From an optimization exercise on the open Yosys and OpenROAD flow, aimed at small area, a short achievable clock period and few clock cycles; shortcuts taken in it are not production practice.
Where RTL was checked, it was by simulation tests only, not by an equivalence proof against the original.
Some runs may be left out. An edit can pass the tests and still lose a function that they never use.
Only the layout flow was run in runs 1 and 8 to 15; the RTL was not checked for function there.

`config.mk`:
```
export PLATFORM = sky130hd
export DESIGN_NAME = fp_mult
export DESIGN_NICKNAME = fp_mult
export VERILOG_FILES = /design/flow/design.v
export SDC_FILE = /design/flow/constraint.sdc
export NUM_CORES = 4
export LEC_CHECK = 0
export ABC_AREA = 1
export CAP_MARGIN = 20
export CORE_MARGIN = 2
export CORE_UTILIZATION = 40
export SLEW_MARGIN = 20
export SYNTH_HIERARCHICAL = 1
```
`constraint.sdc`:
```
create_clock -name core_clock -period 5.0 [get_ports {clk}]
set_input_delay 1.0000 -clock core_clock [delete_from_list [all_inputs] [get_ports {clk}]]
set_output_delay 1.0000 -clock core_clock [all_outputs]
set_load 0.01 [all_outputs]
```
`design.v`:
```
module fp_mult(A, B, clk, reset, C, done, flow);
    input [31:0] A, B;
    input clk;
    input reset;
    output [31:0] C;
    output done;
    output [1:0] flow;
    wire be0_one = B[0] ^ 1'b0;
    wire be0_two = (B[1] & ~B[0] & ~1'b0) | (~B[1] & B[0] & 1'b0);
    wire be0_neg = B[1];
    wire pp1 = ((be0_one & A[0])) ^ be0_neg;
    wire pp2 = ((be0_one & A[1]) | (be0_two & A[0])) ^ be0_neg;
    wire pp3 = ((be0_one & A[2]) | (be0_two & A[1])) ^ be0_neg;
    wire pp4 = ((be0_one & A[3]) | (be0_two & A[2])) ^ be0_neg;
    wire pp5 = ((be0_one & A[4]) | (be0_two & A[3])) ^ be0_neg;
    wire pp6 = ((be0_one & A[5]) | (be0_two & A[4])) ^ be0_neg;
    wire pp7 = ((be0_one & A[6]) | (be0_two & A[5])) ^ be0_neg;
    wire pp8 = ((be0_one & A[7]) | (be0_two & A[6])) ^ be0_neg;
    wire pp9 = ((be0_one & A[8]) | (be0_two & A[7])) ^ be0_neg;
    wire pp10 = ((be0_one & A[9]) | (be0_two & A[8])) ^ be0_neg;
    wire pp11 = ((be0_one & A[10]) | (be0_two & A[9])) ^ be0_neg;
    wire pp12 = ((be0_one & A[11]) | (be0_two & A[10])) ^ be0_neg;
    wire pp13 = ((be0_one & A[12]) | (be0_two & A[11])) ^ be0_neg;
    wire pp14 = ((be0_one & A[13]) | (be0_two & A[12])) ^ be0_neg;
    wire pp15 = ((be0_one & A[14]) | (be0_two & A[13])) ^ be0_neg;
    wire pp16 = ((be0_one & A[15]) | (be0_two & A[14])) ^ be0_neg;
    wire pp17 = ((be0_one & A[16]) | (be0_two & A[15])) ^ be0_neg;
    wire pp18 = ((be0_one & A[17]) | (be0_two & A[16])) ^ be0_neg;
    wire pp19 = ((be0_one & A[18]) | (be0_two & A[17])) ^ be0_neg;
    wire pp20 = ((be0_one & A[19]) | (be0_two & A[18])) ^ be0_neg;
    wire pp21 = ((be0_one & A[20]) | (be0_two & A[19])) ^ be0_neg;
    wire pp22 = ((be0_one & A[21]) | (be0_two & A[20])) ^ be0_neg;
    wire pp23 = ((be0_one & A[22]) | (be0_two & A[21])) ^ be0_neg;
    wire pp24 = (be0_one | (be0_two & A[22])) ^ be0_neg;
    wire pp25 = (be0_two) ^ be0_neg;
    wire pp26 = ~be0_neg;
    wire pp27 = be0_neg;
    wire be1_one = B[2] ^ B[1];
    wire be1_two = (B[3] & ~B[2] & ~B[1]) | (~B[3] & B[2] & B[1]);
    wire be1_neg = B[3];
    wire pp28 = ((be1_one & A[0])) ^ be1_neg;
    wire pp29 = ((be1_one & A[1]) | (be1_two & A[0])) ^ be1_neg;
    wire pp30 = ((be1_one & A[2]) | (be1_two & A[1])) ^ be1_neg;
    wire pp31 = ((be1_one & A[3]) | (be1_two & A[2])) ^ be1_neg;
    wire pp32 = ((be1_one & A[4]) | (be1_two & A[3])) ^ be1_neg;
    wire pp33 = ((be1_one & A[5]) | (be1_two & A[4])) ^ be1_neg;
    wire pp34 = ((be1_one & A[6]) | (be1_two & A[5])) ^ be1_neg;
    wire pp35 = ((be1_one & A[7]) | (be1_two & A[6])) ^ be1_neg;
    wire pp36 = ((be1_one & A[8]) | (be1_two & A[7])) ^ be1_neg;
    wire pp37 = ((be1_one & A[9]) | (be1_two & A[8])) ^ be1_neg;
    wire pp38 = ((be1_one & A[10]) | (be1_two & A[9])) ^ be1_neg;
    wire pp39 = ((be1_one & A[11]) | (be1_two & A[10])) ^ be1_neg;
    wire pp40 = ((be1_one & A[12]) | (be1_two & A[11])) ^ be1_neg;
    wire pp41 = ((be1_one & A[13]) | (be1_two & A[12])) ^ be1_neg;
    wire pp42 = ((be1_one & A[14]) | (be1_two & A[13])) ^ be1_neg;
    wire pp43 = ((be1_one & A[15]) | (be1_two & A[14])) ^ be1_neg;
    wire pp44 = ((be1_one & A[16]) | (be1_two & A[15])) ^ be1_neg;
    wire pp45 = ((be1_one & A[17]) | (be1_two & A[16])) ^ be1_neg;
    wire pp46 = ((be1_one & A[18]) | (be1_two & A[17])) ^ be1_neg;
    wire pp47 = ((be1_one & A[19]) | (be1_two & A[18])) ^ be1_neg;
    wire pp48 = ((be1_one & A[20]) | (be1_two & A[19])) ^ be1_neg;
    wire pp49 = ((be1_one & A[21]) | (be1_two & A[20])) ^ be1_neg;
    wire pp50 = ((be1_one & A[22]) | (be1_two & A[21])) ^ be1_neg;
    wire pp51 = (be1_one | (be1_two & A[22])) ^ be1_neg;
    wire pp52 = (be1_two) ^ be1_neg;
    wire pp53 = ~be1_neg;
    wire pp54 = be1_neg;
    wire be2_one = B[4] ^ B[3];
    wire be2_two = (B[5] & ~B[4] & ~B[3]) | (~B[5] & B[4] & B[3]);
    wire be2_neg = B[5];
    wire pp55 = ((be2_one & A[0])) ^ be2_neg;
    wire pp56 = ((be2_one & A[1]) | (be2_two & A[0])) ^ be2_neg;
    wire pp57 = ((be2_one & A[2]) | (be2_two & A[1])) ^ be2_neg;
    wire pp58 = ((be2_one & A[3]) | (be2_two & A[2])) ^ be2_neg;
    wire pp59 = ((be2_one & A[4]) | (be2_two & A[3])) ^ be2_neg;
    wire pp60 = ((be2_one & A[5]) | (be2_two & A[4])) ^ be2_neg;
    wire pp61 = ((be2_one & A[6]) | (be2_two & A[5])) ^ be2_neg;
    wire pp62 = ((be2_one & A[7]) | (be2_two & A[6])) ^ be2_neg;
    wire pp63 = ((be2_one & A[8]) | (be2_two & A[7])) ^ be2_neg;
    wire pp64 = ((be2_one & A[9]) | (be2_two & A[8])) ^ be2_neg;
    wire pp65 = ((be2_one & A[10]) | (be2_two & A[9])) ^ be2_neg;
    wire pp66 = ((be2_one & A[11]) | (be2_two & A[10])) ^ be2_neg;
    wire pp67 = ((be2_one & A[12]) | (be2_two & A[11])) ^ be2_neg;
    wire pp68 = ((be2_one & A[13]) | (be2_two & A[12])) ^ be2_neg;
    wire pp69 = ((be2_one & A[14]) | (be2_two & A[13])) ^ be2_neg;
    wire pp70 = ((be2_one & A[15]) | (be2_two & A[14])) ^ be2_neg;
    wire pp71 = ((be2_one & A[16]) | (be2_two & A[15])) ^ be2_neg;
    wire pp72 = ((be2_one & A[17]) | (be2_two & A[16])) ^ be2_neg;
    wire pp73 = ((be2_one & A[18]) | (be2_two & A[17])) ^ be2_neg;
    wire pp74 = ((be2_one & A[19]) | (be2_two & A[18])) ^ be2_neg;
    wire pp75 = ((be2_one & A[20]) | (be2_two & A[19])) ^ be2_neg;
    wire pp76 = ((be2_one & A[21]) | (be2_two & A[20])) ^ be2_neg;
    wire pp77 = ((be2_one & A[22]) | (be2_two & A[21])) ^ be2_neg;
    wire pp78 = (be2_one | (be2_two & A[22])) ^ be2_neg;
    wire pp79 = (be2_two) ^ be2_neg;
    wire pp80 = ~be2_neg;
    wire pp81 = be2_neg;
    wire be3_one = B[6] ^ B[5];
    wire be3_two = (B[7] & ~B[6] & ~B[5]) | (~B[7] & B[6] & B[5]);
    wire be3_neg = B[7];
    wire pp82 = ((be3_one & A[0])) ^ be3_neg;
    wire pp83 = ((be3_one & A[1]) | (be3_two & A[0])) ^ be3_neg;
    wire pp84 = ((be3_one & A[2]) | (be3_two & A[1])) ^ be3_neg;
    wire pp85 = ((be3_one & A[3]) | (be3_two & A[2])) ^ be3_neg;
    wire pp86 = ((be3_one & A[4]) | (be3_two & A[3])) ^ be3_neg;
    wire pp87 = ((be3_one & A[5]) | (be3_two & A[4])) ^ be3_neg;
    wire pp88 = ((be3_one & A[6]) | (be3_two & A[5])) ^ be3_neg;
    wire pp89 = ((be3_one & A[7]) | (be3_two & A[6])) ^ be3_neg;
    wire pp90 = ((be3_one & A[8]) | (be3_two & A[7])) ^ be3_neg;
    wire pp91 = ((be3_one & A[9]) | (be3_two & A[8])) ^ be3_neg;
    wire pp92 = ((be3_one & A[10]) | (be3_two & A[9])) ^ be3_neg;
    wire pp93 = ((be3_one & A[11]) | (be3_two & A[10])) ^ be3_neg;
    wire pp94 = ((be3_one & A[12]) | (be3_two & A[11])) ^ be3_neg;
    wire pp95 = ((be3_one & A[13]) | (be3_two & A[12])) ^ be3_neg;
    wire pp96 = ((be3_one & A[14]) | (be3_two & A[13])) ^ be3_neg;
    wire pp97 = ((be3_one & A[15]) | (be3_two & A[14])) ^ be3_neg;
    wire pp98 = ((be3_one & A[16]) | (be3_two & A[15])) ^ be3_neg;
    wire pp99 = ((be3_one & A[17]) | (be3_two & A[16])) ^ be3_neg;
    wire pp100 = ((be3_one & A[18]) | (be3_two & A[17])) ^ be3_neg;
    wire pp101 = ((be3_one & A[19]) | (be3_two & A[18])) ^ be3_neg;
    wire pp102 = ((be3_one & A[20]) | (be3_two & A[19])) ^ be3_neg;
    wire pp103 = ((be3_one & A[21]) | (be3_two & A[20])) ^ be3_neg;
    wire pp104 = ((be3_one & A[22]) | (be3_two & A[21])) ^ be3_neg;
    wire pp105 = (be3_one | (be3_two & A[22])) ^ be3_neg;
    wire pp106 = (be3_two) ^ be3_neg;
    wire pp107 = ~be3_neg;
    wire pp108 = be3_neg;
    wire be4_one = B[8] ^ B[7];
    wire be4_two = (B[9] & ~B[8] & ~B[7]) | (~B[9] & B[8] & B[7]);
    wire be4_neg = B[9];
    wire pp109 = ((be4_one & A[0])) ^ be4_neg;
    wire pp110 = ((be4_one & A[1]) | (be4_two & A[0])) ^ be4_neg;
    wire pp111 = ((be4_one & A[2]) | (be4_two & A[1])) ^ be4_neg;
    wire pp112 = ((be4_one & A[3]) | (be4_two & A[2])) ^ be4_neg;
    wire pp113 = ((be4_one & A[4]) | (be4_two & A[3])) ^ be4_neg;
    wire pp114 = ((be4_one & A[5]) | (be4_two & A[4])) ^ be4_neg;
    wire pp115 = ((be4_one & A[6]) | (be4_two & A[5])) ^ be4_neg;
    wire pp116 = ((be4_one & A[7]) | (be4_two & A[6])) ^ be4_neg;
    wire pp117 = ((be4_one & A[8]) | (be4_two & A[7])) ^ be4_neg;
    wire pp118 = ((be4_one & A[9]) | (be4_two & A[8])) ^ be4_neg;
    wire pp119 = ((be4_one & A[10]) | (be4_two & A[9])) ^ be4_neg;
    wire pp120 = ((be4_one & A[11]) | (be4_two & A[10])) ^ be4_neg;
    wire pp121 = ((be4_one & A[12]) | (be4_two & A[11])) ^ be4_neg;
    wire pp122 = ((be4_one & A[13]) | (be4_two & A[12])) ^ be4_neg;
    wire pp123 = ((be4_one & A[14]) | (be4_two & A[13])) ^ be4_neg;
    wire pp124 = ((be4_one & A[15]) | (be4_two & A[14])) ^ be4_neg;
    wire pp125 = ((be4_one & A[16]) | (be4_two & A[15])) ^ be4_neg;
    wire pp126 = ((be4_one & A[17]) | (be4_two & A[16])) ^ be4_neg;
    wire pp127 = ((be4_one & A[18]) | (be4_two & A[17])) ^ be4_neg;
    wire pp128 = ((be4_one & A[19]) | (be4_two & A[18])) ^ be4_neg;
    wire pp129 = ((be4_one & A[20]) | (be4_two & A[19])) ^ be4_neg;
    wire pp130 = ((be4_one & A[21]) | (be4_two & A[20])) ^ be4_neg;
    wire pp131 = ((be4_one & A[22]) | (be4_two & A[21])) ^ be4_neg;
    wire pp132 = (be4_one | (be4_two & A[22])) ^ be4_neg;
    wire pp133 = (be4_two) ^ be4_neg;
    wire pp134 = ~be4_neg;
    wire pp135 = be4_neg;
    wire be5_one = B[10] ^ B[9];
    wire be5_two = (B[11] & ~B[10] & ~B[9]) | (~B[11] & B[10] & B[9]);
    wire be5_neg = B[11];
    wire pp136 = ((be5_one & A[0])) ^ be5_neg;
    wire pp137 = ((be5_one & A[1]) | (be5_two & A[0])) ^ be5_neg;
    wire pp138 = ((be5_one & A[2]) | (be5_two & A[1])) ^ be5_neg;
    wire pp139 = ((be5_one & A[3]) | (be5_two & A[2])) ^ be5_neg;
    wire pp140 = ((be5_one & A[4]) | (be5_two & A[3])) ^ be5_neg;
    wire pp141 = ((be5_one & A[5]) | (be5_two & A[4])) ^ be5_neg;
    wire pp142 = ((be5_one & A[6]) | (be5_two & A[5])) ^ be5_neg;
    wire pp143 = ((be5_one & A[7]) | (be5_two & A[6])) ^ be5_neg;
    wire pp144 = ((be5_one & A[8]) | (be5_two & A[7])) ^ be5_neg;
    wire pp145 = ((be5_one & A[9]) | (be5_two & A[8])) ^ be5_neg;
    wire pp146 = ((be5_one & A[10]) | (be5_two & A[9])) ^ be5_neg;
    wire pp147 = ((be5_one & A[11]) | (be5_two & A[10])) ^ be5_neg;
    wire pp148 = ((be5_one & A[12]) | (be5_two & A[11])) ^ be5_neg;
    wire pp149 = ((be5_one & A[13]) | (be5_two & A[12])) ^ be5_neg;
    wire pp150 = ((be5_one & A[14]) | (be5_two & A[13])) ^ be5_neg;
    wire pp151 = ((be5_one & A[15]) | (be5_two & A[14])) ^ be5_neg;
    wire pp152 = ((be5_one & A[16]) | (be5_two & A[15])) ^ be5_neg;
    wire pp153 = ((be5_one & A[17]) | (be5_two & A[16])) ^ be5_neg;
    wire pp154 = ((be5_one & A[18]) | (be5_two & A[17])) ^ be5_neg;
    wire pp155 = ((be5_one & A[19]) | (be5_two & A[18])) ^ be5_neg;
    wire pp156 = ((be5_one & A[20]) | (be5_two & A[19])) ^ be5_neg;
    wire pp157 = ((be5_one & A[21]) | (be5_two & A[20])) ^ be5_neg;
    wire pp158 = ((be5_one & A[22]) | (be5_two & A[21])) ^ be5_neg;
    wire pp159 = (be5_one | (be5_two & A[22])) ^ be5_neg;
    wire pp160 = (be5_two) ^ be5_neg;
    wire pp161 = ~be5_neg;
    wire pp162 = be5_neg;
    wire be6_one = B[12] ^ B[11];
    wire be6_two = (B[13] & ~B[12] & ~B[11]) | (~B[13] & B[12] & B[11]);
    wire be6_neg = B[13];
    wire pp163 = ((be6_one & A[0])) ^ be6_neg;
    wire pp164 = ((be6_one & A[1]) | (be6_two & A[0])) ^ be6_neg;
    wire pp165 = ((be6_one & A[2]) | (be6_two & A[1])) ^ be6_neg;
    wire pp166 = ((be6_one & A[3]) | (be6_two & A[2])) ^ be6_neg;
    wire pp167 = ((be6_one & A[4]) | (be6_two & A[3])) ^ be6_neg;
    wire pp168 = ((be6_one & A[5]) | (be6_two & A[4])) ^ be6_neg;
    wire pp169 = ((be6_one & A[6]) | (be6_two & A[5])) ^ be6_neg;
    wire pp170 = ((be6_one & A[7]) | (be6_two & A[6])) ^ be6_neg;
    wire pp171 = ((be6_one & A[8]) | (be6_two & A[7])) ^ be6_neg;
    wire pp172 = ((be6_one & A[9]) | (be6_two & A[8])) ^ be6_neg;
    wire pp173 = ((be6_one & A[10]) | (be6_two & A[9])) ^ be6_neg;
    wire pp174 = ((be6_one & A[11]) | (be6_two & A[10])) ^ be6_neg;
    wire pp175 = ((be6_one & A[12]) | (be6_two & A[11])) ^ be6_neg;
    wire pp176 = ((be6_one & A[13]) | (be6_two & A[12])) ^ be6_neg;
    wire pp177 = ((be6_one & A[14]) | (be6_two & A[13])) ^ be6_neg;
    wire pp178 = ((be6_one & A[15]) | (be6_two & A[14])) ^ be6_neg;
    wire pp179 = ((be6_one & A[16]) | (be6_two & A[15])) ^ be6_neg;
    wire pp180 = ((be6_one & A[17]) | (be6_two & A[16])) ^ be6_neg;
    wire pp181 = ((be6_one & A[18]) | (be6_two & A[17])) ^ be6_neg;
    wire pp182 = ((be6_one & A[19]) | (be6_two & A[18])) ^ be6_neg;
    wire pp183 = ((be6_one & A[20]) | (be6_two & A[19])) ^ be6_neg;
    wire pp184 = ((be6_one & A[21]) | (be6_two & A[20])) ^ be6_neg;
    wire pp185 = ((be6_one & A[22]) | (be6_two & A[21])) ^ be6_neg;
    wire pp186 = (be6_one | (be6_two & A[22])) ^ be6_neg;
    wire pp187 = (be6_two) ^ be6_neg;
    wire pp188 = ~be6_neg;
    wire pp189 = be6_neg;
    wire be7_one = B[14] ^ B[13];
    wire be7_two = (B[15] & ~B[14] & ~B[13]) | (~B[15] & B[14] & B[13]);
    wire be7_neg = B[15];
    wire pp190 = ((be7_one & A[0])) ^ be7_neg;
    wire pp191 = ((be7_one & A[1]) | (be7_two & A[0])) ^ be7_neg;
    wire pp192 = ((be7_one & A[2]) | (be7_two & A[1])) ^ be7_neg;
    wire pp193 = ((be7_one & A[3]) | (be7_two & A[2])) ^ be7_neg;
    wire pp194 = ((be7_one & A[4]) | (be7_two & A[3])) ^ be7_neg;
    wire pp195 = ((be7_one & A[5]) | (be7_two & A[4])) ^ be7_neg;
    wire pp196 = ((be7_one & A[6]) | (be7_two & A[5])) ^ be7_neg;
    wire pp197 = ((be7_one & A[7]) | (be7_two & A[6])) ^ be7_neg;
    wire pp198 = ((be7_one & A[8]) | (be7_two & A[7])) ^ be7_neg;
    wire pp199 = ((be7_one & A[9]) | (be7_two & A[8])) ^ be7_neg;
    wire pp200 = ((be7_one & A[10]) | (be7_two & A[9])) ^ be7_neg;
    wire pp201 = ((be7_one & A[11]) | (be7_two & A[10])) ^ be7_neg;
    wire pp202 = ((be7_one & A[12]) | (be7_two & A[11])) ^ be7_neg;
    wire pp203 = ((be7_one & A[13]) | (be7_two & A[12])) ^ be7_neg;
    wire pp204 = ((be7_one & A[14]) | (be7_two & A[13])) ^ be7_neg;
    wire pp205 = ((be7_one & A[15]) | (be7_two & A[14])) ^ be7_neg;
    wire pp206 = ((be7_one & A[16]) | (be7_two & A[15])) ^ be7_neg;
    wire pp207 = ((be7_one & A[17]) | (be7_two & A[16])) ^ be7_neg;
    wire pp208 = ((be7_one & A[18]) | (be7_two & A[17])) ^ be7_neg;
    wire pp209 = ((be7_one & A[19]) | (be7_two & A[18])) ^ be7_neg;
    wire pp210 = ((be7_one & A[20]) | (be7_two & A[19])) ^ be7_neg;
    wire pp211 = ((be7_one & A[21]) | (be7_two & A[20])) ^ be7_neg;
    wire pp212 = ((be7_one & A[22]) | (be7_two & A[21])) ^ be7_neg;
    wire pp213 = (be7_one | (be7_two & A[22])) ^ be7_neg;
    wire pp214 = (be7_two) ^ be7_neg;
    wire pp215 = ~be7_neg;
    wire pp216 = be7_neg;
    wire be8_one = B[16] ^ B[15];
    wire be8_two = (B[17] & ~B[16] & ~B[15]) | (~B[17] & B[16] & B[15]);
    wire be8_neg = B[17];
    wire pp217 = ((be8_one & A[0])) ^ be8_neg;
    wire pp218 = ((be8_one & A[1]) | (be8_two & A[0])) ^ be8_neg;
    wire pp219 = ((be8_one & A[2]) | (be8_two & A[1])) ^ be8_neg;
    wire pp220 = ((be8_one & A[3]) | (be8_two & A[2])) ^ be8_neg;
    wire pp221 = ((be8_one & A[4]) | (be8_two & A[3])) ^ be8_neg;
    wire pp222 = ((be8_one & A[5]) | (be8_two & A[4])) ^ be8_neg;
    wire pp223 = ((be8_one & A[6]) | (be8_two & A[5])) ^ be8_neg;
    wire pp224 = ((be8_one & A[7]) | (be8_two & A[6])) ^ be8_neg;
    wire pp225 = ((be8_one & A[8]) | (be8_two & A[7])) ^ be8_neg;
    wire pp226 = ((be8_one & A[9]) | (be8_two & A[8])) ^ be8_neg;
    wire pp227 = ((be8_one & A[10]) | (be8_two & A[9])) ^ be8_neg;
    wire pp228 = ((be8_one & A[11]) | (be8_two & A[10])) ^ be8_neg;
    wire pp229 = ((be8_one & A[12]) | (be8_two & A[11])) ^ be8_neg;
    wire pp230 = ((be8_one & A[13]) | (be8_two & A[12])) ^ be8_neg;
    wire pp231 = ((be8_one & A[14]) | (be8_two & A[13])) ^ be8_neg;
    wire pp232 = ((be8_one & A[15]) | (be8_two & A[14])) ^ be8_neg;
    wire pp233 = ((be8_one & A[16]) | (be8_two & A[15])) ^ be8_neg;
    wire pp234 = ((be8_one & A[17]) | (be8_two & A[16])) ^ be8_neg;
    wire pp235 = ((be8_one & A[18]) | (be8_two & A[17])) ^ be8_neg;
    wire pp236 = ((be8_one & A[19]) | (be8_two & A[18])) ^ be8_neg;
    wire pp237 = ((be8_one & A[20]) | (be8_two & A[19])) ^ be8_neg;
    wire pp238 = ((be8_one & A[21]) | (be8_two & A[20])) ^ be8_neg;
    wire pp239 = ((be8_one & A[22]) | (be8_two & A[21])) ^ be8_neg;
    wire pp240 = (be8_one | (be8_two & A[22])) ^ be8_neg;
    wire pp241 = (be8_two) ^ be8_neg;
    wire pp242 = ~be8_neg;
    wire pp243 = be8_neg;
    wire be9_one = B[18] ^ B[17];
    wire be9_two = (B[19] & ~B[18] & ~B[17]) | (~B[19] & B[18] & B[17]);
    wire be9_neg = B[19];
    wire pp244 = ((be9_one & A[0])) ^ be9_neg;
    wire pp245 = ((be9_one & A[1]) | (be9_two & A[0])) ^ be9_neg;
    wire pp246 = ((be9_one & A[2]) | (be9_two & A[1])) ^ be9_neg;
    wire pp247 = ((be9_one & A[3]) | (be9_two & A[2])) ^ be9_neg;
    wire pp248 = ((be9_one & A[4]) | (be9_two & A[3])) ^ be9_neg;
    wire pp249 = ((be9_one & A[5]) | (be9_two & A[4])) ^ be9_neg;
    wire pp250 = ((be9_one & A[6]) | (be9_two & A[5])) ^ be9_neg;
    wire pp251 = ((be9_one & A[7]) | (be9_two & A[6])) ^ be9_neg;
    wire pp252 = ((be9_one & A[8]) | (be9_two & A[7])) ^ be9_neg;
    wire pp253 = ((be9_one & A[9]) | (be9_two & A[8])) ^ be9_neg;
    wire pp254 = ((be9_one & A[10]) | (be9_two & A[9])) ^ be9_neg;
    wire pp255 = ((be9_one & A[11]) | (be9_two & A[10])) ^ be9_neg;
    wire pp256 = ((be9_one & A[12]) | (be9_two & A[11])) ^ be9_neg;
    wire pp257 = ((be9_one & A[13]) | (be9_two & A[12])) ^ be9_neg;
    wire pp258 = ((be9_one & A[14]) | (be9_two & A[13])) ^ be9_neg;
    wire pp259 = ((be9_one & A[15]) | (be9_two & A[14])) ^ be9_neg;
    wire pp260 = ((be9_one & A[16]) | (be9_two & A[15])) ^ be9_neg;
    wire pp261 = ((be9_one & A[17]) | (be9_two & A[16])) ^ be9_neg;
    wire pp262 = ((be9_one & A[18]) | (be9_two & A[17])) ^ be9_neg;
    wire pp263 = ((be9_one & A[19]) | (be9_two & A[18])) ^ be9_neg;
    wire pp264 = ((be9_one & A[20]) | (be9_two & A[19])) ^ be9_neg;
    wire pp265 = ((be9_one & A[21]) | (be9_two & A[20])) ^ be9_neg;
    wire pp266 = ((be9_one & A[22]) | (be9_two & A[21])) ^ be9_neg;
    wire pp267 = (be9_one | (be9_two & A[22])) ^ be9_neg;
    wire pp268 = (be9_two) ^ be9_neg;
    wire pp269 = ~be9_neg;
    wire pp270 = be9_neg;
    wire be10_one = B[20] ^ B[19];
    wire be10_two = (B[21] & ~B[20] & ~B[19]) | (~B[21] & B[20] & B[19]);
    wire be10_neg = B[21];
    wire pp271 = ((be10_one & A[0])) ^ be10_neg;
    wire pp272 = ((be10_one & A[1]) | (be10_two & A[0])) ^ be10_neg;
    wire pp273 = ((be10_one & A[2]) | (be10_two & A[1])) ^ be10_neg;
    wire pp274 = ((be10_one & A[3]) | (be10_two & A[2])) ^ be10_neg;
    wire pp275 = ((be10_one & A[4]) | (be10_two & A[3])) ^ be10_neg;
    wire pp276 = ((be10_one & A[5]) | (be10_two & A[4])) ^ be10_neg;
    wire pp277 = ((be10_one & A[6]) | (be10_two & A[5])) ^ be10_neg;
    wire pp278 = ((be10_one & A[7]) | (be10_two & A[6])) ^ be10_neg;
    wire pp279 = ((be10_one & A[8]) | (be10_two & A[7])) ^ be10_neg;
    wire pp280 = ((be10_one & A[9]) | (be10_two & A[8])) ^ be10_neg;
    wire pp281 = ((be10_one & A[10]) | (be10_two & A[9])) ^ be10_neg;
    wire pp282 = ((be10_one & A[11]) | (be10_two & A[10])) ^ be10_neg;
    wire pp283 = ((be10_one & A[12]) | (be10_two & A[11])) ^ be10_neg;
    wire pp284 = ((be10_one & A[13]) | (be10_two & A[12])) ^ be10_neg;
    wire pp285 = ((be10_one & A[14]) | (be10_two & A[13])) ^ be10_neg;
    wire pp286 = ((be10_one & A[15]) | (be10_two & A[14])) ^ be10_neg;
    wire pp287 = ((be10_one & A[16]) | (be10_two & A[15])) ^ be10_neg;
    wire pp288 = ((be10_one & A[17]) | (be10_two & A[16])) ^ be10_neg;
    wire pp289 = ((be10_one & A[18]) | (be10_two & A[17])) ^ be10_neg;
    wire pp290 = ((be10_one & A[19]) | (be10_two & A[18])) ^ be10_neg;
    wire pp291 = ((be10_one & A[20]) | (be10_two & A[19])) ^ be10_neg;
    wire pp292 = ((be10_one & A[21]) | (be10_two & A[20])) ^ be10_neg;
    wire pp293 = ((be10_one & A[22]) | (be10_two & A[21])) ^ be10_neg;
    wire pp294 = (be10_one | (be10_two & A[22])) ^ be10_neg;
    wire pp295 = (be10_two) ^ be10_neg;
    wire pp296 = ~be10_neg;
    wire pp297 = be10_neg;
    wire be11_one = B[22] ^ B[21];
    wire be11_two = (1'b1 & ~B[22] & ~B[21]) | (~1'b1 & B[22] & B[21]);
    wire be11_neg = 1'b1;
    wire pp298 = ((be11_one & A[0])) ^ be11_neg;
    wire pp299 = ((be11_one & A[1]) | (be11_two & A[0])) ^ be11_neg;
    wire pp300 = ((be11_one & A[2]) | (be11_two & A[1])) ^ be11_neg;
    wire pp301 = ((be11_one & A[3]) | (be11_two & A[2])) ^ be11_neg;
    wire pp302 = ((be11_one & A[4]) | (be11_two & A[3])) ^ be11_neg;
    wire pp303 = ((be11_one & A[5]) | (be11_two & A[4])) ^ be11_neg;
    wire pp304 = ((be11_one & A[6]) | (be11_two & A[5])) ^ be11_neg;
    wire pp305 = ((be11_one & A[7]) | (be11_two & A[6])) ^ be11_neg;
    wire pp306 = ((be11_one & A[8]) | (be11_two & A[7])) ^ be11_neg;
    wire pp307 = ((be11_one & A[9]) | (be11_two & A[8])) ^ be11_neg;
    wire pp308 = ((be11_one & A[10]) | (be11_two & A[9])) ^ be11_neg;
    wire pp309 = ((be11_one & A[11]) | (be11_two & A[10])) ^ be11_neg;
    wire pp310 = ((be11_one & A[12]) | (be11_two & A[11])) ^ be11_neg;
    wire pp311 = ((be11_one & A[13]) | (be11_two & A[12])) ^ be11_neg;
    wire pp312 = ((be11_one & A[14]) | (be11_two & A[13])) ^ be11_neg;
    wire pp313 = ((be11_one & A[15]) | (be11_two & A[14])) ^ be11_neg;
    wire pp314 = ((be11_one & A[16]) | (be11_two & A[15])) ^ be11_neg;
    wire pp315 = ((be11_one & A[17]) | (be11_two & A[16])) ^ be11_neg;
    wire pp316 = ((be11_one & A[18]) | (be11_two & A[17])) ^ be11_neg;
    wire pp317 = ((be11_one & A[19]) | (be11_two & A[18])) ^ be11_neg;
    wire pp318 = ((be11_one & A[20]) | (be11_two & A[19])) ^ be11_neg;
    wire pp319 = ((be11_one & A[21]) | (be11_two & A[20])) ^ be11_neg;
    wire pp320 = ((be11_one & A[22]) | (be11_two & A[21])) ^ be11_neg;
    wire pp321 = (be11_one | (be11_two & A[22])) ^ be11_neg;
    wire pp322 = (be11_two) ^ be11_neg;
    wire pp323 = A[0];
    wire pp324 = A[1];
    wire pp325 = A[2];
    wire pp326 = A[3];
    wire pp327 = A[4];
    wire pp328 = A[5];
    wire pp329 = A[6];
    wire pp330 = A[7];
    wire pp331 = A[8];
    wire pp332 = A[9];
    wire pp333 = A[10];
    wire pp334 = A[11];
    wire pp335 = A[12];
    wire pp336 = A[13];
    wire pp337 = A[14];
    wire pp338 = A[15];
    wire pp339 = A[16];
    wire pp340 = A[17];
    wire pp341 = A[18];
    wire pp342 = A[19];
    wire pp343 = A[20];
    wire pp344 = A[21];
    wire pp345 = A[22];
    wire s346, c347;
    ha_cell u_s346 (.a(pp54), .b(pp3), .s(s346), .co(c347));
    wire s348, c349;
    ha_cell u_s348 (.a(pp4), .b(pp29), .s(s348), .co(c349));
    wire s350, c351;
    fa_cell u_s350 (.a(pp81), .b(pp5), .c(pp30), .s(s350), .co(c351));
    wire s352, c353;
    ha_cell u_s352 (.a(pp55), .b(c349), .s(s352), .co(c353));
    wire s354, c355;
    fa_cell u_s354 (.a(pp6), .b(pp31), .c(pp56), .s(s354), .co(c355));
    wire s356, c357;
    ha_cell u_s356 (.a(c353), .b(c351), .s(s356), .co(c357));
    wire s358, c359;
    fa_cell u_s358 (.a(pp108), .b(pp7), .c(pp32), .s(s358), .co(c359));
    wire s360, c361;
    fa_cell u_s360 (.a(pp57), .b(pp82), .c(c355), .s(s360), .co(c361));
    wire s362, c363;
    ha_cell u_s362 (.a(s358), .b(c357), .s(s362), .co(c363));
    wire s364, c365;
    fa_cell u_s364 (.a(pp8), .b(pp33), .c(pp58), .s(s364), .co(c365));
    wire s366, c367;
    fa_cell u_s366 (.a(pp83), .b(c359), .c(s364), .s(s366), .co(c367));
    wire s368, c369;
    ha_cell u_s368 (.a(c363), .b(c361), .s(s368), .co(c369));
    wire s370, c371;
    fa_cell u_s370 (.a(pp135), .b(pp9), .c(pp34), .s(s370), .co(c371));
    wire s372, c373;
    fa_cell u_s372 (.a(pp59), .b(pp84), .c(pp109), .s(s372), .co(c373));
    wire s374, c375;
    fa_cell u_s374 (.a(c365), .b(s370), .c(s372), .s(s374), .co(c375));
    wire s376, c377;
    ha_cell u_s376 (.a(c367), .b(s374), .s(s376), .co(c377));
    wire s378, c379;
    fa_cell u_s378 (.a(pp10), .b(pp35), .c(pp60), .s(s378), .co(c379));
    wire s380, c381;
    fa_cell u_s380 (.a(pp85), .b(pp110), .c(c371), .s(s380), .co(c381));
    wire s382, c383;
    fa_cell u_s382 (.a(c373), .b(s378), .c(c375), .s(s382), .co(c383));
    wire s384, c385;
    ha_cell u_s384 (.a(s380), .b(c377), .s(s384), .co(c385));
    wire s386, c387;
    fa_cell u_s386 (.a(pp162), .b(pp11), .c(pp36), .s(s386), .co(c387));
    wire s388, c389;
    fa_cell u_s388 (.a(pp61), .b(pp86), .c(pp111), .s(s388), .co(c389));
    wire s390, c391;
    fa_cell u_s390 (.a(pp136), .b(c379), .c(s386), .s(s390), .co(c391));
    wire s392, c393;
    fa_cell u_s392 (.a(s388), .b(c381), .c(s390), .s(s392), .co(c393));
    wire s394, c395;
    ha_cell u_s394 (.a(c383), .b(c385), .s(s394), .co(c395));
    wire s396, c397;
    fa_cell u_s396 (.a(pp12), .b(pp37), .c(pp62), .s(s396), .co(c397));
    wire s398, c399;
    fa_cell u_s398 (.a(pp87), .b(pp112), .c(pp137), .s(s398), .co(c399));
    wire s400, c401;
    fa_cell u_s400 (.a(c387), .b(c389), .c(s396), .s(s400), .co(c401));
    wire s402, c403;
    fa_cell u_s402 (.a(s398), .b(c391), .c(s400), .s(s402), .co(c403));
    wire s404, c405;
    ha_cell u_s404 (.a(c393), .b(s402), .s(s404), .co(c405));
    wire s406, c407;
    fa_cell u_s406 (.a(pp189), .b(pp13), .c(pp38), .s(s406), .co(c407));
    wire s408, c409;
    fa_cell u_s408 (.a(pp63), .b(pp88), .c(pp113), .s(s408), .co(c409));
    wire s410, c411;
    fa_cell u_s410 (.a(pp138), .b(pp163), .c(c397), .s(s410), .co(c411));
    wire s412, c413;
    fa_cell u_s412 (.a(c399), .b(s406), .c(s408), .s(s412), .co(c413));
    wire s414, c415;
    fa_cell u_s414 (.a(c401), .b(s410), .c(s412), .s(s414), .co(c415));
    wire s416, c417;
    ha_cell u_s416 (.a(c403), .b(s414), .s(s416), .co(c417));
    wire s418, c419;
    fa_cell u_s418 (.a(pp14), .b(pp39), .c(pp64), .s(s418), .co(c419));
    wire s420, c421;
    fa_cell u_s420 (.a(pp89), .b(pp114), .c(pp139), .s(s420), .co(c421));
    wire s422, c423;
    fa_cell u_s422 (.a(pp164), .b(c407), .c(c409), .s(s422), .co(c423));
    wire s424, c425;
    fa_cell u_s424 (.a(s418), .b(s420), .c(c411), .s(s424), .co(c425));
    wire s426, c427;
    fa_cell u_s426 (.a(c413), .b(s422), .c(s424), .s(s426), .co(c427));
    wire s428, c429;
    ha_cell u_s428 (.a(c415), .b(c417), .s(s428), .co(c429));
    wire s430, c431;
    fa_cell u_s430 (.a(pp216), .b(pp15), .c(pp40), .s(s430), .co(c431));
    wire s432, c433;
    fa_cell u_s432 (.a(pp65), .b(pp90), .c(pp115), .s(s432), .co(c433));
    wire s434, c435;
    fa_cell u_s434 (.a(pp140), .b(pp165), .c(pp190), .s(s434), .co(c435));
    wire s436, c437;
    fa_cell u_s436 (.a(c419), .b(c421), .c(s430), .s(s436), .co(c437));
    wire s438, c439;
    fa_cell u_s438 (.a(s432), .b(s434), .c(c423), .s(s438), .co(c439));
    wire s440, c441;
    fa_cell u_s440 (.a(s436), .b(c425), .c(s438), .s(s440), .co(c441));
    wire s442, c443;
    ha_cell u_s442 (.a(c427), .b(s440), .s(s442), .co(c443));
    wire s444, c445;
    fa_cell u_s444 (.a(pp16), .b(pp41), .c(pp66), .s(s444), .co(c445));
    wire s446, c447;
    fa_cell u_s446 (.a(pp91), .b(pp116), .c(pp141), .s(s446), .co(c447));
    wire s448, c449;
    fa_cell u_s448 (.a(pp166), .b(pp191), .c(c431), .s(s448), .co(c449));
    wire s450, c451;
    fa_cell u_s450 (.a(c433), .b(c435), .c(s444), .s(s450), .co(c451));
    wire s452, c453;
    fa_cell u_s452 (.a(s446), .b(c437), .c(s448), .s(s452), .co(c453));
    wire s454, c455;
    fa_cell u_s454 (.a(s450), .b(c439), .c(s452), .s(s454), .co(c455));
    wire s456, c457;
    ha_cell u_s456 (.a(c441), .b(s454), .s(s456), .co(c457));
    wire s458, c459;
    fa_cell u_s458 (.a(pp243), .b(pp17), .c(pp42), .s(s458), .co(c459));
    wire s460, c461;
    fa_cell u_s460 (.a(pp67), .b(pp92), .c(pp117), .s(s460), .co(c461));
    wire s462, c463;
    fa_cell u_s462 (.a(pp142), .b(pp167), .c(pp192), .s(s462), .co(c463));
    wire s464, c465;
    fa_cell u_s464 (.a(pp217), .b(c445), .c(c447), .s(s464), .co(c465));
    wire s466, c467;
    fa_cell u_s466 (.a(s458), .b(s460), .c(s462), .s(s466), .co(c467));
    wire s468, c469;
    fa_cell u_s468 (.a(c449), .b(c451), .c(s464), .s(s468), .co(c469));
    wire s470, c471;
    fa_cell u_s470 (.a(s466), .b(c453), .c(s468), .s(s470), .co(c471));
    wire s472, c473;
    ha_cell u_s472 (.a(c455), .b(s470), .s(s472), .co(c473));
    wire s474, c475;
    fa_cell u_s474 (.a(pp18), .b(pp43), .c(pp68), .s(s474), .co(c475));
    wire s476, c477;
    fa_cell u_s476 (.a(pp93), .b(pp118), .c(pp143), .s(s476), .co(c477));
    wire s478, c479;
    fa_cell u_s478 (.a(pp168), .b(pp193), .c(pp218), .s(s478), .co(c479));
    wire s480, c481;
    fa_cell u_s480 (.a(c459), .b(c461), .c(c463), .s(s480), .co(c481));
    wire s482, c483;
    fa_cell u_s482 (.a(s474), .b(s476), .c(s478), .s(s482), .co(c483));
    wire s484, c485;
    fa_cell u_s484 (.a(c465), .b(c467), .c(s480), .s(s484), .co(c485));
    wire s486, c487;
    fa_cell u_s486 (.a(s482), .b(c469), .c(s484), .s(s486), .co(c487));
    wire s488, c489;
    ha_cell u_s488 (.a(c471), .b(s486), .s(s488), .co(c489));
    wire s490, c491;
    fa_cell u_s490 (.a(pp270), .b(pp19), .c(pp44), .s(s490), .co(c491));
    wire s492, c493;
    fa_cell u_s492 (.a(pp69), .b(pp94), .c(pp119), .s(s492), .co(c493));
    wire s494, c495;
    fa_cell u_s494 (.a(pp144), .b(pp169), .c(pp194), .s(s494), .co(c495));
    wire s496, c497;
    fa_cell u_s496 (.a(pp219), .b(pp244), .c(c475), .s(s496), .co(c497));
    wire s498, c499;
    fa_cell u_s498 (.a(c477), .b(c479), .c(s490), .s(s498), .co(c499));
    wire s500, c501;
    fa_cell u_s500 (.a(s492), .b(s494), .c(c481), .s(s500), .co(c501));
    wire s502, c503;
    fa_cell u_s502 (.a(c483), .b(s496), .c(s498), .s(s502), .co(c503));
    wire s504, c505;
    fa_cell u_s504 (.a(s500), .b(c485), .c(s502), .s(s504), .co(c505));
    wire s506, c507;
    ha_cell u_s506 (.a(c487), .b(s504), .s(s506), .co(c507));
    wire s508, c509;
    fa_cell u_s508 (.a(pp20), .b(pp45), .c(pp70), .s(s508), .co(c509));
    wire s510, c511;
    fa_cell u_s510 (.a(pp95), .b(pp120), .c(pp145), .s(s510), .co(c511));
    wire s512, c513;
    fa_cell u_s512 (.a(pp170), .b(pp195), .c(pp220), .s(s512), .co(c513));
    wire s514, c515;
    fa_cell u_s514 (.a(pp245), .b(c491), .c(c493), .s(s514), .co(c515));
    wire s516, c517;
    fa_cell u_s516 (.a(c495), .b(s508), .c(s510), .s(s516), .co(c517));
    wire s518, c519;
    fa_cell u_s518 (.a(s512), .b(c497), .c(c499), .s(s518), .co(c519));
    wire s520, c521;
    fa_cell u_s520 (.a(s514), .b(s516), .c(c501), .s(s520), .co(c521));
    wire s522, c523;
    fa_cell u_s522 (.a(s518), .b(c503), .c(s520), .s(s522), .co(c523));
    wire s524, c525;
    fa_cell u_s524 (.a(pp297), .b(pp21), .c(pp46), .s(s524), .co(c525));
    wire s526, c527;
    fa_cell u_s526 (.a(pp71), .b(pp96), .c(pp121), .s(s526), .co(c527));
    wire s528, c529;
    fa_cell u_s528 (.a(pp146), .b(pp171), .c(pp196), .s(s528), .co(c529));
    wire s530, c531;
    fa_cell u_s530 (.a(pp221), .b(pp246), .c(pp271), .s(s530), .co(c531));
    wire s532, c533;
    fa_cell u_s532 (.a(c509), .b(c511), .c(c513), .s(s532), .co(c533));
    wire s534, c535;
    fa_cell u_s534 (.a(s524), .b(s526), .c(s528), .s(s534), .co(c535));
    wire s536, c537;
    fa_cell u_s536 (.a(s530), .b(c515), .c(c517), .s(s536), .co(c537));
    wire s538, c539;
    fa_cell u_s538 (.a(s532), .b(s534), .c(c519), .s(s538), .co(c539));
    wire s540, c541;
    fa_cell u_s540 (.a(s536), .b(c521), .c(s538), .s(s540), .co(c541));
    wire s542, c543;
    fa_cell u_s542 (.a(pp22), .b(pp47), .c(pp72), .s(s542), .co(c543));
    wire s544, c545;
    fa_cell u_s544 (.a(pp97), .b(pp122), .c(pp147), .s(s544), .co(c545));
    wire s546, c547;
    fa_cell u_s546 (.a(pp172), .b(pp197), .c(pp222), .s(s546), .co(c547));
    wire s548, c549;
    fa_cell u_s548 (.a(pp247), .b(pp272), .c(c525), .s(s548), .co(c549));
    wire s550, c551;
    fa_cell u_s550 (.a(c527), .b(c529), .c(c531), .s(s550), .co(c551));
    wire s552, c553;
    fa_cell u_s552 (.a(s542), .b(s544), .c(s546), .s(s552), .co(c553));
    wire s554, c555;
    fa_cell u_s554 (.a(c533), .b(c535), .c(s548), .s(s554), .co(c555));
    wire s556, c557;
    fa_cell u_s556 (.a(s550), .b(s552), .c(c537), .s(s556), .co(c557));
    wire s558, c559;
    fa_cell u_s558 (.a(s554), .b(c539), .c(s556), .s(s558), .co(c559));
    wire s560, c561;
    fa_cell u_s560 (.a(pp23), .b(pp48), .c(pp73), .s(s560), .co(c561));
    wire s562, c563;
    fa_cell u_s562 (.a(pp98), .b(pp123), .c(pp148), .s(s562), .co(c563));
    wire s564, c565;
    fa_cell u_s564 (.a(pp173), .b(pp198), .c(pp223), .s(s564), .co(c565));
    wire s566, c567;
    fa_cell u_s566 (.a(pp248), .b(pp273), .c(pp298), .s(s566), .co(c567));
    wire s568, c569;
    fa_cell u_s568 (.a(c543), .b(c545), .c(c547), .s(s568), .co(c569));
    wire s570, c571;
    fa_cell u_s570 (.a(s560), .b(s562), .c(s564), .s(s570), .co(c571));
    wire s572, c573;
    fa_cell u_s572 (.a(s566), .b(c549), .c(c551), .s(s572), .co(c573));
    wire s574, c575;
    fa_cell u_s574 (.a(c553), .b(s568), .c(s570), .s(s574), .co(c575));
    wire s576, c577;
    fa_cell u_s576 (.a(s572), .b(c555), .c(s574), .s(s576), .co(c577));
    wire s578 = ~(pp24 ^ pp49);
    wire c579 = pp24 | pp49;
    wire s580, c581;
    fa_cell u_s580 (.a(pp74), .b(pp99), .c(pp124), .s(s580), .co(c581));
    wire s582, c583;
    fa_cell u_s582 (.a(pp149), .b(pp174), .c(pp199), .s(s582), .co(c583));
    wire s584, c585;
    fa_cell u_s584 (.a(pp224), .b(pp249), .c(pp274), .s(s584), .co(c585));
    wire s586, c587;
    fa_cell u_s586 (.a(pp299), .b(c561), .c(c563), .s(s586), .co(c587));
    wire s588, c589;
    fa_cell u_s588 (.a(c565), .b(c567), .c(s578), .s(s588), .co(c589));
    wire s590, c591;
    fa_cell u_s590 (.a(s580), .b(s582), .c(s584), .s(s590), .co(c591));
    wire s592, c593;
    fa_cell u_s592 (.a(c569), .b(c571), .c(s586), .s(s592), .co(c593));
    wire s594, c595;
    fa_cell u_s594 (.a(s588), .b(s590), .c(c573), .s(s594), .co(c595));
    wire s596, c597;
    fa_cell u_s596 (.a(c575), .b(s592), .c(s594), .s(s596), .co(c597));
    wire s598, c599;
    fa_cell u_s598 (.a(pp323), .b(pp25), .c(pp50), .s(s598), .co(c599));
    wire s600, c601;
    fa_cell u_s600 (.a(pp75), .b(pp100), .c(pp125), .s(s600), .co(c601));
    wire s602, c603;
    fa_cell u_s602 (.a(pp150), .b(pp175), .c(pp200), .s(s602), .co(c603));
    wire s604, c605;
    fa_cell u_s604 (.a(pp225), .b(pp250), .c(pp275), .s(s604), .co(c605));
    wire s606, c607;
    fa_cell u_s606 (.a(pp300), .b(c579), .c(c581), .s(s606), .co(c607));
    wire s608, c609;
    fa_cell u_s608 (.a(c583), .b(c585), .c(s598), .s(s608), .co(c609));
    wire s610, c611;
    fa_cell u_s610 (.a(s600), .b(s602), .c(s604), .s(s610), .co(c611));
    wire s612, c613;
    fa_cell u_s612 (.a(c587), .b(c589), .c(c591), .s(s612), .co(c613));
    wire s614, c615;
    fa_cell u_s614 (.a(s606), .b(s608), .c(s610), .s(s614), .co(c615));
    wire s616, c617;
    fa_cell u_s616 (.a(c593), .b(s612), .c(s614), .s(s616), .co(c617));
    wire s618, c619;
    ha_cell u_s618 (.a(c595), .b(s616), .s(s618), .co(c619));
    wire s620 = ~(pp324 ^ pp26);
    wire c621 = pp324 | pp26;
    wire s622, c623;
    fa_cell u_s622 (.a(pp51), .b(pp76), .c(pp101), .s(s622), .co(c623));
    wire s624, c625;
    fa_cell u_s624 (.a(pp126), .b(pp151), .c(pp176), .s(s624), .co(c625));
    wire s626, c627;
    fa_cell u_s626 (.a(pp201), .b(pp226), .c(pp251), .s(s626), .co(c627));
    wire s628, c629;
    fa_cell u_s628 (.a(pp276), .b(pp301), .c(s620), .s(s628), .co(c629));
    wire s630, c631;
    fa_cell u_s630 (.a(c599), .b(c601), .c(c603), .s(s630), .co(c631));
    wire s632, c633;
    fa_cell u_s632 (.a(c605), .b(s622), .c(s624), .s(s632), .co(c633));
    wire s634, c635;
    fa_cell u_s634 (.a(s626), .b(s628), .c(c607), .s(s634), .co(c635));
    wire s636, c637;
    fa_cell u_s636 (.a(c609), .b(c611), .c(s630), .s(s636), .co(c637));
    wire s638, c639;
    fa_cell u_s638 (.a(s632), .b(c613), .c(s634), .s(s638), .co(c639));
    wire s640, c641;
    fa_cell u_s640 (.a(c615), .b(s636), .c(s638), .s(s640), .co(c641));
    wire s642 = ~(pp325 ^ c621);
    wire c643 = pp325 | c621;
    wire s644, c645;
    fa_cell u_s644 (.a(pp52), .b(pp77), .c(pp102), .s(s644), .co(c645));
    wire s646, c647;
    fa_cell u_s646 (.a(pp127), .b(pp152), .c(pp177), .s(s646), .co(c647));
    wire s648, c649;
    fa_cell u_s648 (.a(pp202), .b(pp227), .c(pp252), .s(s648), .co(c649));
    wire s650, c651;
    fa_cell u_s650 (.a(pp277), .b(pp302), .c(c623), .s(s650), .co(c651));
    wire s652, c653;
    fa_cell u_s652 (.a(c625), .b(c627), .c(c629), .s(s652), .co(c653));
    wire s654, c655;
    fa_cell u_s654 (.a(s642), .b(s644), .c(s646), .s(s654), .co(c655));
    wire s656, c657;
    fa_cell u_s656 (.a(s648), .b(c631), .c(c633), .s(s656), .co(c657));
    wire s658, c659;
    fa_cell u_s658 (.a(s650), .b(s652), .c(s654), .s(s658), .co(c659));
    wire s660, c661;
    fa_cell u_s660 (.a(c635), .b(c637), .c(s656), .s(s660), .co(c661));
    wire s662, c663;
    fa_cell u_s662 (.a(pp326), .b(pp53), .c(pp78), .s(s662), .co(c663));
    wire s664, c665;
    fa_cell u_s664 (.a(pp103), .b(pp128), .c(pp153), .s(s664), .co(c665));
    wire s666, c667;
    fa_cell u_s666 (.a(pp178), .b(pp203), .c(pp228), .s(s666), .co(c667));
    wire s668, c669;
    fa_cell u_s668 (.a(pp253), .b(pp278), .c(pp303), .s(s668), .co(c669));
    wire s670, c671;
    fa_cell u_s670 (.a(c643), .b(c645), .c(c647), .s(s670), .co(c671));
    wire s672, c673;
    fa_cell u_s672 (.a(c649), .b(s662), .c(s664), .s(s672), .co(c673));
    wire s674, c675;
    fa_cell u_s674 (.a(s666), .b(s668), .c(c651), .s(s674), .co(c675));
    wire s676, c677;
    fa_cell u_s676 (.a(c653), .b(c655), .c(s670), .s(s676), .co(c677));
    wire s678, c679;
    fa_cell u_s678 (.a(s672), .b(c657), .c(s674), .s(s678), .co(c679));
    wire s680, c681;
    fa_cell u_s680 (.a(c659), .b(s676), .c(c661), .s(s680), .co(c681));
    wire s682 = ~(pp327 ^ pp79);
    wire c683 = pp327 | pp79;
    wire s684, c685;
    fa_cell u_s684 (.a(pp104), .b(pp129), .c(pp154), .s(s684), .co(c685));
    wire s686, c687;
    fa_cell u_s686 (.a(pp179), .b(pp204), .c(pp229), .s(s686), .co(c687));
    wire s688, c689;
    fa_cell u_s688 (.a(pp254), .b(pp279), .c(pp304), .s(s688), .co(c689));
    wire s690, c691;
    fa_cell u_s690 (.a(c663), .b(c665), .c(c667), .s(s690), .co(c691));
    wire s692, c693;
    fa_cell u_s692 (.a(c669), .b(s682), .c(s684), .s(s692), .co(c693));
    wire s694, c695;
    fa_cell u_s694 (.a(s686), .b(s688), .c(c671), .s(s694), .co(c695));
    wire s696, c697;
    fa_cell u_s696 (.a(c673), .b(s690), .c(s692), .s(s696), .co(c697));
    wire s698, c699;
    fa_cell u_s698 (.a(c675), .b(s694), .c(c677), .s(s698), .co(c699));
    wire s700, c701;
    fa_cell u_s700 (.a(pp328), .b(pp80), .c(pp105), .s(s700), .co(c701));
    wire s702, c703;
    fa_cell u_s702 (.a(pp130), .b(pp155), .c(pp180), .s(s702), .co(c703));
    wire s704, c705;
    fa_cell u_s704 (.a(pp205), .b(pp230), .c(pp255), .s(s704), .co(c705));
    wire s706, c707;
    fa_cell u_s706 (.a(pp280), .b(pp305), .c(c683), .s(s706), .co(c707));
    wire s708, c709;
    fa_cell u_s708 (.a(c685), .b(c687), .c(c689), .s(s708), .co(c709));
    wire s710, c711;
    fa_cell u_s710 (.a(s700), .b(s702), .c(s704), .s(s710), .co(c711));
    wire s712, c713;
    fa_cell u_s712 (.a(c691), .b(c693), .c(s706), .s(s712), .co(c713));
    wire s714, c715;
    fa_cell u_s714 (.a(s708), .b(s710), .c(c695), .s(s714), .co(c715));
    wire s716, c717;
    fa_cell u_s716 (.a(c697), .b(s712), .c(s714), .s(s716), .co(c717));
    wire s718 = ~(pp329 ^ pp106);
    wire c719 = pp329 | pp106;
    wire s720, c721;
    fa_cell u_s720 (.a(pp131), .b(pp156), .c(pp181), .s(s720), .co(c721));
    wire s722, c723;
    fa_cell u_s722 (.a(pp206), .b(pp231), .c(pp256), .s(s722), .co(c723));
    wire s724, c725;
    fa_cell u_s724 (.a(pp281), .b(pp306), .c(c701), .s(s724), .co(c725));
    wire s726, c727;
    fa_cell u_s726 (.a(c703), .b(c705), .c(s718), .s(s726), .co(c727));
    wire s728, c729;
    fa_cell u_s728 (.a(s720), .b(s722), .c(c707), .s(s728), .co(c729));
    wire s730, c731;
    fa_cell u_s730 (.a(c709), .b(c711), .c(s724), .s(s730), .co(c731));
    wire s732, c733;
    fa_cell u_s732 (.a(s726), .b(s728), .c(c713), .s(s732), .co(c733));
    wire s734, c735;
    fa_cell u_s734 (.a(pp330), .b(pp107), .c(pp132), .s(s734), .co(c735));
    wire s736, c737;
    fa_cell u_s736 (.a(pp157), .b(pp182), .c(pp207), .s(s736), .co(c737));
    wire s738, c739;
    fa_cell u_s738 (.a(pp232), .b(pp257), .c(pp282), .s(s738), .co(c739));
    wire s740, c741;
    fa_cell u_s740 (.a(pp307), .b(c719), .c(c721), .s(s740), .co(c741));
    wire s742, c743;
    fa_cell u_s742 (.a(c723), .b(s734), .c(s736), .s(s742), .co(c743));
    wire s744, c745;
    fa_cell u_s744 (.a(s738), .b(c725), .c(c727), .s(s744), .co(c745));
    wire s746, c747;
    fa_cell u_s746 (.a(s740), .b(s742), .c(c729), .s(s746), .co(c747));
    wire s748, c749;
    fa_cell u_s748 (.a(c731), .b(s744), .c(s746), .s(s748), .co(c749));
    wire s750 = ~(pp331 ^ pp133);
    wire c751 = pp331 | pp133;
    wire s752, c753;
    fa_cell u_s752 (.a(pp158), .b(pp183), .c(pp208), .s(s752), .co(c753));
    wire s754, c755;
    fa_cell u_s754 (.a(pp233), .b(pp258), .c(pp283), .s(s754), .co(c755));
    wire s756, c757;
    fa_cell u_s756 (.a(pp308), .b(c735), .c(c737), .s(s756), .co(c757));
    wire s758, c759;
    fa_cell u_s758 (.a(c739), .b(s750), .c(s752), .s(s758), .co(c759));
    wire s760, c761;
    fa_cell u_s760 (.a(s754), .b(c741), .c(c743), .s(s760), .co(c761));
    wire s762, c763;
    fa_cell u_s762 (.a(s756), .b(s758), .c(c745), .s(s762), .co(c763));
    wire s764, c765;
    fa_cell u_s764 (.a(s760), .b(c747), .c(s762), .s(s764), .co(c765));
    wire s766, c767;
    fa_cell u_s766 (.a(pp332), .b(pp134), .c(pp159), .s(s766), .co(c767));
    wire s768, c769;
    fa_cell u_s768 (.a(pp184), .b(pp209), .c(pp234), .s(s768), .co(c769));
    wire s770, c771;
    fa_cell u_s770 (.a(pp259), .b(pp284), .c(pp309), .s(s770), .co(c771));
    wire s772, c773;
    fa_cell u_s772 (.a(c751), .b(c753), .c(c755), .s(s772), .co(c773));
    wire s774, c775;
    fa_cell u_s774 (.a(s766), .b(s768), .c(s770), .s(s774), .co(c775));
    wire s776, c777;
    fa_cell u_s776 (.a(c757), .b(c759), .c(s772), .s(s776), .co(c777));
    wire s778, c779;
    fa_cell u_s778 (.a(s774), .b(c761), .c(s776), .s(s778), .co(c779));
    wire s780, c781;
    ha_cell u_s780 (.a(c763), .b(s778), .s(s780), .co(c781));
    wire s782 = ~(pp333 ^ pp160);
    wire c783 = pp333 | pp160;
    wire s784, c785;
    fa_cell u_s784 (.a(pp185), .b(pp210), .c(pp235), .s(s784), .co(c785));
    wire s786, c787;
    fa_cell u_s786 (.a(pp260), .b(pp285), .c(pp310), .s(s786), .co(c787));
    wire s788, c789;
    fa_cell u_s788 (.a(c767), .b(c769), .c(c771), .s(s788), .co(c789));
    wire s790, c791;
    fa_cell u_s790 (.a(s782), .b(s784), .c(s786), .s(s790), .co(c791));
    wire s792, c793;
    fa_cell u_s792 (.a(c773), .b(c775), .c(s788), .s(s792), .co(c793));
    wire s794, c795;
    fa_cell u_s794 (.a(s790), .b(c777), .c(s792), .s(s794), .co(c795));
    wire s796, c797;
    ha_cell u_s796 (.a(c779), .b(s794), .s(s796), .co(c797));
    wire s798, c799;
    fa_cell u_s798 (.a(pp334), .b(pp161), .c(pp186), .s(s798), .co(c799));
    wire s800, c801;
    fa_cell u_s800 (.a(pp211), .b(pp236), .c(pp261), .s(s800), .co(c801));
    wire s802, c803;
    fa_cell u_s802 (.a(pp286), .b(pp311), .c(c783), .s(s802), .co(c803));
    wire s804, c805;
    fa_cell u_s804 (.a(c785), .b(c787), .c(s798), .s(s804), .co(c805));
    wire s806, c807;
    fa_cell u_s806 (.a(s800), .b(c789), .c(c791), .s(s806), .co(c807));
    wire s808, c809;
    fa_cell u_s808 (.a(s802), .b(s804), .c(c793), .s(s808), .co(c809));
    wire s810 = ~(pp335 ^ pp187);
    wire c811 = pp335 | pp187;
    wire s812, c813;
    fa_cell u_s812 (.a(pp212), .b(pp237), .c(pp262), .s(s812), .co(c813));
    wire s814, c815;
    fa_cell u_s814 (.a(pp287), .b(pp312), .c(c799), .s(s814), .co(c815));
    wire s816, c817;
    fa_cell u_s816 (.a(c801), .b(s810), .c(s812), .s(s816), .co(c817));
    wire s818, c819;
    fa_cell u_s818 (.a(c803), .b(c805), .c(s814), .s(s818), .co(c819));
    wire s820, c821;
    fa_cell u_s820 (.a(s816), .b(c807), .c(s818), .s(s820), .co(c821));
    wire s822, c823;
    fa_cell u_s822 (.a(pp336), .b(pp188), .c(pp213), .s(s822), .co(c823));
    wire s824, c825;
    fa_cell u_s824 (.a(pp238), .b(pp263), .c(pp288), .s(s824), .co(c825));
    wire s826, c827;
    fa_cell u_s826 (.a(pp313), .b(c811), .c(c813), .s(s826), .co(c827));
    wire s828, c829;
    fa_cell u_s828 (.a(s822), .b(s824), .c(c815), .s(s828), .co(c829));
    wire s830, c831;
    fa_cell u_s830 (.a(c817), .b(s826), .c(s828), .s(s830), .co(c831));
    wire s832, c833;
    ha_cell u_s832 (.a(c819), .b(s830), .s(s832), .co(c833));
    wire s834 = ~(pp337 ^ pp214);
    wire c835 = pp337 | pp214;
    wire s836, c837;
    fa_cell u_s836 (.a(pp239), .b(pp264), .c(pp289), .s(s836), .co(c837));
    wire s838, c839;
    fa_cell u_s838 (.a(pp314), .b(c823), .c(c825), .s(s838), .co(c839));
    wire s840, c841;
    fa_cell u_s840 (.a(s834), .b(s836), .c(c827), .s(s840), .co(c841));
    wire s842, c843;
    fa_cell u_s842 (.a(s838), .b(c829), .c(s840), .s(s842), .co(c843));
    wire s844, c845;
    ha_cell u_s844 (.a(c831), .b(s842), .s(s844), .co(c845));
    wire s846, c847;
    fa_cell u_s846 (.a(pp338), .b(pp215), .c(pp240), .s(s846), .co(c847));
    wire s848, c849;
    fa_cell u_s848 (.a(pp265), .b(pp290), .c(pp315), .s(s848), .co(c849));
    wire s850, c851;
    fa_cell u_s850 (.a(c835), .b(c837), .c(s846), .s(s850), .co(c851));
    wire s852, c853;
    fa_cell u_s852 (.a(s848), .b(c839), .c(s850), .s(s852), .co(c853));
    wire s854, c855;
    fa_cell u_s854 (.a(c841), .b(s852), .c(c843), .s(s854), .co(c855));
    wire s856 = ~(pp339 ^ pp241);
    wire c857 = pp339 | pp241;
    wire s858, c859;
    fa_cell u_s858 (.a(pp266), .b(pp291), .c(pp316), .s(s858), .co(c859));
    wire s860, c861;
    fa_cell u_s860 (.a(c847), .b(c849), .c(s856), .s(s860), .co(c861));
    wire s862, c863;
    fa_cell u_s862 (.a(s858), .b(c851), .c(s860), .s(s862), .co(c863));
    wire s864, c865;
    ha_cell u_s864 (.a(c853), .b(s862), .s(s864), .co(c865));
    wire s866, c867;
    fa_cell u_s866 (.a(pp340), .b(pp242), .c(pp267), .s(s866), .co(c867));
    wire s868, c869;
    fa_cell u_s868 (.a(pp292), .b(pp317), .c(c857), .s(s868), .co(c869));
    wire s870, c871;
    fa_cell u_s870 (.a(c859), .b(s866), .c(c861), .s(s870), .co(c871));
    wire s872, c873;
    fa_cell u_s872 (.a(s868), .b(s870), .c(c863), .s(s872), .co(c873));
    wire s874 = ~(pp341 ^ pp268);
    wire c875 = pp341 | pp268;
    wire s876, c877;
    fa_cell u_s876 (.a(pp293), .b(pp318), .c(c867), .s(s876), .co(c877));
    wire s878, c879;
    fa_cell u_s878 (.a(s874), .b(c869), .c(s876), .s(s878), .co(c879));
    wire s880, c881;
    ha_cell u_s880 (.a(c871), .b(s878), .s(s880), .co(c881));
    wire s882, c883;
    fa_cell u_s882 (.a(pp342), .b(pp269), .c(pp294), .s(s882), .co(c883));
    wire s884, c885;
    fa_cell u_s884 (.a(pp319), .b(c875), .c(s882), .s(s884), .co(c885));
    wire s886, c887;
    fa_cell u_s886 (.a(c877), .b(s884), .c(c879), .s(s886), .co(c887));
    wire s888 = ~(pp343 ^ pp295);
    wire c889 = pp343 | pp295;
    wire s890, c891;
    fa_cell u_s890 (.a(pp320), .b(c883), .c(s888), .s(s890), .co(c891));
    wire s892, c893;
    ha_cell u_s892 (.a(c885), .b(s890), .s(s892), .co(c893));
    wire s894, c895;
    fa_cell u_s894 (.a(pp344), .b(pp296), .c(pp321), .s(s894), .co(c895));
    wire s896, c897;
    fa_cell u_s896 (.a(c889), .b(s894), .c(c891), .s(s896), .co(c897));
    wire s898 = ~(pp345 ^ pp322);
    wire c899 = pp345 | pp322;
    wire s900, c901;
    ha_cell u_s900 (.a(c895), .b(s898), .s(s900), .co(c901));
    wire s902 = ~c899;
    wire c903 = c899;
    wire g904 = pp27 & pp1;
    wire p905 = pp27 ^ pp1;
    wire g906 = pp28 & s346;
    wire p907 = pp28 ^ s346;
    wire g908 = c347 & s348;
    wire p909 = c347 ^ s348;
    wire g910 = s352 & s350;
    wire p911 = s352 ^ s350;
    wire g912 = s354 & s356;
    wire p913 = s354 ^ s356;
    wire g914 = s362 & s360;
    wire p915 = s362 ^ s360;
    wire g916 = s366 & s368;
    wire p917 = s366 ^ s368;
    wire g918 = c369 & s376;
    wire p919 = c369 ^ s376;
    wire g920 = s382 & s384;
    wire p921 = s382 ^ s384;
    wire g922 = s392 & s394;
    wire p923 = s392 ^ s394;
    wire g924 = c395 & s404;
    wire p925 = c395 ^ s404;
    wire g926 = c405 & s416;
    wire p927 = c405 ^ s416;
    wire g928 = s426 & s428;
    wire p929 = s426 ^ s428;
    wire g930 = c429 & s442;
    wire p931 = c429 ^ s442;
    wire g932 = c443 & s456;
    wire p933 = c443 ^ s456;
    wire g934 = c457 & s472;
    wire p935 = c457 ^ s472;
    wire g936 = c473 & s488;
    wire p937 = c473 ^ s488;
    wire g938 = c489 & s506;
    wire p939 = c489 ^ s506;
    wire G940 = 1'b0 | (pp2 & g904);
    wire P941 = 1'b0;
    wire G942 = g906 | (p907 & G940);
    wire P943 = 1'b0;
    wire G944 = g908 | (p909 & G942);
    wire P945 = 1'b0;
    wire G946 = g910 | (p911 & G944);
    wire P947 = 1'b0;
    wire G948 = g912 | (p913 & G946);
    wire P949 = 1'b0;
    wire G950 = g914 | (p915 & G948);
    wire P951 = 1'b0;
    wire G952 = g916 | (p917 & G950);
    wire P953 = 1'b0;
    wire G954 = g918 | (p919 & G952);
    wire P955 = 1'b0;
    wire G956 = g920 | (p921 & G954);
    wire P957 = 1'b0;
    wire G958 = g922 | (p923 & G956);
    wire P959 = 1'b0;
    wire G960 = g926 | (p927 & g924);
    wire P961 = p927 & p925;
    wire G962 = G960 | (P961 & G958);
    wire P963 = 1'b0;
    wire G964 = g928 | (p929 & G962);
    wire P965 = 1'b0;
    reg [80:0] r_m;           
    reg [8:0] r_esum;
    reg r_sign;
    reg r_done;
    always @(posedge clk) begin
        if (reset) begin
            r_m <= {p939, g938, p937, g936, p935, g934, p933, g932, p931, g930, P965, G964, s902, c901, c897, s900, s896, c893, c887, s892, s886, c881, c873, s880, s872, c865, c855, s864, s854, c845, s844, c833, s832, c821, s820, c809, c797, s808, c795, s806, s796, c781, c765, s780, s764, c749, s748, c733, c717, s732, c715, s730, s716, c699, c681, s698, c679, s696, s680, s678, c641, s660, c639, s658, s640, c619, c617, c597, s618, s596, c577, c559, s576, c557, s558, c541, s540, c523, s522, c507, c505};
            r_esum <= {1'b0, A[30:23]} + {1'b0, B[30:23]};
            r_sign <= A[31] ^ B[31];
            r_done <= 1'b1;
        end
    end
    wire s966, c967;
    ha_cell u_s966 (.a(r_m[0]), .b(r_m[1]), .s(s966), .co(c967));
    wire s968, c969;
    ha_cell u_s968 (.a(r_m[3]), .b(r_m[4]), .s(s968), .co(c969));
    wire s970, c971;
    ha_cell u_s970 (.a(r_m[5]), .b(r_m[6]), .s(s970), .co(c971));
    wire s972, c973;
    fa_cell u_s972 (.a(r_m[7]), .b(r_m[8]), .c(r_m[9]), .s(s972), .co(c973));
    wire s974, c975;
    ha_cell u_s974 (.a(c971), .b(s972), .s(s974), .co(c975));
    wire s976, c977;
    fa_cell u_s976 (.a(r_m[10]), .b(r_m[11]), .c(c973), .s(s976), .co(c977));
    wire s978, c979;
    ha_cell u_s978 (.a(r_m[12]), .b(r_m[13]), .s(s978), .co(c979));
    wire s980, c981;
    fa_cell u_s980 (.a(r_m[14]), .b(r_m[15]), .c(r_m[16]), .s(s980), .co(c981));
    wire s982, c983;
    fa_cell u_s982 (.a(r_m[17]), .b(r_m[18]), .c(r_m[19]), .s(s982), .co(c983));
    wire s984, c985;
    ha_cell u_s984 (.a(r_m[20]), .b(c981), .s(s984), .co(c985));
    wire s986, c987;
    fa_cell u_s986 (.a(r_m[21]), .b(r_m[22]), .c(c983), .s(s986), .co(c987));
    wire s988, c989;
    fa_cell u_s988 (.a(r_m[23]), .b(r_m[24]), .c(r_m[25]), .s(s988), .co(c989));
    wire s990, c991;
    ha_cell u_s990 (.a(r_m[26]), .b(s988), .s(s990), .co(c991));
    wire s992, c993;
    fa_cell u_s992 (.a(r_m[27]), .b(r_m[28]), .c(c989), .s(s992), .co(c993));
    wire s994, c995;
    fa_cell u_s994 (.a(r_m[29]), .b(r_m[30]), .c(r_m[31]), .s(s994), .co(c995));
    wire s996, c997;
    ha_cell u_s996 (.a(r_m[32]), .b(s994), .s(s996), .co(c997));
    wire s998, c999;
    fa_cell u_s998 (.a(r_m[33]), .b(r_m[34]), .c(c995), .s(s998), .co(c999));
    wire s1000, c1001;
    ha_cell u_s1000 (.a(r_m[35]), .b(r_m[36]), .s(s1000), .co(c1001));
    wire s1002, c1003;
    ha_cell u_s1002 (.a(r_m[37]), .b(r_m[38]), .s(s1002), .co(c1003));
    wire s1004, c1005;
    ha_cell u_s1004 (.a(r_m[39]), .b(r_m[40]), .s(s1004), .co(c1005));
    wire s1006, c1007;
    fa_cell u_s1006 (.a(r_m[41]), .b(r_m[42]), .c(r_m[43]), .s(s1006), .co(c1007));
    wire s1008, c1009;
    ha_cell u_s1008 (.a(r_m[44]), .b(c1005), .s(s1008), .co(c1009));
    wire s1010, c1011;
    fa_cell u_s1010 (.a(r_m[45]), .b(r_m[46]), .c(c1009), .s(s1010), .co(c1011));
    wire s1012, c1013;
    ha_cell u_s1012 (.a(r_m[47]), .b(r_m[48]), .s(s1012), .co(c1013));
    wire s1014, c1015;
    ha_cell u_s1014 (.a(r_m[49]), .b(r_m[50]), .s(s1014), .co(c1015));
    wire s1016, c1017;
    ha_cell u_s1016 (.a(r_m[51]), .b(r_m[52]), .s(s1016), .co(c1017));
    wire s1018, c1019;
    ha_cell u_s1018 (.a(r_m[53]), .b(r_m[54]), .s(s1018), .co(c1019));
    wire s1020, c1021;
    ha_cell u_s1020 (.a(r_m[55]), .b(r_m[56]), .s(s1020), .co(c1021));
    wire s1022, c1023;
    ha_cell u_s1022 (.a(r_m[57]), .b(r_m[58]), .s(s1022), .co(c1023));
    wire s1024, c1025;
    ha_cell u_s1024 (.a(r_m[59]), .b(r_m[60]), .s(s1024), .co(c1025));
    wire s1026, c1027;
    ha_cell u_s1026 (.a(r_m[61]), .b(r_m[62]), .s(s1026), .co(c1027));
    wire s1028, c1029;
    ha_cell u_s1028 (.a(r_m[63]), .b(r_m[64]), .s(s1028), .co(c1029));
    wire s1030, c1031;
    ha_cell u_s1030 (.a(r_m[65]), .b(r_m[66]), .s(s1030), .co(c1031));
    wire s1032, c1033;
    ha_cell u_s1032 (.a(r_m[67]), .b(r_m[68]), .s(s1032), .co(c1033));
    wire g1034 = r_m[2] & s966;
    wire p1035 = r_m[2] ^ s966;
    wire g1036 = c967 & s968;
    wire p1037 = c967 ^ s968;
    wire g1038 = c969 & s970;
    wire p1039 = c969 ^ s970;
    wire G1040 = r_m[71] | (r_m[72] & r_m[69]);
    wire P1041 = 1'b0;
    wire G1042 = r_m[75] | (r_m[76] & r_m[73]);
    wire P1043 = r_m[76] & r_m[74];
    wire G1044 = r_m[79] | (r_m[80] & r_m[77]);
    wire P1045 = r_m[80] & r_m[78];
    wire G1046 = G1042 | (P1043 & G1040);
    wire P1047 = 1'b0;
    wire G1048 = G1044 | (P1045 & G1046);
    wire P1049 = 1'b0;
    wire G1050 = g1036 | (p1037 & g1034);
    wire P1051 = p1037 & p1035;
    wire G1052 = G1050 | (P1051 & G1048);
    wire P1053 = 1'b0;
    wire G1054 = g1038 | (p1039 & G1052);
    wire P1055 = 1'b0;
    wire cin = G1054;
    wire [25:0] r_a = {c1031, c1029, c1027, c1025, c1023, c1021, c1019, c1017, c1015, c1013, s1012, c1007, s1008, c1003, c1001, s1000, c997, s996, c991, s990, c985, s982, c979, s978, c975, s974};
    wire [24:0] r_b = {s1032, s1030, s1028, s1026, s1024, s1022, s1020, s1018, s1016, s1014, c1011, s1010, s1006, s1004, s1002, c999, s998, c993, s992, c987, s986, s984, s980, c977, s976};
    wire [25:0] xa = r_a;
    wire [25:0] xb = {r_b, cin};
    wire [25:0] gg = xa & xb;
    wire [25:0] pp = xa ^ xb;
    wire G0_1 = gg[1] | (pp[1] & gg[0]);
    wire P0_1 = pp[1] & pp[0];
    wire G0_3 = gg[3] | (pp[3] & gg[2]);
    wire P0_3 = pp[3] & pp[2];
    wire G0_5 = gg[5] | (pp[5] & gg[4]);
    wire P0_5 = pp[5] & pp[4];
    wire G0_7 = gg[7] | (pp[7] & gg[6]);
    wire P0_7 = pp[7] & pp[6];
    wire G0_9 = gg[9] | (pp[9] & gg[8]);
    wire P0_9 = pp[9] & pp[8];
    wire G0_11 = gg[11] | (pp[11] & gg[10]);
    wire P0_11 = pp[11] & pp[10];
    wire G0_13 = gg[13] | (pp[13] & gg[12]);
    wire P0_13 = pp[13] & pp[12];
    wire G0_15 = gg[15] | (pp[15] & gg[14]);
    wire P0_15 = pp[15] & pp[14];
    wire G0_17 = gg[17] | (pp[17] & gg[16]);
    wire P0_17 = pp[17] & pp[16];
    wire G0_19 = gg[19] | (pp[19] & gg[18]);
    wire P0_19 = pp[19] & pp[18];
    wire G0_21 = gg[21] | (pp[21] & gg[20]);
    wire P0_21 = pp[21] & pp[20];
    wire G0_23 = gg[23] | (pp[23] & gg[22]);
    wire P0_23 = pp[23] & pp[22];
    wire G0_25 = gg[25] | (pp[25] & gg[24]);
    wire P0_25 = pp[25] & pp[24];
    wire G1_2 = gg[2] | (pp[2] & G0_1);
    wire P1_2 = pp[2] & P0_1;
    wire G1_3 = G0_3 | (P0_3 & G0_1);
    wire P1_3 = P0_3 & P0_1;
    wire G1_6 = gg[6] | (pp[6] & G0_5);
    wire P1_6 = pp[6] & P0_5;
    wire G1_7 = G0_7 | (P0_7 & G0_5);
    wire P1_7 = P0_7 & P0_5;
    wire G1_10 = gg[10] | (pp[10] & G0_9);
    wire P1_10 = pp[10] & P0_9;
    wire G1_11 = G0_11 | (P0_11 & G0_9);
    wire P1_11 = P0_11 & P0_9;
    wire G1_14 = gg[14] | (pp[14] & G0_13);
    wire P1_14 = pp[14] & P0_13;
    wire G1_15 = G0_15 | (P0_15 & G0_13);
    wire P1_15 = P0_15 & P0_13;
    wire G1_18 = gg[18] | (pp[18] & G0_17);
    wire P1_18 = pp[18] & P0_17;
    wire G1_19 = G0_19 | (P0_19 & G0_17);
    wire P1_19 = P0_19 & P0_17;
    wire G1_22 = gg[22] | (pp[22] & G0_21);
    wire P1_22 = pp[22] & P0_21;
    wire G1_23 = G0_23 | (P0_23 & G0_21);
    wire P1_23 = P0_23 & P0_21;
    wire G2_4 = gg[4] | (pp[4] & G1_3);
    wire P2_4 = pp[4] & P1_3;
    wire G2_5 = G0_5 | (P0_5 & G1_3);
    wire P2_5 = P0_5 & P1_3;
    wire G2_6 = G1_6 | (P1_6 & G1_3);
    wire P2_6 = P1_6 & P1_3;
    wire G2_7 = G1_7 | (P1_7 & G1_3);
    wire P2_7 = P1_7 & P1_3;
    wire G2_12 = gg[12] | (pp[12] & G1_11);
    wire P2_12 = pp[12] & P1_11;
    wire G2_13 = G0_13 | (P0_13 & G1_11);
    wire P2_13 = P0_13 & P1_11;
    wire G2_14 = G1_14 | (P1_14 & G1_11);
    wire P2_14 = P1_14 & P1_11;
    wire G2_15 = G1_15 | (P1_15 & G1_11);
    wire P2_15 = P1_15 & P1_11;
    wire G2_20 = gg[20] | (pp[20] & G1_19);
    wire P2_20 = pp[20] & P1_19;
    wire G2_21 = G0_21 | (P0_21 & G1_19);
    wire P2_21 = P0_21 & P1_19;
    wire G2_22 = G1_22 | (P1_22 & G1_19);
    wire P2_22 = P1_22 & P1_19;
    wire G2_23 = G1_23 | (P1_23 & G1_19);
    wire P2_23 = P1_23 & P1_19;
    wire G3_8 = gg[8] | (pp[8] & G2_7);
    wire P3_8 = pp[8] & P2_7;
    wire G3_9 = G0_9 | (P0_9 & G2_7);
    wire P3_9 = P0_9 & P2_7;
    wire G3_10 = G1_10 | (P1_10 & G2_7);
    wire P3_10 = P1_10 & P2_7;
    wire G3_11 = G1_11 | (P1_11 & G2_7);
    wire P3_11 = P1_11 & P2_7;
    wire G3_12 = G2_12 | (P2_12 & G2_7);
    wire P3_12 = P2_12 & P2_7;
    wire G3_13 = G2_13 | (P2_13 & G2_7);
    wire P3_13 = P2_13 & P2_7;
    wire G3_14 = G2_14 | (P2_14 & G2_7);
    wire P3_14 = P2_14 & P2_7;
    wire G3_15 = G2_15 | (P2_15 & G2_7);
    wire P3_15 = P2_15 & P2_7;
    wire G3_24 = gg[24] | (pp[24] & G2_23);
    wire P3_24 = pp[24] & P2_23;
    wire G3_25 = G0_25 | (P0_25 & G2_23);
    wire P3_25 = P0_25 & P2_23;
    wire G4_16 = gg[16] | (pp[16] & G3_15);
    wire P4_16 = pp[16] & P3_15;
    wire G4_17 = G0_17 | (P0_17 & G3_15);
    wire P4_17 = P0_17 & P3_15;
    wire G4_18 = G1_18 | (P1_18 & G3_15);
    wire P4_18 = P1_18 & P3_15;
    wire G4_19 = G1_19 | (P1_19 & G3_15);
    wire P4_19 = P1_19 & P3_15;
    wire G4_20 = G2_20 | (P2_20 & G3_15);
    wire P4_20 = P2_20 & P3_15;
    wire G4_21 = G2_21 | (P2_21 & G3_15);
    wire P4_21 = P2_21 & P3_15;
    wire G4_22 = G2_22 | (P2_22 & G3_15);
    wire P4_22 = P2_22 & P3_15;
    wire G4_23 = G2_23 | (P2_23 & G3_15);
    wire P4_23 = P2_23 & P3_15;
    wire G4_24 = G3_24 | (P3_24 & G3_15);
    wire P4_24 = P3_24 & P3_15;
    wire G4_25 = G3_25 | (P3_25 & G3_15);
    wire P4_25 = P3_25 & P3_15;
    wire [26:0] x0 = {1'b0, pp} ^ {G4_25, G4_24, G4_23, G4_22, G4_21, G4_20, G4_19, G4_18, G4_17, G4_16, G3_15, G3_14, G3_13, G3_12, G3_11, G3_10, G3_9, G3_8, G2_7, G2_6, G2_5, G2_4, G1_3, G1_2, G0_1, gg[0], 1'b0};
    wire [26:0] x1 = {1'b0, pp} ^ {(G4_25 | P4_25), (G4_24 | P4_24), (G4_23 | P4_23), (G4_22 | P4_22), (G4_21 | P4_21), (G4_20 | P4_20), (G4_19 | P4_19), (G4_18 | P4_18), (G4_17 | P4_17), (G4_16 | P4_16), (G3_15 | P3_15), (G3_14 | P3_14), (G3_13 | P3_13), (G3_12 | P3_12), (G3_11 | P3_11), (G3_10 | P3_10), (G3_9 | P3_9), (G3_8 | P3_8), (G2_7 | P2_7), (G2_6 | P2_6), (G2_5 | P2_5), (G2_4 | P2_4), (G1_3 | P1_3), (G1_2 | P1_2), (G0_1 | P0_1), (gg[0] | pp[0]), 1'b1};
    wire sel = x0[25];
    wire [22:0] frac = sel ? x1[24:2] : x0[23:1];
    wire rinc = sel & x1[26];             
    wire uf = r_esum < 9'd127;
    wire [9:0] e0 = {1'b0, r_esum} - 10'd127;
    wire [9:0] e1 = {1'b0, r_esum} - 10'd126;
    wire [9:0] e2 = {1'b0, r_esum} - 10'd125;
    wire [9:0] e = sel ? (rinc ? e2 : e1) : e0;
    wire ov = !uf && (sel ? (rinc ? (e2 >= 10'd255) : (e1 >= 10'd255)) : (e0 >= 10'd255));
    assign done = r_done;
    assign flow = uf ? 2'b10 : ov ? 2'b01 : 2'b00;
    assign C = (uf || ov) ? 32'd0 : {r_sign, e[7:0], frac};
endmodule
module fa_cell(a, b, c, s, co);
    input a, b, c;
    output s, co;
    assign s = a ^ b ^ c;
    assign co = (a & b) | (a & c) | (b & c);
endmodule
module ha_cell(a, b, s, co);
    input a, b;
    output s, co;
    assign s = a ^ b;
    assign co = a & b;
endmodule
```
`run.sh`:
```
#!/bin/bash
# synth_recipe.tcl (not shown) runs the flow's synth.tcl, then flattens the netlist and writes it again
# the make line also repeats each setting of config.mk as NAME=value (left out here)
make -C /OpenROAD-flow-scripts/flow DESIGN_CONFIG=/design/flow/config.mk WORK_HOME=/design/flow/orfs CLKGATE_MAP_FILE= SYNTH_SCRIPT=/design/flow/synth_recipe.tcl finish
```
Fig. 1: run 1, I/O nets highlighted
(2 px per micron)
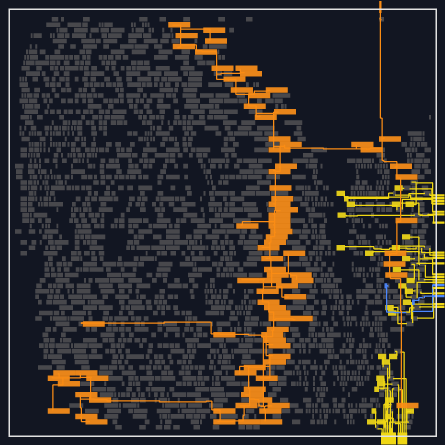
Key: flow = blue [direction output, edge right, end cells 2, buffers 2, wire 59.4 microns]; reset = orange [direction input, edge top, end cells 90, buffers 2, wire 1100 microns]; C = yellow [direction output, edge 19 right, 13 bottom, end cells 32, buffers 32, wire 911 microns]
# port buffers: 99
num ports: 101

Fig. 2: run 1, cell area per tile
(2 px per micron) 21 x 21 tiles, from black (low) to pale yellow (high), 0 to 100% covered.
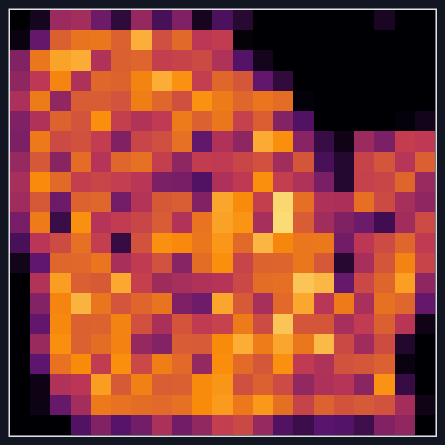
The emptiest ninth of the die: upper right. 9.3% of the tiles are over 75% full. The mean over all tiles is 45%.
core area: 43100 sq um
Starting Density: 0.405

Fig. 3: run 1, routing view
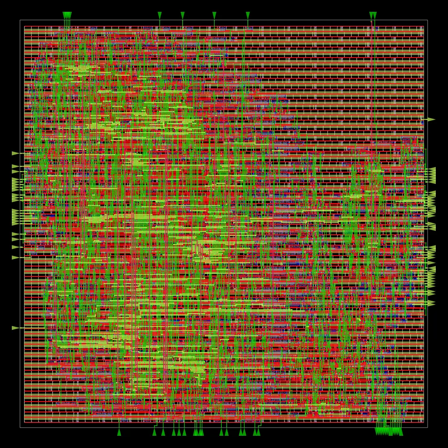
Top Metal Used: met4
met3 routed WL: 4.47 mm
Vias: 14600
total track usage: 0.256

==> flow_metrics.tcl, run 1 <==
set metrics [dict create \
    drt-initial-drc-count 1113 \
    antenna_found_initial 1 \
    timing.fmax_mhz 197 \
    critPathMaxFanout 6 \
    synth_area_leaders "fa_1 (29%), edfxtp_1 (16%), xor2_1 (14%), o22ai_1 (9.4%), ha_1 (8.9%)" \
    synth_top_family_by_area "adder cells" \
    n_clock_buffer 11 \
    finalInstanceArea_sq_um 21200 \
    hold_viol 0 \
    clock_area_frac 0.0124 \
    utilization 0.493 \
    postSynthAreaPerCell_sq_um 9.27 \
    crit_required_ns 4.00 \
    htree_levels 3 \
    cts_resized 134 \
    met2_usage 0.413 \
    dominant_cells "multi-input gates" \
    synthToLayoutAreaGrowth_pct 21.9 \
    numCtsBuffers 9 \
    rows 76 \
    largest-register "r_m" \
    final_cell_mix "xor2_1 (288), o22ai_1 (263), fa_1 (254), buf_4 (217), nand2_1 (205)" \
    grt_pass1_wl_mm 86.4 \
    critPathLaunchType "flop" \
    cp_num_cells 27 \
    layout.nonclk_buf_frac 0.150 \
    cts_sinks 90 \
    synth_common_cells "xor2_1 (288), o22ai_1 (263), fa_1 (256)" \
    dp_cells 2658 \
    rsz0062_at_grt "yes" \
    cpPeakStageDelay_ns 0.42 \
    largest_register_ff_count 80 \
    status "finished with violations" \
    top_usage_layer "met2" \
    timing_max_transition_violations_final 0 \
    finalSetupViolations 30 \
    worstSetupPathType "flop to primary output" \
    hp-start "reset" \
    synth_top_area_cell "fa_1" \
    synth-compound-area-share 0.129 \
    fp.dieW_microns 213 \
    synth_most_common_cell "xor2_1" \
    synthesis.area_sq_um 17400 \
    worst_slack_ns -0.0842 \
    drc 0 \
    ant_nets 0 \
    so_faults "negative setup slack" \
    top_regs "r_m (80), r_esum (9), r_sign (1)" \
    synth_edf_count 90 \
    crit_end "C[4]" \
    nNonClkBuffers 348 \
    drive_above_1_share 0.187 \
    hpwl_mm 46.1 \
    synth-xor-area-share 0.149 \
]
Fig. 4: run 1, routed clock nets over the placement
(2 px per micron)
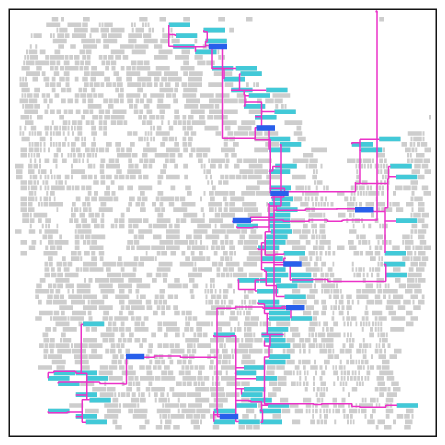

==> run 2: a larger rewrite; changed files in full <==
==> design.v <==
module fp_mult(A, B, clk, reset, C, done, flow);
    input [31:0] A, B;
    input clk;
    input reset;
    output [31:0] C;
    output done;
    output [1:0] flow;
    wire be0_one = B[0] ^ 1'b0;
    wire be0_two = (B[1] & ~B[0] & ~1'b0) | (~B[1] & B[0] & 1'b0);
    wire be0_neg = B[1];
    wire pp1 = ((be0_one & A[0])) ^ be0_neg;
    wire pp2 = ((be0_one & A[1]) | (be0_two & A[0])) ^ be0_neg;
    wire pp3 = ((be0_one & A[2]) | (be0_two & A[1])) ^ be0_neg;
    wire pp4 = ((be0_one & A[3]) | (be0_two & A[2])) ^ be0_neg;
    wire pp5 = ((be0_one & A[4]) | (be0_two & A[3])) ^ be0_neg;
    wire pp6 = ((be0_one & A[5]) | (be0_two & A[4])) ^ be0_neg;
    wire pp7 = ((be0_one & A[6]) | (be0_two & A[5])) ^ be0_neg;
    wire pp8 = ((be0_one & A[7]) | (be0_two & A[6])) ^ be0_neg;
    wire pp9 = ((be0_one & A[8]) | (be0_two & A[7])) ^ be0_neg;
    wire pp10 = ((be0_one & A[9]) | (be0_two & A[8])) ^ be0_neg;
    wire pp11 = ((be0_one & A[10]) | (be0_two & A[9])) ^ be0_neg;
    wire pp12 = ((be0_one & A[11]) | (be0_two & A[10])) ^ be0_neg;
    wire pp13 = ((be0_one & A[12]) | (be0_two & A[11])) ^ be0_neg;
    wire pp14 = ((be0_one & A[13]) | (be0_two & A[12])) ^ be0_neg;
    wire pp15 = ((be0_one & A[14]) | (be0_two & A[13])) ^ be0_neg;
    wire pp16 = ((be0_one & A[15]) | (be0_two & A[14])) ^ be0_neg;
    wire pp17 = ((be0_one & A[16]) | (be0_two & A[15])) ^ be0_neg;
    wire pp18 = ((be0_one & A[17]) | (be0_two & A[16])) ^ be0_neg;
    wire pp19 = ((be0_one & A[18]) | (be0_two & A[17])) ^ be0_neg;
    wire pp20 = ((be0_one & A[19]) | (be0_two & A[18])) ^ be0_neg;
    wire pp21 = ((be0_one & A[20]) | (be0_two & A[19])) ^ be0_neg;
    wire pp22 = ((be0_one & A[21]) | (be0_two & A[20])) ^ be0_neg;
    wire pp23 = ((be0_one & A[22]) | (be0_two & A[21])) ^ be0_neg;
    wire pp24 = (be0_one | (be0_two & A[22])) ^ be0_neg;
    wire pp25 = (be0_two) ^ be0_neg;
    wire pp26 = ~be0_neg;
    wire pp27 = be0_neg;
    wire be1_one = B[2] ^ B[1];
    wire be1_two = (B[3] & ~B[2] & ~B[1]) | (~B[3] & B[2] & B[1]);
    wire be1_neg = B[3];
    wire pp28 = ((be1_one & A[0])) ^ be1_neg;
    wire pp29 = ((be1_one & A[1]) | (be1_two & A[0])) ^ be1_neg;
    wire pp30 = ((be1_one & A[2]) | (be1_two & A[1])) ^ be1_neg;
    wire pp31 = ((be1_one & A[3]) | (be1_two & A[2])) ^ be1_neg;
    wire pp32 = ((be1_one & A[4]) | (be1_two & A[3])) ^ be1_neg;
    wire pp33 = ((be1_one & A[5]) | (be1_two & A[4])) ^ be1_neg;
    wire pp34 = ((be1_one & A[6]) | (be1_two & A[5])) ^ be1_neg;
    wire pp35 = ((be1_one & A[7]) | (be1_two & A[6])) ^ be1_neg;
    wire pp36 = ((be1_one & A[8]) | (be1_two & A[7])) ^ be1_neg;
    wire pp37 = ((be1_one & A[9]) | (be1_two & A[8])) ^ be1_neg;
    wire pp38 = ((be1_one & A[10]) | (be1_two & A[9])) ^ be1_neg;
    wire pp39 = ((be1_one & A[11]) | (be1_two & A[10])) ^ be1_neg;
    wire pp40 = ((be1_one & A[12]) | (be1_two & A[11])) ^ be1_neg;
    wire pp41 = ((be1_one & A[13]) | (be1_two & A[12])) ^ be1_neg;
    wire pp42 = ((be1_one & A[14]) | (be1_two & A[13])) ^ be1_neg;
    wire pp43 = ((be1_one & A[15]) | (be1_two & A[14])) ^ be1_neg;
    wire pp44 = ((be1_one & A[16]) | (be1_two & A[15])) ^ be1_neg;
    wire pp45 = ((be1_one & A[17]) | (be1_two & A[16])) ^ be1_neg;
    wire pp46 = ((be1_one & A[18]) | (be1_two & A[17])) ^ be1_neg;
    wire pp47 = ((be1_one & A[19]) | (be1_two & A[18])) ^ be1_neg;
    wire pp48 = ((be1_one & A[20]) | (be1_two & A[19])) ^ be1_neg;
    wire pp49 = ((be1_one & A[21]) | (be1_two & A[20])) ^ be1_neg;
    wire pp50 = ((be1_one & A[22]) | (be1_two & A[21])) ^ be1_neg;
    wire pp51 = (be1_one | (be1_two & A[22])) ^ be1_neg;
    wire pp52 = (be1_two) ^ be1_neg;
    wire pp53 = ~be1_neg;
    wire pp54 = be1_neg;
    wire be2_one = B[4] ^ B[3];
    wire be2_two = (B[5] & ~B[4] & ~B[3]) | (~B[5] & B[4] & B[3]);
    wire be2_neg = B[5];
    wire pp55 = ((be2_one & A[0])) ^ be2_neg;
    wire pp56 = ((be2_one & A[1]) | (be2_two & A[0])) ^ be2_neg;
    wire pp57 = ((be2_one & A[2]) | (be2_two & A[1])) ^ be2_neg;
    wire pp58 = ((be2_one & A[3]) | (be2_two & A[2])) ^ be2_neg;
    wire pp59 = ((be2_one & A[4]) | (be2_two & A[3])) ^ be2_neg;
    wire pp60 = ((be2_one & A[5]) | (be2_two & A[4])) ^ be2_neg;
    wire pp61 = ((be2_one & A[6]) | (be2_two & A[5])) ^ be2_neg;
    wire pp62 = ((be2_one & A[7]) | (be2_two & A[6])) ^ be2_neg;
    wire pp63 = ((be2_one & A[8]) | (be2_two & A[7])) ^ be2_neg;
    wire pp64 = ((be2_one & A[9]) | (be2_two & A[8])) ^ be2_neg;
    wire pp65 = ((be2_one & A[10]) | (be2_two & A[9])) ^ be2_neg;
    wire pp66 = ((be2_one & A[11]) | (be2_two & A[10])) ^ be2_neg;
    wire pp67 = ((be2_one & A[12]) | (be2_two & A[11])) ^ be2_neg;
    wire pp68 = ((be2_one & A[13]) | (be2_two & A[12])) ^ be2_neg;
    wire pp69 = ((be2_one & A[14]) | (be2_two & A[13])) ^ be2_neg;
    wire pp70 = ((be2_one & A[15]) | (be2_two & A[14])) ^ be2_neg;
    wire pp71 = ((be2_one & A[16]) | (be2_two & A[15])) ^ be2_neg;
    wire pp72 = ((be2_one & A[17]) | (be2_two & A[16])) ^ be2_neg;
    wire pp73 = ((be2_one & A[18]) | (be2_two & A[17])) ^ be2_neg;
    wire pp74 = ((be2_one & A[19]) | (be2_two & A[18])) ^ be2_neg;
    wire pp75 = ((be2_one & A[20]) | (be2_two & A[19])) ^ be2_neg;
    wire pp76 = ((be2_one & A[21]) | (be2_two & A[20])) ^ be2_neg;
    wire pp77 = ((be2_one & A[22]) | (be2_two & A[21])) ^ be2_neg;
    wire pp78 = (be2_one | (be2_two & A[22])) ^ be2_neg;
    wire pp79 = (be2_two) ^ be2_neg;
    wire pp80 = ~be2_neg;
    wire pp81 = be2_neg;
    wire be3_one = B[6] ^ B[5];
    wire be3_two = (B[7] & ~B[6] & ~B[5]) | (~B[7] & B[6] & B[5]);
    wire be3_neg = B[7];
    wire pp82 = ((be3_one & A[0])) ^ be3_neg;
    wire pp83 = ((be3_one & A[1]) | (be3_two & A[0])) ^ be3_neg;
    wire pp84 = ((be3_one & A[2]) | (be3_two & A[1])) ^ be3_neg;
    wire pp85 = ((be3_one & A[3]) | (be3_two & A[2])) ^ be3_neg;
    wire pp86 = ((be3_one & A[4]) | (be3_two & A[3])) ^ be3_neg;
    wire pp87 = ((be3_one & A[5]) | (be3_two & A[4])) ^ be3_neg;
    wire pp88 = ((be3_one & A[6]) | (be3_two & A[5])) ^ be3_neg;
    wire pp89 = ((be3_one & A[7]) | (be3_two & A[6])) ^ be3_neg;
    wire pp90 = ((be3_one & A[8]) | (be3_two & A[7])) ^ be3_neg;
    wire pp91 = ((be3_one & A[9]) | (be3_two & A[8])) ^ be3_neg;
    wire pp92 = ((be3_one & A[10]) | (be3_two & A[9])) ^ be3_neg;
    wire pp93 = ((be3_one & A[11]) | (be3_two & A[10])) ^ be3_neg;
    wire pp94 = ((be3_one & A[12]) | (be3_two & A[11])) ^ be3_neg;
    wire pp95 = ((be3_one & A[13]) | (be3_two & A[12])) ^ be3_neg;
    wire pp96 = ((be3_one & A[14]) | (be3_two & A[13])) ^ be3_neg;
    wire pp97 = ((be3_one & A[15]) | (be3_two & A[14])) ^ be3_neg;
    wire pp98 = ((be3_one & A[16]) | (be3_two & A[15])) ^ be3_neg;
    wire pp99 = ((be3_one & A[17]) | (be3_two & A[16])) ^ be3_neg;
    wire pp100 = ((be3_one & A[18]) | (be3_two & A[17])) ^ be3_neg;
    wire pp101 = ((be3_one & A[19]) | (be3_two & A[18])) ^ be3_neg;
    wire pp102 = ((be3_one & A[20]) | (be3_two & A[19])) ^ be3_neg;
    wire pp103 = ((be3_one & A[21]) | (be3_two & A[20])) ^ be3_neg;
    wire pp104 = ((be3_one & A[22]) | (be3_two & A[21])) ^ be3_neg;
    wire pp105 = (be3_one | (be3_two & A[22])) ^ be3_neg;
    wire pp106 = (be3_two) ^ be3_neg;
    wire pp107 = ~be3_neg;
    wire pp108 = be3_neg;
    wire be4_one = B[8] ^ B[7];
    wire be4_two = (B[9] & ~B[8] & ~B[7]) | (~B[9] & B[8] & B[7]);
    wire be4_neg = B[9];
    wire pp109 = ((be4_one & A[0])) ^ be4_neg;
    wire pp110 = ((be4_one & A[1]) | (be4_two & A[0])) ^ be4_neg;
    wire pp111 = ((be4_one & A[2]) | (be4_two & A[1])) ^ be4_neg;
    wire pp112 = ((be4_one & A[3]) | (be4_two & A[2])) ^ be4_neg;
    wire pp113 = ((be4_one & A[4]) | (be4_two & A[3])) ^ be4_neg;
    wire pp114 = ((be4_one & A[5]) | (be4_two & A[4])) ^ be4_neg;
    wire pp115 = ((be4_one & A[6]) | (be4_two & A[5])) ^ be4_neg;
    wire pp116 = ((be4_one & A[7]) | (be4_two & A[6])) ^ be4_neg;
    wire pp117 = ((be4_one & A[8]) | (be4_two & A[7])) ^ be4_neg;
    wire pp118 = ((be4_one & A[9]) | (be4_two & A[8])) ^ be4_neg;
    wire pp119 = ((be4_one & A[10]) | (be4_two & A[9])) ^ be4_neg;
    wire pp120 = ((be4_one & A[11]) | (be4_two & A[10])) ^ be4_neg;
    wire pp121 = ((be4_one & A[12]) | (be4_two & A[11])) ^ be4_neg;
    wire pp122 = ((be4_one & A[13]) | (be4_two & A[12])) ^ be4_neg;
    wire pp123 = ((be4_one & A[14]) | (be4_two & A[13])) ^ be4_neg;
    wire pp124 = ((be4_one & A[15]) | (be4_two & A[14])) ^ be4_neg;
    wire pp125 = ((be4_one & A[16]) | (be4_two & A[15])) ^ be4_neg;
    wire pp126 = ((be4_one & A[17]) | (be4_two & A[16])) ^ be4_neg;
    wire pp127 = ((be4_one & A[18]) | (be4_two & A[17])) ^ be4_neg;
    wire pp128 = ((be4_one & A[19]) | (be4_two & A[18])) ^ be4_neg;
    wire pp129 = ((be4_one & A[20]) | (be4_two & A[19])) ^ be4_neg;
    wire pp130 = ((be4_one & A[21]) | (be4_two & A[20])) ^ be4_neg;
    wire pp131 = ((be4_one & A[22]) | (be4_two & A[21])) ^ be4_neg;
    wire pp132 = (be4_one | (be4_two & A[22])) ^ be4_neg;
    wire pp133 = (be4_two) ^ be4_neg;
    wire pp134 = ~be4_neg;
    wire pp135 = be4_neg;
    wire be5_one = B[10] ^ B[9];
    wire be5_two = (B[11] & ~B[10] & ~B[9]) | (~B[11] & B[10] & B[9]);
    wire be5_neg = B[11];
    wire pp136 = ((be5_one & A[0])) ^ be5_neg;
    wire pp137 = ((be5_one & A[1]) | (be5_two & A[0])) ^ be5_neg;
    wire pp138 = ((be5_one & A[2]) | (be5_two & A[1])) ^ be5_neg;
    wire pp139 = ((be5_one & A[3]) | (be5_two & A[2])) ^ be5_neg;
    wire pp140 = ((be5_one & A[4]) | (be5_two & A[3])) ^ be5_neg;
    wire pp141 = ((be5_one & A[5]) | (be5_two & A[4])) ^ be5_neg;
    wire pp142 = ((be5_one & A[6]) | (be5_two & A[5])) ^ be5_neg;
    wire pp143 = ((be5_one & A[7]) | (be5_two & A[6])) ^ be5_neg;
    wire pp144 = ((be5_one & A[8]) | (be5_two & A[7])) ^ be5_neg;
    wire pp145 = ((be5_one & A[9]) | (be5_two & A[8])) ^ be5_neg;
    wire pp146 = ((be5_one & A[10]) | (be5_two & A[9])) ^ be5_neg;
    wire pp147 = ((be5_one & A[11]) | (be5_two & A[10])) ^ be5_neg;
    wire pp148 = ((be5_one & A[12]) | (be5_two & A[11])) ^ be5_neg;
    wire pp149 = ((be5_one & A[13]) | (be5_two & A[12])) ^ be5_neg;
    wire pp150 = ((be5_one & A[14]) | (be5_two & A[13])) ^ be5_neg;
    wire pp151 = ((be5_one & A[15]) | (be5_two & A[14])) ^ be5_neg;
    wire pp152 = ((be5_one & A[16]) | (be5_two & A[15])) ^ be5_neg;
    wire pp153 = ((be5_one & A[17]) | (be5_two & A[16])) ^ be5_neg;
    wire pp154 = ((be5_one & A[18]) | (be5_two & A[17])) ^ be5_neg;
    wire pp155 = ((be5_one & A[19]) | (be5_two & A[18])) ^ be5_neg;
    wire pp156 = ((be5_one & A[20]) | (be5_two & A[19])) ^ be5_neg;
    wire pp157 = ((be5_one & A[21]) | (be5_two & A[20])) ^ be5_neg;
    wire pp158 = ((be5_one & A[22]) | (be5_two & A[21])) ^ be5_neg;
    wire pp159 = (be5_one | (be5_two & A[22])) ^ be5_neg;
    wire pp160 = (be5_two) ^ be5_neg;
    wire pp161 = ~be5_neg;
    wire pp162 = be5_neg;
    wire be6_one = B[12] ^ B[11];
    wire be6_two = (B[13] & ~B[12] & ~B[11]) | (~B[13] & B[12] & B[11]);
    wire be6_neg = B[13];
    wire pp163 = ((be6_one & A[0])) ^ be6_neg;
    wire pp164 = ((be6_one & A[1]) | (be6_two & A[0])) ^ be6_neg;
    wire pp165 = ((be6_one & A[2]) | (be6_two & A[1])) ^ be6_neg;
    wire pp166 = ((be6_one & A[3]) | (be6_two & A[2])) ^ be6_neg;
    wire pp167 = ((be6_one & A[4]) | (be6_two & A[3])) ^ be6_neg;
    wire pp168 = ((be6_one & A[5]) | (be6_two & A[4])) ^ be6_neg;
    wire pp169 = ((be6_one & A[6]) | (be6_two & A[5])) ^ be6_neg;
    wire pp170 = ((be6_one & A[7]) | (be6_two & A[6])) ^ be6_neg;
    wire pp171 = ((be6_one & A[8]) | (be6_two & A[7])) ^ be6_neg;
    wire pp172 = ((be6_one & A[9]) | (be6_two & A[8])) ^ be6_neg;
    wire pp173 = ((be6_one & A[10]) | (be6_two & A[9])) ^ be6_neg;
    wire pp174 = ((be6_one & A[11]) | (be6_two & A[10])) ^ be6_neg;
    wire pp175 = ((be6_one & A[12]) | (be6_two & A[11])) ^ be6_neg;
    wire pp176 = ((be6_one & A[13]) | (be6_two & A[12])) ^ be6_neg;
    wire pp177 = ((be6_one & A[14]) | (be6_two & A[13])) ^ be6_neg;
    wire pp178 = ((be6_one & A[15]) | (be6_two & A[14])) ^ be6_neg;
    wire pp179 = ((be6_one & A[16]) | (be6_two & A[15])) ^ be6_neg;
    wire pp180 = ((be6_one & A[17]) | (be6_two & A[16])) ^ be6_neg;
    wire pp181 = ((be6_one & A[18]) | (be6_two & A[17])) ^ be6_neg;
    wire pp182 = ((be6_one & A[19]) | (be6_two & A[18])) ^ be6_neg;
    wire pp183 = ((be6_one & A[20]) | (be6_two & A[19])) ^ be6_neg;
    wire pp184 = ((be6_one & A[21]) | (be6_two & A[20])) ^ be6_neg;
    wire pp185 = ((be6_one & A[22]) | (be6_two & A[21])) ^ be6_neg;
    wire pp186 = (be6_one | (be6_two & A[22])) ^ be6_neg;
    wire pp187 = (be6_two) ^ be6_neg;
    wire pp188 = ~be6_neg;
    wire pp189 = be6_neg;
    wire be7_one = B[14] ^ B[13];
    wire be7_two = (B[15] & ~B[14] & ~B[13]) | (~B[15] & B[14] & B[13]);
    wire be7_neg = B[15];
    wire pp190 = ((be7_one & A[0])) ^ be7_neg;
    wire pp191 = ((be7_one & A[1]) | (be7_two & A[0])) ^ be7_neg;
    wire pp192 = ((be7_one & A[2]) | (be7_two & A[1])) ^ be7_neg;
    wire pp193 = ((be7_one & A[3]) | (be7_two & A[2])) ^ be7_neg;
    wire pp194 = ((be7_one & A[4]) | (be7_two & A[3])) ^ be7_neg;
    wire pp195 = ((be7_one & A[5]) | (be7_two & A[4])) ^ be7_neg;
    wire pp196 = ((be7_one & A[6]) | (be7_two & A[5])) ^ be7_neg;
    wire pp197 = ((be7_one & A[7]) | (be7_two & A[6])) ^ be7_neg;
    wire pp198 = ((be7_one & A[8]) | (be7_two & A[7])) ^ be7_neg;
    wire pp199 = ((be7_one & A[9]) | (be7_two & A[8])) ^ be7_neg;
    wire pp200 = ((be7_one & A[10]) | (be7_two & A[9])) ^ be7_neg;
    wire pp201 = ((be7_one & A[11]) | (be7_two & A[10])) ^ be7_neg;
    wire pp202 = ((be7_one & A[12]) | (be7_two & A[11])) ^ be7_neg;
    wire pp203 = ((be7_one & A[13]) | (be7_two & A[12])) ^ be7_neg;
    wire pp204 = ((be7_one & A[14]) | (be7_two & A[13])) ^ be7_neg;
    wire pp205 = ((be7_one & A[15]) | (be7_two & A[14])) ^ be7_neg;
    wire pp206 = ((be7_one & A[16]) | (be7_two & A[15])) ^ be7_neg;
    wire pp207 = ((be7_one & A[17]) | (be7_two & A[16])) ^ be7_neg;
    wire pp208 = ((be7_one & A[18]) | (be7_two & A[17])) ^ be7_neg;
    wire pp209 = ((be7_one & A[19]) | (be7_two & A[18])) ^ be7_neg;
    wire pp210 = ((be7_one & A[20]) | (be7_two & A[19])) ^ be7_neg;
    wire pp211 = ((be7_one & A[21]) | (be7_two & A[20])) ^ be7_neg;
    wire pp212 = ((be7_one & A[22]) | (be7_two & A[21])) ^ be7_neg;
    wire pp213 = (be7_one | (be7_two & A[22])) ^ be7_neg;
    wire pp214 = (be7_two) ^ be7_neg;
    wire pp215 = ~be7_neg;
    wire pp216 = be7_neg;
    wire be8_one = B[16] ^ B[15];
    wire be8_two = (B[17] & ~B[16] & ~B[15]) | (~B[17] & B[16] & B[15]);
    wire be8_neg = B[17];
    wire pp217 = ((be8_one & A[0])) ^ be8_neg;
    wire pp218 = ((be8_one & A[1]) | (be8_two & A[0])) ^ be8_neg;
    wire pp219 = ((be8_one & A[2]) | (be8_two & A[1])) ^ be8_neg;
    wire pp220 = ((be8_one & A[3]) | (be8_two & A[2])) ^ be8_neg;
    wire pp221 = ((be8_one & A[4]) | (be8_two & A[3])) ^ be8_neg;
    wire pp222 = ((be8_one & A[5]) | (be8_two & A[4])) ^ be8_neg;
    wire pp223 = ((be8_one & A[6]) | (be8_two & A[5])) ^ be8_neg;
    wire pp224 = ((be8_one & A[7]) | (be8_two & A[6])) ^ be8_neg;
    wire pp225 = ((be8_one & A[8]) | (be8_two & A[7])) ^ be8_neg;
    wire pp226 = ((be8_one & A[9]) | (be8_two & A[8])) ^ be8_neg;
    wire pp227 = ((be8_one & A[10]) | (be8_two & A[9])) ^ be8_neg;
    wire pp228 = ((be8_one & A[11]) | (be8_two & A[10])) ^ be8_neg;
    wire pp229 = ((be8_one & A[12]) | (be8_two & A[11])) ^ be8_neg;
    wire pp230 = ((be8_one & A[13]) | (be8_two & A[12])) ^ be8_neg;
    wire pp231 = ((be8_one & A[14]) | (be8_two & A[13])) ^ be8_neg;
    wire pp232 = ((be8_one & A[15]) | (be8_two & A[14])) ^ be8_neg;
    wire pp233 = ((be8_one & A[16]) | (be8_two & A[15])) ^ be8_neg;
    wire pp234 = ((be8_one & A[17]) | (be8_two & A[16])) ^ be8_neg;
    wire pp235 = ((be8_one & A[18]) | (be8_two & A[17])) ^ be8_neg;
    wire pp236 = ((be8_one & A[19]) | (be8_two & A[18])) ^ be8_neg;
    wire pp237 = ((be8_one & A[20]) | (be8_two & A[19])) ^ be8_neg;
    wire pp238 = ((be8_one & A[21]) | (be8_two & A[20])) ^ be8_neg;
    wire pp239 = ((be8_one & A[22]) | (be8_two & A[21])) ^ be8_neg;
    wire pp240 = (be8_one | (be8_two & A[22])) ^ be8_neg;
    wire pp241 = (be8_two) ^ be8_neg;
    wire pp242 = ~be8_neg;
    wire pp243 = be8_neg;
    wire be9_one = B[18] ^ B[17];
    wire be9_two = (B[19] & ~B[18] & ~B[17]) | (~B[19] & B[18] & B[17]);
    wire be9_neg = B[19];
    wire pp244 = ((be9_one & A[0])) ^ be9_neg;
    wire pp245 = ((be9_one & A[1]) | (be9_two & A[0])) ^ be9_neg;
    wire pp246 = ((be9_one & A[2]) | (be9_two & A[1])) ^ be9_neg;
    wire pp247 = ((be9_one & A[3]) | (be9_two & A[2])) ^ be9_neg;
    wire pp248 = ((be9_one & A[4]) | (be9_two & A[3])) ^ be9_neg;
    wire pp249 = ((be9_one & A[5]) | (be9_two & A[4])) ^ be9_neg;
    wire pp250 = ((be9_one & A[6]) | (be9_two & A[5])) ^ be9_neg;
    wire pp251 = ((be9_one & A[7]) | (be9_two & A[6])) ^ be9_neg;
    wire pp252 = ((be9_one & A[8]) | (be9_two & A[7])) ^ be9_neg;
    wire pp253 = ((be9_one & A[9]) | (be9_two & A[8])) ^ be9_neg;
    wire pp254 = ((be9_one & A[10]) | (be9_two & A[9])) ^ be9_neg;
    wire pp255 = ((be9_one & A[11]) | (be9_two & A[10])) ^ be9_neg;
    wire pp256 = ((be9_one & A[12]) | (be9_two & A[11])) ^ be9_neg;
    wire pp257 = ((be9_one & A[13]) | (be9_two & A[12])) ^ be9_neg;
    wire pp258 = ((be9_one & A[14]) | (be9_two & A[13])) ^ be9_neg;
    wire pp259 = ((be9_one & A[15]) | (be9_two & A[14])) ^ be9_neg;
    wire pp260 = ((be9_one & A[16]) | (be9_two & A[15])) ^ be9_neg;
    wire pp261 = ((be9_one & A[17]) | (be9_two & A[16])) ^ be9_neg;
    wire pp262 = ((be9_one & A[18]) | (be9_two & A[17])) ^ be9_neg;
    wire pp263 = ((be9_one & A[19]) | (be9_two & A[18])) ^ be9_neg;
    wire pp264 = ((be9_one & A[20]) | (be9_two & A[19])) ^ be9_neg;
    wire pp265 = ((be9_one & A[21]) | (be9_two & A[20])) ^ be9_neg;
    wire pp266 = ((be9_one & A[22]) | (be9_two & A[21])) ^ be9_neg;
    wire pp267 = (be9_one | (be9_two & A[22])) ^ be9_neg;
    wire pp268 = (be9_two) ^ be9_neg;
    wire pp269 = ~be9_neg;
    wire pp270 = be9_neg;
    wire be10_one = B[20] ^ B[19];
    wire be10_two = (B[21] & ~B[20] & ~B[19]) | (~B[21] & B[20] & B[19]);
    wire be10_neg = B[21];
    wire pp271 = ((be10_one & A[0])) ^ be10_neg;
    wire pp272 = ((be10_one & A[1]) | (be10_two & A[0])) ^ be10_neg;
    wire pp273 = ((be10_one & A[2]) | (be10_two & A[1])) ^ be10_neg;
    wire pp274 = ((be10_one & A[3]) | (be10_two & A[2])) ^ be10_neg;
    wire pp275 = ((be10_one & A[4]) | (be10_two & A[3])) ^ be10_neg;
    wire pp276 = ((be10_one & A[5]) | (be10_two & A[4])) ^ be10_neg;
    wire pp277 = ((be10_one & A[6]) | (be10_two & A[5])) ^ be10_neg;
    wire pp278 = ((be10_one & A[7]) | (be10_two & A[6])) ^ be10_neg;
    wire pp279 = ((be10_one & A[8]) | (be10_two & A[7])) ^ be10_neg;
    wire pp280 = ((be10_one & A[9]) | (be10_two & A[8])) ^ be10_neg;
    wire pp281 = ((be10_one & A[10]) | (be10_two & A[9])) ^ be10_neg;
    wire pp282 = ((be10_one & A[11]) | (be10_two & A[10])) ^ be10_neg;
    wire pp283 = ((be10_one & A[12]) | (be10_two & A[11])) ^ be10_neg;
    wire pp284 = ((be10_one & A[13]) | (be10_two & A[12])) ^ be10_neg;
    wire pp285 = ((be10_one & A[14]) | (be10_two & A[13])) ^ be10_neg;
    wire pp286 = ((be10_one & A[15]) | (be10_two & A[14])) ^ be10_neg;
    wire pp287 = ((be10_one & A[16]) | (be10_two & A[15])) ^ be10_neg;
    wire pp288 = ((be10_one & A[17]) | (be10_two & A[16])) ^ be10_neg;
    wire pp289 = ((be10_one & A[18]) | (be10_two & A[17])) ^ be10_neg;
    wire pp290 = ((be10_one & A[19]) | (be10_two & A[18])) ^ be10_neg;
    wire pp291 = ((be10_one & A[20]) | (be10_two & A[19])) ^ be10_neg;
    wire pp292 = ((be10_one & A[21]) | (be10_two & A[20])) ^ be10_neg;
    wire pp293 = ((be10_one & A[22]) | (be10_two & A[21])) ^ be10_neg;
    wire pp294 = (be10_one | (be10_two & A[22])) ^ be10_neg;
    wire pp295 = (be10_two) ^ be10_neg;
    wire pp296 = ~be10_neg;
    wire pp297 = be10_neg;
    wire be11_one = B[22] ^ B[21];
    wire be11_two = (1'b1 & ~B[22] & ~B[21]) | (~1'b1 & B[22] & B[21]);
    wire be11_neg = 1'b1;
    wire pp298 = ((be11_one & A[0])) ^ be11_neg;
    wire pp299 = ((be11_one & A[1]) | (be11_two & A[0])) ^ be11_neg;
    wire pp300 = ((be11_one & A[2]) | (be11_two & A[1])) ^ be11_neg;
    wire pp301 = ((be11_one & A[3]) | (be11_two & A[2])) ^ be11_neg;
    wire pp302 = ((be11_one & A[4]) | (be11_two & A[3])) ^ be11_neg;
    wire pp303 = ((be11_one & A[5]) | (be11_two & A[4])) ^ be11_neg;
    wire pp304 = ((be11_one & A[6]) | (be11_two & A[5])) ^ be11_neg;
    wire pp305 = ((be11_one & A[7]) | (be11_two & A[6])) ^ be11_neg;
    wire pp306 = ((be11_one & A[8]) | (be11_two & A[7])) ^ be11_neg;
    wire pp307 = ((be11_one & A[9]) | (be11_two & A[8])) ^ be11_neg;
    wire pp308 = ((be11_one & A[10]) | (be11_two & A[9])) ^ be11_neg;
    wire pp309 = ((be11_one & A[11]) | (be11_two & A[10])) ^ be11_neg;
    wire pp310 = ((be11_one & A[12]) | (be11_two & A[11])) ^ be11_neg;
    wire pp311 = ((be11_one & A[13]) | (be11_two & A[12])) ^ be11_neg;
    wire pp312 = ((be11_one & A[14]) | (be11_two & A[13])) ^ be11_neg;
    wire pp313 = ((be11_one & A[15]) | (be11_two & A[14])) ^ be11_neg;
    wire pp314 = ((be11_one & A[16]) | (be11_two & A[15])) ^ be11_neg;
    wire pp315 = ((be11_one & A[17]) | (be11_two & A[16])) ^ be11_neg;
    wire pp316 = ((be11_one & A[18]) | (be11_two & A[17])) ^ be11_neg;
    wire pp317 = ((be11_one & A[19]) | (be11_two & A[18])) ^ be11_neg;
    wire pp318 = ((be11_one & A[20]) | (be11_two & A[19])) ^ be11_neg;
    wire pp319 = ((be11_one & A[21]) | (be11_two & A[20])) ^ be11_neg;
    wire pp320 = ((be11_one & A[22]) | (be11_two & A[21])) ^ be11_neg;
    wire pp321 = (be11_one | (be11_two & A[22])) ^ be11_neg;
    wire pp322 = (be11_two) ^ be11_neg;
    wire pp323 = A[0];
    wire pp324 = A[1];
    wire pp325 = A[2];
    wire pp326 = A[3];
    wire pp327 = A[4];
    wire pp328 = A[5];
    wire pp329 = A[6];
    wire pp330 = A[7];
    wire pp331 = A[8];
    wire pp332 = A[9];
    wire pp333 = A[10];
    wire pp334 = A[11];
    wire pp335 = A[12];
    wire pp336 = A[13];
    wire pp337 = A[14];
    wire pp338 = A[15];
    wire pp339 = A[16];
    wire pp340 = A[17];
    wire pp341 = A[18];
    wire pp342 = A[19];
    wire pp343 = A[20];
    wire pp344 = A[21];
    wire pp345 = A[22];
    wire s346, c347;
    ha_cell u_s346 (.a(pp54), .b(pp3), .s(s346), .co(c347));
    wire s348, c349;
    ha_cell u_s348 (.a(pp4), .b(pp29), .s(s348), .co(c349));
    wire s350, c351;
    fa_cell u_s350 (.a(pp81), .b(pp5), .c(pp30), .s(s350), .co(c351));
    wire s352, c353;
    ha_cell u_s352 (.a(pp55), .b(c349), .s(s352), .co(c353));
    wire s354, c355;
    fa_cell u_s354 (.a(pp6), .b(pp31), .c(pp56), .s(s354), .co(c355));
    wire s356, c357;
    ha_cell u_s356 (.a(c353), .b(c351), .s(s356), .co(c357));
    wire s358, c359;
    fa_cell u_s358 (.a(pp108), .b(pp7), .c(pp32), .s(s358), .co(c359));
    wire s360, c361;
    fa_cell u_s360 (.a(pp57), .b(pp82), .c(c355), .s(s360), .co(c361));
    wire s362, c363;
    ha_cell u_s362 (.a(s358), .b(c357), .s(s362), .co(c363));
    wire s364, c365;
    fa_cell u_s364 (.a(pp8), .b(pp33), .c(pp58), .s(s364), .co(c365));
    wire s366, c367;
    fa_cell u_s366 (.a(pp83), .b(c359), .c(s364), .s(s366), .co(c367));
    wire s368, c369;
    ha_cell u_s368 (.a(c363), .b(c361), .s(s368), .co(c369));
    wire s370, c371;
    fa_cell u_s370 (.a(pp135), .b(pp9), .c(pp34), .s(s370), .co(c371));
    wire s372, c373;
    fa_cell u_s372 (.a(pp59), .b(pp84), .c(pp109), .s(s372), .co(c373));
    wire s374, c375;
    fa_cell u_s374 (.a(c365), .b(s370), .c(s372), .s(s374), .co(c375));
    wire s376, c377;
    ha_cell u_s376 (.a(c367), .b(s374), .s(s376), .co(c377));
    wire s378, c379;
    fa_cell u_s378 (.a(pp10), .b(pp35), .c(pp60), .s(s378), .co(c379));
    wire s380, c381;
    fa_cell u_s380 (.a(pp85), .b(pp110), .c(c371), .s(s380), .co(c381));
    wire s382, c383;
    fa_cell u_s382 (.a(c373), .b(s378), .c(c375), .s(s382), .co(c383));
    wire s384, c385;
    ha_cell u_s384 (.a(s380), .b(c377), .s(s384), .co(c385));
    wire s386, c387;
    fa_cell u_s386 (.a(pp162), .b(pp11), .c(pp36), .s(s386), .co(c387));
    wire s388, c389;
    fa_cell u_s388 (.a(pp61), .b(pp86), .c(pp111), .s(s388), .co(c389));
    wire s390, c391;
    fa_cell u_s390 (.a(pp136), .b(c379), .c(s386), .s(s390), .co(c391));
    wire s392, c393;
    fa_cell u_s392 (.a(s388), .b(c381), .c(s390), .s(s392), .co(c393));
    wire s394, c395;
    ha_cell u_s394 (.a(c383), .b(c385), .s(s394), .co(c395));
    wire s396, c397;
    fa_cell u_s396 (.a(pp12), .b(pp37), .c(pp62), .s(s396), .co(c397));
    wire s398, c399;
    fa_cell u_s398 (.a(pp87), .b(pp112), .c(pp137), .s(s398), .co(c399));
    wire s400, c401;
    fa_cell u_s400 (.a(c387), .b(c389), .c(s396), .s(s400), .co(c401));
    wire s402, c403;
    fa_cell u_s402 (.a(s398), .b(c391), .c(s400), .s(s402), .co(c403));
    wire s404, c405;
    ha_cell u_s404 (.a(c393), .b(s402), .s(s404), .co(c405));
    wire s406, c407;
    fa_cell u_s406 (.a(pp189), .b(pp13), .c(pp38), .s(s406), .co(c407));
    wire s408, c409;
    fa_cell u_s408 (.a(pp63), .b(pp88), .c(pp113), .s(s408), .co(c409));
    wire s410, c411;
    fa_cell u_s410 (.a(pp138), .b(pp163), .c(c397), .s(s410), .co(c411));
    wire s412, c413;
    fa_cell u_s412 (.a(c399), .b(s406), .c(s408), .s(s412), .co(c413));
    wire s414, c415;
    fa_cell u_s414 (.a(c401), .b(s410), .c(s412), .s(s414), .co(c415));
    wire s416, c417;
    ha_cell u_s416 (.a(c403), .b(s414), .s(s416), .co(c417));
    wire s418, c419;
    fa_cell u_s418 (.a(pp14), .b(pp39), .c(pp64), .s(s418), .co(c419));
    wire s420, c421;
    fa_cell u_s420 (.a(pp89), .b(pp114), .c(pp139), .s(s420), .co(c421));
    wire s422, c423;
    fa_cell u_s422 (.a(pp164), .b(c407), .c(c409), .s(s422), .co(c423));
    wire s424, c425;
    fa_cell u_s424 (.a(s418), .b(s420), .c(c411), .s(s424), .co(c425));
    wire s426, c427;
    fa_cell u_s426 (.a(c413), .b(s422), .c(s424), .s(s426), .co(c427));
    wire s428, c429;
    ha_cell u_s428 (.a(c415), .b(c417), .s(s428), .co(c429));
    wire s430, c431;
    fa_cell u_s430 (.a(pp216), .b(pp15), .c(pp40), .s(s430), .co(c431));
    wire s432, c433;
    fa_cell u_s432 (.a(pp65), .b(pp90), .c(pp115), .s(s432), .co(c433));
    wire s434, c435;
    fa_cell u_s434 (.a(pp140), .b(pp165), .c(pp190), .s(s434), .co(c435));
    wire s436, c437;
    fa_cell u_s436 (.a(c419), .b(c421), .c(s430), .s(s436), .co(c437));
    wire s438, c439;
    fa_cell u_s438 (.a(s432), .b(s434), .c(c423), .s(s438), .co(c439));
    wire s440, c441;
    fa_cell u_s440 (.a(s436), .b(c425), .c(s438), .s(s440), .co(c441));
    wire s442, c443;
    ha_cell u_s442 (.a(c427), .b(s440), .s(s442), .co(c443));
    wire s444, c445;
    fa_cell u_s444 (.a(pp16), .b(pp41), .c(pp66), .s(s444), .co(c445));
    wire s446, c447;
    fa_cell u_s446 (.a(pp91), .b(pp116), .c(pp141), .s(s446), .co(c447));
    wire s448, c449;
    fa_cell u_s448 (.a(pp166), .b(pp191), .c(c431), .s(s448), .co(c449));
    wire s450, c451;
    fa_cell u_s450 (.a(c433), .b(c435), .c(s444), .s(s450), .co(c451));
    wire s452, c453;
    fa_cell u_s452 (.a(s446), .b(c437), .c(s448), .s(s452), .co(c453));
    wire s454, c455;
    fa_cell u_s454 (.a(s450), .b(c439), .c(s452), .s(s454), .co(c455));
    wire s456, c457;
    ha_cell u_s456 (.a(c441), .b(s454), .s(s456), .co(c457));
    wire s458, c459;
    fa_cell u_s458 (.a(pp243), .b(pp17), .c(pp42), .s(s458), .co(c459));
    wire s460, c461;
    fa_cell u_s460 (.a(pp67), .b(pp92), .c(pp117), .s(s460), .co(c461));
    wire s462, c463;
    fa_cell u_s462 (.a(pp142), .b(pp167), .c(pp192), .s(s462), .co(c463));
    wire s464, c465;
    fa_cell u_s464 (.a(pp217), .b(c445), .c(c447), .s(s464), .co(c465));
    wire s466, c467;
    fa_cell u_s466 (.a(s458), .b(s460), .c(s462), .s(s466), .co(c467));
    wire s468, c469;
    fa_cell u_s468 (.a(c449), .b(c451), .c(s464), .s(s468), .co(c469));
    wire s470, c471;
    fa_cell u_s470 (.a(s466), .b(c453), .c(s468), .s(s470), .co(c471));
    wire s472, c473;
    ha_cell u_s472 (.a(c455), .b(s470), .s(s472), .co(c473));
    wire s474, c475;
    fa_cell u_s474 (.a(pp18), .b(pp43), .c(pp68), .s(s474), .co(c475));
    wire s476, c477;
    fa_cell u_s476 (.a(pp93), .b(pp118), .c(pp143), .s(s476), .co(c477));
    wire s478, c479;
    fa_cell u_s478 (.a(pp168), .b(pp193), .c(pp218), .s(s478), .co(c479));
    wire s480, c481;
    fa_cell u_s480 (.a(c459), .b(c461), .c(c463), .s(s480), .co(c481));
    wire s482, c483;
    fa_cell u_s482 (.a(s474), .b(s476), .c(s478), .s(s482), .co(c483));
    wire s484, c485;
    fa_cell u_s484 (.a(c465), .b(c467), .c(s480), .s(s484), .co(c485));
    wire s486, c487;
    fa_cell u_s486 (.a(s482), .b(c469), .c(s484), .s(s486), .co(c487));
    wire s488, c489;
    ha_cell u_s488 (.a(c471), .b(s486), .s(s488), .co(c489));
    wire s490, c491;
    fa_cell u_s490 (.a(pp270), .b(pp19), .c(pp44), .s(s490), .co(c491));
    wire s492, c493;
    fa_cell u_s492 (.a(pp69), .b(pp94), .c(pp119), .s(s492), .co(c493));
    wire s494, c495;
    fa_cell u_s494 (.a(pp144), .b(pp169), .c(pp194), .s(s494), .co(c495));
    wire s496, c497;
    fa_cell u_s496 (.a(pp219), .b(pp244), .c(c475), .s(s496), .co(c497));
    wire s498, c499;
    fa_cell u_s498 (.a(c477), .b(c479), .c(s490), .s(s498), .co(c499));
    wire s500, c501;
    fa_cell u_s500 (.a(s492), .b(s494), .c(c481), .s(s500), .co(c501));
    wire s502, c503;
    fa_cell u_s502 (.a(c483), .b(s496), .c(s498), .s(s502), .co(c503));
    wire s504, c505;
    fa_cell u_s504 (.a(s500), .b(c485), .c(s502), .s(s504), .co(c505));
    wire s506, c507;
    ha_cell u_s506 (.a(c487), .b(s504), .s(s506), .co(c507));
    wire s508, c509;
    fa_cell u_s508 (.a(pp20), .b(pp45), .c(pp70), .s(s508), .co(c509));
    wire s510, c511;
    fa_cell u_s510 (.a(pp95), .b(pp120), .c(pp145), .s(s510), .co(c511));
    wire s512, c513;
    fa_cell u_s512 (.a(pp170), .b(pp195), .c(pp220), .s(s512), .co(c513));
    wire s514, c515;
    fa_cell u_s514 (.a(pp245), .b(c491), .c(c493), .s(s514), .co(c515));
    wire s516, c517;
    fa_cell u_s516 (.a(c495), .b(s508), .c(s510), .s(s516), .co(c517));
    wire s518, c519;
    fa_cell u_s518 (.a(s512), .b(c497), .c(c499), .s(s518), .co(c519));
    wire s520, c521;
    fa_cell u_s520 (.a(s514), .b(s516), .c(c501), .s(s520), .co(c521));
    wire s522, c523;
    fa_cell u_s522 (.a(s518), .b(c503), .c(s520), .s(s522), .co(c523));
    wire s524, c525;
    ha_cell u_s524 (.a(c505), .b(c507), .s(s524), .co(c525));
    wire s526, c527;
    fa_cell u_s526 (.a(pp297), .b(pp21), .c(pp46), .s(s526), .co(c527));
    wire s528, c529;
    fa_cell u_s528 (.a(pp71), .b(pp96), .c(pp121), .s(s528), .co(c529));
    wire s530, c531;
    fa_cell u_s530 (.a(pp146), .b(pp171), .c(pp196), .s(s530), .co(c531));
    wire s532, c533;
    fa_cell u_s532 (.a(pp221), .b(pp246), .c(pp271), .s(s532), .co(c533));
    wire s534, c535;
    fa_cell u_s534 (.a(c509), .b(c511), .c(c513), .s(s534), .co(c535));
    wire s536, c537;
    fa_cell u_s536 (.a(s526), .b(s528), .c(s530), .s(s536), .co(c537));
    wire s538, c539;
    fa_cell u_s538 (.a(s532), .b(c515), .c(c517), .s(s538), .co(c539));
    wire s540, c541;
    fa_cell u_s540 (.a(s534), .b(s536), .c(c519), .s(s540), .co(c541));
    wire s542, c543;
    fa_cell u_s542 (.a(s538), .b(c521), .c(s540), .s(s542), .co(c543));
    wire s544, c545;
    ha_cell u_s544 (.a(c523), .b(s542), .s(s544), .co(c545));
    wire s546, c547;
    fa_cell u_s546 (.a(pp22), .b(pp47), .c(pp72), .s(s546), .co(c547));
    wire s548, c549;
    fa_cell u_s548 (.a(pp97), .b(pp122), .c(pp147), .s(s548), .co(c549));
    wire s550, c551;
    fa_cell u_s550 (.a(pp172), .b(pp197), .c(pp222), .s(s550), .co(c551));
    wire s552, c553;
    fa_cell u_s552 (.a(pp247), .b(pp272), .c(c527), .s(s552), .co(c553));
    wire s554, c555;
    fa_cell u_s554 (.a(c529), .b(c531), .c(c533), .s(s554), .co(c555));
    wire s556, c557;
    fa_cell u_s556 (.a(s546), .b(s548), .c(s550), .s(s556), .co(c557));
    wire s558, c559;
    fa_cell u_s558 (.a(c535), .b(c537), .c(s552), .s(s558), .co(c559));
    wire s560, c561;
    fa_cell u_s560 (.a(s554), .b(s556), .c(c539), .s(s560), .co(c561));
    wire s562, c563;
    fa_cell u_s562 (.a(s558), .b(c541), .c(s560), .s(s562), .co(c563));
    wire s564, c565;
    ha_cell u_s564 (.a(c543), .b(s562), .s(s564), .co(c565));
    wire s566, c567;
    fa_cell u_s566 (.a(pp23), .b(pp48), .c(pp73), .s(s566), .co(c567));
    wire s568, c569;
    fa_cell u_s568 (.a(pp98), .b(pp123), .c(pp148), .s(s568), .co(c569));
    wire s570, c571;
    fa_cell u_s570 (.a(pp173), .b(pp198), .c(pp223), .s(s570), .co(c571));
    wire s572, c573;
    fa_cell u_s572 (.a(pp248), .b(pp273), .c(pp298), .s(s572), .co(c573));
    wire s574, c575;
    fa_cell u_s574 (.a(c547), .b(c549), .c(c551), .s(s574), .co(c575));
    wire s576, c577;
    fa_cell u_s576 (.a(s566), .b(s568), .c(s570), .s(s576), .co(c577));
    wire s578, c579;
    fa_cell u_s578 (.a(s572), .b(c553), .c(c555), .s(s578), .co(c579));
    wire s580, c581;
    fa_cell u_s580 (.a(c557), .b(s574), .c(s576), .s(s580), .co(c581));
    wire s582, c583;
    fa_cell u_s582 (.a(s578), .b(c559), .c(s580), .s(s582), .co(c583));
    wire s584, c585;
    fa_cell u_s584 (.a(c561), .b(s582), .c(c563), .s(s584), .co(c585));
    wire s586 = ~(pp24 ^ pp49);
    wire c587 = pp24 | pp49;
    wire s588, c589;
    fa_cell u_s588 (.a(pp74), .b(pp99), .c(pp124), .s(s588), .co(c589));
    wire s590, c591;
    fa_cell u_s590 (.a(pp149), .b(pp174), .c(pp199), .s(s590), .co(c591));
    wire s592, c593;
    fa_cell u_s592 (.a(pp224), .b(pp249), .c(pp274), .s(s592), .co(c593));
    wire s594, c595;
    fa_cell u_s594 (.a(pp299), .b(c567), .c(c569), .s(s594), .co(c595));
    wire s596, c597;
    fa_cell u_s596 (.a(c571), .b(c573), .c(s586), .s(s596), .co(c597));
    wire s598, c599;
    fa_cell u_s598 (.a(s588), .b(s590), .c(s592), .s(s598), .co(c599));
    wire s600, c601;
    fa_cell u_s600 (.a(c575), .b(c577), .c(s594), .s(s600), .co(c601));
    wire s602, c603;
    fa_cell u_s602 (.a(s596), .b(s598), .c(c579), .s(s602), .co(c603));
    wire s604, c605;
    fa_cell u_s604 (.a(c581), .b(s600), .c(s602), .s(s604), .co(c605));
    wire s606, c607;
    fa_cell u_s606 (.a(pp323), .b(pp25), .c(pp50), .s(s606), .co(c607));
    wire s608, c609;
    fa_cell u_s608 (.a(pp75), .b(pp100), .c(pp125), .s(s608), .co(c609));
    wire s610, c611;
    fa_cell u_s610 (.a(pp150), .b(pp175), .c(pp200), .s(s610), .co(c611));
    wire s612, c613;
    fa_cell u_s612 (.a(pp225), .b(pp250), .c(pp275), .s(s612), .co(c613));
    wire s614, c615;
    fa_cell u_s614 (.a(pp300), .b(c587), .c(c589), .s(s614), .co(c615));
    wire s616, c617;
    fa_cell u_s616 (.a(c591), .b(c593), .c(s606), .s(s616), .co(c617));
    wire s618, c619;
    fa_cell u_s618 (.a(s608), .b(s610), .c(s612), .s(s618), .co(c619));
    wire s620, c621;
    fa_cell u_s620 (.a(c595), .b(c597), .c(c599), .s(s620), .co(c621));
    wire s622, c623;
    fa_cell u_s622 (.a(s614), .b(s616), .c(s618), .s(s622), .co(c623));
    wire s624, c625;
    fa_cell u_s624 (.a(c601), .b(s620), .c(s622), .s(s624), .co(c625));
    wire s626 = ~(pp324 ^ pp26);
    wire c627 = pp324 | pp26;
    wire s628, c629;
    fa_cell u_s628 (.a(pp51), .b(pp76), .c(pp101), .s(s628), .co(c629));
    wire s630, c631;
    fa_cell u_s630 (.a(pp126), .b(pp151), .c(pp176), .s(s630), .co(c631));
    wire s632, c633;
    fa_cell u_s632 (.a(pp201), .b(pp226), .c(pp251), .s(s632), .co(c633));
    wire s634, c635;
    fa_cell u_s634 (.a(pp276), .b(pp301), .c(s626), .s(s634), .co(c635));
    wire s636, c637;
    fa_cell u_s636 (.a(c607), .b(c609), .c(c611), .s(s636), .co(c637));
    wire s638, c639;
    fa_cell u_s638 (.a(c613), .b(s628), .c(s630), .s(s638), .co(c639));
    wire s640, c641;
    fa_cell u_s640 (.a(s632), .b(s634), .c(c615), .s(s640), .co(c641));
    wire s642, c643;
    fa_cell u_s642 (.a(c617), .b(c619), .c(s636), .s(s642), .co(c643));
    wire s644, c645;
    fa_cell u_s644 (.a(s638), .b(c621), .c(s640), .s(s644), .co(c645));
    wire s646, c647;
    fa_cell u_s646 (.a(c623), .b(s642), .c(s644), .s(s646), .co(c647));
    wire s648 = ~(pp325 ^ c627);
    wire c649 = pp325 | c627;
    wire s650, c651;
    fa_cell u_s650 (.a(pp52), .b(pp77), .c(pp102), .s(s650), .co(c651));
    wire s652, c653;
    fa_cell u_s652 (.a(pp127), .b(pp152), .c(pp177), .s(s652), .co(c653));
    wire s654, c655;
    fa_cell u_s654 (.a(pp202), .b(pp227), .c(pp252), .s(s654), .co(c655));
    wire s656, c657;
    fa_cell u_s656 (.a(pp277), .b(pp302), .c(c629), .s(s656), .co(c657));
    wire s658, c659;
    fa_cell u_s658 (.a(c631), .b(c633), .c(c635), .s(s658), .co(c659));
    wire s660, c661;
    fa_cell u_s660 (.a(s648), .b(s650), .c(s652), .s(s660), .co(c661));
    wire s662, c663;
    fa_cell u_s662 (.a(s654), .b(c637), .c(c639), .s(s662), .co(c663));
    wire s664, c665;
    fa_cell u_s664 (.a(s656), .b(s658), .c(s660), .s(s664), .co(c665));
    wire s666, c667;
    fa_cell u_s666 (.a(c641), .b(c643), .c(s662), .s(s666), .co(c667));
    wire s668, c669;
    fa_cell u_s668 (.a(s664), .b(c645), .c(s666), .s(s668), .co(c669));
    wire s670, c671;
    fa_cell u_s670 (.a(pp326), .b(pp53), .c(pp78), .s(s670), .co(c671));
    wire s672, c673;
    fa_cell u_s672 (.a(pp103), .b(pp128), .c(pp153), .s(s672), .co(c673));
    wire s674, c675;
    fa_cell u_s674 (.a(pp178), .b(pp203), .c(pp228), .s(s674), .co(c675));
    wire s676, c677;
    fa_cell u_s676 (.a(pp253), .b(pp278), .c(pp303), .s(s676), .co(c677));
    wire s678, c679;
    fa_cell u_s678 (.a(c649), .b(c651), .c(c653), .s(s678), .co(c679));
    wire s680, c681;
    fa_cell u_s680 (.a(c655), .b(s670), .c(s672), .s(s680), .co(c681));
    wire s682, c683;
    fa_cell u_s682 (.a(s674), .b(s676), .c(c657), .s(s682), .co(c683));
    wire s684, c685;
    fa_cell u_s684 (.a(c659), .b(c661), .c(s678), .s(s684), .co(c685));
    wire s686, c687;
    fa_cell u_s686 (.a(s680), .b(c663), .c(s682), .s(s686), .co(c687));
    wire s688, c689;
    fa_cell u_s688 (.a(c665), .b(s684), .c(c667), .s(s688), .co(c689));
    wire s690 = ~(pp327 ^ pp79);
    wire c691 = pp327 | pp79;
    wire s692, c693;
    fa_cell u_s692 (.a(pp104), .b(pp129), .c(pp154), .s(s692), .co(c693));
    wire s694, c695;
    fa_cell u_s694 (.a(pp179), .b(pp204), .c(pp229), .s(s694), .co(c695));
    wire s696, c697;
    fa_cell u_s696 (.a(pp254), .b(pp279), .c(pp304), .s(s696), .co(c697));
    wire s698, c699;
    fa_cell u_s698 (.a(c671), .b(c673), .c(c675), .s(s698), .co(c699));
    wire s700, c701;
    fa_cell u_s700 (.a(c677), .b(s690), .c(s692), .s(s700), .co(c701));
    wire s702, c703;
    fa_cell u_s702 (.a(s694), .b(s696), .c(c679), .s(s702), .co(c703));
    wire s704, c705;
    fa_cell u_s704 (.a(c681), .b(s698), .c(s700), .s(s704), .co(c705));
    wire s706, c707;
    fa_cell u_s706 (.a(c683), .b(s702), .c(c685), .s(s706), .co(c707));
    wire s708, c709;
    fa_cell u_s708 (.a(s704), .b(c687), .c(s706), .s(s708), .co(c709));
    wire s710, c711;
    fa_cell u_s710 (.a(pp328), .b(pp80), .c(pp105), .s(s710), .co(c711));
    wire s712, c713;
    fa_cell u_s712 (.a(pp130), .b(pp155), .c(pp180), .s(s712), .co(c713));
    wire s714, c715;
    fa_cell u_s714 (.a(pp205), .b(pp230), .c(pp255), .s(s714), .co(c715));
    wire s716, c717;
    fa_cell u_s716 (.a(pp280), .b(pp305), .c(c691), .s(s716), .co(c717));
    wire s718, c719;
    fa_cell u_s718 (.a(c693), .b(c695), .c(c697), .s(s718), .co(c719));
    wire s720, c721;
    fa_cell u_s720 (.a(s710), .b(s712), .c(s714), .s(s720), .co(c721));
    wire s722, c723;
    fa_cell u_s722 (.a(c699), .b(c701), .c(s716), .s(s722), .co(c723));
    wire s724, c725;
    fa_cell u_s724 (.a(s718), .b(s720), .c(c703), .s(s724), .co(c725));
    wire s726, c727;
    fa_cell u_s726 (.a(c705), .b(s722), .c(s724), .s(s726), .co(c727));
    wire s728 = ~(pp329 ^ pp106);
    wire c729 = pp329 | pp106;
    wire s730, c731;
    fa_cell u_s730 (.a(pp131), .b(pp156), .c(pp181), .s(s730), .co(c731));
    wire s732, c733;
    fa_cell u_s732 (.a(pp206), .b(pp231), .c(pp256), .s(s732), .co(c733));
    wire s734, c735;
    fa_cell u_s734 (.a(pp281), .b(pp306), .c(c711), .s(s734), .co(c735));
    wire s736, c737;
    fa_cell u_s736 (.a(c713), .b(c715), .c(s728), .s(s736), .co(c737));
    wire s738, c739;
    fa_cell u_s738 (.a(s730), .b(s732), .c(c717), .s(s738), .co(c739));
    wire s740, c741;
    fa_cell u_s740 (.a(c719), .b(c721), .c(s734), .s(s740), .co(c741));
    wire s742, c743;
    fa_cell u_s742 (.a(s736), .b(s738), .c(c723), .s(s742), .co(c743));
    wire s744, c745;
    fa_cell u_s744 (.a(s740), .b(c725), .c(s742), .s(s744), .co(c745));
    wire s746, c747;
    fa_cell u_s746 (.a(pp330), .b(pp107), .c(pp132), .s(s746), .co(c747));
    wire s748, c749;
    fa_cell u_s748 (.a(pp157), .b(pp182), .c(pp207), .s(s748), .co(c749));
    wire s750, c751;
    fa_cell u_s750 (.a(pp232), .b(pp257), .c(pp282), .s(s750), .co(c751));
    wire s752, c753;
    fa_cell u_s752 (.a(pp307), .b(c729), .c(c731), .s(s752), .co(c753));
    wire s754, c755;
    fa_cell u_s754 (.a(c733), .b(s746), .c(s748), .s(s754), .co(c755));
    wire s756, c757;
    fa_cell u_s756 (.a(s750), .b(c735), .c(c737), .s(s756), .co(c757));
    wire s758, c759;
    fa_cell u_s758 (.a(s752), .b(s754), .c(c739), .s(s758), .co(c759));
    wire s760, c761;
    fa_cell u_s760 (.a(c741), .b(s756), .c(s758), .s(s760), .co(c761));
    wire s762 = ~(pp331 ^ pp133);
    wire c763 = pp331 | pp133;
    wire s764, c765;
    fa_cell u_s764 (.a(pp158), .b(pp183), .c(pp208), .s(s764), .co(c765));
    wire s766, c767;
    fa_cell u_s766 (.a(pp233), .b(pp258), .c(pp283), .s(s766), .co(c767));
    wire s768, c769;
    fa_cell u_s768 (.a(pp308), .b(c747), .c(c749), .s(s768), .co(c769));
    wire s770, c771;
    fa_cell u_s770 (.a(c751), .b(s762), .c(s764), .s(s770), .co(c771));
    wire s772, c773;
    fa_cell u_s772 (.a(s766), .b(c753), .c(c755), .s(s772), .co(c773));
    wire s774, c775;
    fa_cell u_s774 (.a(s768), .b(s770), .c(c757), .s(s774), .co(c775));
    wire s776, c777;
    fa_cell u_s776 (.a(s772), .b(c759), .c(s774), .s(s776), .co(c777));
    wire s778, c779;
    fa_cell u_s778 (.a(pp332), .b(pp134), .c(pp159), .s(s778), .co(c779));
    wire s780, c781;
    fa_cell u_s780 (.a(pp184), .b(pp209), .c(pp234), .s(s780), .co(c781));
    wire s782, c783;
    fa_cell u_s782 (.a(pp259), .b(pp284), .c(pp309), .s(s782), .co(c783));
    wire s784, c785;
    fa_cell u_s784 (.a(c763), .b(c765), .c(c767), .s(s784), .co(c785));
    wire s786, c787;
    fa_cell u_s786 (.a(s778), .b(s780), .c(s782), .s(s786), .co(c787));
    wire s788, c789;
    fa_cell u_s788 (.a(c769), .b(c771), .c(s784), .s(s788), .co(c789));
    wire s790, c791;
    fa_cell u_s790 (.a(s786), .b(c773), .c(s788), .s(s790), .co(c791));
    wire s792 = ~(pp333 ^ pp160);
    wire c793 = pp333 | pp160;
    wire s794, c795;
    fa_cell u_s794 (.a(pp185), .b(pp210), .c(pp235), .s(s794), .co(c795));
    wire s796, c797;
    fa_cell u_s796 (.a(pp260), .b(pp285), .c(pp310), .s(s796), .co(c797));
    wire s798, c799;
    fa_cell u_s798 (.a(c779), .b(c781), .c(c783), .s(s798), .co(c799));
    wire s800, c801;
    fa_cell u_s800 (.a(s792), .b(s794), .c(s796), .s(s800), .co(c801));
    wire s802, c803;
    fa_cell u_s802 (.a(c785), .b(c787), .c(s798), .s(s802), .co(c803));
    wire s804, c805;
    fa_cell u_s804 (.a(s800), .b(c789), .c(s802), .s(s804), .co(c805));
    wire s806, c807;
    fa_cell u_s806 (.a(pp334), .b(pp161), .c(pp186), .s(s806), .co(c807));
    wire s808, c809;
    fa_cell u_s808 (.a(pp211), .b(pp236), .c(pp261), .s(s808), .co(c809));
    wire s810, c811;
    fa_cell u_s810 (.a(pp286), .b(pp311), .c(c793), .s(s810), .co(c811));
    wire s812, c813;
    fa_cell u_s812 (.a(c795), .b(c797), .c(s806), .s(s812), .co(c813));
    wire s814, c815;
    fa_cell u_s814 (.a(s808), .b(c799), .c(c801), .s(s814), .co(c815));
    wire s816, c817;
    fa_cell u_s816 (.a(s810), .b(s812), .c(c803), .s(s816), .co(c817));
    wire s818 = ~(pp335 ^ pp187);
    wire c819 = pp335 | pp187;
    wire s820, c821;
    fa_cell u_s820 (.a(pp212), .b(pp237), .c(pp262), .s(s820), .co(c821));
    wire s822, c823;
    fa_cell u_s822 (.a(pp287), .b(pp312), .c(c807), .s(s822), .co(c823));
    wire s824, c825;
    fa_cell u_s824 (.a(c809), .b(s818), .c(s820), .s(s824), .co(c825));
    wire s826, c827;
    fa_cell u_s826 (.a(c811), .b(c813), .c(s822), .s(s826), .co(c827));
    wire s828, c829;
    fa_cell u_s828 (.a(s824), .b(c815), .c(s826), .s(s828), .co(c829));
    wire s830, c831;
    fa_cell u_s830 (.a(pp336), .b(pp188), .c(pp213), .s(s830), .co(c831));
    wire s832, c833;
    fa_cell u_s832 (.a(pp238), .b(pp263), .c(pp288), .s(s832), .co(c833));
    wire s834, c835;
    fa_cell u_s834 (.a(pp313), .b(c819), .c(c821), .s(s834), .co(c835));
    wire s836, c837;
    fa_cell u_s836 (.a(s830), .b(s832), .c(c823), .s(s836), .co(c837));
    wire s838, c839;
    fa_cell u_s838 (.a(c825), .b(s834), .c(s836), .s(s838), .co(c839));
    wire s840 = ~(pp337 ^ pp214);
    wire c841 = pp337 | pp214;
    wire s842, c843;
    fa_cell u_s842 (.a(pp239), .b(pp264), .c(pp289), .s(s842), .co(c843));
    wire s844, c845;
    fa_cell u_s844 (.a(pp314), .b(c831), .c(c833), .s(s844), .co(c845));
    wire s846, c847;
    fa_cell u_s846 (.a(s840), .b(s842), .c(c835), .s(s846), .co(c847));
    wire s848, c849;
    fa_cell u_s848 (.a(s844), .b(c837), .c(s846), .s(s848), .co(c849));
    wire s850, c851;
    fa_cell u_s850 (.a(pp338), .b(pp215), .c(pp240), .s(s850), .co(c851));
    wire s852, c853;
    fa_cell u_s852 (.a(pp265), .b(pp290), .c(pp315), .s(s852), .co(c853));
    wire s854, c855;
    fa_cell u_s854 (.a(c841), .b(c843), .c(s850), .s(s854), .co(c855));
    wire s856, c857;
    fa_cell u_s856 (.a(s852), .b(c845), .c(s854), .s(s856), .co(c857));
    wire s858, c859;
    ha_cell u_s858 (.a(c847), .b(s856), .s(s858), .co(c859));
    wire s860 = ~(pp339 ^ pp241);
    wire c861 = pp339 | pp241;
    wire s862, c863;
    fa_cell u_s862 (.a(pp266), .b(pp291), .c(pp316), .s(s862), .co(c863));
    wire s864, c865;
    fa_cell u_s864 (.a(c851), .b(c853), .c(s860), .s(s864), .co(c865));
    wire s866, c867;
    fa_cell u_s866 (.a(s862), .b(c855), .c(s864), .s(s866), .co(c867));
    wire s868, c869;
    ha_cell u_s868 (.a(c857), .b(s866), .s(s868), .co(c869));
    wire s870, c871;
    fa_cell u_s870 (.a(pp340), .b(pp242), .c(pp267), .s(s870), .co(c871));
    wire s872, c873;
    fa_cell u_s872 (.a(pp292), .b(pp317), .c(c861), .s(s872), .co(c873));
    wire s874, c875;
    fa_cell u_s874 (.a(c863), .b(s870), .c(c865), .s(s874), .co(c875));
    wire s876, c877;
    fa_cell u_s876 (.a(s872), .b(s874), .c(c867), .s(s876), .co(c877));
    wire s878 = ~(pp341 ^ pp268);
    wire c879 = pp341 | pp268;
    wire s880, c881;
    fa_cell u_s880 (.a(pp293), .b(pp318), .c(c871), .s(s880), .co(c881));
    wire s882, c883;
    fa_cell u_s882 (.a(s878), .b(c873), .c(s880), .s(s882), .co(c883));
    wire s884, c885;
    ha_cell u_s884 (.a(c875), .b(s882), .s(s884), .co(c885));
    wire s886, c887;
    fa_cell u_s886 (.a(pp342), .b(pp269), .c(pp294), .s(s886), .co(c887));
    wire s888, c889;
    fa_cell u_s888 (.a(pp319), .b(c879), .c(s886), .s(s888), .co(c889));
    wire s890, c891;
    fa_cell u_s890 (.a(c881), .b(s888), .c(c883), .s(s890), .co(c891));
    wire s892 = ~(pp343 ^ pp295);
    wire c893 = pp343 | pp295;
    wire s894, c895;
    fa_cell u_s894 (.a(pp320), .b(c887), .c(s892), .s(s894), .co(c895));
    wire s896, c897;
    ha_cell u_s896 (.a(c889), .b(s894), .s(s896), .co(c897));
    wire s898, c899;
    fa_cell u_s898 (.a(pp344), .b(pp296), .c(pp321), .s(s898), .co(c899));
    wire s900, c901;
    fa_cell u_s900 (.a(c893), .b(s898), .c(c895), .s(s900), .co(c901));
    wire s902 = ~(pp345 ^ pp322);
    wire c903 = pp345 | pp322;
    wire s904, c905;
    ha_cell u_s904 (.a(c899), .b(s902), .s(s904), .co(c905));
    wire s906 = ~c903;
    wire c907 = c903;
    wire g908 = pp27 & pp1;
    wire p909 = pp27 ^ pp1;
    wire g910 = pp28 & s346;
    wire p911 = pp28 ^ s346;
    wire g912 = c347 & s348;
    wire p913 = c347 ^ s348;
    wire g914 = s352 & s350;
    wire p915 = s352 ^ s350;
    wire g916 = s354 & s356;
    wire p917 = s354 ^ s356;
    wire g918 = s362 & s360;
    wire p919 = s362 ^ s360;
    wire g920 = s366 & s368;
    wire p921 = s366 ^ s368;
    wire g922 = c369 & s376;
    wire p923 = c369 ^ s376;
    wire g924 = s382 & s384;
    wire p925 = s382 ^ s384;
    wire g926 = s392 & s394;
    wire p927 = s392 ^ s394;
    wire g928 = c395 & s404;
    wire p929 = c395 ^ s404;
    wire g930 = c405 & s416;
    wire p931 = c405 ^ s416;
    wire g932 = s426 & s428;
    wire p933 = s426 ^ s428;
    wire g934 = c429 & s442;
    wire p935 = c429 ^ s442;
    wire g936 = c443 & s456;
    wire p937 = c443 ^ s456;
    wire g938 = c457 & s472;
    wire p939 = c457 ^ s472;
    wire g940 = c473 & s488;
    wire p941 = c473 ^ s488;
    wire g942 = c489 & s506;
    wire p943 = c489 ^ s506;
    wire g944 = s522 & s524;
    wire p945 = s522 ^ s524;
    wire g946 = c525 & s544;
    wire p947 = c525 ^ s544;
    wire g948 = c545 & s564;
    wire p949 = c545 ^ s564;
    wire G950 = 1'b0 | (pp2 & g908);
    wire P951 = 1'b0;
    wire G952 = g910 | (p911 & G950);
    wire P953 = 1'b0;
    wire G954 = g912 | (p913 & G952);
    wire P955 = 1'b0;
    wire G956 = g914 | (p915 & G954);
    wire P957 = 1'b0;
    wire G958 = g916 | (p917 & G956);
    wire P959 = 1'b0;
    wire G960 = g918 | (p919 & G958);
    wire P961 = 1'b0;
    wire G962 = g920 | (p921 & G960);
    wire P963 = 1'b0;
    wire G964 = g922 | (p923 & G962);
    wire P965 = 1'b0;
    wire G966 = g924 | (p925 & G964);
    wire P967 = 1'b0;
    wire G968 = g926 | (p927 & G966);
    wire P969 = 1'b0;
    wire G970 = g930 | (p931 & g928);
    wire P971 = p931 & p929;
    reg [81:0] r_m;           
    reg [8:0] r_esum;
    reg r_sign;
    reg r_done;
    always @(posedge clk) begin
        if (reset) begin
            r_m <= {p949, g948, p947, g946, p945, g944, p943, g942, p941, g940, p939, g938, p937, g936, p935, g934, p933, g932, P971, G970, P969, G968, s906, c905, c901, s904, s900, c897, c891, s896, s890, c885, c877, s884, s876, c869, s868, c859, c849, s858, s848, c839, c829, s838, c827, s828, c817, s816, c805, s814, s804, c791, c777, s790, c775, s776, c761, c745, s760, c743, s744, c727, c709, s726, c707, s708, c689, s688, c669, s686, s668, c647, s646, c625, c605, s624, c603, c585, s604, c583, s584, c565};
            r_esum <= {1'b0, A[30:23]} + {1'b0, B[30:23]};
            r_sign <= A[31] ^ B[31];
            r_done <= 1'b1;
        end
    end
    wire s972, c973;
    ha_cell u_s972 (.a(r_m[0]), .b(r_m[1]), .s(s972), .co(c973));
    wire s974, c975;
    fa_cell u_s974 (.a(r_m[2]), .b(r_m[3]), .c(r_m[4]), .s(s974), .co(c975));
    wire s976, c977;
    fa_cell u_s976 (.a(r_m[5]), .b(r_m[6]), .c(r_m[7]), .s(s976), .co(c977));
    wire s978, c979;
    ha_cell u_s978 (.a(r_m[8]), .b(r_m[9]), .s(s978), .co(c979));
    wire s980, c981;
    ha_cell u_s980 (.a(r_m[10]), .b(r_m[11]), .s(s980), .co(c981));
    wire s982, c983;
    fa_cell u_s982 (.a(r_m[12]), .b(r_m[13]), .c(r_m[14]), .s(s982), .co(c983));
    wire s984, c985;
    ha_cell u_s984 (.a(r_m[15]), .b(r_m[16]), .s(s984), .co(c985));
    wire s986, c987;
    fa_cell u_s986 (.a(r_m[17]), .b(r_m[18]), .c(r_m[19]), .s(s986), .co(c987));
    wire s988, c989;
    ha_cell u_s988 (.a(r_m[20]), .b(r_m[21]), .s(s988), .co(c989));
    wire s990, c991;
    fa_cell u_s990 (.a(r_m[22]), .b(r_m[23]), .c(r_m[24]), .s(s990), .co(c991));
    wire s992, c993;
    ha_cell u_s992 (.a(r_m[25]), .b(r_m[26]), .s(s992), .co(c993));
    wire s994, c995;
    fa_cell u_s994 (.a(r_m[27]), .b(r_m[28]), .c(r_m[29]), .s(s994), .co(c995));
    wire s996, c997;
    ha_cell u_s996 (.a(r_m[30]), .b(r_m[31]), .s(s996), .co(c997));
    wire s998, c999;
    fa_cell u_s998 (.a(r_m[32]), .b(r_m[33]), .c(r_m[34]), .s(s998), .co(c999));
    wire s1000, c1001;
    ha_cell u_s1000 (.a(r_m[35]), .b(r_m[36]), .s(s1000), .co(c1001));
    wire s1002, c1003;
    fa_cell u_s1002 (.a(r_m[37]), .b(r_m[38]), .c(r_m[39]), .s(s1002), .co(c1003));
    wire s1004, c1005;
    ha_cell u_s1004 (.a(r_m[40]), .b(r_m[41]), .s(s1004), .co(c1005));
    wire s1006, c1007;
    ha_cell u_s1006 (.a(r_m[42]), .b(r_m[43]), .s(s1006), .co(c1007));
    wire s1008, c1009;
    ha_cell u_s1008 (.a(r_m[44]), .b(r_m[45]), .s(s1008), .co(c1009));
    wire s1010, c1011;
    ha_cell u_s1010 (.a(r_m[46]), .b(r_m[47]), .s(s1010), .co(c1011));
    wire s1012, c1013;
    ha_cell u_s1012 (.a(r_m[48]), .b(r_m[49]), .s(s1012), .co(c1013));
    wire s1014, c1015;
    ha_cell u_s1014 (.a(r_m[50]), .b(r_m[51]), .s(s1014), .co(c1015));
    wire s1016, c1017;
    ha_cell u_s1016 (.a(r_m[52]), .b(r_m[53]), .s(s1016), .co(c1017));
    wire s1018, c1019;
    ha_cell u_s1018 (.a(r_m[54]), .b(r_m[55]), .s(s1018), .co(c1019));
    wire s1020, c1021;
    ha_cell u_s1020 (.a(r_m[56]), .b(r_m[57]), .s(s1020), .co(c1021));
    wire s1022, c1023;
    ha_cell u_s1022 (.a(r_m[58]), .b(r_m[59]), .s(s1022), .co(c1023));
    wire G1024 = r_m[62] | (r_m[63] & r_m[60]);
    wire P1025 = 1'b0;
    wire G1026 = r_m[66] | (r_m[67] & r_m[64]);
    wire P1027 = r_m[67] & r_m[65];
    wire G1028 = r_m[70] | (r_m[71] & r_m[68]);
    wire P1029 = r_m[71] & r_m[69];
    wire G1030 = r_m[74] | (r_m[75] & r_m[72]);
    wire P1031 = r_m[75] & r_m[73];
    wire G1032 = r_m[78] | (r_m[79] & r_m[76]);
    wire P1033 = r_m[79] & r_m[77];
    wire G1034 = G1026 | (P1027 & G1024);
    wire P1035 = 1'b0;
    wire G1036 = G1030 | (P1031 & G1028);
    wire P1037 = P1031 & P1029;
    wire G1038 = r_m[80] | (r_m[81] & G1032);
    wire P1039 = r_m[81] & P1033;
    wire G1040 = G1036 | (P1037 & G1034);
    wire P1041 = 1'b0;
    wire G1042 = G1038 | (P1039 & G1040);
    wire P1043 = 1'b0;
    wire cin = G1042;
    wire [25:0] r_a = {c1021, c1019, c1017, c1015, c1013, c1011, c1009, c1007, c1005, s1004, c1001, s1000, c997, s996, c993, s992, c989, s988, c985, s984, c981, c979, s978, c975, c973, s972};
    wire [24:0] r_b = {s1022, s1020, s1018, s1016, s1014, s1012, s1010, s1008, s1006, c1003, s1002, c999, s998, c995, s994, c991, s990, c987, s986, c983, s982, s980, c977, s976, s974};
    wire [24:0] xa = r_a[25:1];
    wire [24:0] xb = r_b;
    wire [24:0] gg = xa & xb;
    wire [24:0] pp = xa ^ xb;
    wire G0_1 = gg[1] | (pp[1] & gg[0]);
    wire P0_1 = pp[1] & pp[0];
    wire G0_3 = gg[3] | (pp[3] & gg[2]);
    wire P0_3 = pp[3] & pp[2];
    wire G0_5 = gg[5] | (pp[5] & gg[4]);
    wire P0_5 = pp[5] & pp[4];
    wire G0_7 = gg[7] | (pp[7] & gg[6]);
    wire P0_7 = pp[7] & pp[6];
    wire G0_9 = gg[9] | (pp[9] & gg[8]);
    wire P0_9 = pp[9] & pp[8];
    wire G0_11 = gg[11] | (pp[11] & gg[10]);
    wire P0_11 = pp[11] & pp[10];
    wire G0_13 = gg[13] | (pp[13] & gg[12]);
    wire P0_13 = pp[13] & pp[12];
    wire G0_15 = gg[15] | (pp[15] & gg[14]);
    wire P0_15 = pp[15] & pp[14];
    wire G0_17 = gg[17] | (pp[17] & gg[16]);
    wire P0_17 = pp[17] & pp[16];
    wire G0_19 = gg[19] | (pp[19] & gg[18]);
    wire P0_19 = pp[19] & pp[18];
    wire G0_21 = gg[21] | (pp[21] & gg[20]);
    wire P0_21 = pp[21] & pp[20];
    wire G0_23 = gg[23] | (pp[23] & gg[22]);
    wire P0_23 = pp[23] & pp[22];
    wire G1_2 = gg[2] | (pp[2] & G0_1);
    wire P1_2 = pp[2] & P0_1;
    wire G1_3 = G0_3 | (P0_3 & G0_1);
    wire P1_3 = P0_3 & P0_1;
    wire G1_6 = gg[6] | (pp[6] & G0_5);
    wire P1_6 = pp[6] & P0_5;
    wire G1_7 = G0_7 | (P0_7 & G0_5);
    wire P1_7 = P0_7 & P0_5;
    wire G1_10 = gg[10] | (pp[10] & G0_9);
    wire P1_10 = pp[10] & P0_9;
    wire G1_11 = G0_11 | (P0_11 & G0_9);
    wire P1_11 = P0_11 & P0_9;
    wire G1_14 = gg[14] | (pp[14] & G0_13);
    wire P1_14 = pp[14] & P0_13;
    wire G1_15 = G0_15 | (P0_15 & G0_13);
    wire P1_15 = P0_15 & P0_13;
    wire G1_18 = gg[18] | (pp[18] & G0_17);
    wire P1_18 = pp[18] & P0_17;
    wire G1_19 = G0_19 | (P0_19 & G0_17);
    wire P1_19 = P0_19 & P0_17;
    wire G1_22 = gg[22] | (pp[22] & G0_21);
    wire P1_22 = pp[22] & P0_21;
    wire G1_23 = G0_23 | (P0_23 & G0_21);
    wire P1_23 = P0_23 & P0_21;
    wire G2_4 = gg[4] | (pp[4] & G1_3);
    wire P2_4 = pp[4] & P1_3;
    wire G2_5 = G0_5 | (P0_5 & G1_3);
    wire P2_5 = P0_5 & P1_3;
    wire G2_6 = G1_6 | (P1_6 & G1_3);
    wire P2_6 = P1_6 & P1_3;
    wire G2_7 = G1_7 | (P1_7 & G1_3);
    wire P2_7 = P1_7 & P1_3;
    wire G2_12 = gg[12] | (pp[12] & G1_11);
    wire P2_12 = pp[12] & P1_11;
    wire G2_13 = G0_13 | (P0_13 & G1_11);
    wire P2_13 = P0_13 & P1_11;
    wire G2_14 = G1_14 | (P1_14 & G1_11);
    wire P2_14 = P1_14 & P1_11;
    wire G2_15 = G1_15 | (P1_15 & G1_11);
    wire P2_15 = P1_15 & P1_11;
    wire G2_20 = gg[20] | (pp[20] & G1_19);
    wire P2_20 = pp[20] & P1_19;
    wire G2_21 = G0_21 | (P0_21 & G1_19);
    wire P2_21 = P0_21 & P1_19;
    wire G2_22 = G1_22 | (P1_22 & G1_19);
    wire P2_22 = P1_22 & P1_19;
    wire G2_23 = G1_23 | (P1_23 & G1_19);
    wire P2_23 = P1_23 & P1_19;
    wire G3_8 = gg[8] | (pp[8] & G2_7);
    wire P3_8 = pp[8] & P2_7;
    wire G3_9 = G0_9 | (P0_9 & G2_7);
    wire P3_9 = P0_9 & P2_7;
    wire G3_10 = G1_10 | (P1_10 & G2_7);
    wire P3_10 = P1_10 & P2_7;
    wire G3_11 = G1_11 | (P1_11 & G2_7);
    wire P3_11 = P1_11 & P2_7;
    wire G3_12 = G2_12 | (P2_12 & G2_7);
    wire P3_12 = P2_12 & P2_7;
    wire G3_13 = G2_13 | (P2_13 & G2_7);
    wire P3_13 = P2_13 & P2_7;
    wire G3_14 = G2_14 | (P2_14 & G2_7);
    wire P3_14 = P2_14 & P2_7;
    wire G3_15 = G2_15 | (P2_15 & G2_7);
    wire P3_15 = P2_15 & P2_7;
    wire G3_24 = gg[24] | (pp[24] & G2_23);
    wire P3_24 = pp[24] & P2_23;
    wire G4_16 = gg[16] | (pp[16] & G3_15);
    wire P4_16 = pp[16] & P3_15;
    wire G4_17 = G0_17 | (P0_17 & G3_15);
    wire P4_17 = P0_17 & P3_15;
    wire G4_18 = G1_18 | (P1_18 & G3_15);
    wire P4_18 = P1_18 & P3_15;
    wire G4_19 = G1_19 | (P1_19 & G3_15);
    wire P4_19 = P1_19 & P3_15;
    wire G4_20 = G2_20 | (P2_20 & G3_15);
    wire P4_20 = P2_20 & P3_15;
    wire G4_21 = G2_21 | (P2_21 & G3_15);
    wire P4_21 = P2_21 & P3_15;
    wire G4_22 = G2_22 | (P2_22 & G3_15);
    wire P4_22 = P2_22 & P3_15;
    wire G4_23 = G2_23 | (P2_23 & G3_15);
    wire P4_23 = P2_23 & P3_15;
    wire G4_24 = G3_24 | (P3_24 & G3_15);
    wire P4_24 = P3_24 & P3_15;
    wire [25:0] uu = {1'b0, pp} ^ {G4_24, G4_23, G4_22, G4_21, G4_20, G4_19, G4_18, G4_17, G4_16, G3_15, G3_14, G3_13, G3_12, G3_11, G3_10, G3_9, G3_8, G2_7, G2_6, G2_5, G2_4, G1_3, G1_2, G0_1, gg[0], 1'b0};
    wire [25:0] vv = {1'b0, pp} ^ {(G4_24 | P4_24), (G4_23 | P4_23), (G4_22 | P4_22), (G4_21 | P4_21), (G4_20 | P4_20), (G4_19 | P4_19), (G4_18 | P4_18), (G4_17 | P4_17), (G4_16 | P4_16), (G3_15 | P3_15), (G3_14 | P3_14), (G3_13 | P3_13), (G3_12 | P3_12), (G3_11 | P3_11), (G3_10 | P3_10), (G3_9 | P3_9), (G3_8 | P3_8), (G2_7 | P2_7), (G2_6 | P2_6), (G2_5 | P2_5), (G2_4 | P2_4), (G1_3 | P1_3), (G1_2 | P1_2), (G0_1 | P0_1), (gg[0] | pp[0]), 1'b1};
    wire a0 = r_a[0];
    wire uf = r_esum < 9'd127;
    wire [9:0] e0 = {1'b0, r_esum} - 10'd127;
    wire [9:0] e1 = {1'b0, r_esum} - 10'd126;
    wire [9:0] e2 = {1'b0, r_esum} - 10'd125;
    wire ov0 = e0 >= 10'd255;
    wire ov1 = e1 >= 10'd255;
    wire ov2 = e2 >= 10'd255;
    wire sel_0 = uu[24];                  
    wire [22:0] frac_0 = sel_0 ? (a0 ? vv[23:1] : uu[23:1]) : uu[22:0];
    wire rinc_0 = sel_0 & (a0 ? vv[25] : uu[25]);    
    wire sel_1 = a0 ? vv[24] : uu[24];
    wire [22:0] frac_1 = sel_1 ? vv[23:1] : (a0 ? vv[22:0] : uu[22:0]);
    wire rinc_1 = sel_1 & vv[25];
    wire [9:0] e_0 = sel_0 ? (rinc_0 ? e2 : e1) : e0;
    wire [9:0] e_1 = sel_1 ? (rinc_1 ? e2 : e1) : e0;
    wire ov_0 = !uf && (sel_0 ? (rinc_0 ? ov2 : ov1) : ov0);
    wire ov_1 = !uf && (sel_1 ? (rinc_1 ? ov2 : ov1) : ov0);
    wire [31:0] c_0 = (uf || ov_0) ? 32'd0 : {r_sign, e_0[7:0], frac_0};
    wire [31:0] c_1 = (uf || ov_1) ? 32'd0 : {r_sign, e_1[7:0], frac_1};
    assign done = r_done;
    assign flow = uf ? 2'b10 : (cin ? ov_1 : ov_0) ? 2'b01 : 2'b00;
    assign C = cin ? c_1 : c_0;
endmodule
module fa_cell(a, b, c, s, co);
    input a, b, c;
    output s, co;
    assign s = a ^ b ^ c;
    assign co = (a & b) | (a & c) | (b & c);
endmodule
module ha_cell(a, b, s, co);
    input a, b;
    output s, co;
    assign s = a ^ b;
    assign co = a & b;
endmodule
==> config.mk <==
export PLATFORM = sky130hd
export DESIGN_NAME = fp_mult
export DESIGN_NICKNAME = fp_mult
export VERILOG_FILES = /design/flow/design.v
export SDC_FILE = /design/flow/constraint.sdc
export NUM_CORES = 4
export LEC_CHECK = 0
export ABC_AREA = 1
export CAP_MARGIN = 20
export CORE_MARGIN = 2
export CORE_UTILIZATION = 40
export SETUP_SLACK_MARGIN = 0.3
export SLEW_MARGIN = 20
export SYNTH_HIERARCHICAL = 1
Fig. 5: run 2, routed clock nets over the placement
(2 px per micron)
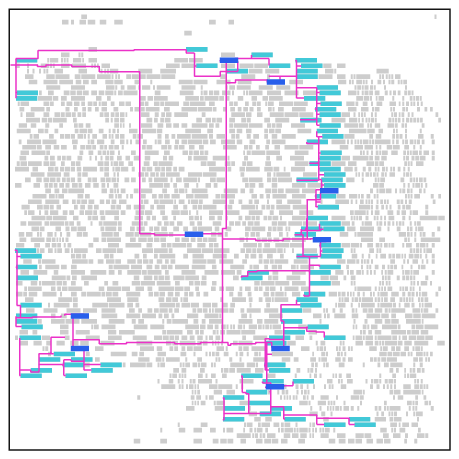
Key: flip-flops = cyan [count 91]; clock drivers = blue [count 9]; clock wires = magenta [length 1500 microns]
Position of the flops: spread over the die.

==> run 2 against run 1 <==
  * The run now finishes clean
  * Count of clock-buffer cells in the layout decreased by 1
  * Sequential share of layout area decreased by 0.93 points
  * Hold slack worse by 0.029 ns
  * Synthesized cell count increased by 14%
  * Via count is 12% higher
  * Synthesized area rose by 6.7%
  * Design area up 9.1%
  * Maximum frequency grew 5.3%
  * Critical path depth is 3 lower
  * Critical path type unchanged
  * Highest routed layer unchanged
==> flow_metrics.tcl, run 2 <==
set metrics [dict create \
    status "timing/DRC/antenna clean" \
    synth-xor-area-share 0.141 \
    synth_top_area_cell "fa_1" \
    synth_top_family_by_area "adder cells" \
    timing_max_transition_violations_final 0 \
    top_layer "met4" \
    largest-register "r_m" \
    hold_viol 0 \
    clock_area_frac 0.0126 \
    finalInstanceArea_sq_um 23200 \
    top_regs "r_m (81), r_esum (9), r_sign (1)" \
    worstSetupPathType "flop to primary output" \
    hp-start "reset" \
    n_clock_buffer 10 \
    ant_nets 0 \
    synthesis.area_sq_um 18600 \
    ios 101 \
    rows 79 \
    critPathMaxFanout 8 \
    largest_register_ff_count 81 \
    cp_num_cells 24 \
    dp_cells 2922 \
    synth_edf_count 91 \
    drive_above_1_share 0.259 \
    crit_end "C[29]" \
    synthToLayoutAreaGrowth_pct 24.6 \
    fp.coreArea_sq_um 46300 \
    critPathLaunchType "flop" \
    wl_met3_mm 3.40 \
    antenna_found_initial 1 \
    grt_pass1_wl_mm 95.2 \
    drc 0 \
    met2_usage 0.426 \
]
Testbench counts for the RTL of run 2, summed over its fixed seeds: cycles 2,400.
Fig. 6: run 2, routed metal, one colour a layer
(1.5 px per micron) Only two layers are drawn.
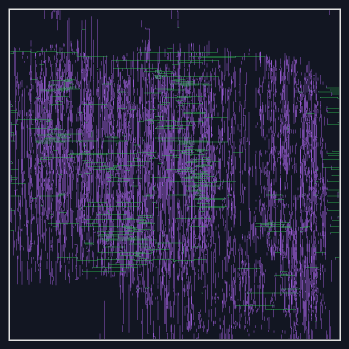
Key: metal 3 = green [wire length 3400 microns]; metal 2 = purple [wire length 28.8 mm]
final wirelength: 60.9 mm
average routed wire per standard cell: 20.4 microns
Vias: 16400
total track usage: 0.258

Fig. 7: run 2, routing view
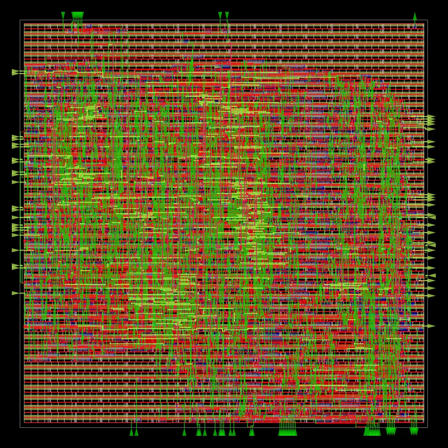

==> run 3, diff against run 2 <==
--- a/config.mk
+++ b/config.mk
@@ -8,7 +8,6 @@
 export ABC_AREA = 1
 export CAP_MARGIN = 20
 export CORE_MARGIN = 2
-export CORE_UTILIZATION = 40
-export SETUP_SLACK_MARGIN = 0.3
+export CORE_UTILIZATION = 60
 export SLEW_MARGIN = 20
 export SYNTH_HIERARCHICAL = 1
Fig. 8: run 3, routing view
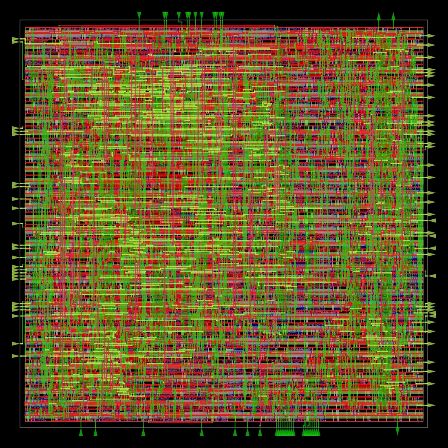
average routed wire per standard cell: 21.6 microns
M1 WL: 23.7 mm
met3 routed WL: 5.26 mm
total track usage: 0.357
met2 routed WL: 27.9 mm

==> run 3 against run 2 <==
  * The layout now fails its checks (negative setup slack)
  * Sequential share of layout area is 0.45 points higher
  * Via count up 2.5%
  * Routed wire length fell by 1.7%
  * Hold slack lost 0.018 ns
  * Critical endpoint is now r_m[79]$_DFFE_PP_
==> flow_metrics.tcl, run 3 <==
set metrics [dict create \
    dp_cells 2709 \
    critPathLaunchType "input port" \
    synthesis.area_sq_um 18600 \
    antenna_found_initial 0 \
    drc 0 \
    grt-ovfl-total 0 \
    clk_path_buf_depth 2 \
    hold_viol 0 \
    met2_usage 0.575 \
    hp-start "reset" \
    synthToLayoutAreaGrowth_pct 20.1 \
    largest-register "r_m" \
    worstMarginPinSlew_ns 0.856 \
    cp_num_cells 15 \
    clock_area_frac 0.0138 \
    ys_ff_latch 91 \
    drive_above_1_share 0.198 \
    syn_inst 2140 \
    ios 101 \
    mappedNetlistNets 2580 \
    htree_levels 3 \
    routed_wl_mm 59.9 \
    grt_pass1_wl_mm 90.5 \
    critPathMaxFanout 5 \
    so_faults "negative setup slack" \
    synth-xor-area-share 0.141 \
    slew_headroom 0.429 \
    clk_pin_slew_worst_paths_ns 0.07 \
    diodes 0 \
    vias 16800 \
    synth_top_family_by_area "adder cells" \
    fp.coreArea_sq_um 30600 \
    holdPathEnd "r_m[27]$_DFFE_PP_" \
    top_layer "met4" \
    worst_slack_ns -0.0194 \
    largest_register_ff_count 81 \
    crit_end "r_m[79]$_DFFE_PP_" \
    crit_required_ns 5.11 \
    worstSetupPathType "input port to flop" \
    synth_top_area_frac 0.276 \
    synth_top_area_cell "fa_1" \
    cp_slowest_cell "fa_2" \
    status "finished with violations" \
    finalSetupViolations 7 \
    finalInstanceArea_sq_um 22300 \
    ant_nets 0 \
    top_regs "r_m (81), r_esum (9), r_sign (1)" \
    timing_max_transition_violations_final 0 \
    whs_ns 1.23 \
    rows 64 \
    n_clock_buffer 9 \
    synth_edf_count 91 \
    nMultiInputCombCells 1679 \
]
Fig. 9: run 3, routed clock nets over the placement
(2 px per micron)
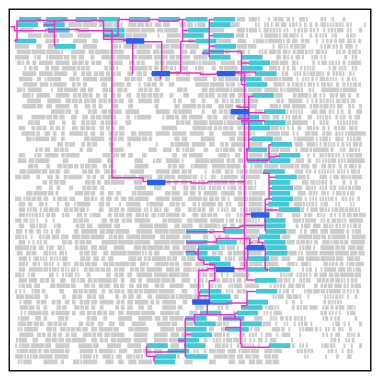
Key: clock wires = magenta [length 1250 microns]; clock drivers = blue [count 9]; flip-flops = cyan [count 91]
There are 10 routed clock nets.

Fig. 10: run 3, I/O nets highlighted
(2 px per micron)
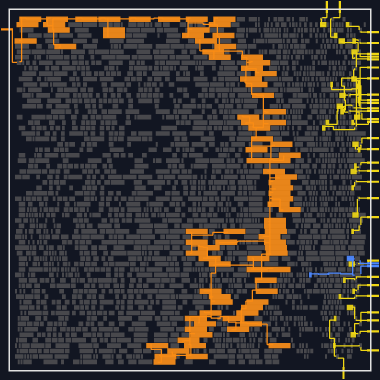

==> run 4, diff against run 3 <==
--- a/config.mk
+++ b/config.mk
@@ -8,6 +8,7 @@
 export ABC_AREA = 1
 export CAP_MARGIN = 20
 export CORE_MARGIN = 2
-export CORE_UTILIZATION = 60
+export CORE_UTILIZATION = 40
+export GPL_TIMING_DRIVEN = 0
 export SLEW_MARGIN = 20
 export SYNTH_HIERARCHICAL = 1
Fig. 11: run 4, I/O nets highlighted
(2 px per micron)
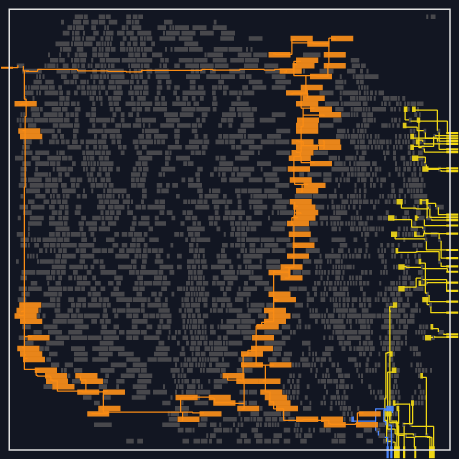
Key: flow = blue [direction output, edge bottom, end cells 2, buffers 3, wire 65.1 microns]; C = yellow [direction output, edge 24 right, 8 bottom, end cells 32, buffers 32, wire 893 microns]; reset = orange [direction input, edge left, end cells 91, buffers 2, wire 1000 microns]

Fig. 12: run 4, cell area per tile
(1.5 px per micron) 22 x 22 tiles, from black (low) to pale yellow (high), 0 to 100% covered.
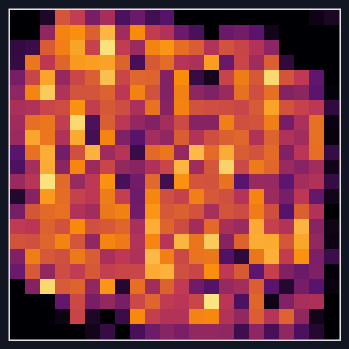
The mean over all tiles is 46%. 9.7% of the tiles are nearly empty. 9.9% of the tiles are over 75% full. The fullest tile reaches 94%.
fin util: 0.490
Starting Density: 0.402

==> run 4 against run 3 <==
  * Utilization fell by 24 points
  * Synthesized area did not move
  * Die area rose by 49%
  * Routed wire length rose by 18%
  * First-iteration DRC count fell by 6.1%
  * Synthesized cell count did not move
  * Critical endpoint is now r_m[11]$_DFFE_PP_
  * Still fails the layout checks on negative setup slack
==> flow_metrics.tcl, run 4 <==
set metrics [dict create \
    whs_ns 1.03 \
    antenna_found_initial 1 \
    grt_usage 0.293 \
    worstMarginPinSlew_ns 0.975 \
    rows 79 \
    so_faults "negative setup slack" \
    critPathLaunchType "input port" \
    top_regs "r_m (81), r_esum (9), r_sign (1)" \
    synth-xor-area-share 0.141 \
    hold_viol 0 \
    met1Wirelength_mm 29.1 \
    dr_wl_met2_mm 32.4 \
    synthToLayoutAreaGrowth_pct 22.0 \
    syn_inst 2140 \
    critPathMaxFanout 10 \
    top_layer "met4" \
    crit_end "r_m[11]$_DFFE_PP_" \
    worst_slack_ns -0.0425 \
    synthesis.area_sq_um 18600 \
    grt_pass1_wl_mm 105 \
    finalSetupViolations 2 \
    status "finished with violations" \
    cp_num_cells 13 \
]
Fig. 13: run 4, routed clock nets over the placement
(2 px per micron)
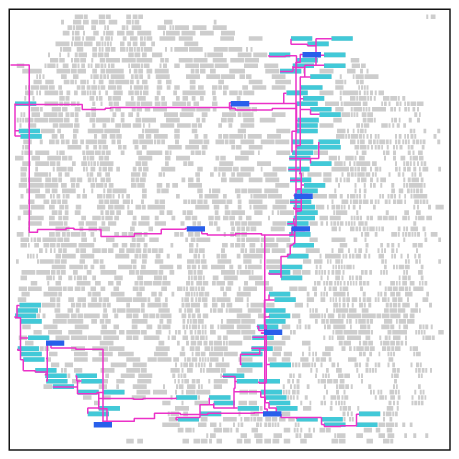

==> run 5, diff against run 4 <==
--- a/config.mk
+++ b/config.mk
@@ -9,6 +9,5 @@
 export CAP_MARGIN = 20
 export CORE_MARGIN = 2
 export CORE_UTILIZATION = 40
-export GPL_TIMING_DRIVEN = 0
 export SLEW_MARGIN = 20
 export SYNTH_HIERARCHICAL = 1
Fig. 14: run 5, routed clock nets over the placement
(2 px per micron)
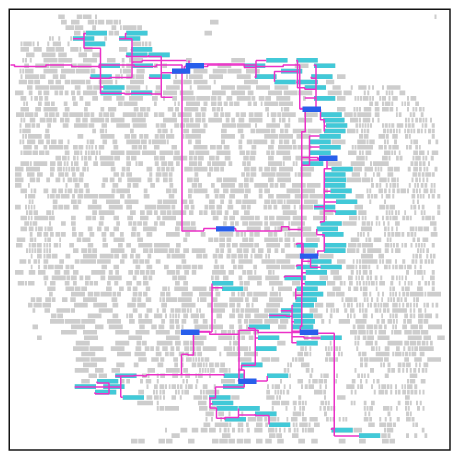
Key: flip-flops = cyan [count 91]; clock drivers = blue [count 9]; clock wires = magenta [length 1530 microns]
There are 10 routed clock nets.

Fig. 15: run 5, routed metal, one colour a layer
(1.5 px per micron) Only two layers are drawn.
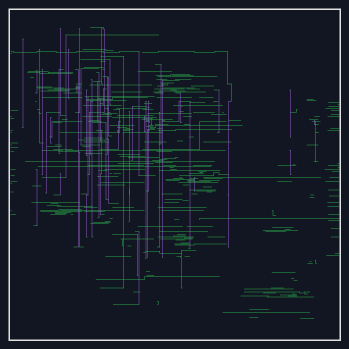
Key: metal 4 = purple [wire length 3120 microns]; metal 3 = green [wire length 4520 microns]
Vias: 16500
total track usage: 0.267
final wirelength: 63.1 mm
average routed wire per standard cell: 21.1 microns

==> run 5 against run 4 <==
  * Sequential cell count did not move
  * Critical path depth fell by 2
  * Now clean on timing, DRC and antenna
  * Critical path type unchanged
  * Global-route usage is 2.6 points lower
  * Cell count up 0.50%
  * Via count down 2.2%
  * Design area shrank 0.30%
  * Utilization is 0.15 points lower
  * Synthesized area stayed put
  * Maximum frequency up 3.3%
  * Die area unchanged
==> flow_metrics.tcl, run 5 <==
set metrics [dict create \
    cp_num_cells 11 \
    utilization 0.489 \
    regArea_sq_um 2730 \
    first_pass_iters 7 \
    antenna_found_initial 2 \
    worst_slack_ns 0.119 \
    clock_area_frac 0.0119 \
    met3_usage 0.0407 \
    synth-compound-area-share 0.137 \
    met1Wirelength_mm 26.8 \
    inv_count 221 \
    finalSetupViolations 0 \
    hpwl_mm 51.2 \
    routabilityCongestion 0.981 \
    hold_viol 0 \
    crit_end "r_m[81]$_DFFE_PP_" \
    synthToLayoutAreaGrowth_pct 21.7 \
    top_layer "met5" \
    grt_pass1_vias 16600 \
    grt_pass1_wl_mm 97.6 \
    worstSetupPathType "input port to flop" \
    synth-xor-area-share 0.141 \
    crit_path_frequent_cell "fa_1" \
    syn_inst 2140 \
    start_util 0.402 \
    clockRootBuffer "clkbuf_16" \
    critPathLaunchType "input port" \
    dr_wl_met2_mm 28.6 \
    layoutNonFillerInstCount 2995 \
    clk_pin_slew_worst_paths_ns 0.07 \
    fin_nets 2823 \
    placed_cell_area_sq_um 21800 \
    fin_crit_sh 0.976 \
    synthesis.area_sq_um 18600 \
    worstMarginPinSlew_ns 0.792 \
    status "timing/DRC/antenna clean" \
    rows 79 \
    top_regs "r_m (81), r_esum (9), r_sign (1)" \
    critPathMaxFanout 9 \
    whs_ns 1.23 \
]
Fig. 16: run 5, cell area per tile
(1.5 px per micron) 22 x 22 tiles, from black (low) to pale yellow (high), 0 to 100% covered.
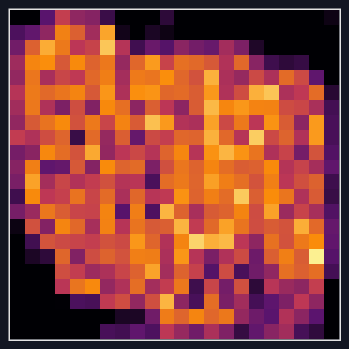

==> run 6, diff against run 5 <==
==> flow/run.sh (new file) <==
#!/bin/bash
set -o pipefail
export BUFFER_PORTS_ARGS="-buffer_cell sky130_fd_sc_hd__buf_4"
bash standard.sh > standard.log 2>&1
==> standard.sh (new file) <==
#!/bin/bash
# synth_recipe.tcl (not shown) runs the flow's synth.tcl, then flattens the netlist and writes it again
# the make line also repeats each setting of config.mk as NAME=value (left out here)
make -C /OpenROAD-flow-scripts/flow DESIGN_CONFIG=/design/flow/config.mk WORK_HOME=/design/flow/orfs CLKGATE_MAP_FILE= SYNTH_SCRIPT=/design/flow/synth_recipe.tcl "${@:-finish}"
removed: run.sh
Fig. 17: run 6, cell area per tile
(1.5 px per micron) 22 x 22 tiles, from black (low) to pale yellow (high), 0 to 100% covered.
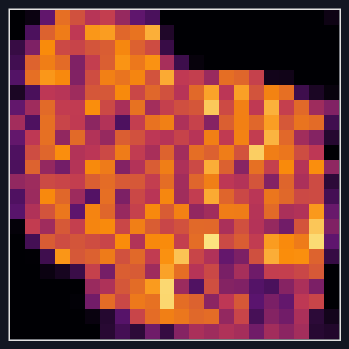
7.0% of the tiles are over 75% full. 16% of the tiles are nearly empty. The emptiest ninth of the die: upper right. The fullest tile reaches 94%.
fin util: 0.467
core area: 46300 sq um

Fig. 18: run 6, routing view
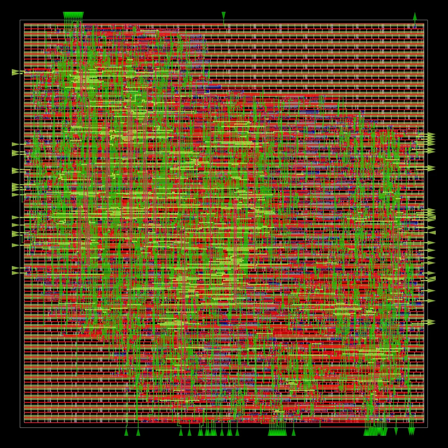
final wirelength: 62.6 mm
Vias: 16100
M1 WL: 27.8 mm
average routed wire per standard cell: 21.7 microns

==> run 6 against run 5 <==
  * Routed wire length down 0.85%
  * Highest routed layer is now met4
  * Design area down 4.6%
  * Non-clock buffer count down 109
  * Global-route usage down 0.54 points
  * Cell count down 3.6%
  * Critical endpoint is now C[31]
  * Maximum frequency down 0.44%
  * Hold slack worse by 0.32 ns
  * Die area unchanged
==> flow_metrics.tcl, run 6 <==
set metrics [dict create \
    tapCellCount 607 \
    met3_usage 0.0373 \
    worstSetupPathType "flop to primary output" \
    crit_end "C[31]" \
    cp_num_cells 23 \
    rows 79 \
    timing.fmax_mhz 204 \
    postSynthAreaPerCell_sq_um 8.69 \
    finalSetupViolations 0 \
    worstMarginPinSlew_ns 1.14 \
    whs_ns 0.909 \
    hpwl_mm 50.8 \
    grt-ovfl-total 0 \
    synthToLayoutAreaGrowth_pct 16.1 \
    synth_adder_area_share 0.355 \
    clockRootBuffer "clkbuf_16" \
    critPathMaxFanout 8 \
    n_clock_buffer 10 \
    first_pass_iters 5 \
    start_util 0.402 \
    numCtsBuffers 9 \
    inv_count 221 \
    top_layer "met4" \
    syn_inst 2140 \
    fin_crit_sh 0.981 \
    critPathLaunchType "flop" \
    regArea_sq_um 2730 \
    path_cells "fa_1 -> ha_2 -> inv_2 -> fa_2 -> inv_2 -> nand3_2 -> nand2_2 -> nand2_2 -> nand2_4 -> nand2_4 -> nand2_8 -> nand2_8 -> nand2_4 -> nand2_4 -> nand2_8 -> nand2_8 -> nand3_4 -> nand2_4 -> inv_2 -> nand4_4 -> clkbuf_16 -> a21oi_2 -> buf_4" \
    dr_wl_met2_mm 28.6 \
    crit_path_frequent_cell "nand2_4" \
    antenna_found_initial 0 \
    status "timing/DRC/antenna clean" \
    synth_edf_count 91 \
    worst_slack_ns 0.0974 \
    layoutNonFillerInstCount 2887 \
    grt_usage 0.261 \
    placed_cell_area_sq_um 20800 \
    clock_area_frac 0.0136 \
    clk_pin_slew_worst_paths_ns 0.07 \
    synth-compound-area-share 0.137 \
    routabilityCongestion 0.985 \
    drive_above_1_share 0.175 \
    synth-xor-area-share 0.141 \
    fin_nets 2715 \
    top_regs "r_m (81), r_esum (9), r_sign (1)" \
    grt_pass1_vias 16100 \
    grt_pass1_wl_mm 95.9 \
]
Fig. 19: run 6, I/O nets highlighted
(2 px per micron)
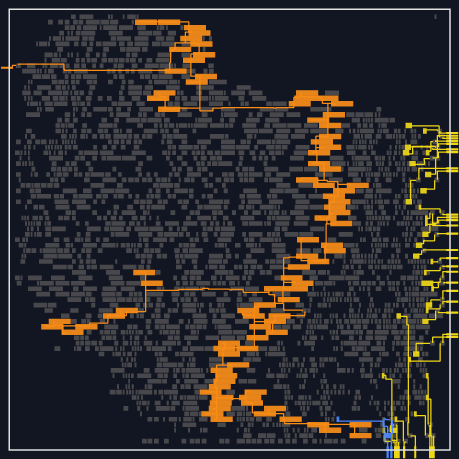

==> run 7, diff against run 6 <==
--- a/design.v
+++ b/design.v
@@ -1018,7 +1018,7 @@
     reg r_done;
     always @(posedge clk) begin
         if (reset) begin
-            r_m <= {p949, g948, p947, g946, p945, g944, p943, g942, p941, g940, p939, g938, p937, g936, p935, g934, p933, g932, P971, G970, P969, G968, s906, c905, c901, s904, s900, c897, c891, s896, s890, c885, c877, s884, s876, c869, s868, c859, c849, s858, s848, c839, c829, s838, c827, s828, c817, s816, c805, s814, s804, c791, c777, s790, c775, s776, c761, c745, s760, c743, s744, c727, c709, s726, c707, s708, c689, s688, c669, s686, s668, c647, s646, c625, c605, s624, c603, c585, s604, c583, s584, c565};
+            r_m <= {s564, c545, s544, c525, s524, s522, s506, c489, s488, c473, s472, c457, s456, c443, s442, c429, s428, s426, P971, G970, P969, G968, s906, c905, c901, s904, s900, c897, c891, s896, s890, c885, c877, s884, s876, c869, s868, c859, c849, s858, s848, c839, c829, s838, c827, s828, c817, s816, c805, s814, s804, c791, c777, s790, c775, s776, c761, c745, s760, c743, s744, c727, c709, s726, c707, s708, c689, s688, c669, s686, s668, c647, s646, c625, c605, s624, c603, c585, s604, c583, s584, c565};
             r_esum <= {1'b0, A[30:23]} + {1'b0, B[30:23]};
             r_sign <= A[31] ^ B[31];
             r_done <= 1'b1;
@@ -1076,27 +1076,45 @@
     ha_cell u_s1020 (.a(r_m[56]), .b(r_m[57]), .s(s1020), .co(c1021));
     wire s1022, c1023;
     ha_cell u_s1022 (.a(r_m[58]), .b(r_m[59]), .s(s1022), .co(c1023));
-    wire G1024 = r_m[62] | (r_m[63] & r_m[60]);
-    wire P1025 = 1'b0;
-    wire G1026 = r_m[66] | (r_m[67] & r_m[64]);
-    wire P1027 = r_m[67] & r_m[65];
-    wire G1028 = r_m[70] | (r_m[71] & r_m[68]);
-    wire P1029 = r_m[71] & r_m[69];
-    wire G1030 = r_m[74] | (r_m[75] & r_m[72]);
-    wire P1031 = r_m[75] & r_m[73];
-    wire G1032 = r_m[78] | (r_m[79] & r_m[76]);
-    wire P1033 = r_m[79] & r_m[77];
-    wire G1034 = G1026 | (P1027 & G1024);
-    wire P1035 = 1'b0;
-    wire G1036 = G1030 | (P1031 & G1028);
-    wire P1037 = P1031 & P1029;
-    wire G1038 = r_m[80] | (r_m[81] & G1032);
-    wire P1039 = r_m[81] & P1033;
-    wire G1040 = G1036 | (P1037 & G1034);
-    wire P1041 = 1'b0;
-    wire G1042 = G1038 | (P1039 & G1040);
+    wire g1024 = r_m[64] & r_m[65];
+    wire p1025 = r_m[64] ^ r_m[65];
+    wire g1026 = r_m[66] & r_m[67];
+    wire p1027 = r_m[66] ^ r_m[67];
+    wire g1028 = r_m[68] & r_m[69];
+    wire p1029 = r_m[68] ^ r_m[69];
+    wire g1030 = r_m[70] & r_m[71];
+    wire p1031 = r_m[70] ^ r_m[71];
+    wire g1032 = r_m[72] & r_m[73];
+    wire p1033 = r_m[72] ^ r_m[73];
+    wire g1034 = r_m[74] & r_m[75];
+    wire p1035 = r_m[74] ^ r_m[75];
+    wire g1036 = r_m[76] & r_m[77];
+    wire p1037 = r_m[76] ^ r_m[77];
+    wire g1038 = r_m[78] & r_m[79];
+    wire p1039 = r_m[78] ^ r_m[79];
+    wire g1040 = r_m[80] & r_m[81];
+    wire p1041 = r_m[80] ^ r_m[81];
+    wire G1042 = r_m[62] | (r_m[63] & r_m[60]);
     wire P1043 = 1'b0;
-    wire cin = G1042;
+    wire G1044 = g1024 | (p1025 & G1042);
+    wire P1045 = 1'b0;
+    wire G1046 = g1028 | (p1029 & g1026);
+    wire P1047 = p1029 & p1027;
+    wire G1048 = g1032 | (p1033 & g1030);
+    wire P1049 = p1033 & p1031;
+    wire G1050 = g1036 | (p1037 & g1034);
+    wire P1051 = p1037 & p1035;
+    wire G1052 = g1040 | (p1041 & g1038);
+    wire P1053 = p1041 & p1039;
+    wire G1054 = G1046 | (P1047 & G1044);
+    wire P1055 = 1'b0;
+    wire G1056 = G1050 | (P1051 & G1048);
+    wire P1057 = P1051 & P1049;
+    wire G1058 = G1056 | (P1057 & G1054);
+    wire P1059 = 1'b0;
+    wire G1060 = G1052 | (P1053 & G1058);
+    wire P1061 = 1'b0;
+    wire cin = G1060;
     wire [25:0] r_a = {c1021, c1019, c1017, c1015, c1013, c1011, c1009, c1007, c1005, s1004, c1001, s1000, c997, s996, c993, s992, c989, s988, c985, s984, c981, c979, s978, c975, c973, s972};
     wire [24:0] r_b = {s1022, s1020, s1018, s1016, s1014, s1012, s1010, s1008, s1006, c1003, s1002, c999, s998, c995, s994, c991, s990, c987, s986, c983, s982, s980, c977, s976, s974};
     wire [24:0] xa = r_a[25:1];
Fig. 20: run 7, I/O nets highlighted
(2 px per micron)
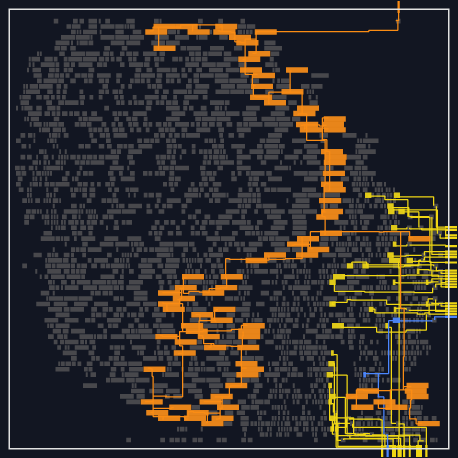
Key: flow = blue [direction output, edge 1 right, 1 bottom, end cells 2, buffers 2, wire 108 microns]; reset = orange [direction input, edge top, end cells 91, buffers 3, wire 1140 microns]; C = yellow [direction output, edge 21 right, 11 bottom, end cells 32, buffers 32, wire 1540 microns]

==> run 7 against run 6 <==
  * First-iteration DRC count up 6.6%
  * Cell count fell by 2.4%
  * Critical path depth did not move
  * Utilization decreased by 0.45 points
  * Hold slack better by 0.012 ns
  * Routed wire length is 4.5% lower
  * Largest cell class unchanged
  * Highest routed layer unchanged
==> flow_metrics.tcl, run 7 <==
set metrics [dict create \
    timing.fmax_mhz 206 \
    regArea_sq_um 2730 \
    grt_pass1_wl_mm 93.8 \
    layoutNonFillerInstCount 2817 \
    vias 15600 \
    syn_inst 2116 \
    critPathMaxFanout 7 \
    crit_end "C[23]" \
    whs_ns 0.921 \
    rows 78 \
    finalSetupViolations 0 \
    clk_pin_slew_worst_paths_ns 0.08 \
    hpwl_mm 48.4 \
    postSynthAreaPerCell_sq_um 8.74 \
    inv_count 219 \
    top_layer "met4" \
    fin_nets 2652 \
    grt_usage 0.255 \
    worstMarginPinSlew_ns 0.883 \
    fin_crit_sh 0.973 \
    placed_cell_area_sq_um 20300 \
    status "timing/DRC/antenna clean" \
    synthToLayoutAreaGrowth_pct 13.6 \
    clockRootBuffer "clkbuf_16" \
    worst_slack_ns 0.136 \
    top_regs "r_m (81), r_esum (9), r_sign (1)" \
    fp.coreArea_sq_um 45500 \
    synth-compound-area-share 0.138 \
    synth_edf_count 91 \
]
Testbench counts for the RTL of run 7, summed over its fixed seeds: cycles 2,400.
Fig. 21: run 7, routing view
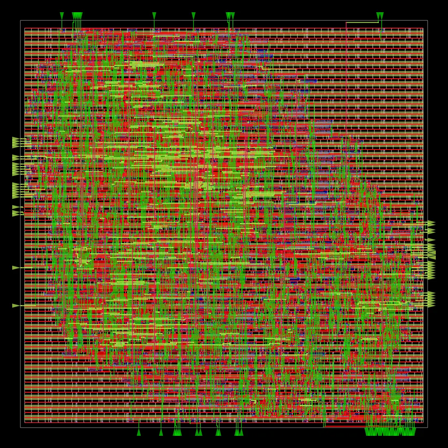
met2 routed WL: 27.5 mm
average routed wire per standard cell: 21.2 microns
met3 routed WL: 3.95 mm

Fig. 22: run 7, routed metal, one colour a layer
(1.5 px per micron) Only two layers are drawn.
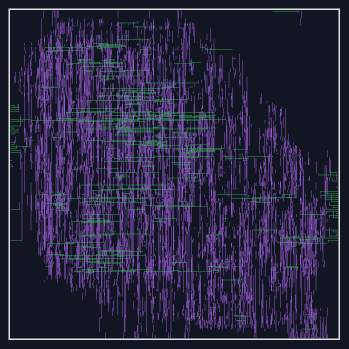

==> run 8, diff against run 7 <==
--- a/design.v
+++ b/design.v
@@ -1024,58 +1024,76 @@
             r_done <= 1'b1;
         end
     end
-    wire s972, c973;
-    ha_cell u_s972 (.a(r_m[0]), .b(r_m[1]), .s(s972), .co(c973));
+    wire s972;
+    xor_cell u_s972 (.a(r_m[0]), .b(r_m[1]), .y(s972));
+    wire c973 = r_m[0] & r_m[1];
     wire s974, c975;
     fa_cell u_s974 (.a(r_m[2]), .b(r_m[3]), .c(r_m[4]), .s(s974), .co(c975));
     wire s976, c977;
     fa_cell u_s976 (.a(r_m[5]), .b(r_m[6]), .c(r_m[7]), .s(s976), .co(c977));
-    wire s978, c979;
-    ha_cell u_s978 (.a(r_m[8]), .b(r_m[9]), .s(s978), .co(c979));
-    wire s980, c981;
-    ha_cell u_s980 (.a(r_m[10]), .b(r_m[11]), .s(s980), .co(c981));
+    wire s978;
+    xor_cell u_s978 (.a(r_m[8]), .b(r_m[9]), .y(s978));
+    wire c979 = r_m[8] & r_m[9];
+    wire s980;
+    xor_cell u_s980 (.a(r_m[10]), .b(r_m[11]), .y(s980));
+    wire c981 = r_m[10] & r_m[11];
     wire s982, c983;
     fa_cell u_s982 (.a(r_m[12]), .b(r_m[13]), .c(r_m[14]), .s(s982), .co(c983));
-    wire s984, c985;
-    ha_cell u_s984 (.a(r_m[15]), .b(r_m[16]), .s(s984), .co(c985));
+    wire s984;
+    xor_cell u_s984 (.a(r_m[15]), .b(r_m[16]), .y(s984));
+    wire c985 = r_m[15] & r_m[16];
     wire s986, c987;
     fa_cell u_s986 (.a(r_m[17]), .b(r_m[18]), .c(r_m[19]), .s(s986), .co(c987));
-    wire s988, c989;
-    ha_cell u_s988 (.a(r_m[20]), .b(r_m[21]), .s(s988), .co(c989));
+    wire s988;
+    xor_cell u_s988 (.a(r_m[20]), .b(r_m[21]), .y(s988));
+    wire c989 = r_m[20] & r_m[21];
     wire s990, c991;
     fa_cell u_s990 (.a(r_m[22]), .b(r_m[23]), .c(r_m[24]), .s(s990), .co(c991));
-    wire s992, c993;
-    ha_cell u_s992 (.a(r_m[25]), .b(r_m[26]), .s(s992), .co(c993));
+    wire s992;
+    xor_cell u_s992 (.a(r_m[25]), .b(r_m[26]), .y(s992));
+    wire c993 = r_m[25] & r_m[26];
     wire s994, c995;
     fa_cell u_s994 (.a(r_m[27]), .b(r_m[28]), .c(r_m[29]), .s(s994), .co(c995));
-    wire s996, c997;
-    ha_cell u_s996 (.a(r_m[30]), .b(r_m[31]), .s(s996), .co(c997));
+    wire s996;
+    xor_cell u_s996 (.a(r_m[30]), .b(r_m[31]), .y(s996));
+    wire c997 = r_m[30] & r_m[31];
     wire s998, c999;
     fa_cell u_s998 (.a(r_m[32]), .b(r_m[33]), .c(r_m[34]), .s(s998), .co(c999));
-    wire s1000, c1001;
-    ha_cell u_s1000 (.a(r_m[35]), .b(r_m[36]), .s(s1000), .co(c1001));
+    wire s1000;
+    xor_cell u_s1000 (.a(r_m[35]), .b(r_m[36]), .y(s1000));
+    wire c1001 = r_m[35] & r_m[36];
     wire s1002, c1003;
     fa_cell u_s1002 (.a(r_m[37]), .b(r_m[38]), .c(r_m[39]), .s(s1002), .co(c1003));
-    wire s1004, c1005;
-    ha_cell u_s1004 (.a(r_m[40]), .b(r_m[41]), .s(s1004), .co(c1005));
-    wire s1006, c1007;
-    ha_cell u_s1006 (.a(r_m[42]), .b(r_m[43]), .s(s1006), .co(c1007));
-    wire s1008, c1009;
-    ha_cell u_s1008 (.a(r_m[44]), .b(r_m[45]), .s(s1008), .co(c1009));
-    wire s1010, c1011;
-    ha_cell u_s1010 (.a(r_m[46]), .b(r_m[47]), .s(s1010), .co(c1011));
-    wire s1012, c1013;
-    ha_cell u_s1012 (.a(r_m[48]), .b(r_m[49]), .s(s1012), .co(c1013));
-    wire s1014, c1015;
-    ha_cell u_s1014 (.a(r_m[50]), .b(r_m[51]), .s(s1014), .co(c1015));
-    wire s1016, c1017;
-    ha_cell u_s1016 (.a(r_m[52]), .b(r_m[53]), .s(s1016), .co(c1017));
-    wire s1018, c1019;
-    ha_cell u_s1018 (.a(r_m[54]), .b(r_m[55]), .s(s1018), .co(c1019));
-    wire s1020, c1021;
-    ha_cell u_s1020 (.a(r_m[56]), .b(r_m[57]), .s(s1020), .co(c1021));
-    wire s1022, c1023;
-    ha_cell u_s1022 (.a(r_m[58]), .b(r_m[59]), .s(s1022), .co(c1023));
+    wire s1004;
+    xor_cell u_s1004 (.a(r_m[40]), .b(r_m[41]), .y(s1004));
+    wire c1005 = r_m[40] & r_m[41];
+    wire s1006;
+    xor_cell u_s1006 (.a(r_m[42]), .b(r_m[43]), .y(s1006));
+    wire c1007 = r_m[42] & r_m[43];
+    wire s1008;
+    xor_cell u_s1008 (.a(r_m[44]), .b(r_m[45]), .y(s1008));
+    wire c1009 = r_m[44] & r_m[45];
+    wire s1010;
+    xor_cell u_s1010 (.a(r_m[46]), .b(r_m[47]), .y(s1010));
+    wire c1011 = r_m[46] & r_m[47];
+    wire s1012;
+    xor_cell u_s1012 (.a(r_m[48]), .b(r_m[49]), .y(s1012));
+    wire c1013 = r_m[48] & r_m[49];
+    wire s1014;
+    xor_cell u_s1014 (.a(r_m[50]), .b(r_m[51]), .y(s1014));
+    wire c1015 = r_m[50] & r_m[51];
+    wire s1016;
+    xor_cell u_s1016 (.a(r_m[52]), .b(r_m[53]), .y(s1016));
+    wire c1017 = r_m[52] & r_m[53];
+    wire s1018;
+    xor_cell u_s1018 (.a(r_m[54]), .b(r_m[55]), .y(s1018));
+    wire c1019 = r_m[54] & r_m[55];
+    wire s1020;
+    xor_cell u_s1020 (.a(r_m[56]), .b(r_m[57]), .y(s1020));
+    wire c1021 = r_m[56] & r_m[57];
+    wire s1022;
+    xor_cell u_s1022 (.a(r_m[58]), .b(r_m[59]), .y(s1022));
+    wire c1023 = r_m[58] & r_m[59];
     wire g1024 = r_m[64] & r_m[65];
     wire p1025 = r_m[64] ^ r_m[65];
     wire g1026 = r_m[66] & r_m[67];
@@ -1120,7 +1138,32 @@
     wire [24:0] xa = r_a[25:1];
     wire [24:0] xb = r_b;
     wire [24:0] gg = xa & xb;
-    wire [24:0] pp = xa ^ xb;
+    wire [24:0] pp;
+    xor_cell u_pp0 (.a(xa[0]), .b(xb[0]), .y(pp[0]));
+    xor_cell u_pp1 (.a(xa[1]), .b(xb[1]), .y(pp[1]));
+    xor_cell u_pp2 (.a(xa[2]), .b(xb[2]), .y(pp[2]));
+    xor_cell u_pp3 (.a(xa[3]), .b(xb[3]), .y(pp[3]));
+    xor_cell u_pp4 (.a(xa[4]), .b(xb[4]), .y(pp[4]));
+    xor_cell u_pp5 (.a(xa[5]), .b(xb[5]), .y(pp[5]));
+    xor_cell u_pp6 (.a(xa[6]), .b(xb[6]), .y(pp[6]));
+    xor_cell u_pp7 (.a(xa[7]), .b(xb[7]), .y(pp[7]));
+    xor_cell u_pp8 (.a(xa[8]), .b(xb[8]), .y(pp[8]));
+    xor_cell u_pp9 (.a(xa[9]), .b(xb[9]), .y(pp[9]));
+    xor_cell u_pp10 (.a(xa[10]), .b(xb[10]), .y(pp[10]));
+    xor_cell u_pp11 (.a(xa[11]), .b(xb[11]), .y(pp[11]));
+    xor_cell u_pp12 (.a(xa[12]), .b(xb[12]), .y(pp[12]));
+    xor_cell u_pp13 (.a(xa[13]), .b(xb[13]), .y(pp[13]));
+    xor_cell u_pp14 (.a(xa[14]), .b(xb[14]), .y(pp[14]));
+    xor_cell u_pp15 (.a(xa[15]), .b(xb[15]), .y(pp[15]));
+    xor_cell u_pp16 (.a(xa[16]), .b(xb[16]), .y(pp[16]));
+    xor_cell u_pp17 (.a(xa[17]), .b(xb[17]), .y(pp[17]));
+    xor_cell u_pp18 (.a(xa[18]), .b(xb[18]), .y(pp[18]));
+    xor_cell u_pp19 (.a(xa[19]), .b(xb[19]), .y(pp[19]));
+    xor_cell u_pp20 (.a(xa[20]), .b(xb[20]), .y(pp[20]));
+    xor_cell u_pp21 (.a(xa[21]), .b(xb[21]), .y(pp[21]));
+    xor_cell u_pp22 (.a(xa[22]), .b(xb[22]), .y(pp[22]));
+    xor_cell u_pp23 (.a(xa[23]), .b(xb[23]), .y(pp[23]));
+    xor_cell u_pp24 (.a(xa[24]), .b(xb[24]), .y(pp[24]));
     wire G0_1 = gg[1] | (pp[1] & gg[0]);
     wire P0_1 = pp[1] & pp[0];
     wire G0_3 = gg[3] | (pp[3] & gg[2]);
@@ -1267,3 +1310,8 @@
     assign s = a ^ b;
     assign co = a & b;
 endmodule
+module xor_cell(a, b, y);
+    input a, b;
+    output y;
+    assign y = a ^ b;
+endmodule
Fig. 23: run 8, routed metal, one colour a layer
(1.5 px per micron) Only two layers are drawn.
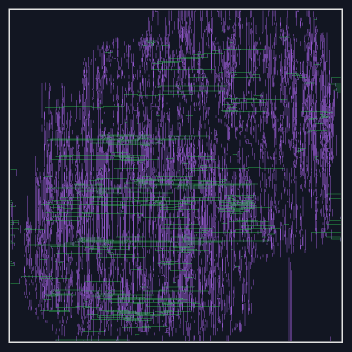
Key: metal 3 = green [wire length 4860 microns]; metal 2 = purple [wire length 27.7 mm]
Vias: 16700
total track usage: 0.256
final wirelength: 62.0 mm

Fig. 24: run 8, cell area per tile
(1.5 px per micron) 22 x 22 tiles, from black (low) to pale yellow (high), 0 to 100% covered.
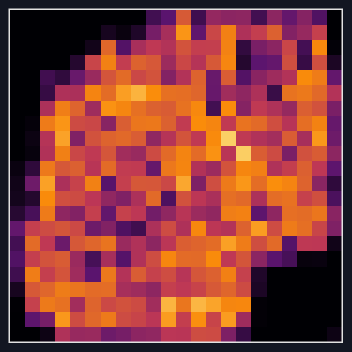
5.2% of the tiles are over 75% full. 14% of the tiles are nearly empty. The fullest tile reaches 90%. The mean over all tiles is 43%.
Starting Density: 0.405
fin util: 0.463
core area: 46600 sq um

==> run 8 against run 7 <==
  * Still clean on timing, DRC and antenna
  * Worst setup slack better by 0.055 ns
  * Critical path depth up 3
==> flow_metrics.tcl, run 8 <==
set metrics [dict create \
    status "timing/DRC/antenna clean" \
    top_regs "r_m (81), r_esum (9), r_sign (1)" \
    finalSetupViolations 0 \
    worst_slack_ns 0.191 \
    antenna_found_initial 1 \
    vias_per_cell 5.48 \
    postSynthAreaPerCell_sq_um 8.05 \
    syn_inst 2341 \
    synth_edf_count 91 \
    whs_ns 0.896 \
    synthToLayoutAreaGrowth_pct 14.5 \
    rows 79 \
    top_layer "met4" \
    wl_met3_mm 4.86 \
    grt_pass1_wl_mm 97.1 \
    placed_cell_area_sq_um 20800 \
    critPathMaxFanout 7 \
    ys_warn_count 7 \
    fin_nets 2838 \
    dr_wl_met2_mm 27.7 \
    fin_crit_sh 0.962 \
    critPathLaunchType "flop" \
    regArea_sq_um 2730 \
    wl_per_cell_microns 20.3 \
    synth-compound-area-share 0.136 \
    hpwl_mm 49.1 \
    htree_levels 3 \
    layoutNonFillerInstCount 3053 \
    clockRootBuffer "clkbuf_16" \
    inv_count 306 \
    timing.fmax_mhz 208 \
]
Fig. 25: run 8, routing view
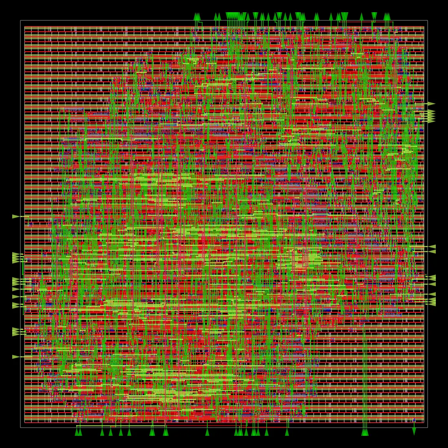

## Run 9: large edit since run 8, in outline
design.v: 1317 -> 1281 lines; modules unchanged: 2
  fp_mult: edited, 1300 -> 1269 lines
  removed: xor_cell
Fig. 26: run 9, routing view
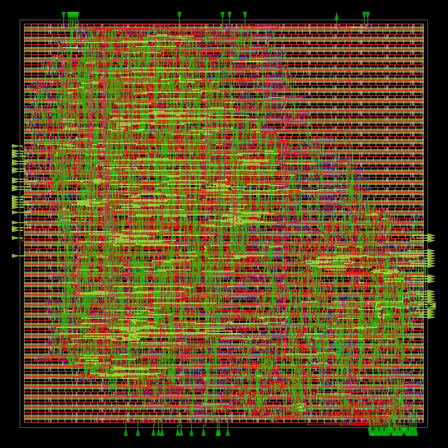
M1 WL: 27.5 mm
final wirelength: 61.9 mm
total track usage: 0.265
Vias: 15700

Fig. 27: run 9, routed metal, one colour a layer
(1.5 px per micron) Only two layers are drawn.
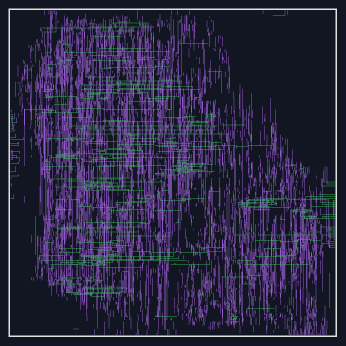
Key: metal 3 = green [wire length 4790 microns]; metal 2 = purple [wire length 27.6 mm]
average routed wire per standard cell: 21.9 microns

==> run 9 against run 8 <==
  * Still clean on timing, DRC and antenna
  * Sequential share of layout area shrank 0.67 points
  * Critical path type unchanged
  * Maximum frequency shrank 1.1%
==> flow_metrics.tcl, run 9 <==
set metrics [dict create \
    rows 78 \
    grt_pass1_wl_mm 95.3 \
    status "timing/DRC/antenna clean" \
    finalInstanceArea_sq_um 21000 \
    ys_warn_count 7 \
    synth_adder_area_share 0.369 \
    fp.dieArea_sq_um 47100 \
    placed_cell_area_sq_um 20200 \
    postSynthAreaPerCell_sq_um 8.62 \
    vias_per_cell 5.56 \
    whs_ns 0.920 \
    worst_slack_ns 0.137 \
    cts_setup_buffers 5 \
    cts_sinks 84 \
    inv_count 215 \
    synthToLayoutAreaGrowth_pct 15.9 \
    syn_inst 2106 \
    dr_wl_met2_mm 27.6 \
    wl_met3_mm 4.79 \
    synth-simple-area-share 0.119 \
    fin_nets 2672 \
    regArea_sq_um 2520 \
    clockRootBuffer "clkbuf_16" \
    cp_data_arrival_time_ns 3.86 \
    cp_top_family "simple AND/OR/NAND/NOR gates" \
    start_util 0.403 \
    finalSetupViolations 0 \
    holdPathEnd "r_esum[0]$_DFFE_PP_" \
    htree_levels 3 \
    antenna_found_initial 0 \
    seq_share 0.120 \
    utilization 0.466 \
    synth_top_area_frac 0.282 \
    nFlopsAndLatches 84 \
    critPathMaxFanout 6 \
    top_layer "met4" \
    timing.fmax_mhz 206 \
    top_regs "r_m (74), r_esum (9), r_sign (1)" \
    fin_crit_sh 0.973 \
    place_ws_ns -0.0409 \
    critPathLaunchType "flop" \
    hpwl_mm 49.9 \
    cpPeakStageDelay_ns 0.49 \
]
Fig. 28: run 9, routed clock nets over the placement
(2 px per micron)
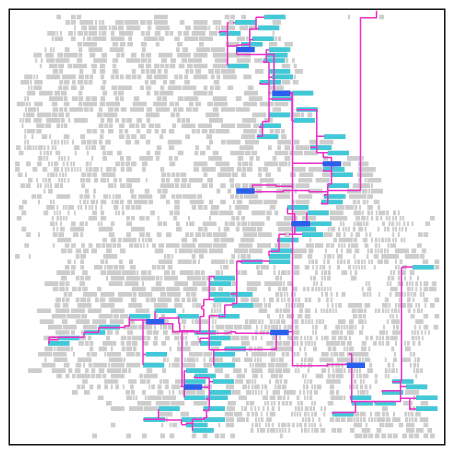

## Run 10: large edit since run 9, in outline
design.v: 1281 -> 1287 lines; modules unchanged: 2
  fp_mult: edited, 1269 -> 1275 lines
Fig. 29: run 10, routed clock nets over the placement
(2 px per micron)
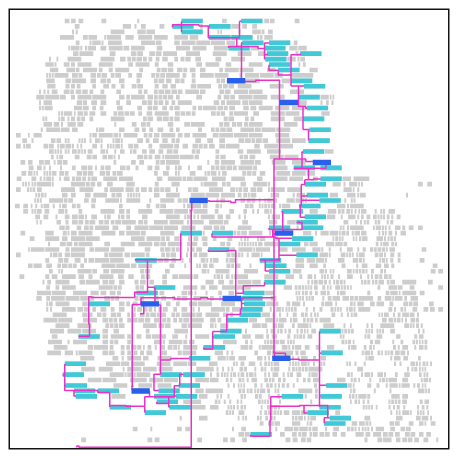
Key: flip-flops = cyan [count 87]; clock wires = magenta [length 1490 microns]; clock drivers = blue [count 9]
There are 10 routed clock nets.

Fig. 30: run 10, I/O nets highlighted
(2 px per micron)
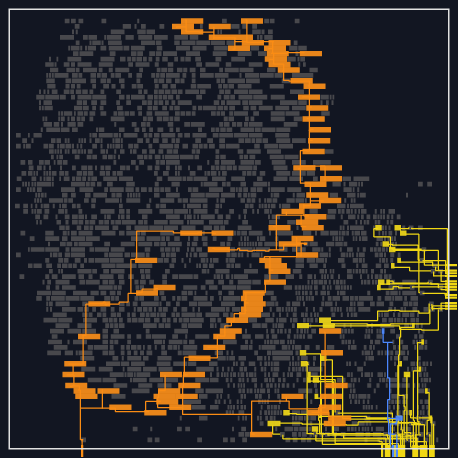
Key: C = yellow [direction output, edge 19 bottom, 13 right, end cells 32, buffers 32, wire 1810 microns]; reset = orange [direction input, edge bottom, end cells 87, buffers 2, wire 1000 microns]; flow = blue [direction output, edge bottom, end cells 2, buffers 2, wire 91.0 microns]

==> run 10 against run 9 <==
  * Count of clock-buffer cells in the layout rose by 1
  * Sequential cell count up 3
  * Utilization is 0.31 points higher
  * Sequential share of layout area is 0.24 points higher
  * Cell count is 1.3% higher
  * Non-clock buffer count is 21 higher
  * Routed wire length down 4.5%
  * Hold slack better by 0.0024 ns
==> flow_metrics.tcl, run 10 <==
set metrics [dict create \
    status "timing/DRC/antenna clean" \
    synth-simple-area-share 0.132 \
    cts_setup_buffers 0 \
    wl_met3_mm 3.75 \
    ys_warn_count 7 \
    top_layer "met4" \
    fin_crit_sh 0.966 \
    cts_sinks 87 \
    grt_pass1_wl_mm 92.0 \
    cp_data_arrival_time_ns 3.83 \
    utilization 0.470 \
    syn_inst 2121 \
    routed_wl_mm 59.1 \
    critPathLaunchType "flop" \
    clockRootBuffer "clkbuf_16" \
    start_util 0.407 \
    holdPathEnd "r_sign$_DFFE_PP_" \
    wl_per_cell_microns 20.6 \
    vias_per_cell 5.56 \
    cpPeakStageDelay_ns 0.45 \
    synth_adder_area_share 0.363 \
    htree_levels 3 \
    place_ws_ns -0.196 \
    synthToLayoutAreaGrowth_pct 15.5 \
    dr_wl_met2_mm 27.0 \
    antenna_found_initial 0 \
    grt_usage 0.250 \
    worst_slack_ns 0.172 \
    regArea_sq_um 2610 \
    inv_count 219 \
    finalInstanceArea_sq_um 21400 \
    timing.fmax_mhz 207 \
    nFlopsAndLatches 87 \
    top_regs "r_m (77), r_esum (9), r_sign (1)" \
    whs_ns 0.923 \
    fp.dieArea_sq_um 48000 \
    placed_cell_area_sq_um 20800 \
    postSynthAreaPerCell_sq_um 8.72 \
]
Fig. 31: run 10, routed metal, one colour a layer
(1.5 px per micron) Only two layers are drawn.
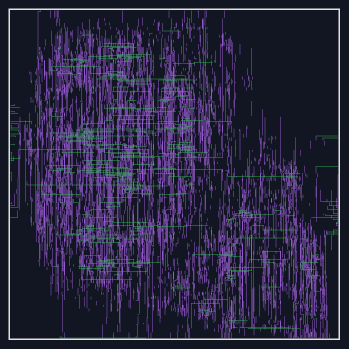

## Run 11: large edit since run 10, in outline
design.v: 1287 -> 1279 lines; modules unchanged: 2
  fp_mult: edited, 1275 -> 1267 lines
Fig. 32: run 11, routed metal, one colour a layer
(1.5 px per micron) Only two layers are drawn.
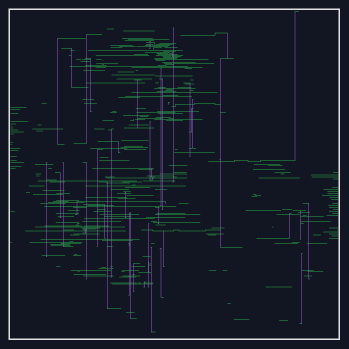
Key: metal 4 = purple [wire length 1890 microns]; metal 3 = green [wire length 4190 microns]
final wirelength: 59.1 mm
Vias: 15800
total track usage: 0.249
average routed wire per standard cell: 20.8 microns

==> run 11 against run 10 <==
  * Cell count shrank 0.87%
  * Synthesized cell count is essentially flat
  * Routed wire length about the same
  * Worst setup slack better by 0.026 ns
  * Sequential cell count increased by 2
  * Utilization shrank 0.73 points
  * Non-clock buffer count decreased by 24
  * Maximum frequency increased by 0.55%
  * First-iteration DRC count is 1.6% higher
  * Via count decreased by 1.0%
  * Critical path type unchanged
==> flow_metrics.tcl, run 11 <==
set metrics [dict create \
    vias_per_cell 5.56 \
    synth-simple-area-share 0.132 \
    worst_slack_ns 0.198 \
    clockRootBuffer "clkbuf_16" \
    dr_wl_met2_mm 27.3 \
    cts_sinks 89 \
    cts_tree "done" \
    status "timing/DRC/antenna clean" \
    synth-xor-area-share 0.143 \
    cp_data_arrival_time_ns 3.80 \
    holdPathEnd "r_esum[0]$_DFFE_PP_" \
    crit_path_frequent_cell "nand2_1" \
    place_ws_ns -0.100 \
    fin_crit_ns 4.80 \
    timing.fmax_mhz 208 \
    placed_cell_area_sq_um 20500 \
    whs_ns 0.907 \
    fin_crit_sh 0.960 \
    start_util 0.407 \
    synth_adder_area_share 0.360 \
    nFlopsAndLatches 89 \
    worstMarginPinSlew_ns 0.911 \
    ys_warn_count 7 \
    inv_count 219 \
    cpPeakStageDelay_ns 0.55 \
    critPathMaxFanout 12 \
    top_regs "r_m (79), r_esum (9), r_sign (1)" \
    critPathLaunchType "flop" \
    fp.dieW_microns 219 \
    antenna_found_initial 1 \
    regArea_sq_um 2670 \
    htree_levels 3 \
    finalInstanceArea_sq_um 21000 \
    grt_pass1_vias 15700 \
    first_pass_iters 6 \
    worstSetupPathType "flop to primary output" \
    postSynthAreaPerCell_sq_um 8.73 \
    nFillCells 4464 \
    syn_inst 2119 \
    wl_met3_mm 4.19 \
    synthToLayoutAreaGrowth_pct 13.6 \
    grt_pass1_wl_mm 91.4 \
    fp.dieArea_sq_um 48000 \
    cts_resized 1 \
    grt_util_met1 0.341 \
    cts_setup_buffers 0 \
    met2_usage 0.403 \
    end_kind "primary output" \
    hold_path_class "input port to flop" \
    top_layer "met5" \
]
Fig. 33: run 11, cell area per tile
(1.5 px per micron) 22 x 22 tiles, from black (low) to pale yellow (high), 0 to 100% covered.
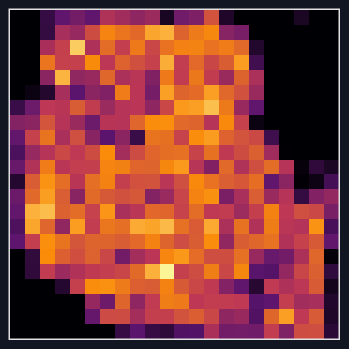
18% of the tiles are nearly empty. The fullest tile reaches 98%. 7.9% of the tiles are over 75% full. The emptiest ninth of the die: upper right. The mean over all tiles is 42%.
core area: 45500 sq um
fin util: 0.462

Fig. 34: run 11, routed clock nets over the placement
(2 px per micron)
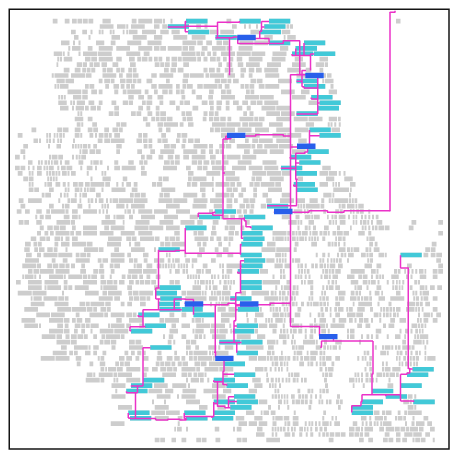

--- run 12: outline of the changes from run 11 ---
design.v: 1279 -> 1592 lines; modules unchanged: 2
  fp_mult: edited, 1267 -> 1575 lines
  xor_cell: new, 5 lines
==> module xor_cell as of run 12 <==
module xor_cell(a, b, y);
    input a, b;
    output y;
    assign y = a ^ b;
endmodule
Fig. 35: run 12, routed clock nets over the placement
(2 px per micron)
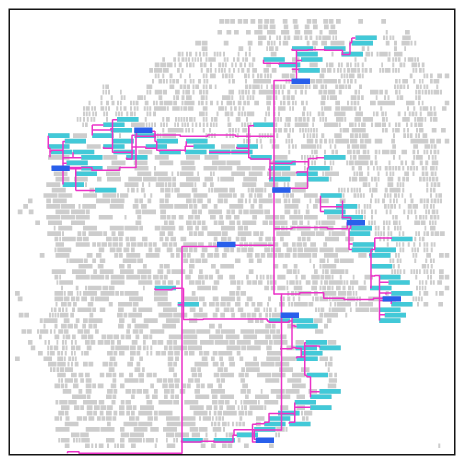
Key: clock drivers = blue [count 9]; flip-flops = cyan [count 91]; clock wires = magenta [length 1500 microns]
There are 10 routed clock nets.

==> run 12 against run 11 <==
  * Maximum frequency up 0.59%
  * Non-clock buffer count down 50
  * Routed wire length down 0.30%
  * Design area up 1.3%
  * Sequential cell count up 2
  * Count of clock-buffer cells in the layout unchanged
  * Largest cell class unchanged
  * Critical path depth up 4
  * Sequential share of layout area up 0.12 points
==> flow_metrics.tcl, run 12 <==
set metrics [dict create \
    holdPathEnd "r_esum[0]$_DFFE_PP_" \
    start_util 0.406 \
    first_pass_iters 5 \
    critPathMaxFanout 8 \
    dr_wl_met2_mm 25.6 \
    regArea_sq_um 2730 \
    wl_met3_mm 5.32 \
    cts_sinks 91 \
    cts_tree "done" \
    grt_pass1_wl_mm 92.9 \
    grt_pass1_vias 16600 \
    timing.fmax_mhz 209 \
    nFillCells 4526 \
    antenna_found_initial 2 \
    vias_per_cell 5.47 \
    top_layer "met4" \
    synth_adder_area_share 0.323 \
    fp.dieW_microns 222 \
    fin_crit_ns 4.77 \
    crit_path_frequent_cell "nand2_2" \
    wl_per_cell_microns 19.4 \
    fin_crit_sh 0.955 \
    synth-xor-area-share 0.130 \
    routed_wl_mm 58.9 \
    rows 79 \
    cp_data_arrival_time_ns 3.77 \
    grt_util_met1 0.333 \
    cts_setup_buffers 2 \
    vias 16600 \
    fp.coreArea_sq_um 46800 \
    place_ws_ns 0.143 \
    postSynthAreaPerCell_sq_um 8.07 \
    cpPeakStageDelay_ns 0.59 \
    critPathLaunchType "flop" \
    worst_slack_ns 0.226 \
    ys_warn_count 7 \
    finalInstanceArea_sq_um 21300 \
    cts_resized 9 \
    utilization 0.455 \
    synth-simple-area-share 0.164 \
    crit_end "C[18]" \
    status "timing/DRC/antenna clean" \
    synthToLayoutAreaGrowth_pct 12.1 \
    syn_inst 2354 \
    whs_ns 0.908 \
    placed_cell_area_sq_um 20600 \
    nFlopsAndLatches 91 \
]
Fig. 36: run 12, I/O nets highlighted
(2 px per micron)
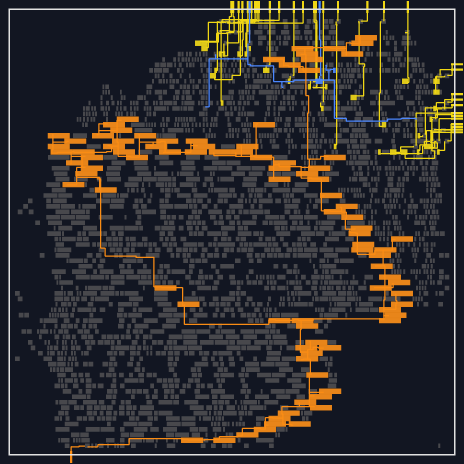
Key: flow = blue [direction output, edge top, end cells 2, buffers 3, wire 241 microns]; reset = orange [direction input, edge bottom, end cells 91, buffers 2, wire 1100 microns]; C = yellow [direction output, edge 20 top, 12 right, end cells 32, buffers 32, wire 1190 microns]

Fig. 37: run 12, routing view
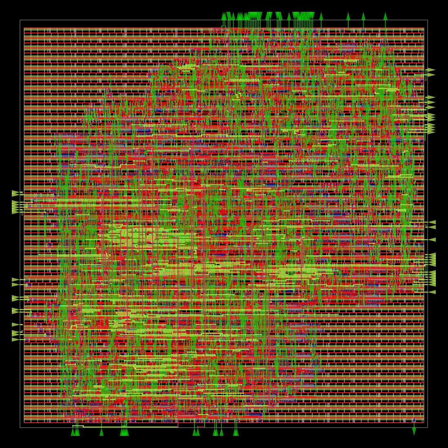

==> run 13, diff against run 12 <==
--- a/design.v
+++ b/design.v
@@ -1299,76 +1299,58 @@
             r_done <= 1'b1;
         end
     end
-    wire s972;
-    xor_cell u_s972 (.a(r_m[0]), .b(r_m[1]), .y(s972));
-    wire c973 = r_m[0] & r_m[1];
+    wire s972, c973;
+    ha_cell u_s972 (.a(r_m[0]), .b(r_m[1]), .s(s972), .co(c973));
     wire s974, c975;
     fa_cell u_s974 (.a(r_m[2]), .b(r_m[3]), .c(r_m[4]), .s(s974), .co(c975));
     wire s976, c977;
     fa_cell u_s976 (.a(r_m[5]), .b(r_m[6]), .c(r_m[7]), .s(s976), .co(c977));
-    wire s978;
-    xor_cell u_s978 (.a(r_m[8]), .b(r_m[9]), .y(s978));
-    wire c979 = r_m[8] & r_m[9];
-    wire s980;
-    xor_cell u_s980 (.a(r_m[10]), .b(r_m[11]), .y(s980));
-    wire c981 = r_m[10] & r_m[11];
+    wire s978, c979;
+    ha_cell u_s978 (.a(r_m[8]), .b(r_m[9]), .s(s978), .co(c979));
+    wire s980, c981;
+    ha_cell u_s980 (.a(r_m[10]), .b(r_m[11]), .s(s980), .co(c981));
     wire s982, c983;
     fa_cell u_s982 (.a(r_m[12]), .b(r_m[13]), .c(r_m[14]), .s(s982), .co(c983));
-    wire s984;
-    xor_cell u_s984 (.a(r_m[15]), .b(r_m[16]), .y(s984));
-    wire c985 = r_m[15] & r_m[16];
+    wire s984, c985;
+    ha_cell u_s984 (.a(r_m[15]), .b(r_m[16]), .s(s984), .co(c985));
     wire s986, c987;
     fa_cell u_s986 (.a(r_m[17]), .b(r_m[18]), .c(r_m[19]), .s(s986), .co(c987));
-    wire s988;
-    xor_cell u_s988 (.a(r_m[20]), .b(r_m[21]), .y(s988));
-    wire c989 = r_m[20] & r_m[21];
+    wire s988, c989;
+    ha_cell u_s988 (.a(r_m[20]), .b(r_m[21]), .s(s988), .co(c989));
     wire s990, c991;
     fa_cell u_s990 (.a(r_m[22]), .b(r_m[23]), .c(r_m[24]), .s(s990), .co(c991));
-    wire s992;
-    xor_cell u_s992 (.a(r_m[25]), .b(r_m[26]), .y(s992));
-    wire c993 = r_m[25] & r_m[26];
+    wire s992, c993;
+    ha_cell u_s992 (.a(r_m[25]), .b(r_m[26]), .s(s992), .co(c993));
     wire s994, c995;
     fa_cell u_s994 (.a(r_m[27]), .b(r_m[28]), .c(r_m[29]), .s(s994), .co(c995));
-    wire s996;
-    xor_cell u_s996 (.a(r_m[30]), .b(r_m[31]), .y(s996));
-    wire c997 = r_m[30] & r_m[31];
+    wire s996, c997;
+    ha_cell u_s996 (.a(r_m[30]), .b(r_m[31]), .s(s996), .co(c997));
     wire s998, c999;
     fa_cell u_s998 (.a(r_m[32]), .b(r_m[33]), .c(r_m[34]), .s(s998), .co(c999));
-    wire s1000;
-    xor_cell u_s1000 (.a(r_m[35]), .b(r_m[36]), .y(s1000));
-    wire c1001 = r_m[35] & r_m[36];
+    wire s1000, c1001;
+    ha_cell u_s1000 (.a(r_m[35]), .b(r_m[36]), .s(s1000), .co(c1001));
     wire s1002, c1003;
     fa_cell u_s1002 (.a(r_m[37]), .b(r_m[38]), .c(r_m[39]), .s(s1002), .co(c1003));
-    wire s1004;
-    xor_cell u_s1004 (.a(r_m[40]), .b(r_m[41]), .y(s1004));
-    wire c1005 = r_m[40] & r_m[41];
-    wire s1006;
-    xor_cell u_s1006 (.a(r_m[42]), .b(r_m[43]), .y(s1006));
-    wire c1007 = r_m[42] & r_m[43];
-    wire s1008;
-    xor_cell u_s1008 (.a(r_m[44]), .b(r_m[45]), .y(s1008));
-    wire c1009 = r_m[44] & r_m[45];
-    wire s1010;
-    xor_cell u_s1010 (.a(r_m[46]), .b(r_m[47]), .y(s1010));
-    wire c1011 = r_m[46] & r_m[47];
-    wire s1012;
-    xor_cell u_s1012 (.a(r_m[48]), .b(r_m[49]), .y(s1012));
-    wire c1013 = r_m[48] & r_m[49];
-    wire s1014;
-    xor_cell u_s1014 (.a(r_m[50]), .b(r_m[51]), .y(s1014));
-    wire c1015 = r_m[50] & r_m[51];
-    wire s1016;
-    xor_cell u_s1016 (.a(r_m[52]), .b(r_m[53]), .y(s1016));
-    wire c1017 = r_m[52] & r_m[53];
-    wire s1018;
-    xor_cell u_s1018 (.a(r_m[54]), .b(r_m[55]), .y(s1018));
-    wire c1019 = r_m[54] & r_m[55];
-    wire s1020;
-    xor_cell u_s1020 (.a(r_m[56]), .b(r_m[57]), .y(s1020));
-    wire c1021 = r_m[56] & r_m[57];
-    wire s1022;
-    xor_cell u_s1022 (.a(r_m[58]), .b(r_m[59]), .y(s1022));
-    wire c1023 = r_m[58] & r_m[59];
+    wire s1004, c1005;
+    ha_cell u_s1004 (.a(r_m[40]), .b(r_m[41]), .s(s1004), .co(c1005));
+    wire s1006, c1007;
+    ha_cell u_s1006 (.a(r_m[42]), .b(r_m[43]), .s(s1006), .co(c1007));
+    wire s1008, c1009;
+    ha_cell u_s1008 (.a(r_m[44]), .b(r_m[45]), .s(s1008), .co(c1009));
+    wire s1010, c1011;
+    ha_cell u_s1010 (.a(r_m[46]), .b(r_m[47]), .s(s1010), .co(c1011));
+    wire s1012, c1013;
+    ha_cell u_s1012 (.a(r_m[48]), .b(r_m[49]), .s(s1012), .co(c1013));
+    wire s1014, c1015;
+    ha_cell u_s1014 (.a(r_m[50]), .b(r_m[51]), .s(s1014), .co(c1015));
+    wire s1016, c1017;
+    ha_cell u_s1016 (.a(r_m[52]), .b(r_m[53]), .s(s1016), .co(c1017));
+    wire s1018, c1019;
+    ha_cell u_s1018 (.a(r_m[54]), .b(r_m[55]), .s(s1018), .co(c1019));
+    wire s1020, c1021;
+    ha_cell u_s1020 (.a(r_m[56]), .b(r_m[57]), .s(s1020), .co(c1021));
+    wire s1022, c1023;
+    ha_cell u_s1022 (.a(r_m[58]), .b(r_m[59]), .s(s1022), .co(c1023));
     wire g1024 = r_m[64] & r_m[65];
     wire p1025 = r_m[64] ^ r_m[65];
     wire g1026 = r_m[66] & r_m[67];
@@ -1413,32 +1395,7 @@
     wire [24:0] xa = r_a[25:1];
     wire [24:0] xb = r_b;
     wire [24:0] gg = xa & xb;
-    wire [24:0] pp;
-    xor_cell u_pp0 (.a(xa[0]), .b(xb[0]), .y(pp[0]));
-    xor_cell u_pp1 (.a(xa[1]), .b(xb[1]), .y(pp[1]));
-    xor_cell u_pp2 (.a(xa[2]), .b(xb[2]), .y(pp[2]));
-    xor_cell u_pp3 (.a(xa[3]), .b(xb[3]), .y(pp[3]));
-    xor_cell u_pp4 (.a(xa[4]), .b(xb[4]), .y(pp[4]));
-    xor_cell u_pp5 (.a(xa[5]), .b(xb[5]), .y(pp[5]));
-    xor_cell u_pp6 (.a(xa[6]), .b(xb[6]), .y(pp[6]));
-    xor_cell u_pp7 (.a(xa[7]), .b(xb[7]), .y(pp[7]));
-    xor_cell u_pp8 (.a(xa[8]), .b(xb[8]), .y(pp[8]));
-    xor_cell u_pp9 (.a(xa[9]), .b(xb[9]), .y(pp[9]));
-    xor_cell u_pp10 (.a(xa[10]), .b(xb[10]), .y(pp[10]));
-    xor_cell u_pp11 (.a(xa[11]), .b(xb[11]), .y(pp[11]));
-    xor_cell u_pp12 (.a(xa[12]), .b(xb[12]), .y(pp[12]));
-    xor_cell u_pp13 (.a(xa[13]), .b(xb[13]), .y(pp[13]));
-    xor_cell u_pp14 (.a(xa[14]), .b(xb[14]), .y(pp[14]));
-    xor_cell u_pp15 (.a(xa[15]), .b(xb[15]), .y(pp[15]));
-    xor_cell u_pp16 (.a(xa[16]), .b(xb[16]), .y(pp[16]));
-    xor_cell u_pp17 (.a(xa[17]), .b(xb[17]), .y(pp[17]));
-    xor_cell u_pp18 (.a(xa[18]), .b(xb[18]), .y(pp[18]));
-    xor_cell u_pp19 (.a(xa[19]), .b(xb[19]), .y(pp[19]));
-    xor_cell u_pp20 (.a(xa[20]), .b(xb[20]), .y(pp[20]));
-    xor_cell u_pp21 (.a(xa[21]), .b(xb[21]), .y(pp[21]));
-    xor_cell u_pp22 (.a(xa[22]), .b(xb[22]), .y(pp[22]));
-    xor_cell u_pp23 (.a(xa[23]), .b(xb[23]), .y(pp[23]));
-    xor_cell u_pp24 (.a(xa[24]), .b(xb[24]), .y(pp[24]));
+    wire [24:0] pp = xa ^ xb;
     wire G0_1 = gg[1] | (pp[1] & gg[0]);
     wire P0_1 = pp[1] & pp[0];
     wire G0_3 = gg[3] | (pp[3] & gg[2]);
@@ -1585,8 +1542,3 @@
     assign s = a ^ b;
     assign co = a & b;
 endmodule
-module xor_cell(a, b, y);
-    input a, b;
-    output y;
-    assign y = a ^ b;
-endmodule
Fig. 38: run 13, routing view
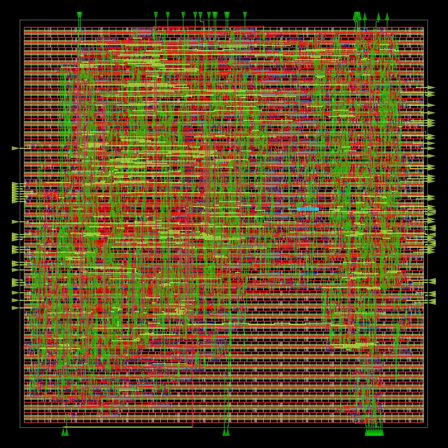
M1 WL: 25.6 mm
final wirelength: 59.9 mm
met3 routed WL: 4.40 mm
total track usage: 0.255
met2 routed WL: 27.2 mm

==> run 13 against run 12 <==
  * Still clean
  * Global-route usage grew 1.2 points
  * Worst setup slack lost 0.15 ns
  * Sequential share of layout area grew 0.38 points
  * Utilization shrank 0.080 points
  * Sequential cell count is the same
  * Critical path type unchanged
  * Critical endpoint is now C[6]
==> flow_metrics.tcl, run 13 <==
set metrics [dict create \
    worst_slack_ns 0.0803 \
    critPathLaunchType "flop" \
    placed_cell_area_sq_um 20000 \
    cts_tree "done" \
    synth-xor-area-share 0.136 \
    nFlopsAndLatches 91 \
    syn_inst 2120 \
    cts_setup_buffers 2 \
    grt_util_met1 0.341 \
    top_layer "met5" \
    grt_pass1_wl_mm 92.1 \
    nFillCells 4496 \
    fp.dieW_microns 219 \
    synth_adder_area_share 0.364 \
    synth-simple-area-share 0.122 \
    crit_end "C[6]" \
    tapCellCount 600 \
    antenna_found_initial 1 \
    ys_warn_count 7 \
    fp.coreArea_sq_um 45500 \
    place_ws_ns 0.0688 \
    rows 78 \
    status "timing/DRC/antenna clean" \
    holdPathEnd "r_esum[0]$_DFFE_PP_" \
    wl_per_cell_microns 21.5 \
    postSynthAreaPerCell_sq_um 8.71 \
    utilization 0.455 \
    synthToLayoutAreaGrowth_pct 12.0 \
    cts_sinks 91 \
    cts_resized 14 \
    whs_ns 0.917 \
    fin_nets 2628 \
    fin_crit_sh 0.984 \
    grt_pass1_vias 15800 \
]
Fig. 39: run 13, I/O nets highlighted
(2 px per micron)
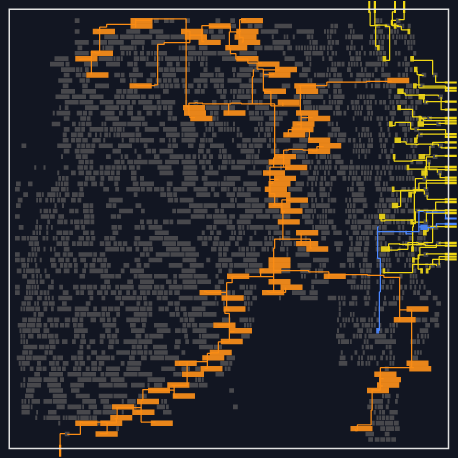
Key: reset = orange [direction input, edge bottom, end cells 91, buffers 2, wire 1180 microns]; C = yellow [direction output, edge 28 right, 4 top, end cells 32, buffers 32, wire 816 microns]; flow = blue [direction output, edge right, end cells 2, buffers 2, wire 117 microns]

Fig. 40: run 13, cell area per tile
(1.5 px per micron) 22 x 22 tiles, from black (low) to pale yellow (high), 0 to 100% covered.
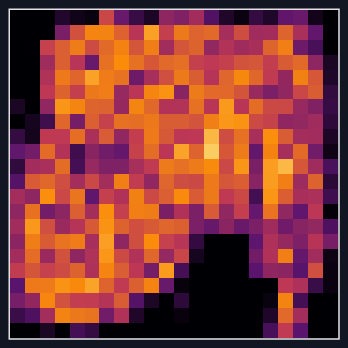

==> run 14, diff against run 13 <==
--- a/design.v
+++ b/design.v
@@ -1291,9 +1291,12 @@
     reg [8:0] r_esum;
     reg r_sign;
     reg r_done;
+    wire [81:0] m_next;
+    hold_mux #(.W(82)) u_hold (.load(reset), .q(r_m), .d({s564, c545, s544, c525, s524, s522, s506, c489, s488, c473, s472, c457, s456, c443, s442, c429, s428, s426, P971, G970, P969, G968, s906, c905, c901, s904, s900, c897, c891, s896, s890, c885, c877, s884, s876, c869, s868, c859, c849, s858, s848, c839, c829, s838, c827, s828, c817, s816, c805, s814, s804, c791, c777, s790, c775, s776, c761, c745, s760, c743, s744, c727, c709, s726, c707, s708, c689, s688, c669, s686, s668, c647, s646, c625, c605, s624, c603, c585, s604, c583, s584, c565}), .y(m_next));
+    always @(posedge clk)
+        r_m <= m_next;
     always @(posedge clk) begin
         if (reset) begin
-            r_m <= {s564, c545, s544, c525, s524, s522, s506, c489, s488, c473, s472, c457, s456, c443, s442, c429, s428, s426, P971, G970, P969, G968, s906, c905, c901, s904, s900, c897, c891, s896, s890, c885, c877, s884, s876, c869, s868, c859, c849, s858, s848, c839, c829, s838, c827, s828, c817, s816, c805, s814, s804, c791, c777, s790, c775, s776, c761, c745, s760, c743, s744, c727, c709, s726, c707, s708, c689, s688, c669, s686, s668, c647, s646, c625, c605, s624, c603, c585, s604, c583, s584, c565};
             r_esum <= {1'b0, A[30:23]} + {1'b0, B[30:23]};
             r_sign <= A[31] ^ B[31];
             r_done <= 1'b1;
@@ -1542,3 +1545,10 @@
     assign s = a ^ b;
     assign co = a & b;
 endmodule
+module hold_mux(load, q, d, y);
+    parameter W = 1;
+    input load;
+    input [W-1:0] q, d;
+    output [W-1:0] y;
+    assign y = load ? d : q;
+endmodule
Fig. 41: run 14, cell area per tile
(1.5 px per micron) 22 x 22 tiles, from black (low) to pale yellow (high), 0 to 100% covered.
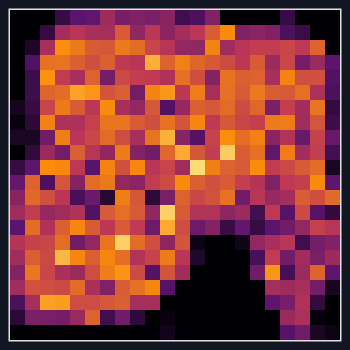
15% of the tiles are nearly empty. The fullest tile reaches 92%. The mean over all tiles is 41%. The densest ninth of the die: centre. 4.1% of the tiles are over 75% full.
fin util: 0.445
core area: 46300 sq um
Starting Density: 0.403

==> run 14 against run 13 <==
  * Still clean on timing, DRC and antenna
  * Worst setup slack improved by 0.11 ns
  * Die area rose by 1.0%
  * Design area fell by 0.45%
  * Non-clock buffer count fell by 3
  * Maximum frequency rose by 2.4%
==> flow_metrics.tcl, run 14 <==
set metrics [dict create \
    met1Wirelength_mm 26.1 \
    mappedNetlistNets 2817 \
    grt_pass1_vias 16100 \
    wl_met3_mm 4.89 \
    fp.dieW_microns 220 \
    clock_area_frac 0.0163 \
    crit_end "C[0]" \
    nFlopsAndLatches 91 \
    htree_levels 3 \
    synthToLayoutAreaGrowth_pct 10.3 \
    nFillCells 4635 \
    clk_pin_slew_worst_paths_ns 0.06 \
    critPathLaunchType "flop" \
    fin_crit_sh 0.961 \
    top_layer "met5" \
    routed_wl_mm 60.1 \
    wl_per_cell_microns 19.9 \
    met2_usage 0.390 \
    status "timing/DRC/antenna clean" \
    antenna_found_initial 1 \
    worst_slack_ns 0.194 \
    grt_usage 0.252 \
    tapCellCount 607 \
    grt_util_met1 0.332 \
    worst-path-buf-inv 5 \
    cts_tree "done" \
    cts_setup_buffers 4 \
    whs_ns 0.452 \
    clock_skew_ns 0 \
    postSynthAreaPerCell_sq_um 7.88 \
    fin_nets 2857 \
    rows 79 \
    placed_cell_area_sq_um 20100 \
    die_h_microns 220 \
    cts_sinks 91 \
    cts_resized 5 \
    reg2reg_from "r_m[21]$_DFF_P_" \
    place_ws_ns 0.157 \
    syn_inst 2367 \
]
Fig. 42: run 14, I/O nets highlighted
(2 px per micron)
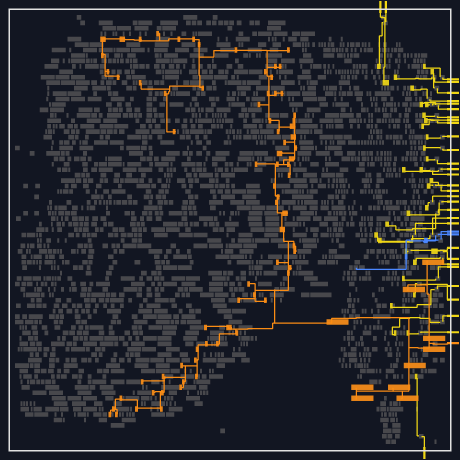
Key: reset = orange [direction input, edge right, end cells 92, buffers 2, wire 939 microns]; C = yellow [direction output, edge 29 right, 2 top, 1 bottom, end cells 32, buffers 32, wire 711 microns]; flow = blue [direction output, edge right, end cells 2, buffers 2, wire 80.1 microns]

Fig. 43: run 14, routing view
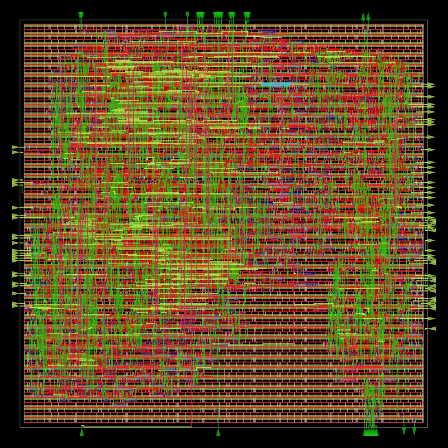

==> run 15: too many edits to list; what changed since run 14 <==
design.v: 1554 -> 1576 lines; modules unchanged: 2
  fp_mult: edited, 1535 -> 1564 lines
  removed: hold_mux
Fig. 44: run 15, routing view
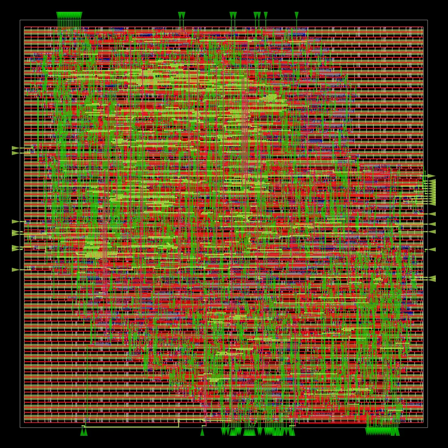
M1 WL: 27.5 mm
final wirelength: 60.4 mm
average routed wire per standard cell: 21.4 microns
met2 routed WL: 26.0 mm
total track usage: 0.258

Fig. 45: run 15, cell area per tile
(1.5 px per micron) 22 x 22 tiles, from black (low) to pale yellow (high), 0 to 100% covered.
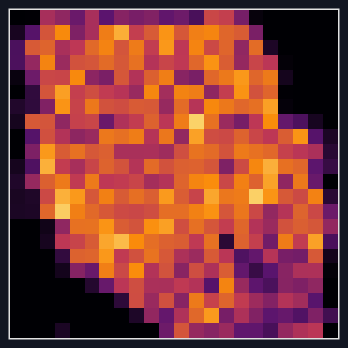
The fullest tile reaches 90%. 17% of the tiles are nearly empty. The emptiest ninth of the die: lower left.
fin util: 0.462
core area: 45400 sq um
Starting Density: 0.406

==> run 15 against run 14 <==
  * Routed wire length grew 0.43%
  * Design area increased by 1.9%
  * Utilization rose by 1.7 points
  * Synthesized cell count is 10% lower
  * Sequential cell count shrank 8
  * Critical endpoint is now C[1]
==> flow_metrics.tcl, run 15 <==
set metrics [dict create \
    status "timing/DRC/antenna clean" \
    placed_cell_area_sq_um 20400 \
    top_layer "met4" \
    die_h_microns 219 \
    rows 78 \
    grt_util_met1 0.370 \
    synthToLayoutAreaGrowth_pct 13.9 \
    syn_inst 2128 \
    clk_pin_slew_worst_paths_ns 0.07 \
    critPathLaunchType "flop" \
    tapCellCount 600 \
    worst_slack_ns 0.179 \
    cts_sinks 83 \
    timing_max_transition_violations_final 0 \
    ant_nets 0 \
    inv_count 252 \
    nFillCells 4445 \
    critPathMaxFanout 7 \
    fin_crit_sh 0.964 \
    cp_slowest_cell "edfxtp_1" \
    nFlopsAndLatches 83 \
    timing.fmax_mhz 207 \
    synth_edf_count 83 \
    mappedNetlistNets 2594 \
    wl_met3_mm 4.79 \
    synth_common_cells "nand2_1 (284), o22ai_1 (274), xnor2_1 (258)" \
    grt_pass1_vias 15400 \
    whs_ns 0.915 \
    fp.dieW_microns 219 \
    clock_area_frac 0.0159 \
    antenna_found_initial 1 \
    place_ws_ns -0.00354 \
    htree_levels 3 \
    diodes 1 \
    crit_end "C[1]" \
    cts_setup_buffers 0 \
    worst-path-buf-inv 5 \
    cts_tree "done" \
    postSynthAreaPerCell_sq_um 8.66 \
    cts_resized 7 \
    layoutNonFillerInstCount 2820 \
    fin_nets 2680 \
]
Fig. 46: run 15, routed clock nets over the placement
(2 px per micron)
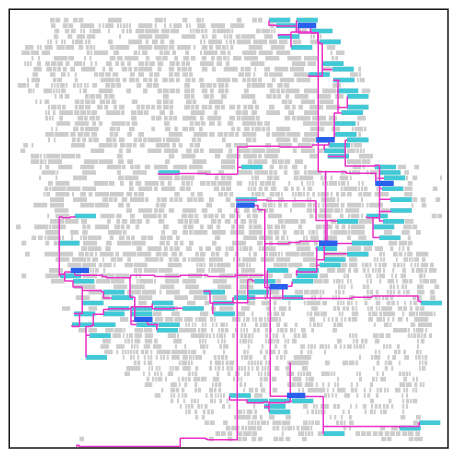

==> run 16, diff against run 15 <==
--- a/design.v
+++ b/design.v
@@ -1323,9 +1323,12 @@
     reg [8:0] r_esum;
     reg r_sign;
     reg r_done;
+    wire [73:0] m_next;
+    hold_mux #(.W(74)) u_hold (.load(reset), .q(r_m), .d({s564, c545, s544, c525, s524, s522, s506, c489, s488, c473, s472, c457, s456, c443, s442, c429, s428, s426, P1003, G1002, P1001, G1000, s938, c937, c933, s936, s932, c929, c923, s928, s922, c917, c909, s916, s908, c901, c891, s900, s890, c881, c869, s880, s868, c857, c843, s856, s842, c829, c813, s828, s812, c797, c779, s796, s778, c761, c741, s760, s740, c721, c699, s720, s698, c677, s676, c653, c629, s652, s628, c607, c585, s606, s584, c565}), .y(m_next));
+    always @(posedge clk)
+        r_m <= m_next;
     always @(posedge clk) begin
         if (reset) begin
-            r_m <= {s564, c545, s544, c525, s524, s522, s506, c489, s488, c473, s472, c457, s456, c443, s442, c429, s428, s426, P1003, G1002, P1001, G1000, s938, c937, c933, s936, s932, c929, c923, s928, s922, c917, c909, s916, s908, c901, c891, s900, s890, c881, c869, s880, s868, c857, c843, s856, s842, c829, c813, s828, s812, c797, c779, s796, s778, c761, c741, s760, s740, c721, c699, s720, s698, c677, s676, c653, c629, s652, s628, c607, c585, s606, s584, c565};
             r_esum <= {1'b0, A[30:23]} + {1'b0, B[30:23]};
             r_sign <= A[31] ^ B[31];
             r_done <= 1'b1;
@@ -1574,3 +1577,10 @@
     assign s = a ^ b;
     assign co = a & b;
 endmodule
+module hold_mux(load, q, d, y);
+    parameter W = 1;
+    input load;
+    input [W-1:0] q, d;
+    output [W-1:0] y;
+    assign y = load ? d : q;
+endmodule
--- a/config.mk
+++ b/config.mk
@@ -9,5 +9,7 @@
 export CAP_MARGIN = 20
 export CORE_MARGIN = 2
 export CORE_UTILIZATION = 40
+export CTS_BUF_LIST = sky130_fd_sc_hd__clkbuf_8
+export CTS_CLUSTER_SIZE = 40
 export SLEW_MARGIN = 20
 export SYNTH_HIERARCHICAL = 1
Fig. 47: run 16, routed clock nets over the placement
(2 px per micron)
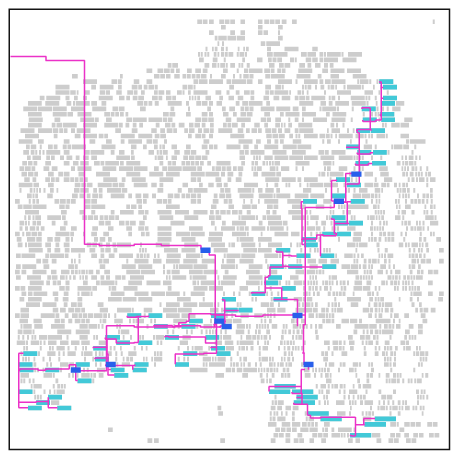
Key: clock wires = magenta [length 1290 microns]; clock drivers = blue [count 9]; flip-flops = cyan [count 83]
Position of the flops: spread over the die. There are 10 routed clock nets.
Skew-Pair Late Insertion Delay: 0.39 ns
Layout Skew: 0 ns

Fig. 48: run 16, cell area per tile
(1.5 px per micron) 22 x 22 tiles, from black (low) to pale yellow (high), 0 to 100% covered.
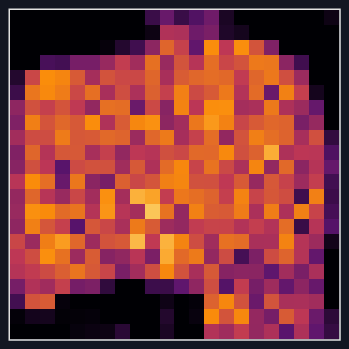
4.3% of the tiles are over 75% full. The densest ninth of the die: centre. 17% of the tiles are nearly empty. The fullest tile reaches 88%. The mean over all tiles is 41%.
Starting Density: 0.407
core area: 45600 sq um
fin util: 0.451

==> run 16 against run 15 <==
  * Sequential share of layout area is 3.3 points lower
  * Routed wire length is 0.44% lower
  * Design area down 2.0%
  * Global-route usage shrank 0.47 points
  * Highest routed layer unchanged
  * Hold slack worse by 0.46 ns
==> flow_metrics.tcl, run 16 <==
set metrics [dict create \
    status "timing/DRC/antenna clean" \
    wl_per_cell_microns 20.0 \
    mappedNetlistNets 2816 \
    rows 78 \
    die_h_microns 219 \
    placed_cell_area_sq_um 20300 \
    cts_tree "done" \
    worst-path-buf-inv 6 \
    place_ws_ns -0.00661 \
    grt-ovfl-total 0 \
    grt_pass1_vias 16500 \
    clock_area_frac 0.0102 \
    critPathLaunchType "flop" \
    nFillCells 4563 \
    whs_ns 0.452 \
    critPathMaxFanout 10 \
    dr_wl_met2_mm 28.8 \
    met1Wirelength_mm 25.2 \
    postSynthAreaPerCell_sq_um 7.90 \
    wl_met3_mm 3.09 \
    layoutNonFillerInstCount 3012 \
    htree_levels 3 \
    clk_pin_slew_worst_paths_ns 0.09 \
    grt_util_met1 0.319 \
    finalInstanceArea_sq_um 20600 \
    cts_setup_buffers 0 \
    fp.dieW_microns 219 \
    antenna_found_initial 0 \
    hold_path_class "flop to flop" \
    crit_end "C[17]" \
    hpwl_mm 51.2 \
    cp_slowest_cell "dfxtp_2" \
    syn_inst 2350 \
    ant_nets 0 \
    nFlopsAndLatches 83 \
    worst_slack_ns 0.232 \
    top_layer "met4" \
    routed_wl_mm 60.1 \
    fin_nets 2873 \
    cts_resized 2 \
    timing.fmax_mhz 210 \
    diodes 0 \
    tapCellCount 600 \
    timing_max_transition_violations_final 0 \
    grt_usage 0.253 \
    fin_crit_sh 0.954 \
    synthToLayoutAreaGrowth_pct 10.7 \
]
Testbench counts for the RTL of run 16, summed over its fixed seeds: cycles 2,400.
Fig. 49: run 16, I/O nets highlighted
(2 px per micron)
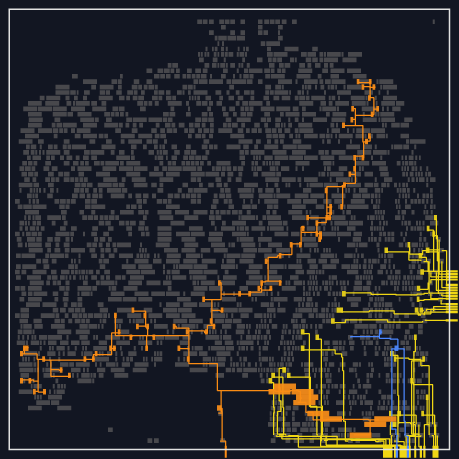

==> run 17, diff against run 16 <==
--- a/config.mk
+++ b/config.mk
@@ -9,7 +9,5 @@
 export CAP_MARGIN = 20
 export CORE_MARGIN = 2
 export CORE_UTILIZATION = 40
-export CTS_BUF_LIST = sky130_fd_sc_hd__clkbuf_8
-export CTS_CLUSTER_SIZE = 40
 export SLEW_MARGIN = 20
 export SYNTH_HIERARCHICAL = 1
Fig. 50: run 17, I/O nets highlighted
(2 px per micron)
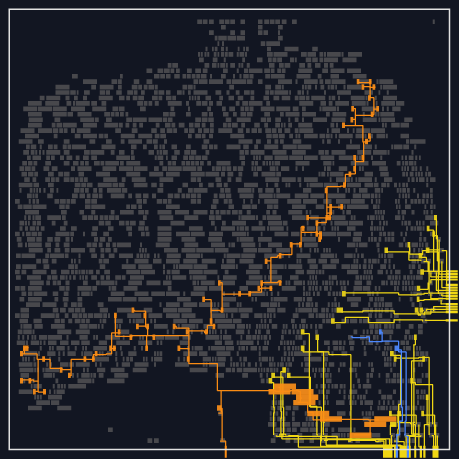
Key: C = yellow [direction output, edge 17 bottom, 15 right, end cells 32, buffers 32, wire 1540 microns]; reset = orange [direction input, edge bottom, end cells 84, buffers 2, wire 747 microns]; flow = blue [direction output, edge bottom, end cells 2, buffers 2, wire 147 microns]

Fig. 51: run 17, routed metal, one colour a layer
(1.5 px per micron) Only two layers are drawn.
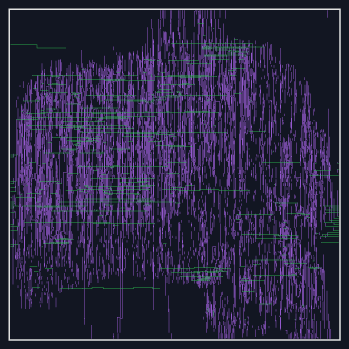
Key: metal 2 = purple [wire length 28.9 mm]; metal 3 = green [wire length 3300 microns]
average routed wire per standard cell: 20.0 microns
final wirelength: 60.1 mm
total track usage: 0.253
Vias: 16600

==> run 17 against run 16 <==
  * Worst setup slack improved by 0.072 ns
  * Design area increased by 0.44%
  * Hold slack got worse by 0.0035 ns
  * Routed wire length about the same
  * Highest routed layer unchanged
  * Critical path depth decreased by 2
  * Cell count about the same
==> flow_metrics.tcl, run 17 <==
set metrics [dict create \
    met1Wirelength_mm 25.0 \
    clk_latency_ns 0.35 \
    clock_area_frac 0.0150 \
    die_h_microns 219 \
    htree_levels 3 \
    status "timing/DRC/antenna clean" \
    postSynthAreaPerCell_sq_um 7.90 \
    start_util 0.407 \
    synthToLayoutAreaGrowth_pct 11.2 \
    cts_tree "done" \
    crit_end "C[5]" \
    worst-path-buf-inv 4 \
    nFlopsAndLatches 83 \
    whs_ns 0.449 \
    clock_skew_ns 0 \
    timing.fmax_mhz 213 \
    fin_nets 2872 \
    layoutNonFillerInstCount 3011 \
    cts_setup_buffers 0 \
    critPathMaxFanout 15 \
    grt_util_met1 0.320 \
    mappedNetlistNets 2816 \
    placed_cell_area_sq_um 20300 \
    critPathLaunchType "flop" \
    antenna_found_initial 0 \
]
==> run 18, diff against run 17 <==
--- a/config.mk
+++ b/config.mk
@@ -6,6 +6,7 @@
 export NUM_CORES = 4
 export LEC_CHECK = 0
 export ABC_AREA = 1
+export ABC_CLOCK_PERIOD_IN_PS = 8000
 export CAP_MARGIN = 20
 export CORE_MARGIN = 2
 export CORE_UTILIZATION = 40
Fig. 52: run 18, routed clock nets over the placement
(2 px per micron)
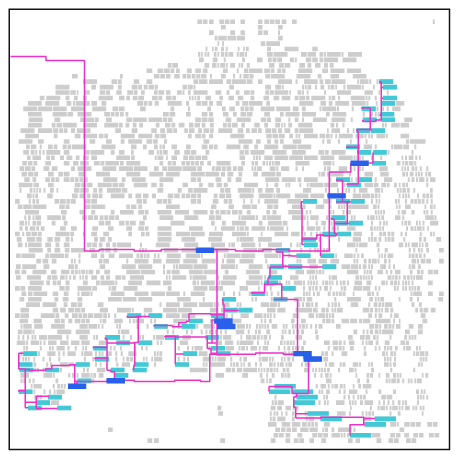
Key: clock drivers = blue [count 9]; clock wires = magenta [length 1320 microns]; flip-flops = cyan [count 83]
There are 10 routed clock nets. Position of the flops: spread over the die.
Skew-Pair Late Insertion Delay: 0.35 ns

Fig. 53: run 18, cell area per tile
(1.5 px per micron) 22 x 22 tiles, from black (low) to pale yellow (high), 0 to 100% covered.
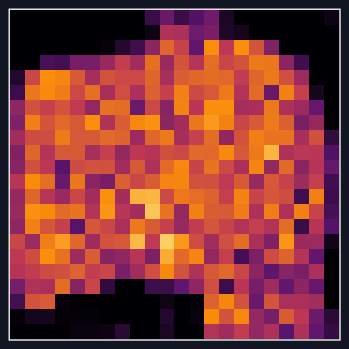
The fullest tile reaches 90%. 17% of the tiles are nearly empty. The densest ninth of the die: centre. 4.8% of the tiles are over 75% full. The mean over all tiles is 41%.
fin util: 0.453

==> run 18 against run 17 <==
  * Still clean on timing, DRC and antenna
  * Hold slack unchanged
  * Critical path type unchanged
  * Global-route usage unchanged
  * Critical endpoint unchanged
  * Synthesized cell count is the same
  * Die area is the same
==> flow_metrics.tcl, run 18 <==
set metrics [dict create \
    cts_setup_buffers 0 \
    hold_path_class "flop to flop" \
    layoutNonFillerInstCount 3011 \
    vias 16600 \
    mostFrequentLayoutCell "nand2_1" \
    postSynthAreaPerCell_sq_um 7.90 \
    critPathLaunchType "flop" \
    path_cells "ha_4 -> ha_1 -> inv_1 -> fa_2 -> inv_1 -> nand2_1 -> nand2_1 -> nand3_2 -> nand2_4 -> nand2_4 -> nand2_8 -> nand2_4 -> nand2_1 -> nand2_2 -> nand2_4 -> nand3_1 -> nand2_1 -> nand2_2 -> nor2_4 -> buf_4 -> nand3_1 -> o21ai_0 -> buf_4" \
    worst-path-buf-inv 4 \
    rrSetupSlack_ns 4.42 \
    synthToLayoutAreaGrowth_pct 11.2 \
    placed_cell_area_sq_um 20300 \
    htree_levels 3 \
    inv_count 248 \
    die_h_microns 219 \
    timing.fmax_mhz 213 \
    critPathMaxFanout 15 \
    met1Wirelength_mm 25.0 \
    grt_usage 0.253 \
    hold_viol 0 \
    fin_nets 2872 \
    clock_skew_ns 0 \
    met3_usage 0.0380 \
    routed_wl_mm 60.1 \
    nFlopsAndLatches 83 \
    place_ws_ns -0.00661 \
    cts_tree "done" \
    crit_end "C[5]" \
    antenna_found_initial 0 \
    grt_util_met1 0.320 \
    wl_per_cell_microns 20.0 \
    nNonClkBuffers 208 \
    start_util 0.407 \
    status "timing/DRC/antenna clean" \
    mappedNetlistNets 2816 \
    worstMarginPinSlew_ns 0.848 \
    clock_area_frac 0.0150 \
    fp.coreArea_sq_um 45600 \
]

==> screenshots <==
Routed clock nets over the placement.
(2 px per micron)
panel A
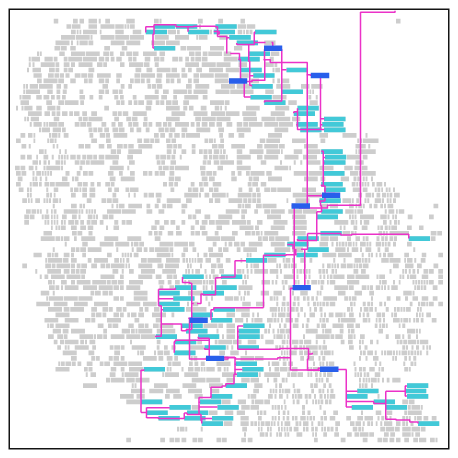
panel B
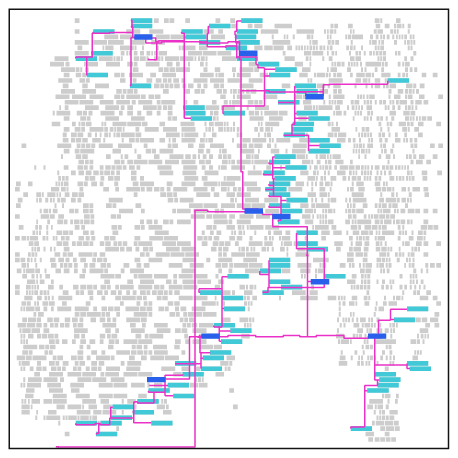
panel C
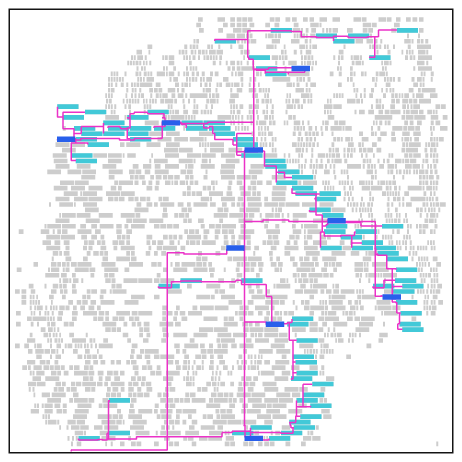
panel D
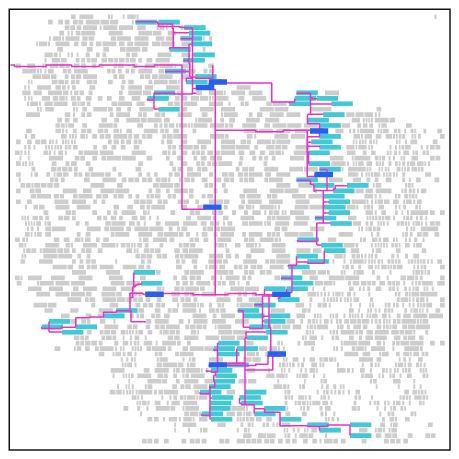
Panel C comes from run 8.
Panel A comes from run 7.
Panel D comes from run 6.
Panel B comes from run 13.

-- separate check: timing with driven ports --
The flow's constraints put no driver on any port. The routed layouts listed below were extracted and timed again, unchanged, in two steps.
Step 1 assumes that a clkbuf_16 drives the clock port and a buf_2 every other input.
Step 2 times the ports against the registers' clock, not the clock port: input delays grow and output delays shrink by t, the midpoint of the rising clock arrivals with the driver on.
Slacks: no drivers / after step 1 / after step 2; pairs: no drivers / after step 1.
run | shift t [ns] | slack for setup (ns) | worst hold slack (ns) | worst setup path after step 2 | worst data-port slew with drivers (ns)
run 1 | 0.419 | -0.084 / -0.137 / -0.274 | 1.278 / 1.246 / 1.575 | input to register | 0.04
run 2 | 0.430 | 0.174 / 0.119 / -0.066 | 1.248 / 1.214 / 1.595 | input to register | 0.11
run 3 | 0.413 | -0.019 / -0.069 / -0.404 | 1.230 / 1.207 / 1.620 | input to register | 0.07
run 4 | 0.433 | -0.042 / -0.015 / -0.448 | 1.026 / 1.002 / 1.435 | input to register | 0.09
run 5 | 0.422 | 0.119 / 0.076 / -0.288 | 1.228 / 1.192 / 1.585 | input to register | 0.12
run 6 | 0.421 | 0.097 / 0.041 / -0.240 | 0.909 / 0.886 / 1.308 | input to register | 0.16
run 7 | 0.412 | 0.136 / 0.091 / -0.036 | 0.921 / 0.903 / 1.315 | input to register | 0.05
run 8 | 0.435 | 0.191 / 0.138 / 0.040 | 0.896 / 0.873 / 1.308 | input to register | 0.06
run 9 | 0.415 | 0.137 / 0.088 / -0.116 | 0.920 / 0.903 / 1.318 | input to register | 0.04
run 10 | 0.417 | 0.172 / 0.121 / -0.202 | 0.923 / 0.901 / 1.318 | input to register | 0.06
run 11 | 0.416 | 0.198 / 0.151 / -0.133 | 0.907 / 0.893 / 1.309 | input to register | 0.08
run 12 | 0.434 | 0.226 / 0.174 / 0.075 | 0.908 / 0.885 / 1.319 | input to register | 0.10
run 13 | 0.420 | 0.080 / 0.027 / 0.006 | 0.917 / 0.900 / 1.320 | input to register | 0.12
run 14 | 0.420 | 0.194 / 0.140 / 0.118 | 0.452 / 0.452 / 0.452 | input to register | 0.09
run 15 | 0.430 | 0.179 / 0.126 / -0.074 | 0.915 / 0.887 / 1.318 | input to register | 0.09
run 16 | 0.443 | 0.232 / 0.179 / -0.053 | 0.452 / 0.452 / 0.452 | input to register | 0.08
run 17 | 0.413 | 0.304 / 0.247 / -0.037 | 0.449 / 0.449 / 0.449 | input to register | 0.08
run 18 | 0.413 | 0.304 / 0.247 / -0.037 | 0.449 / 0.449 / 0.449 | input to register | 0.08
With both steps, setup timing fails in 11 of these runs, where it was met with ideal ports. For run 5, which loses most, drivers alone change the setup slack by -0.043 ns; drivers and shift together by -0.407 ns.
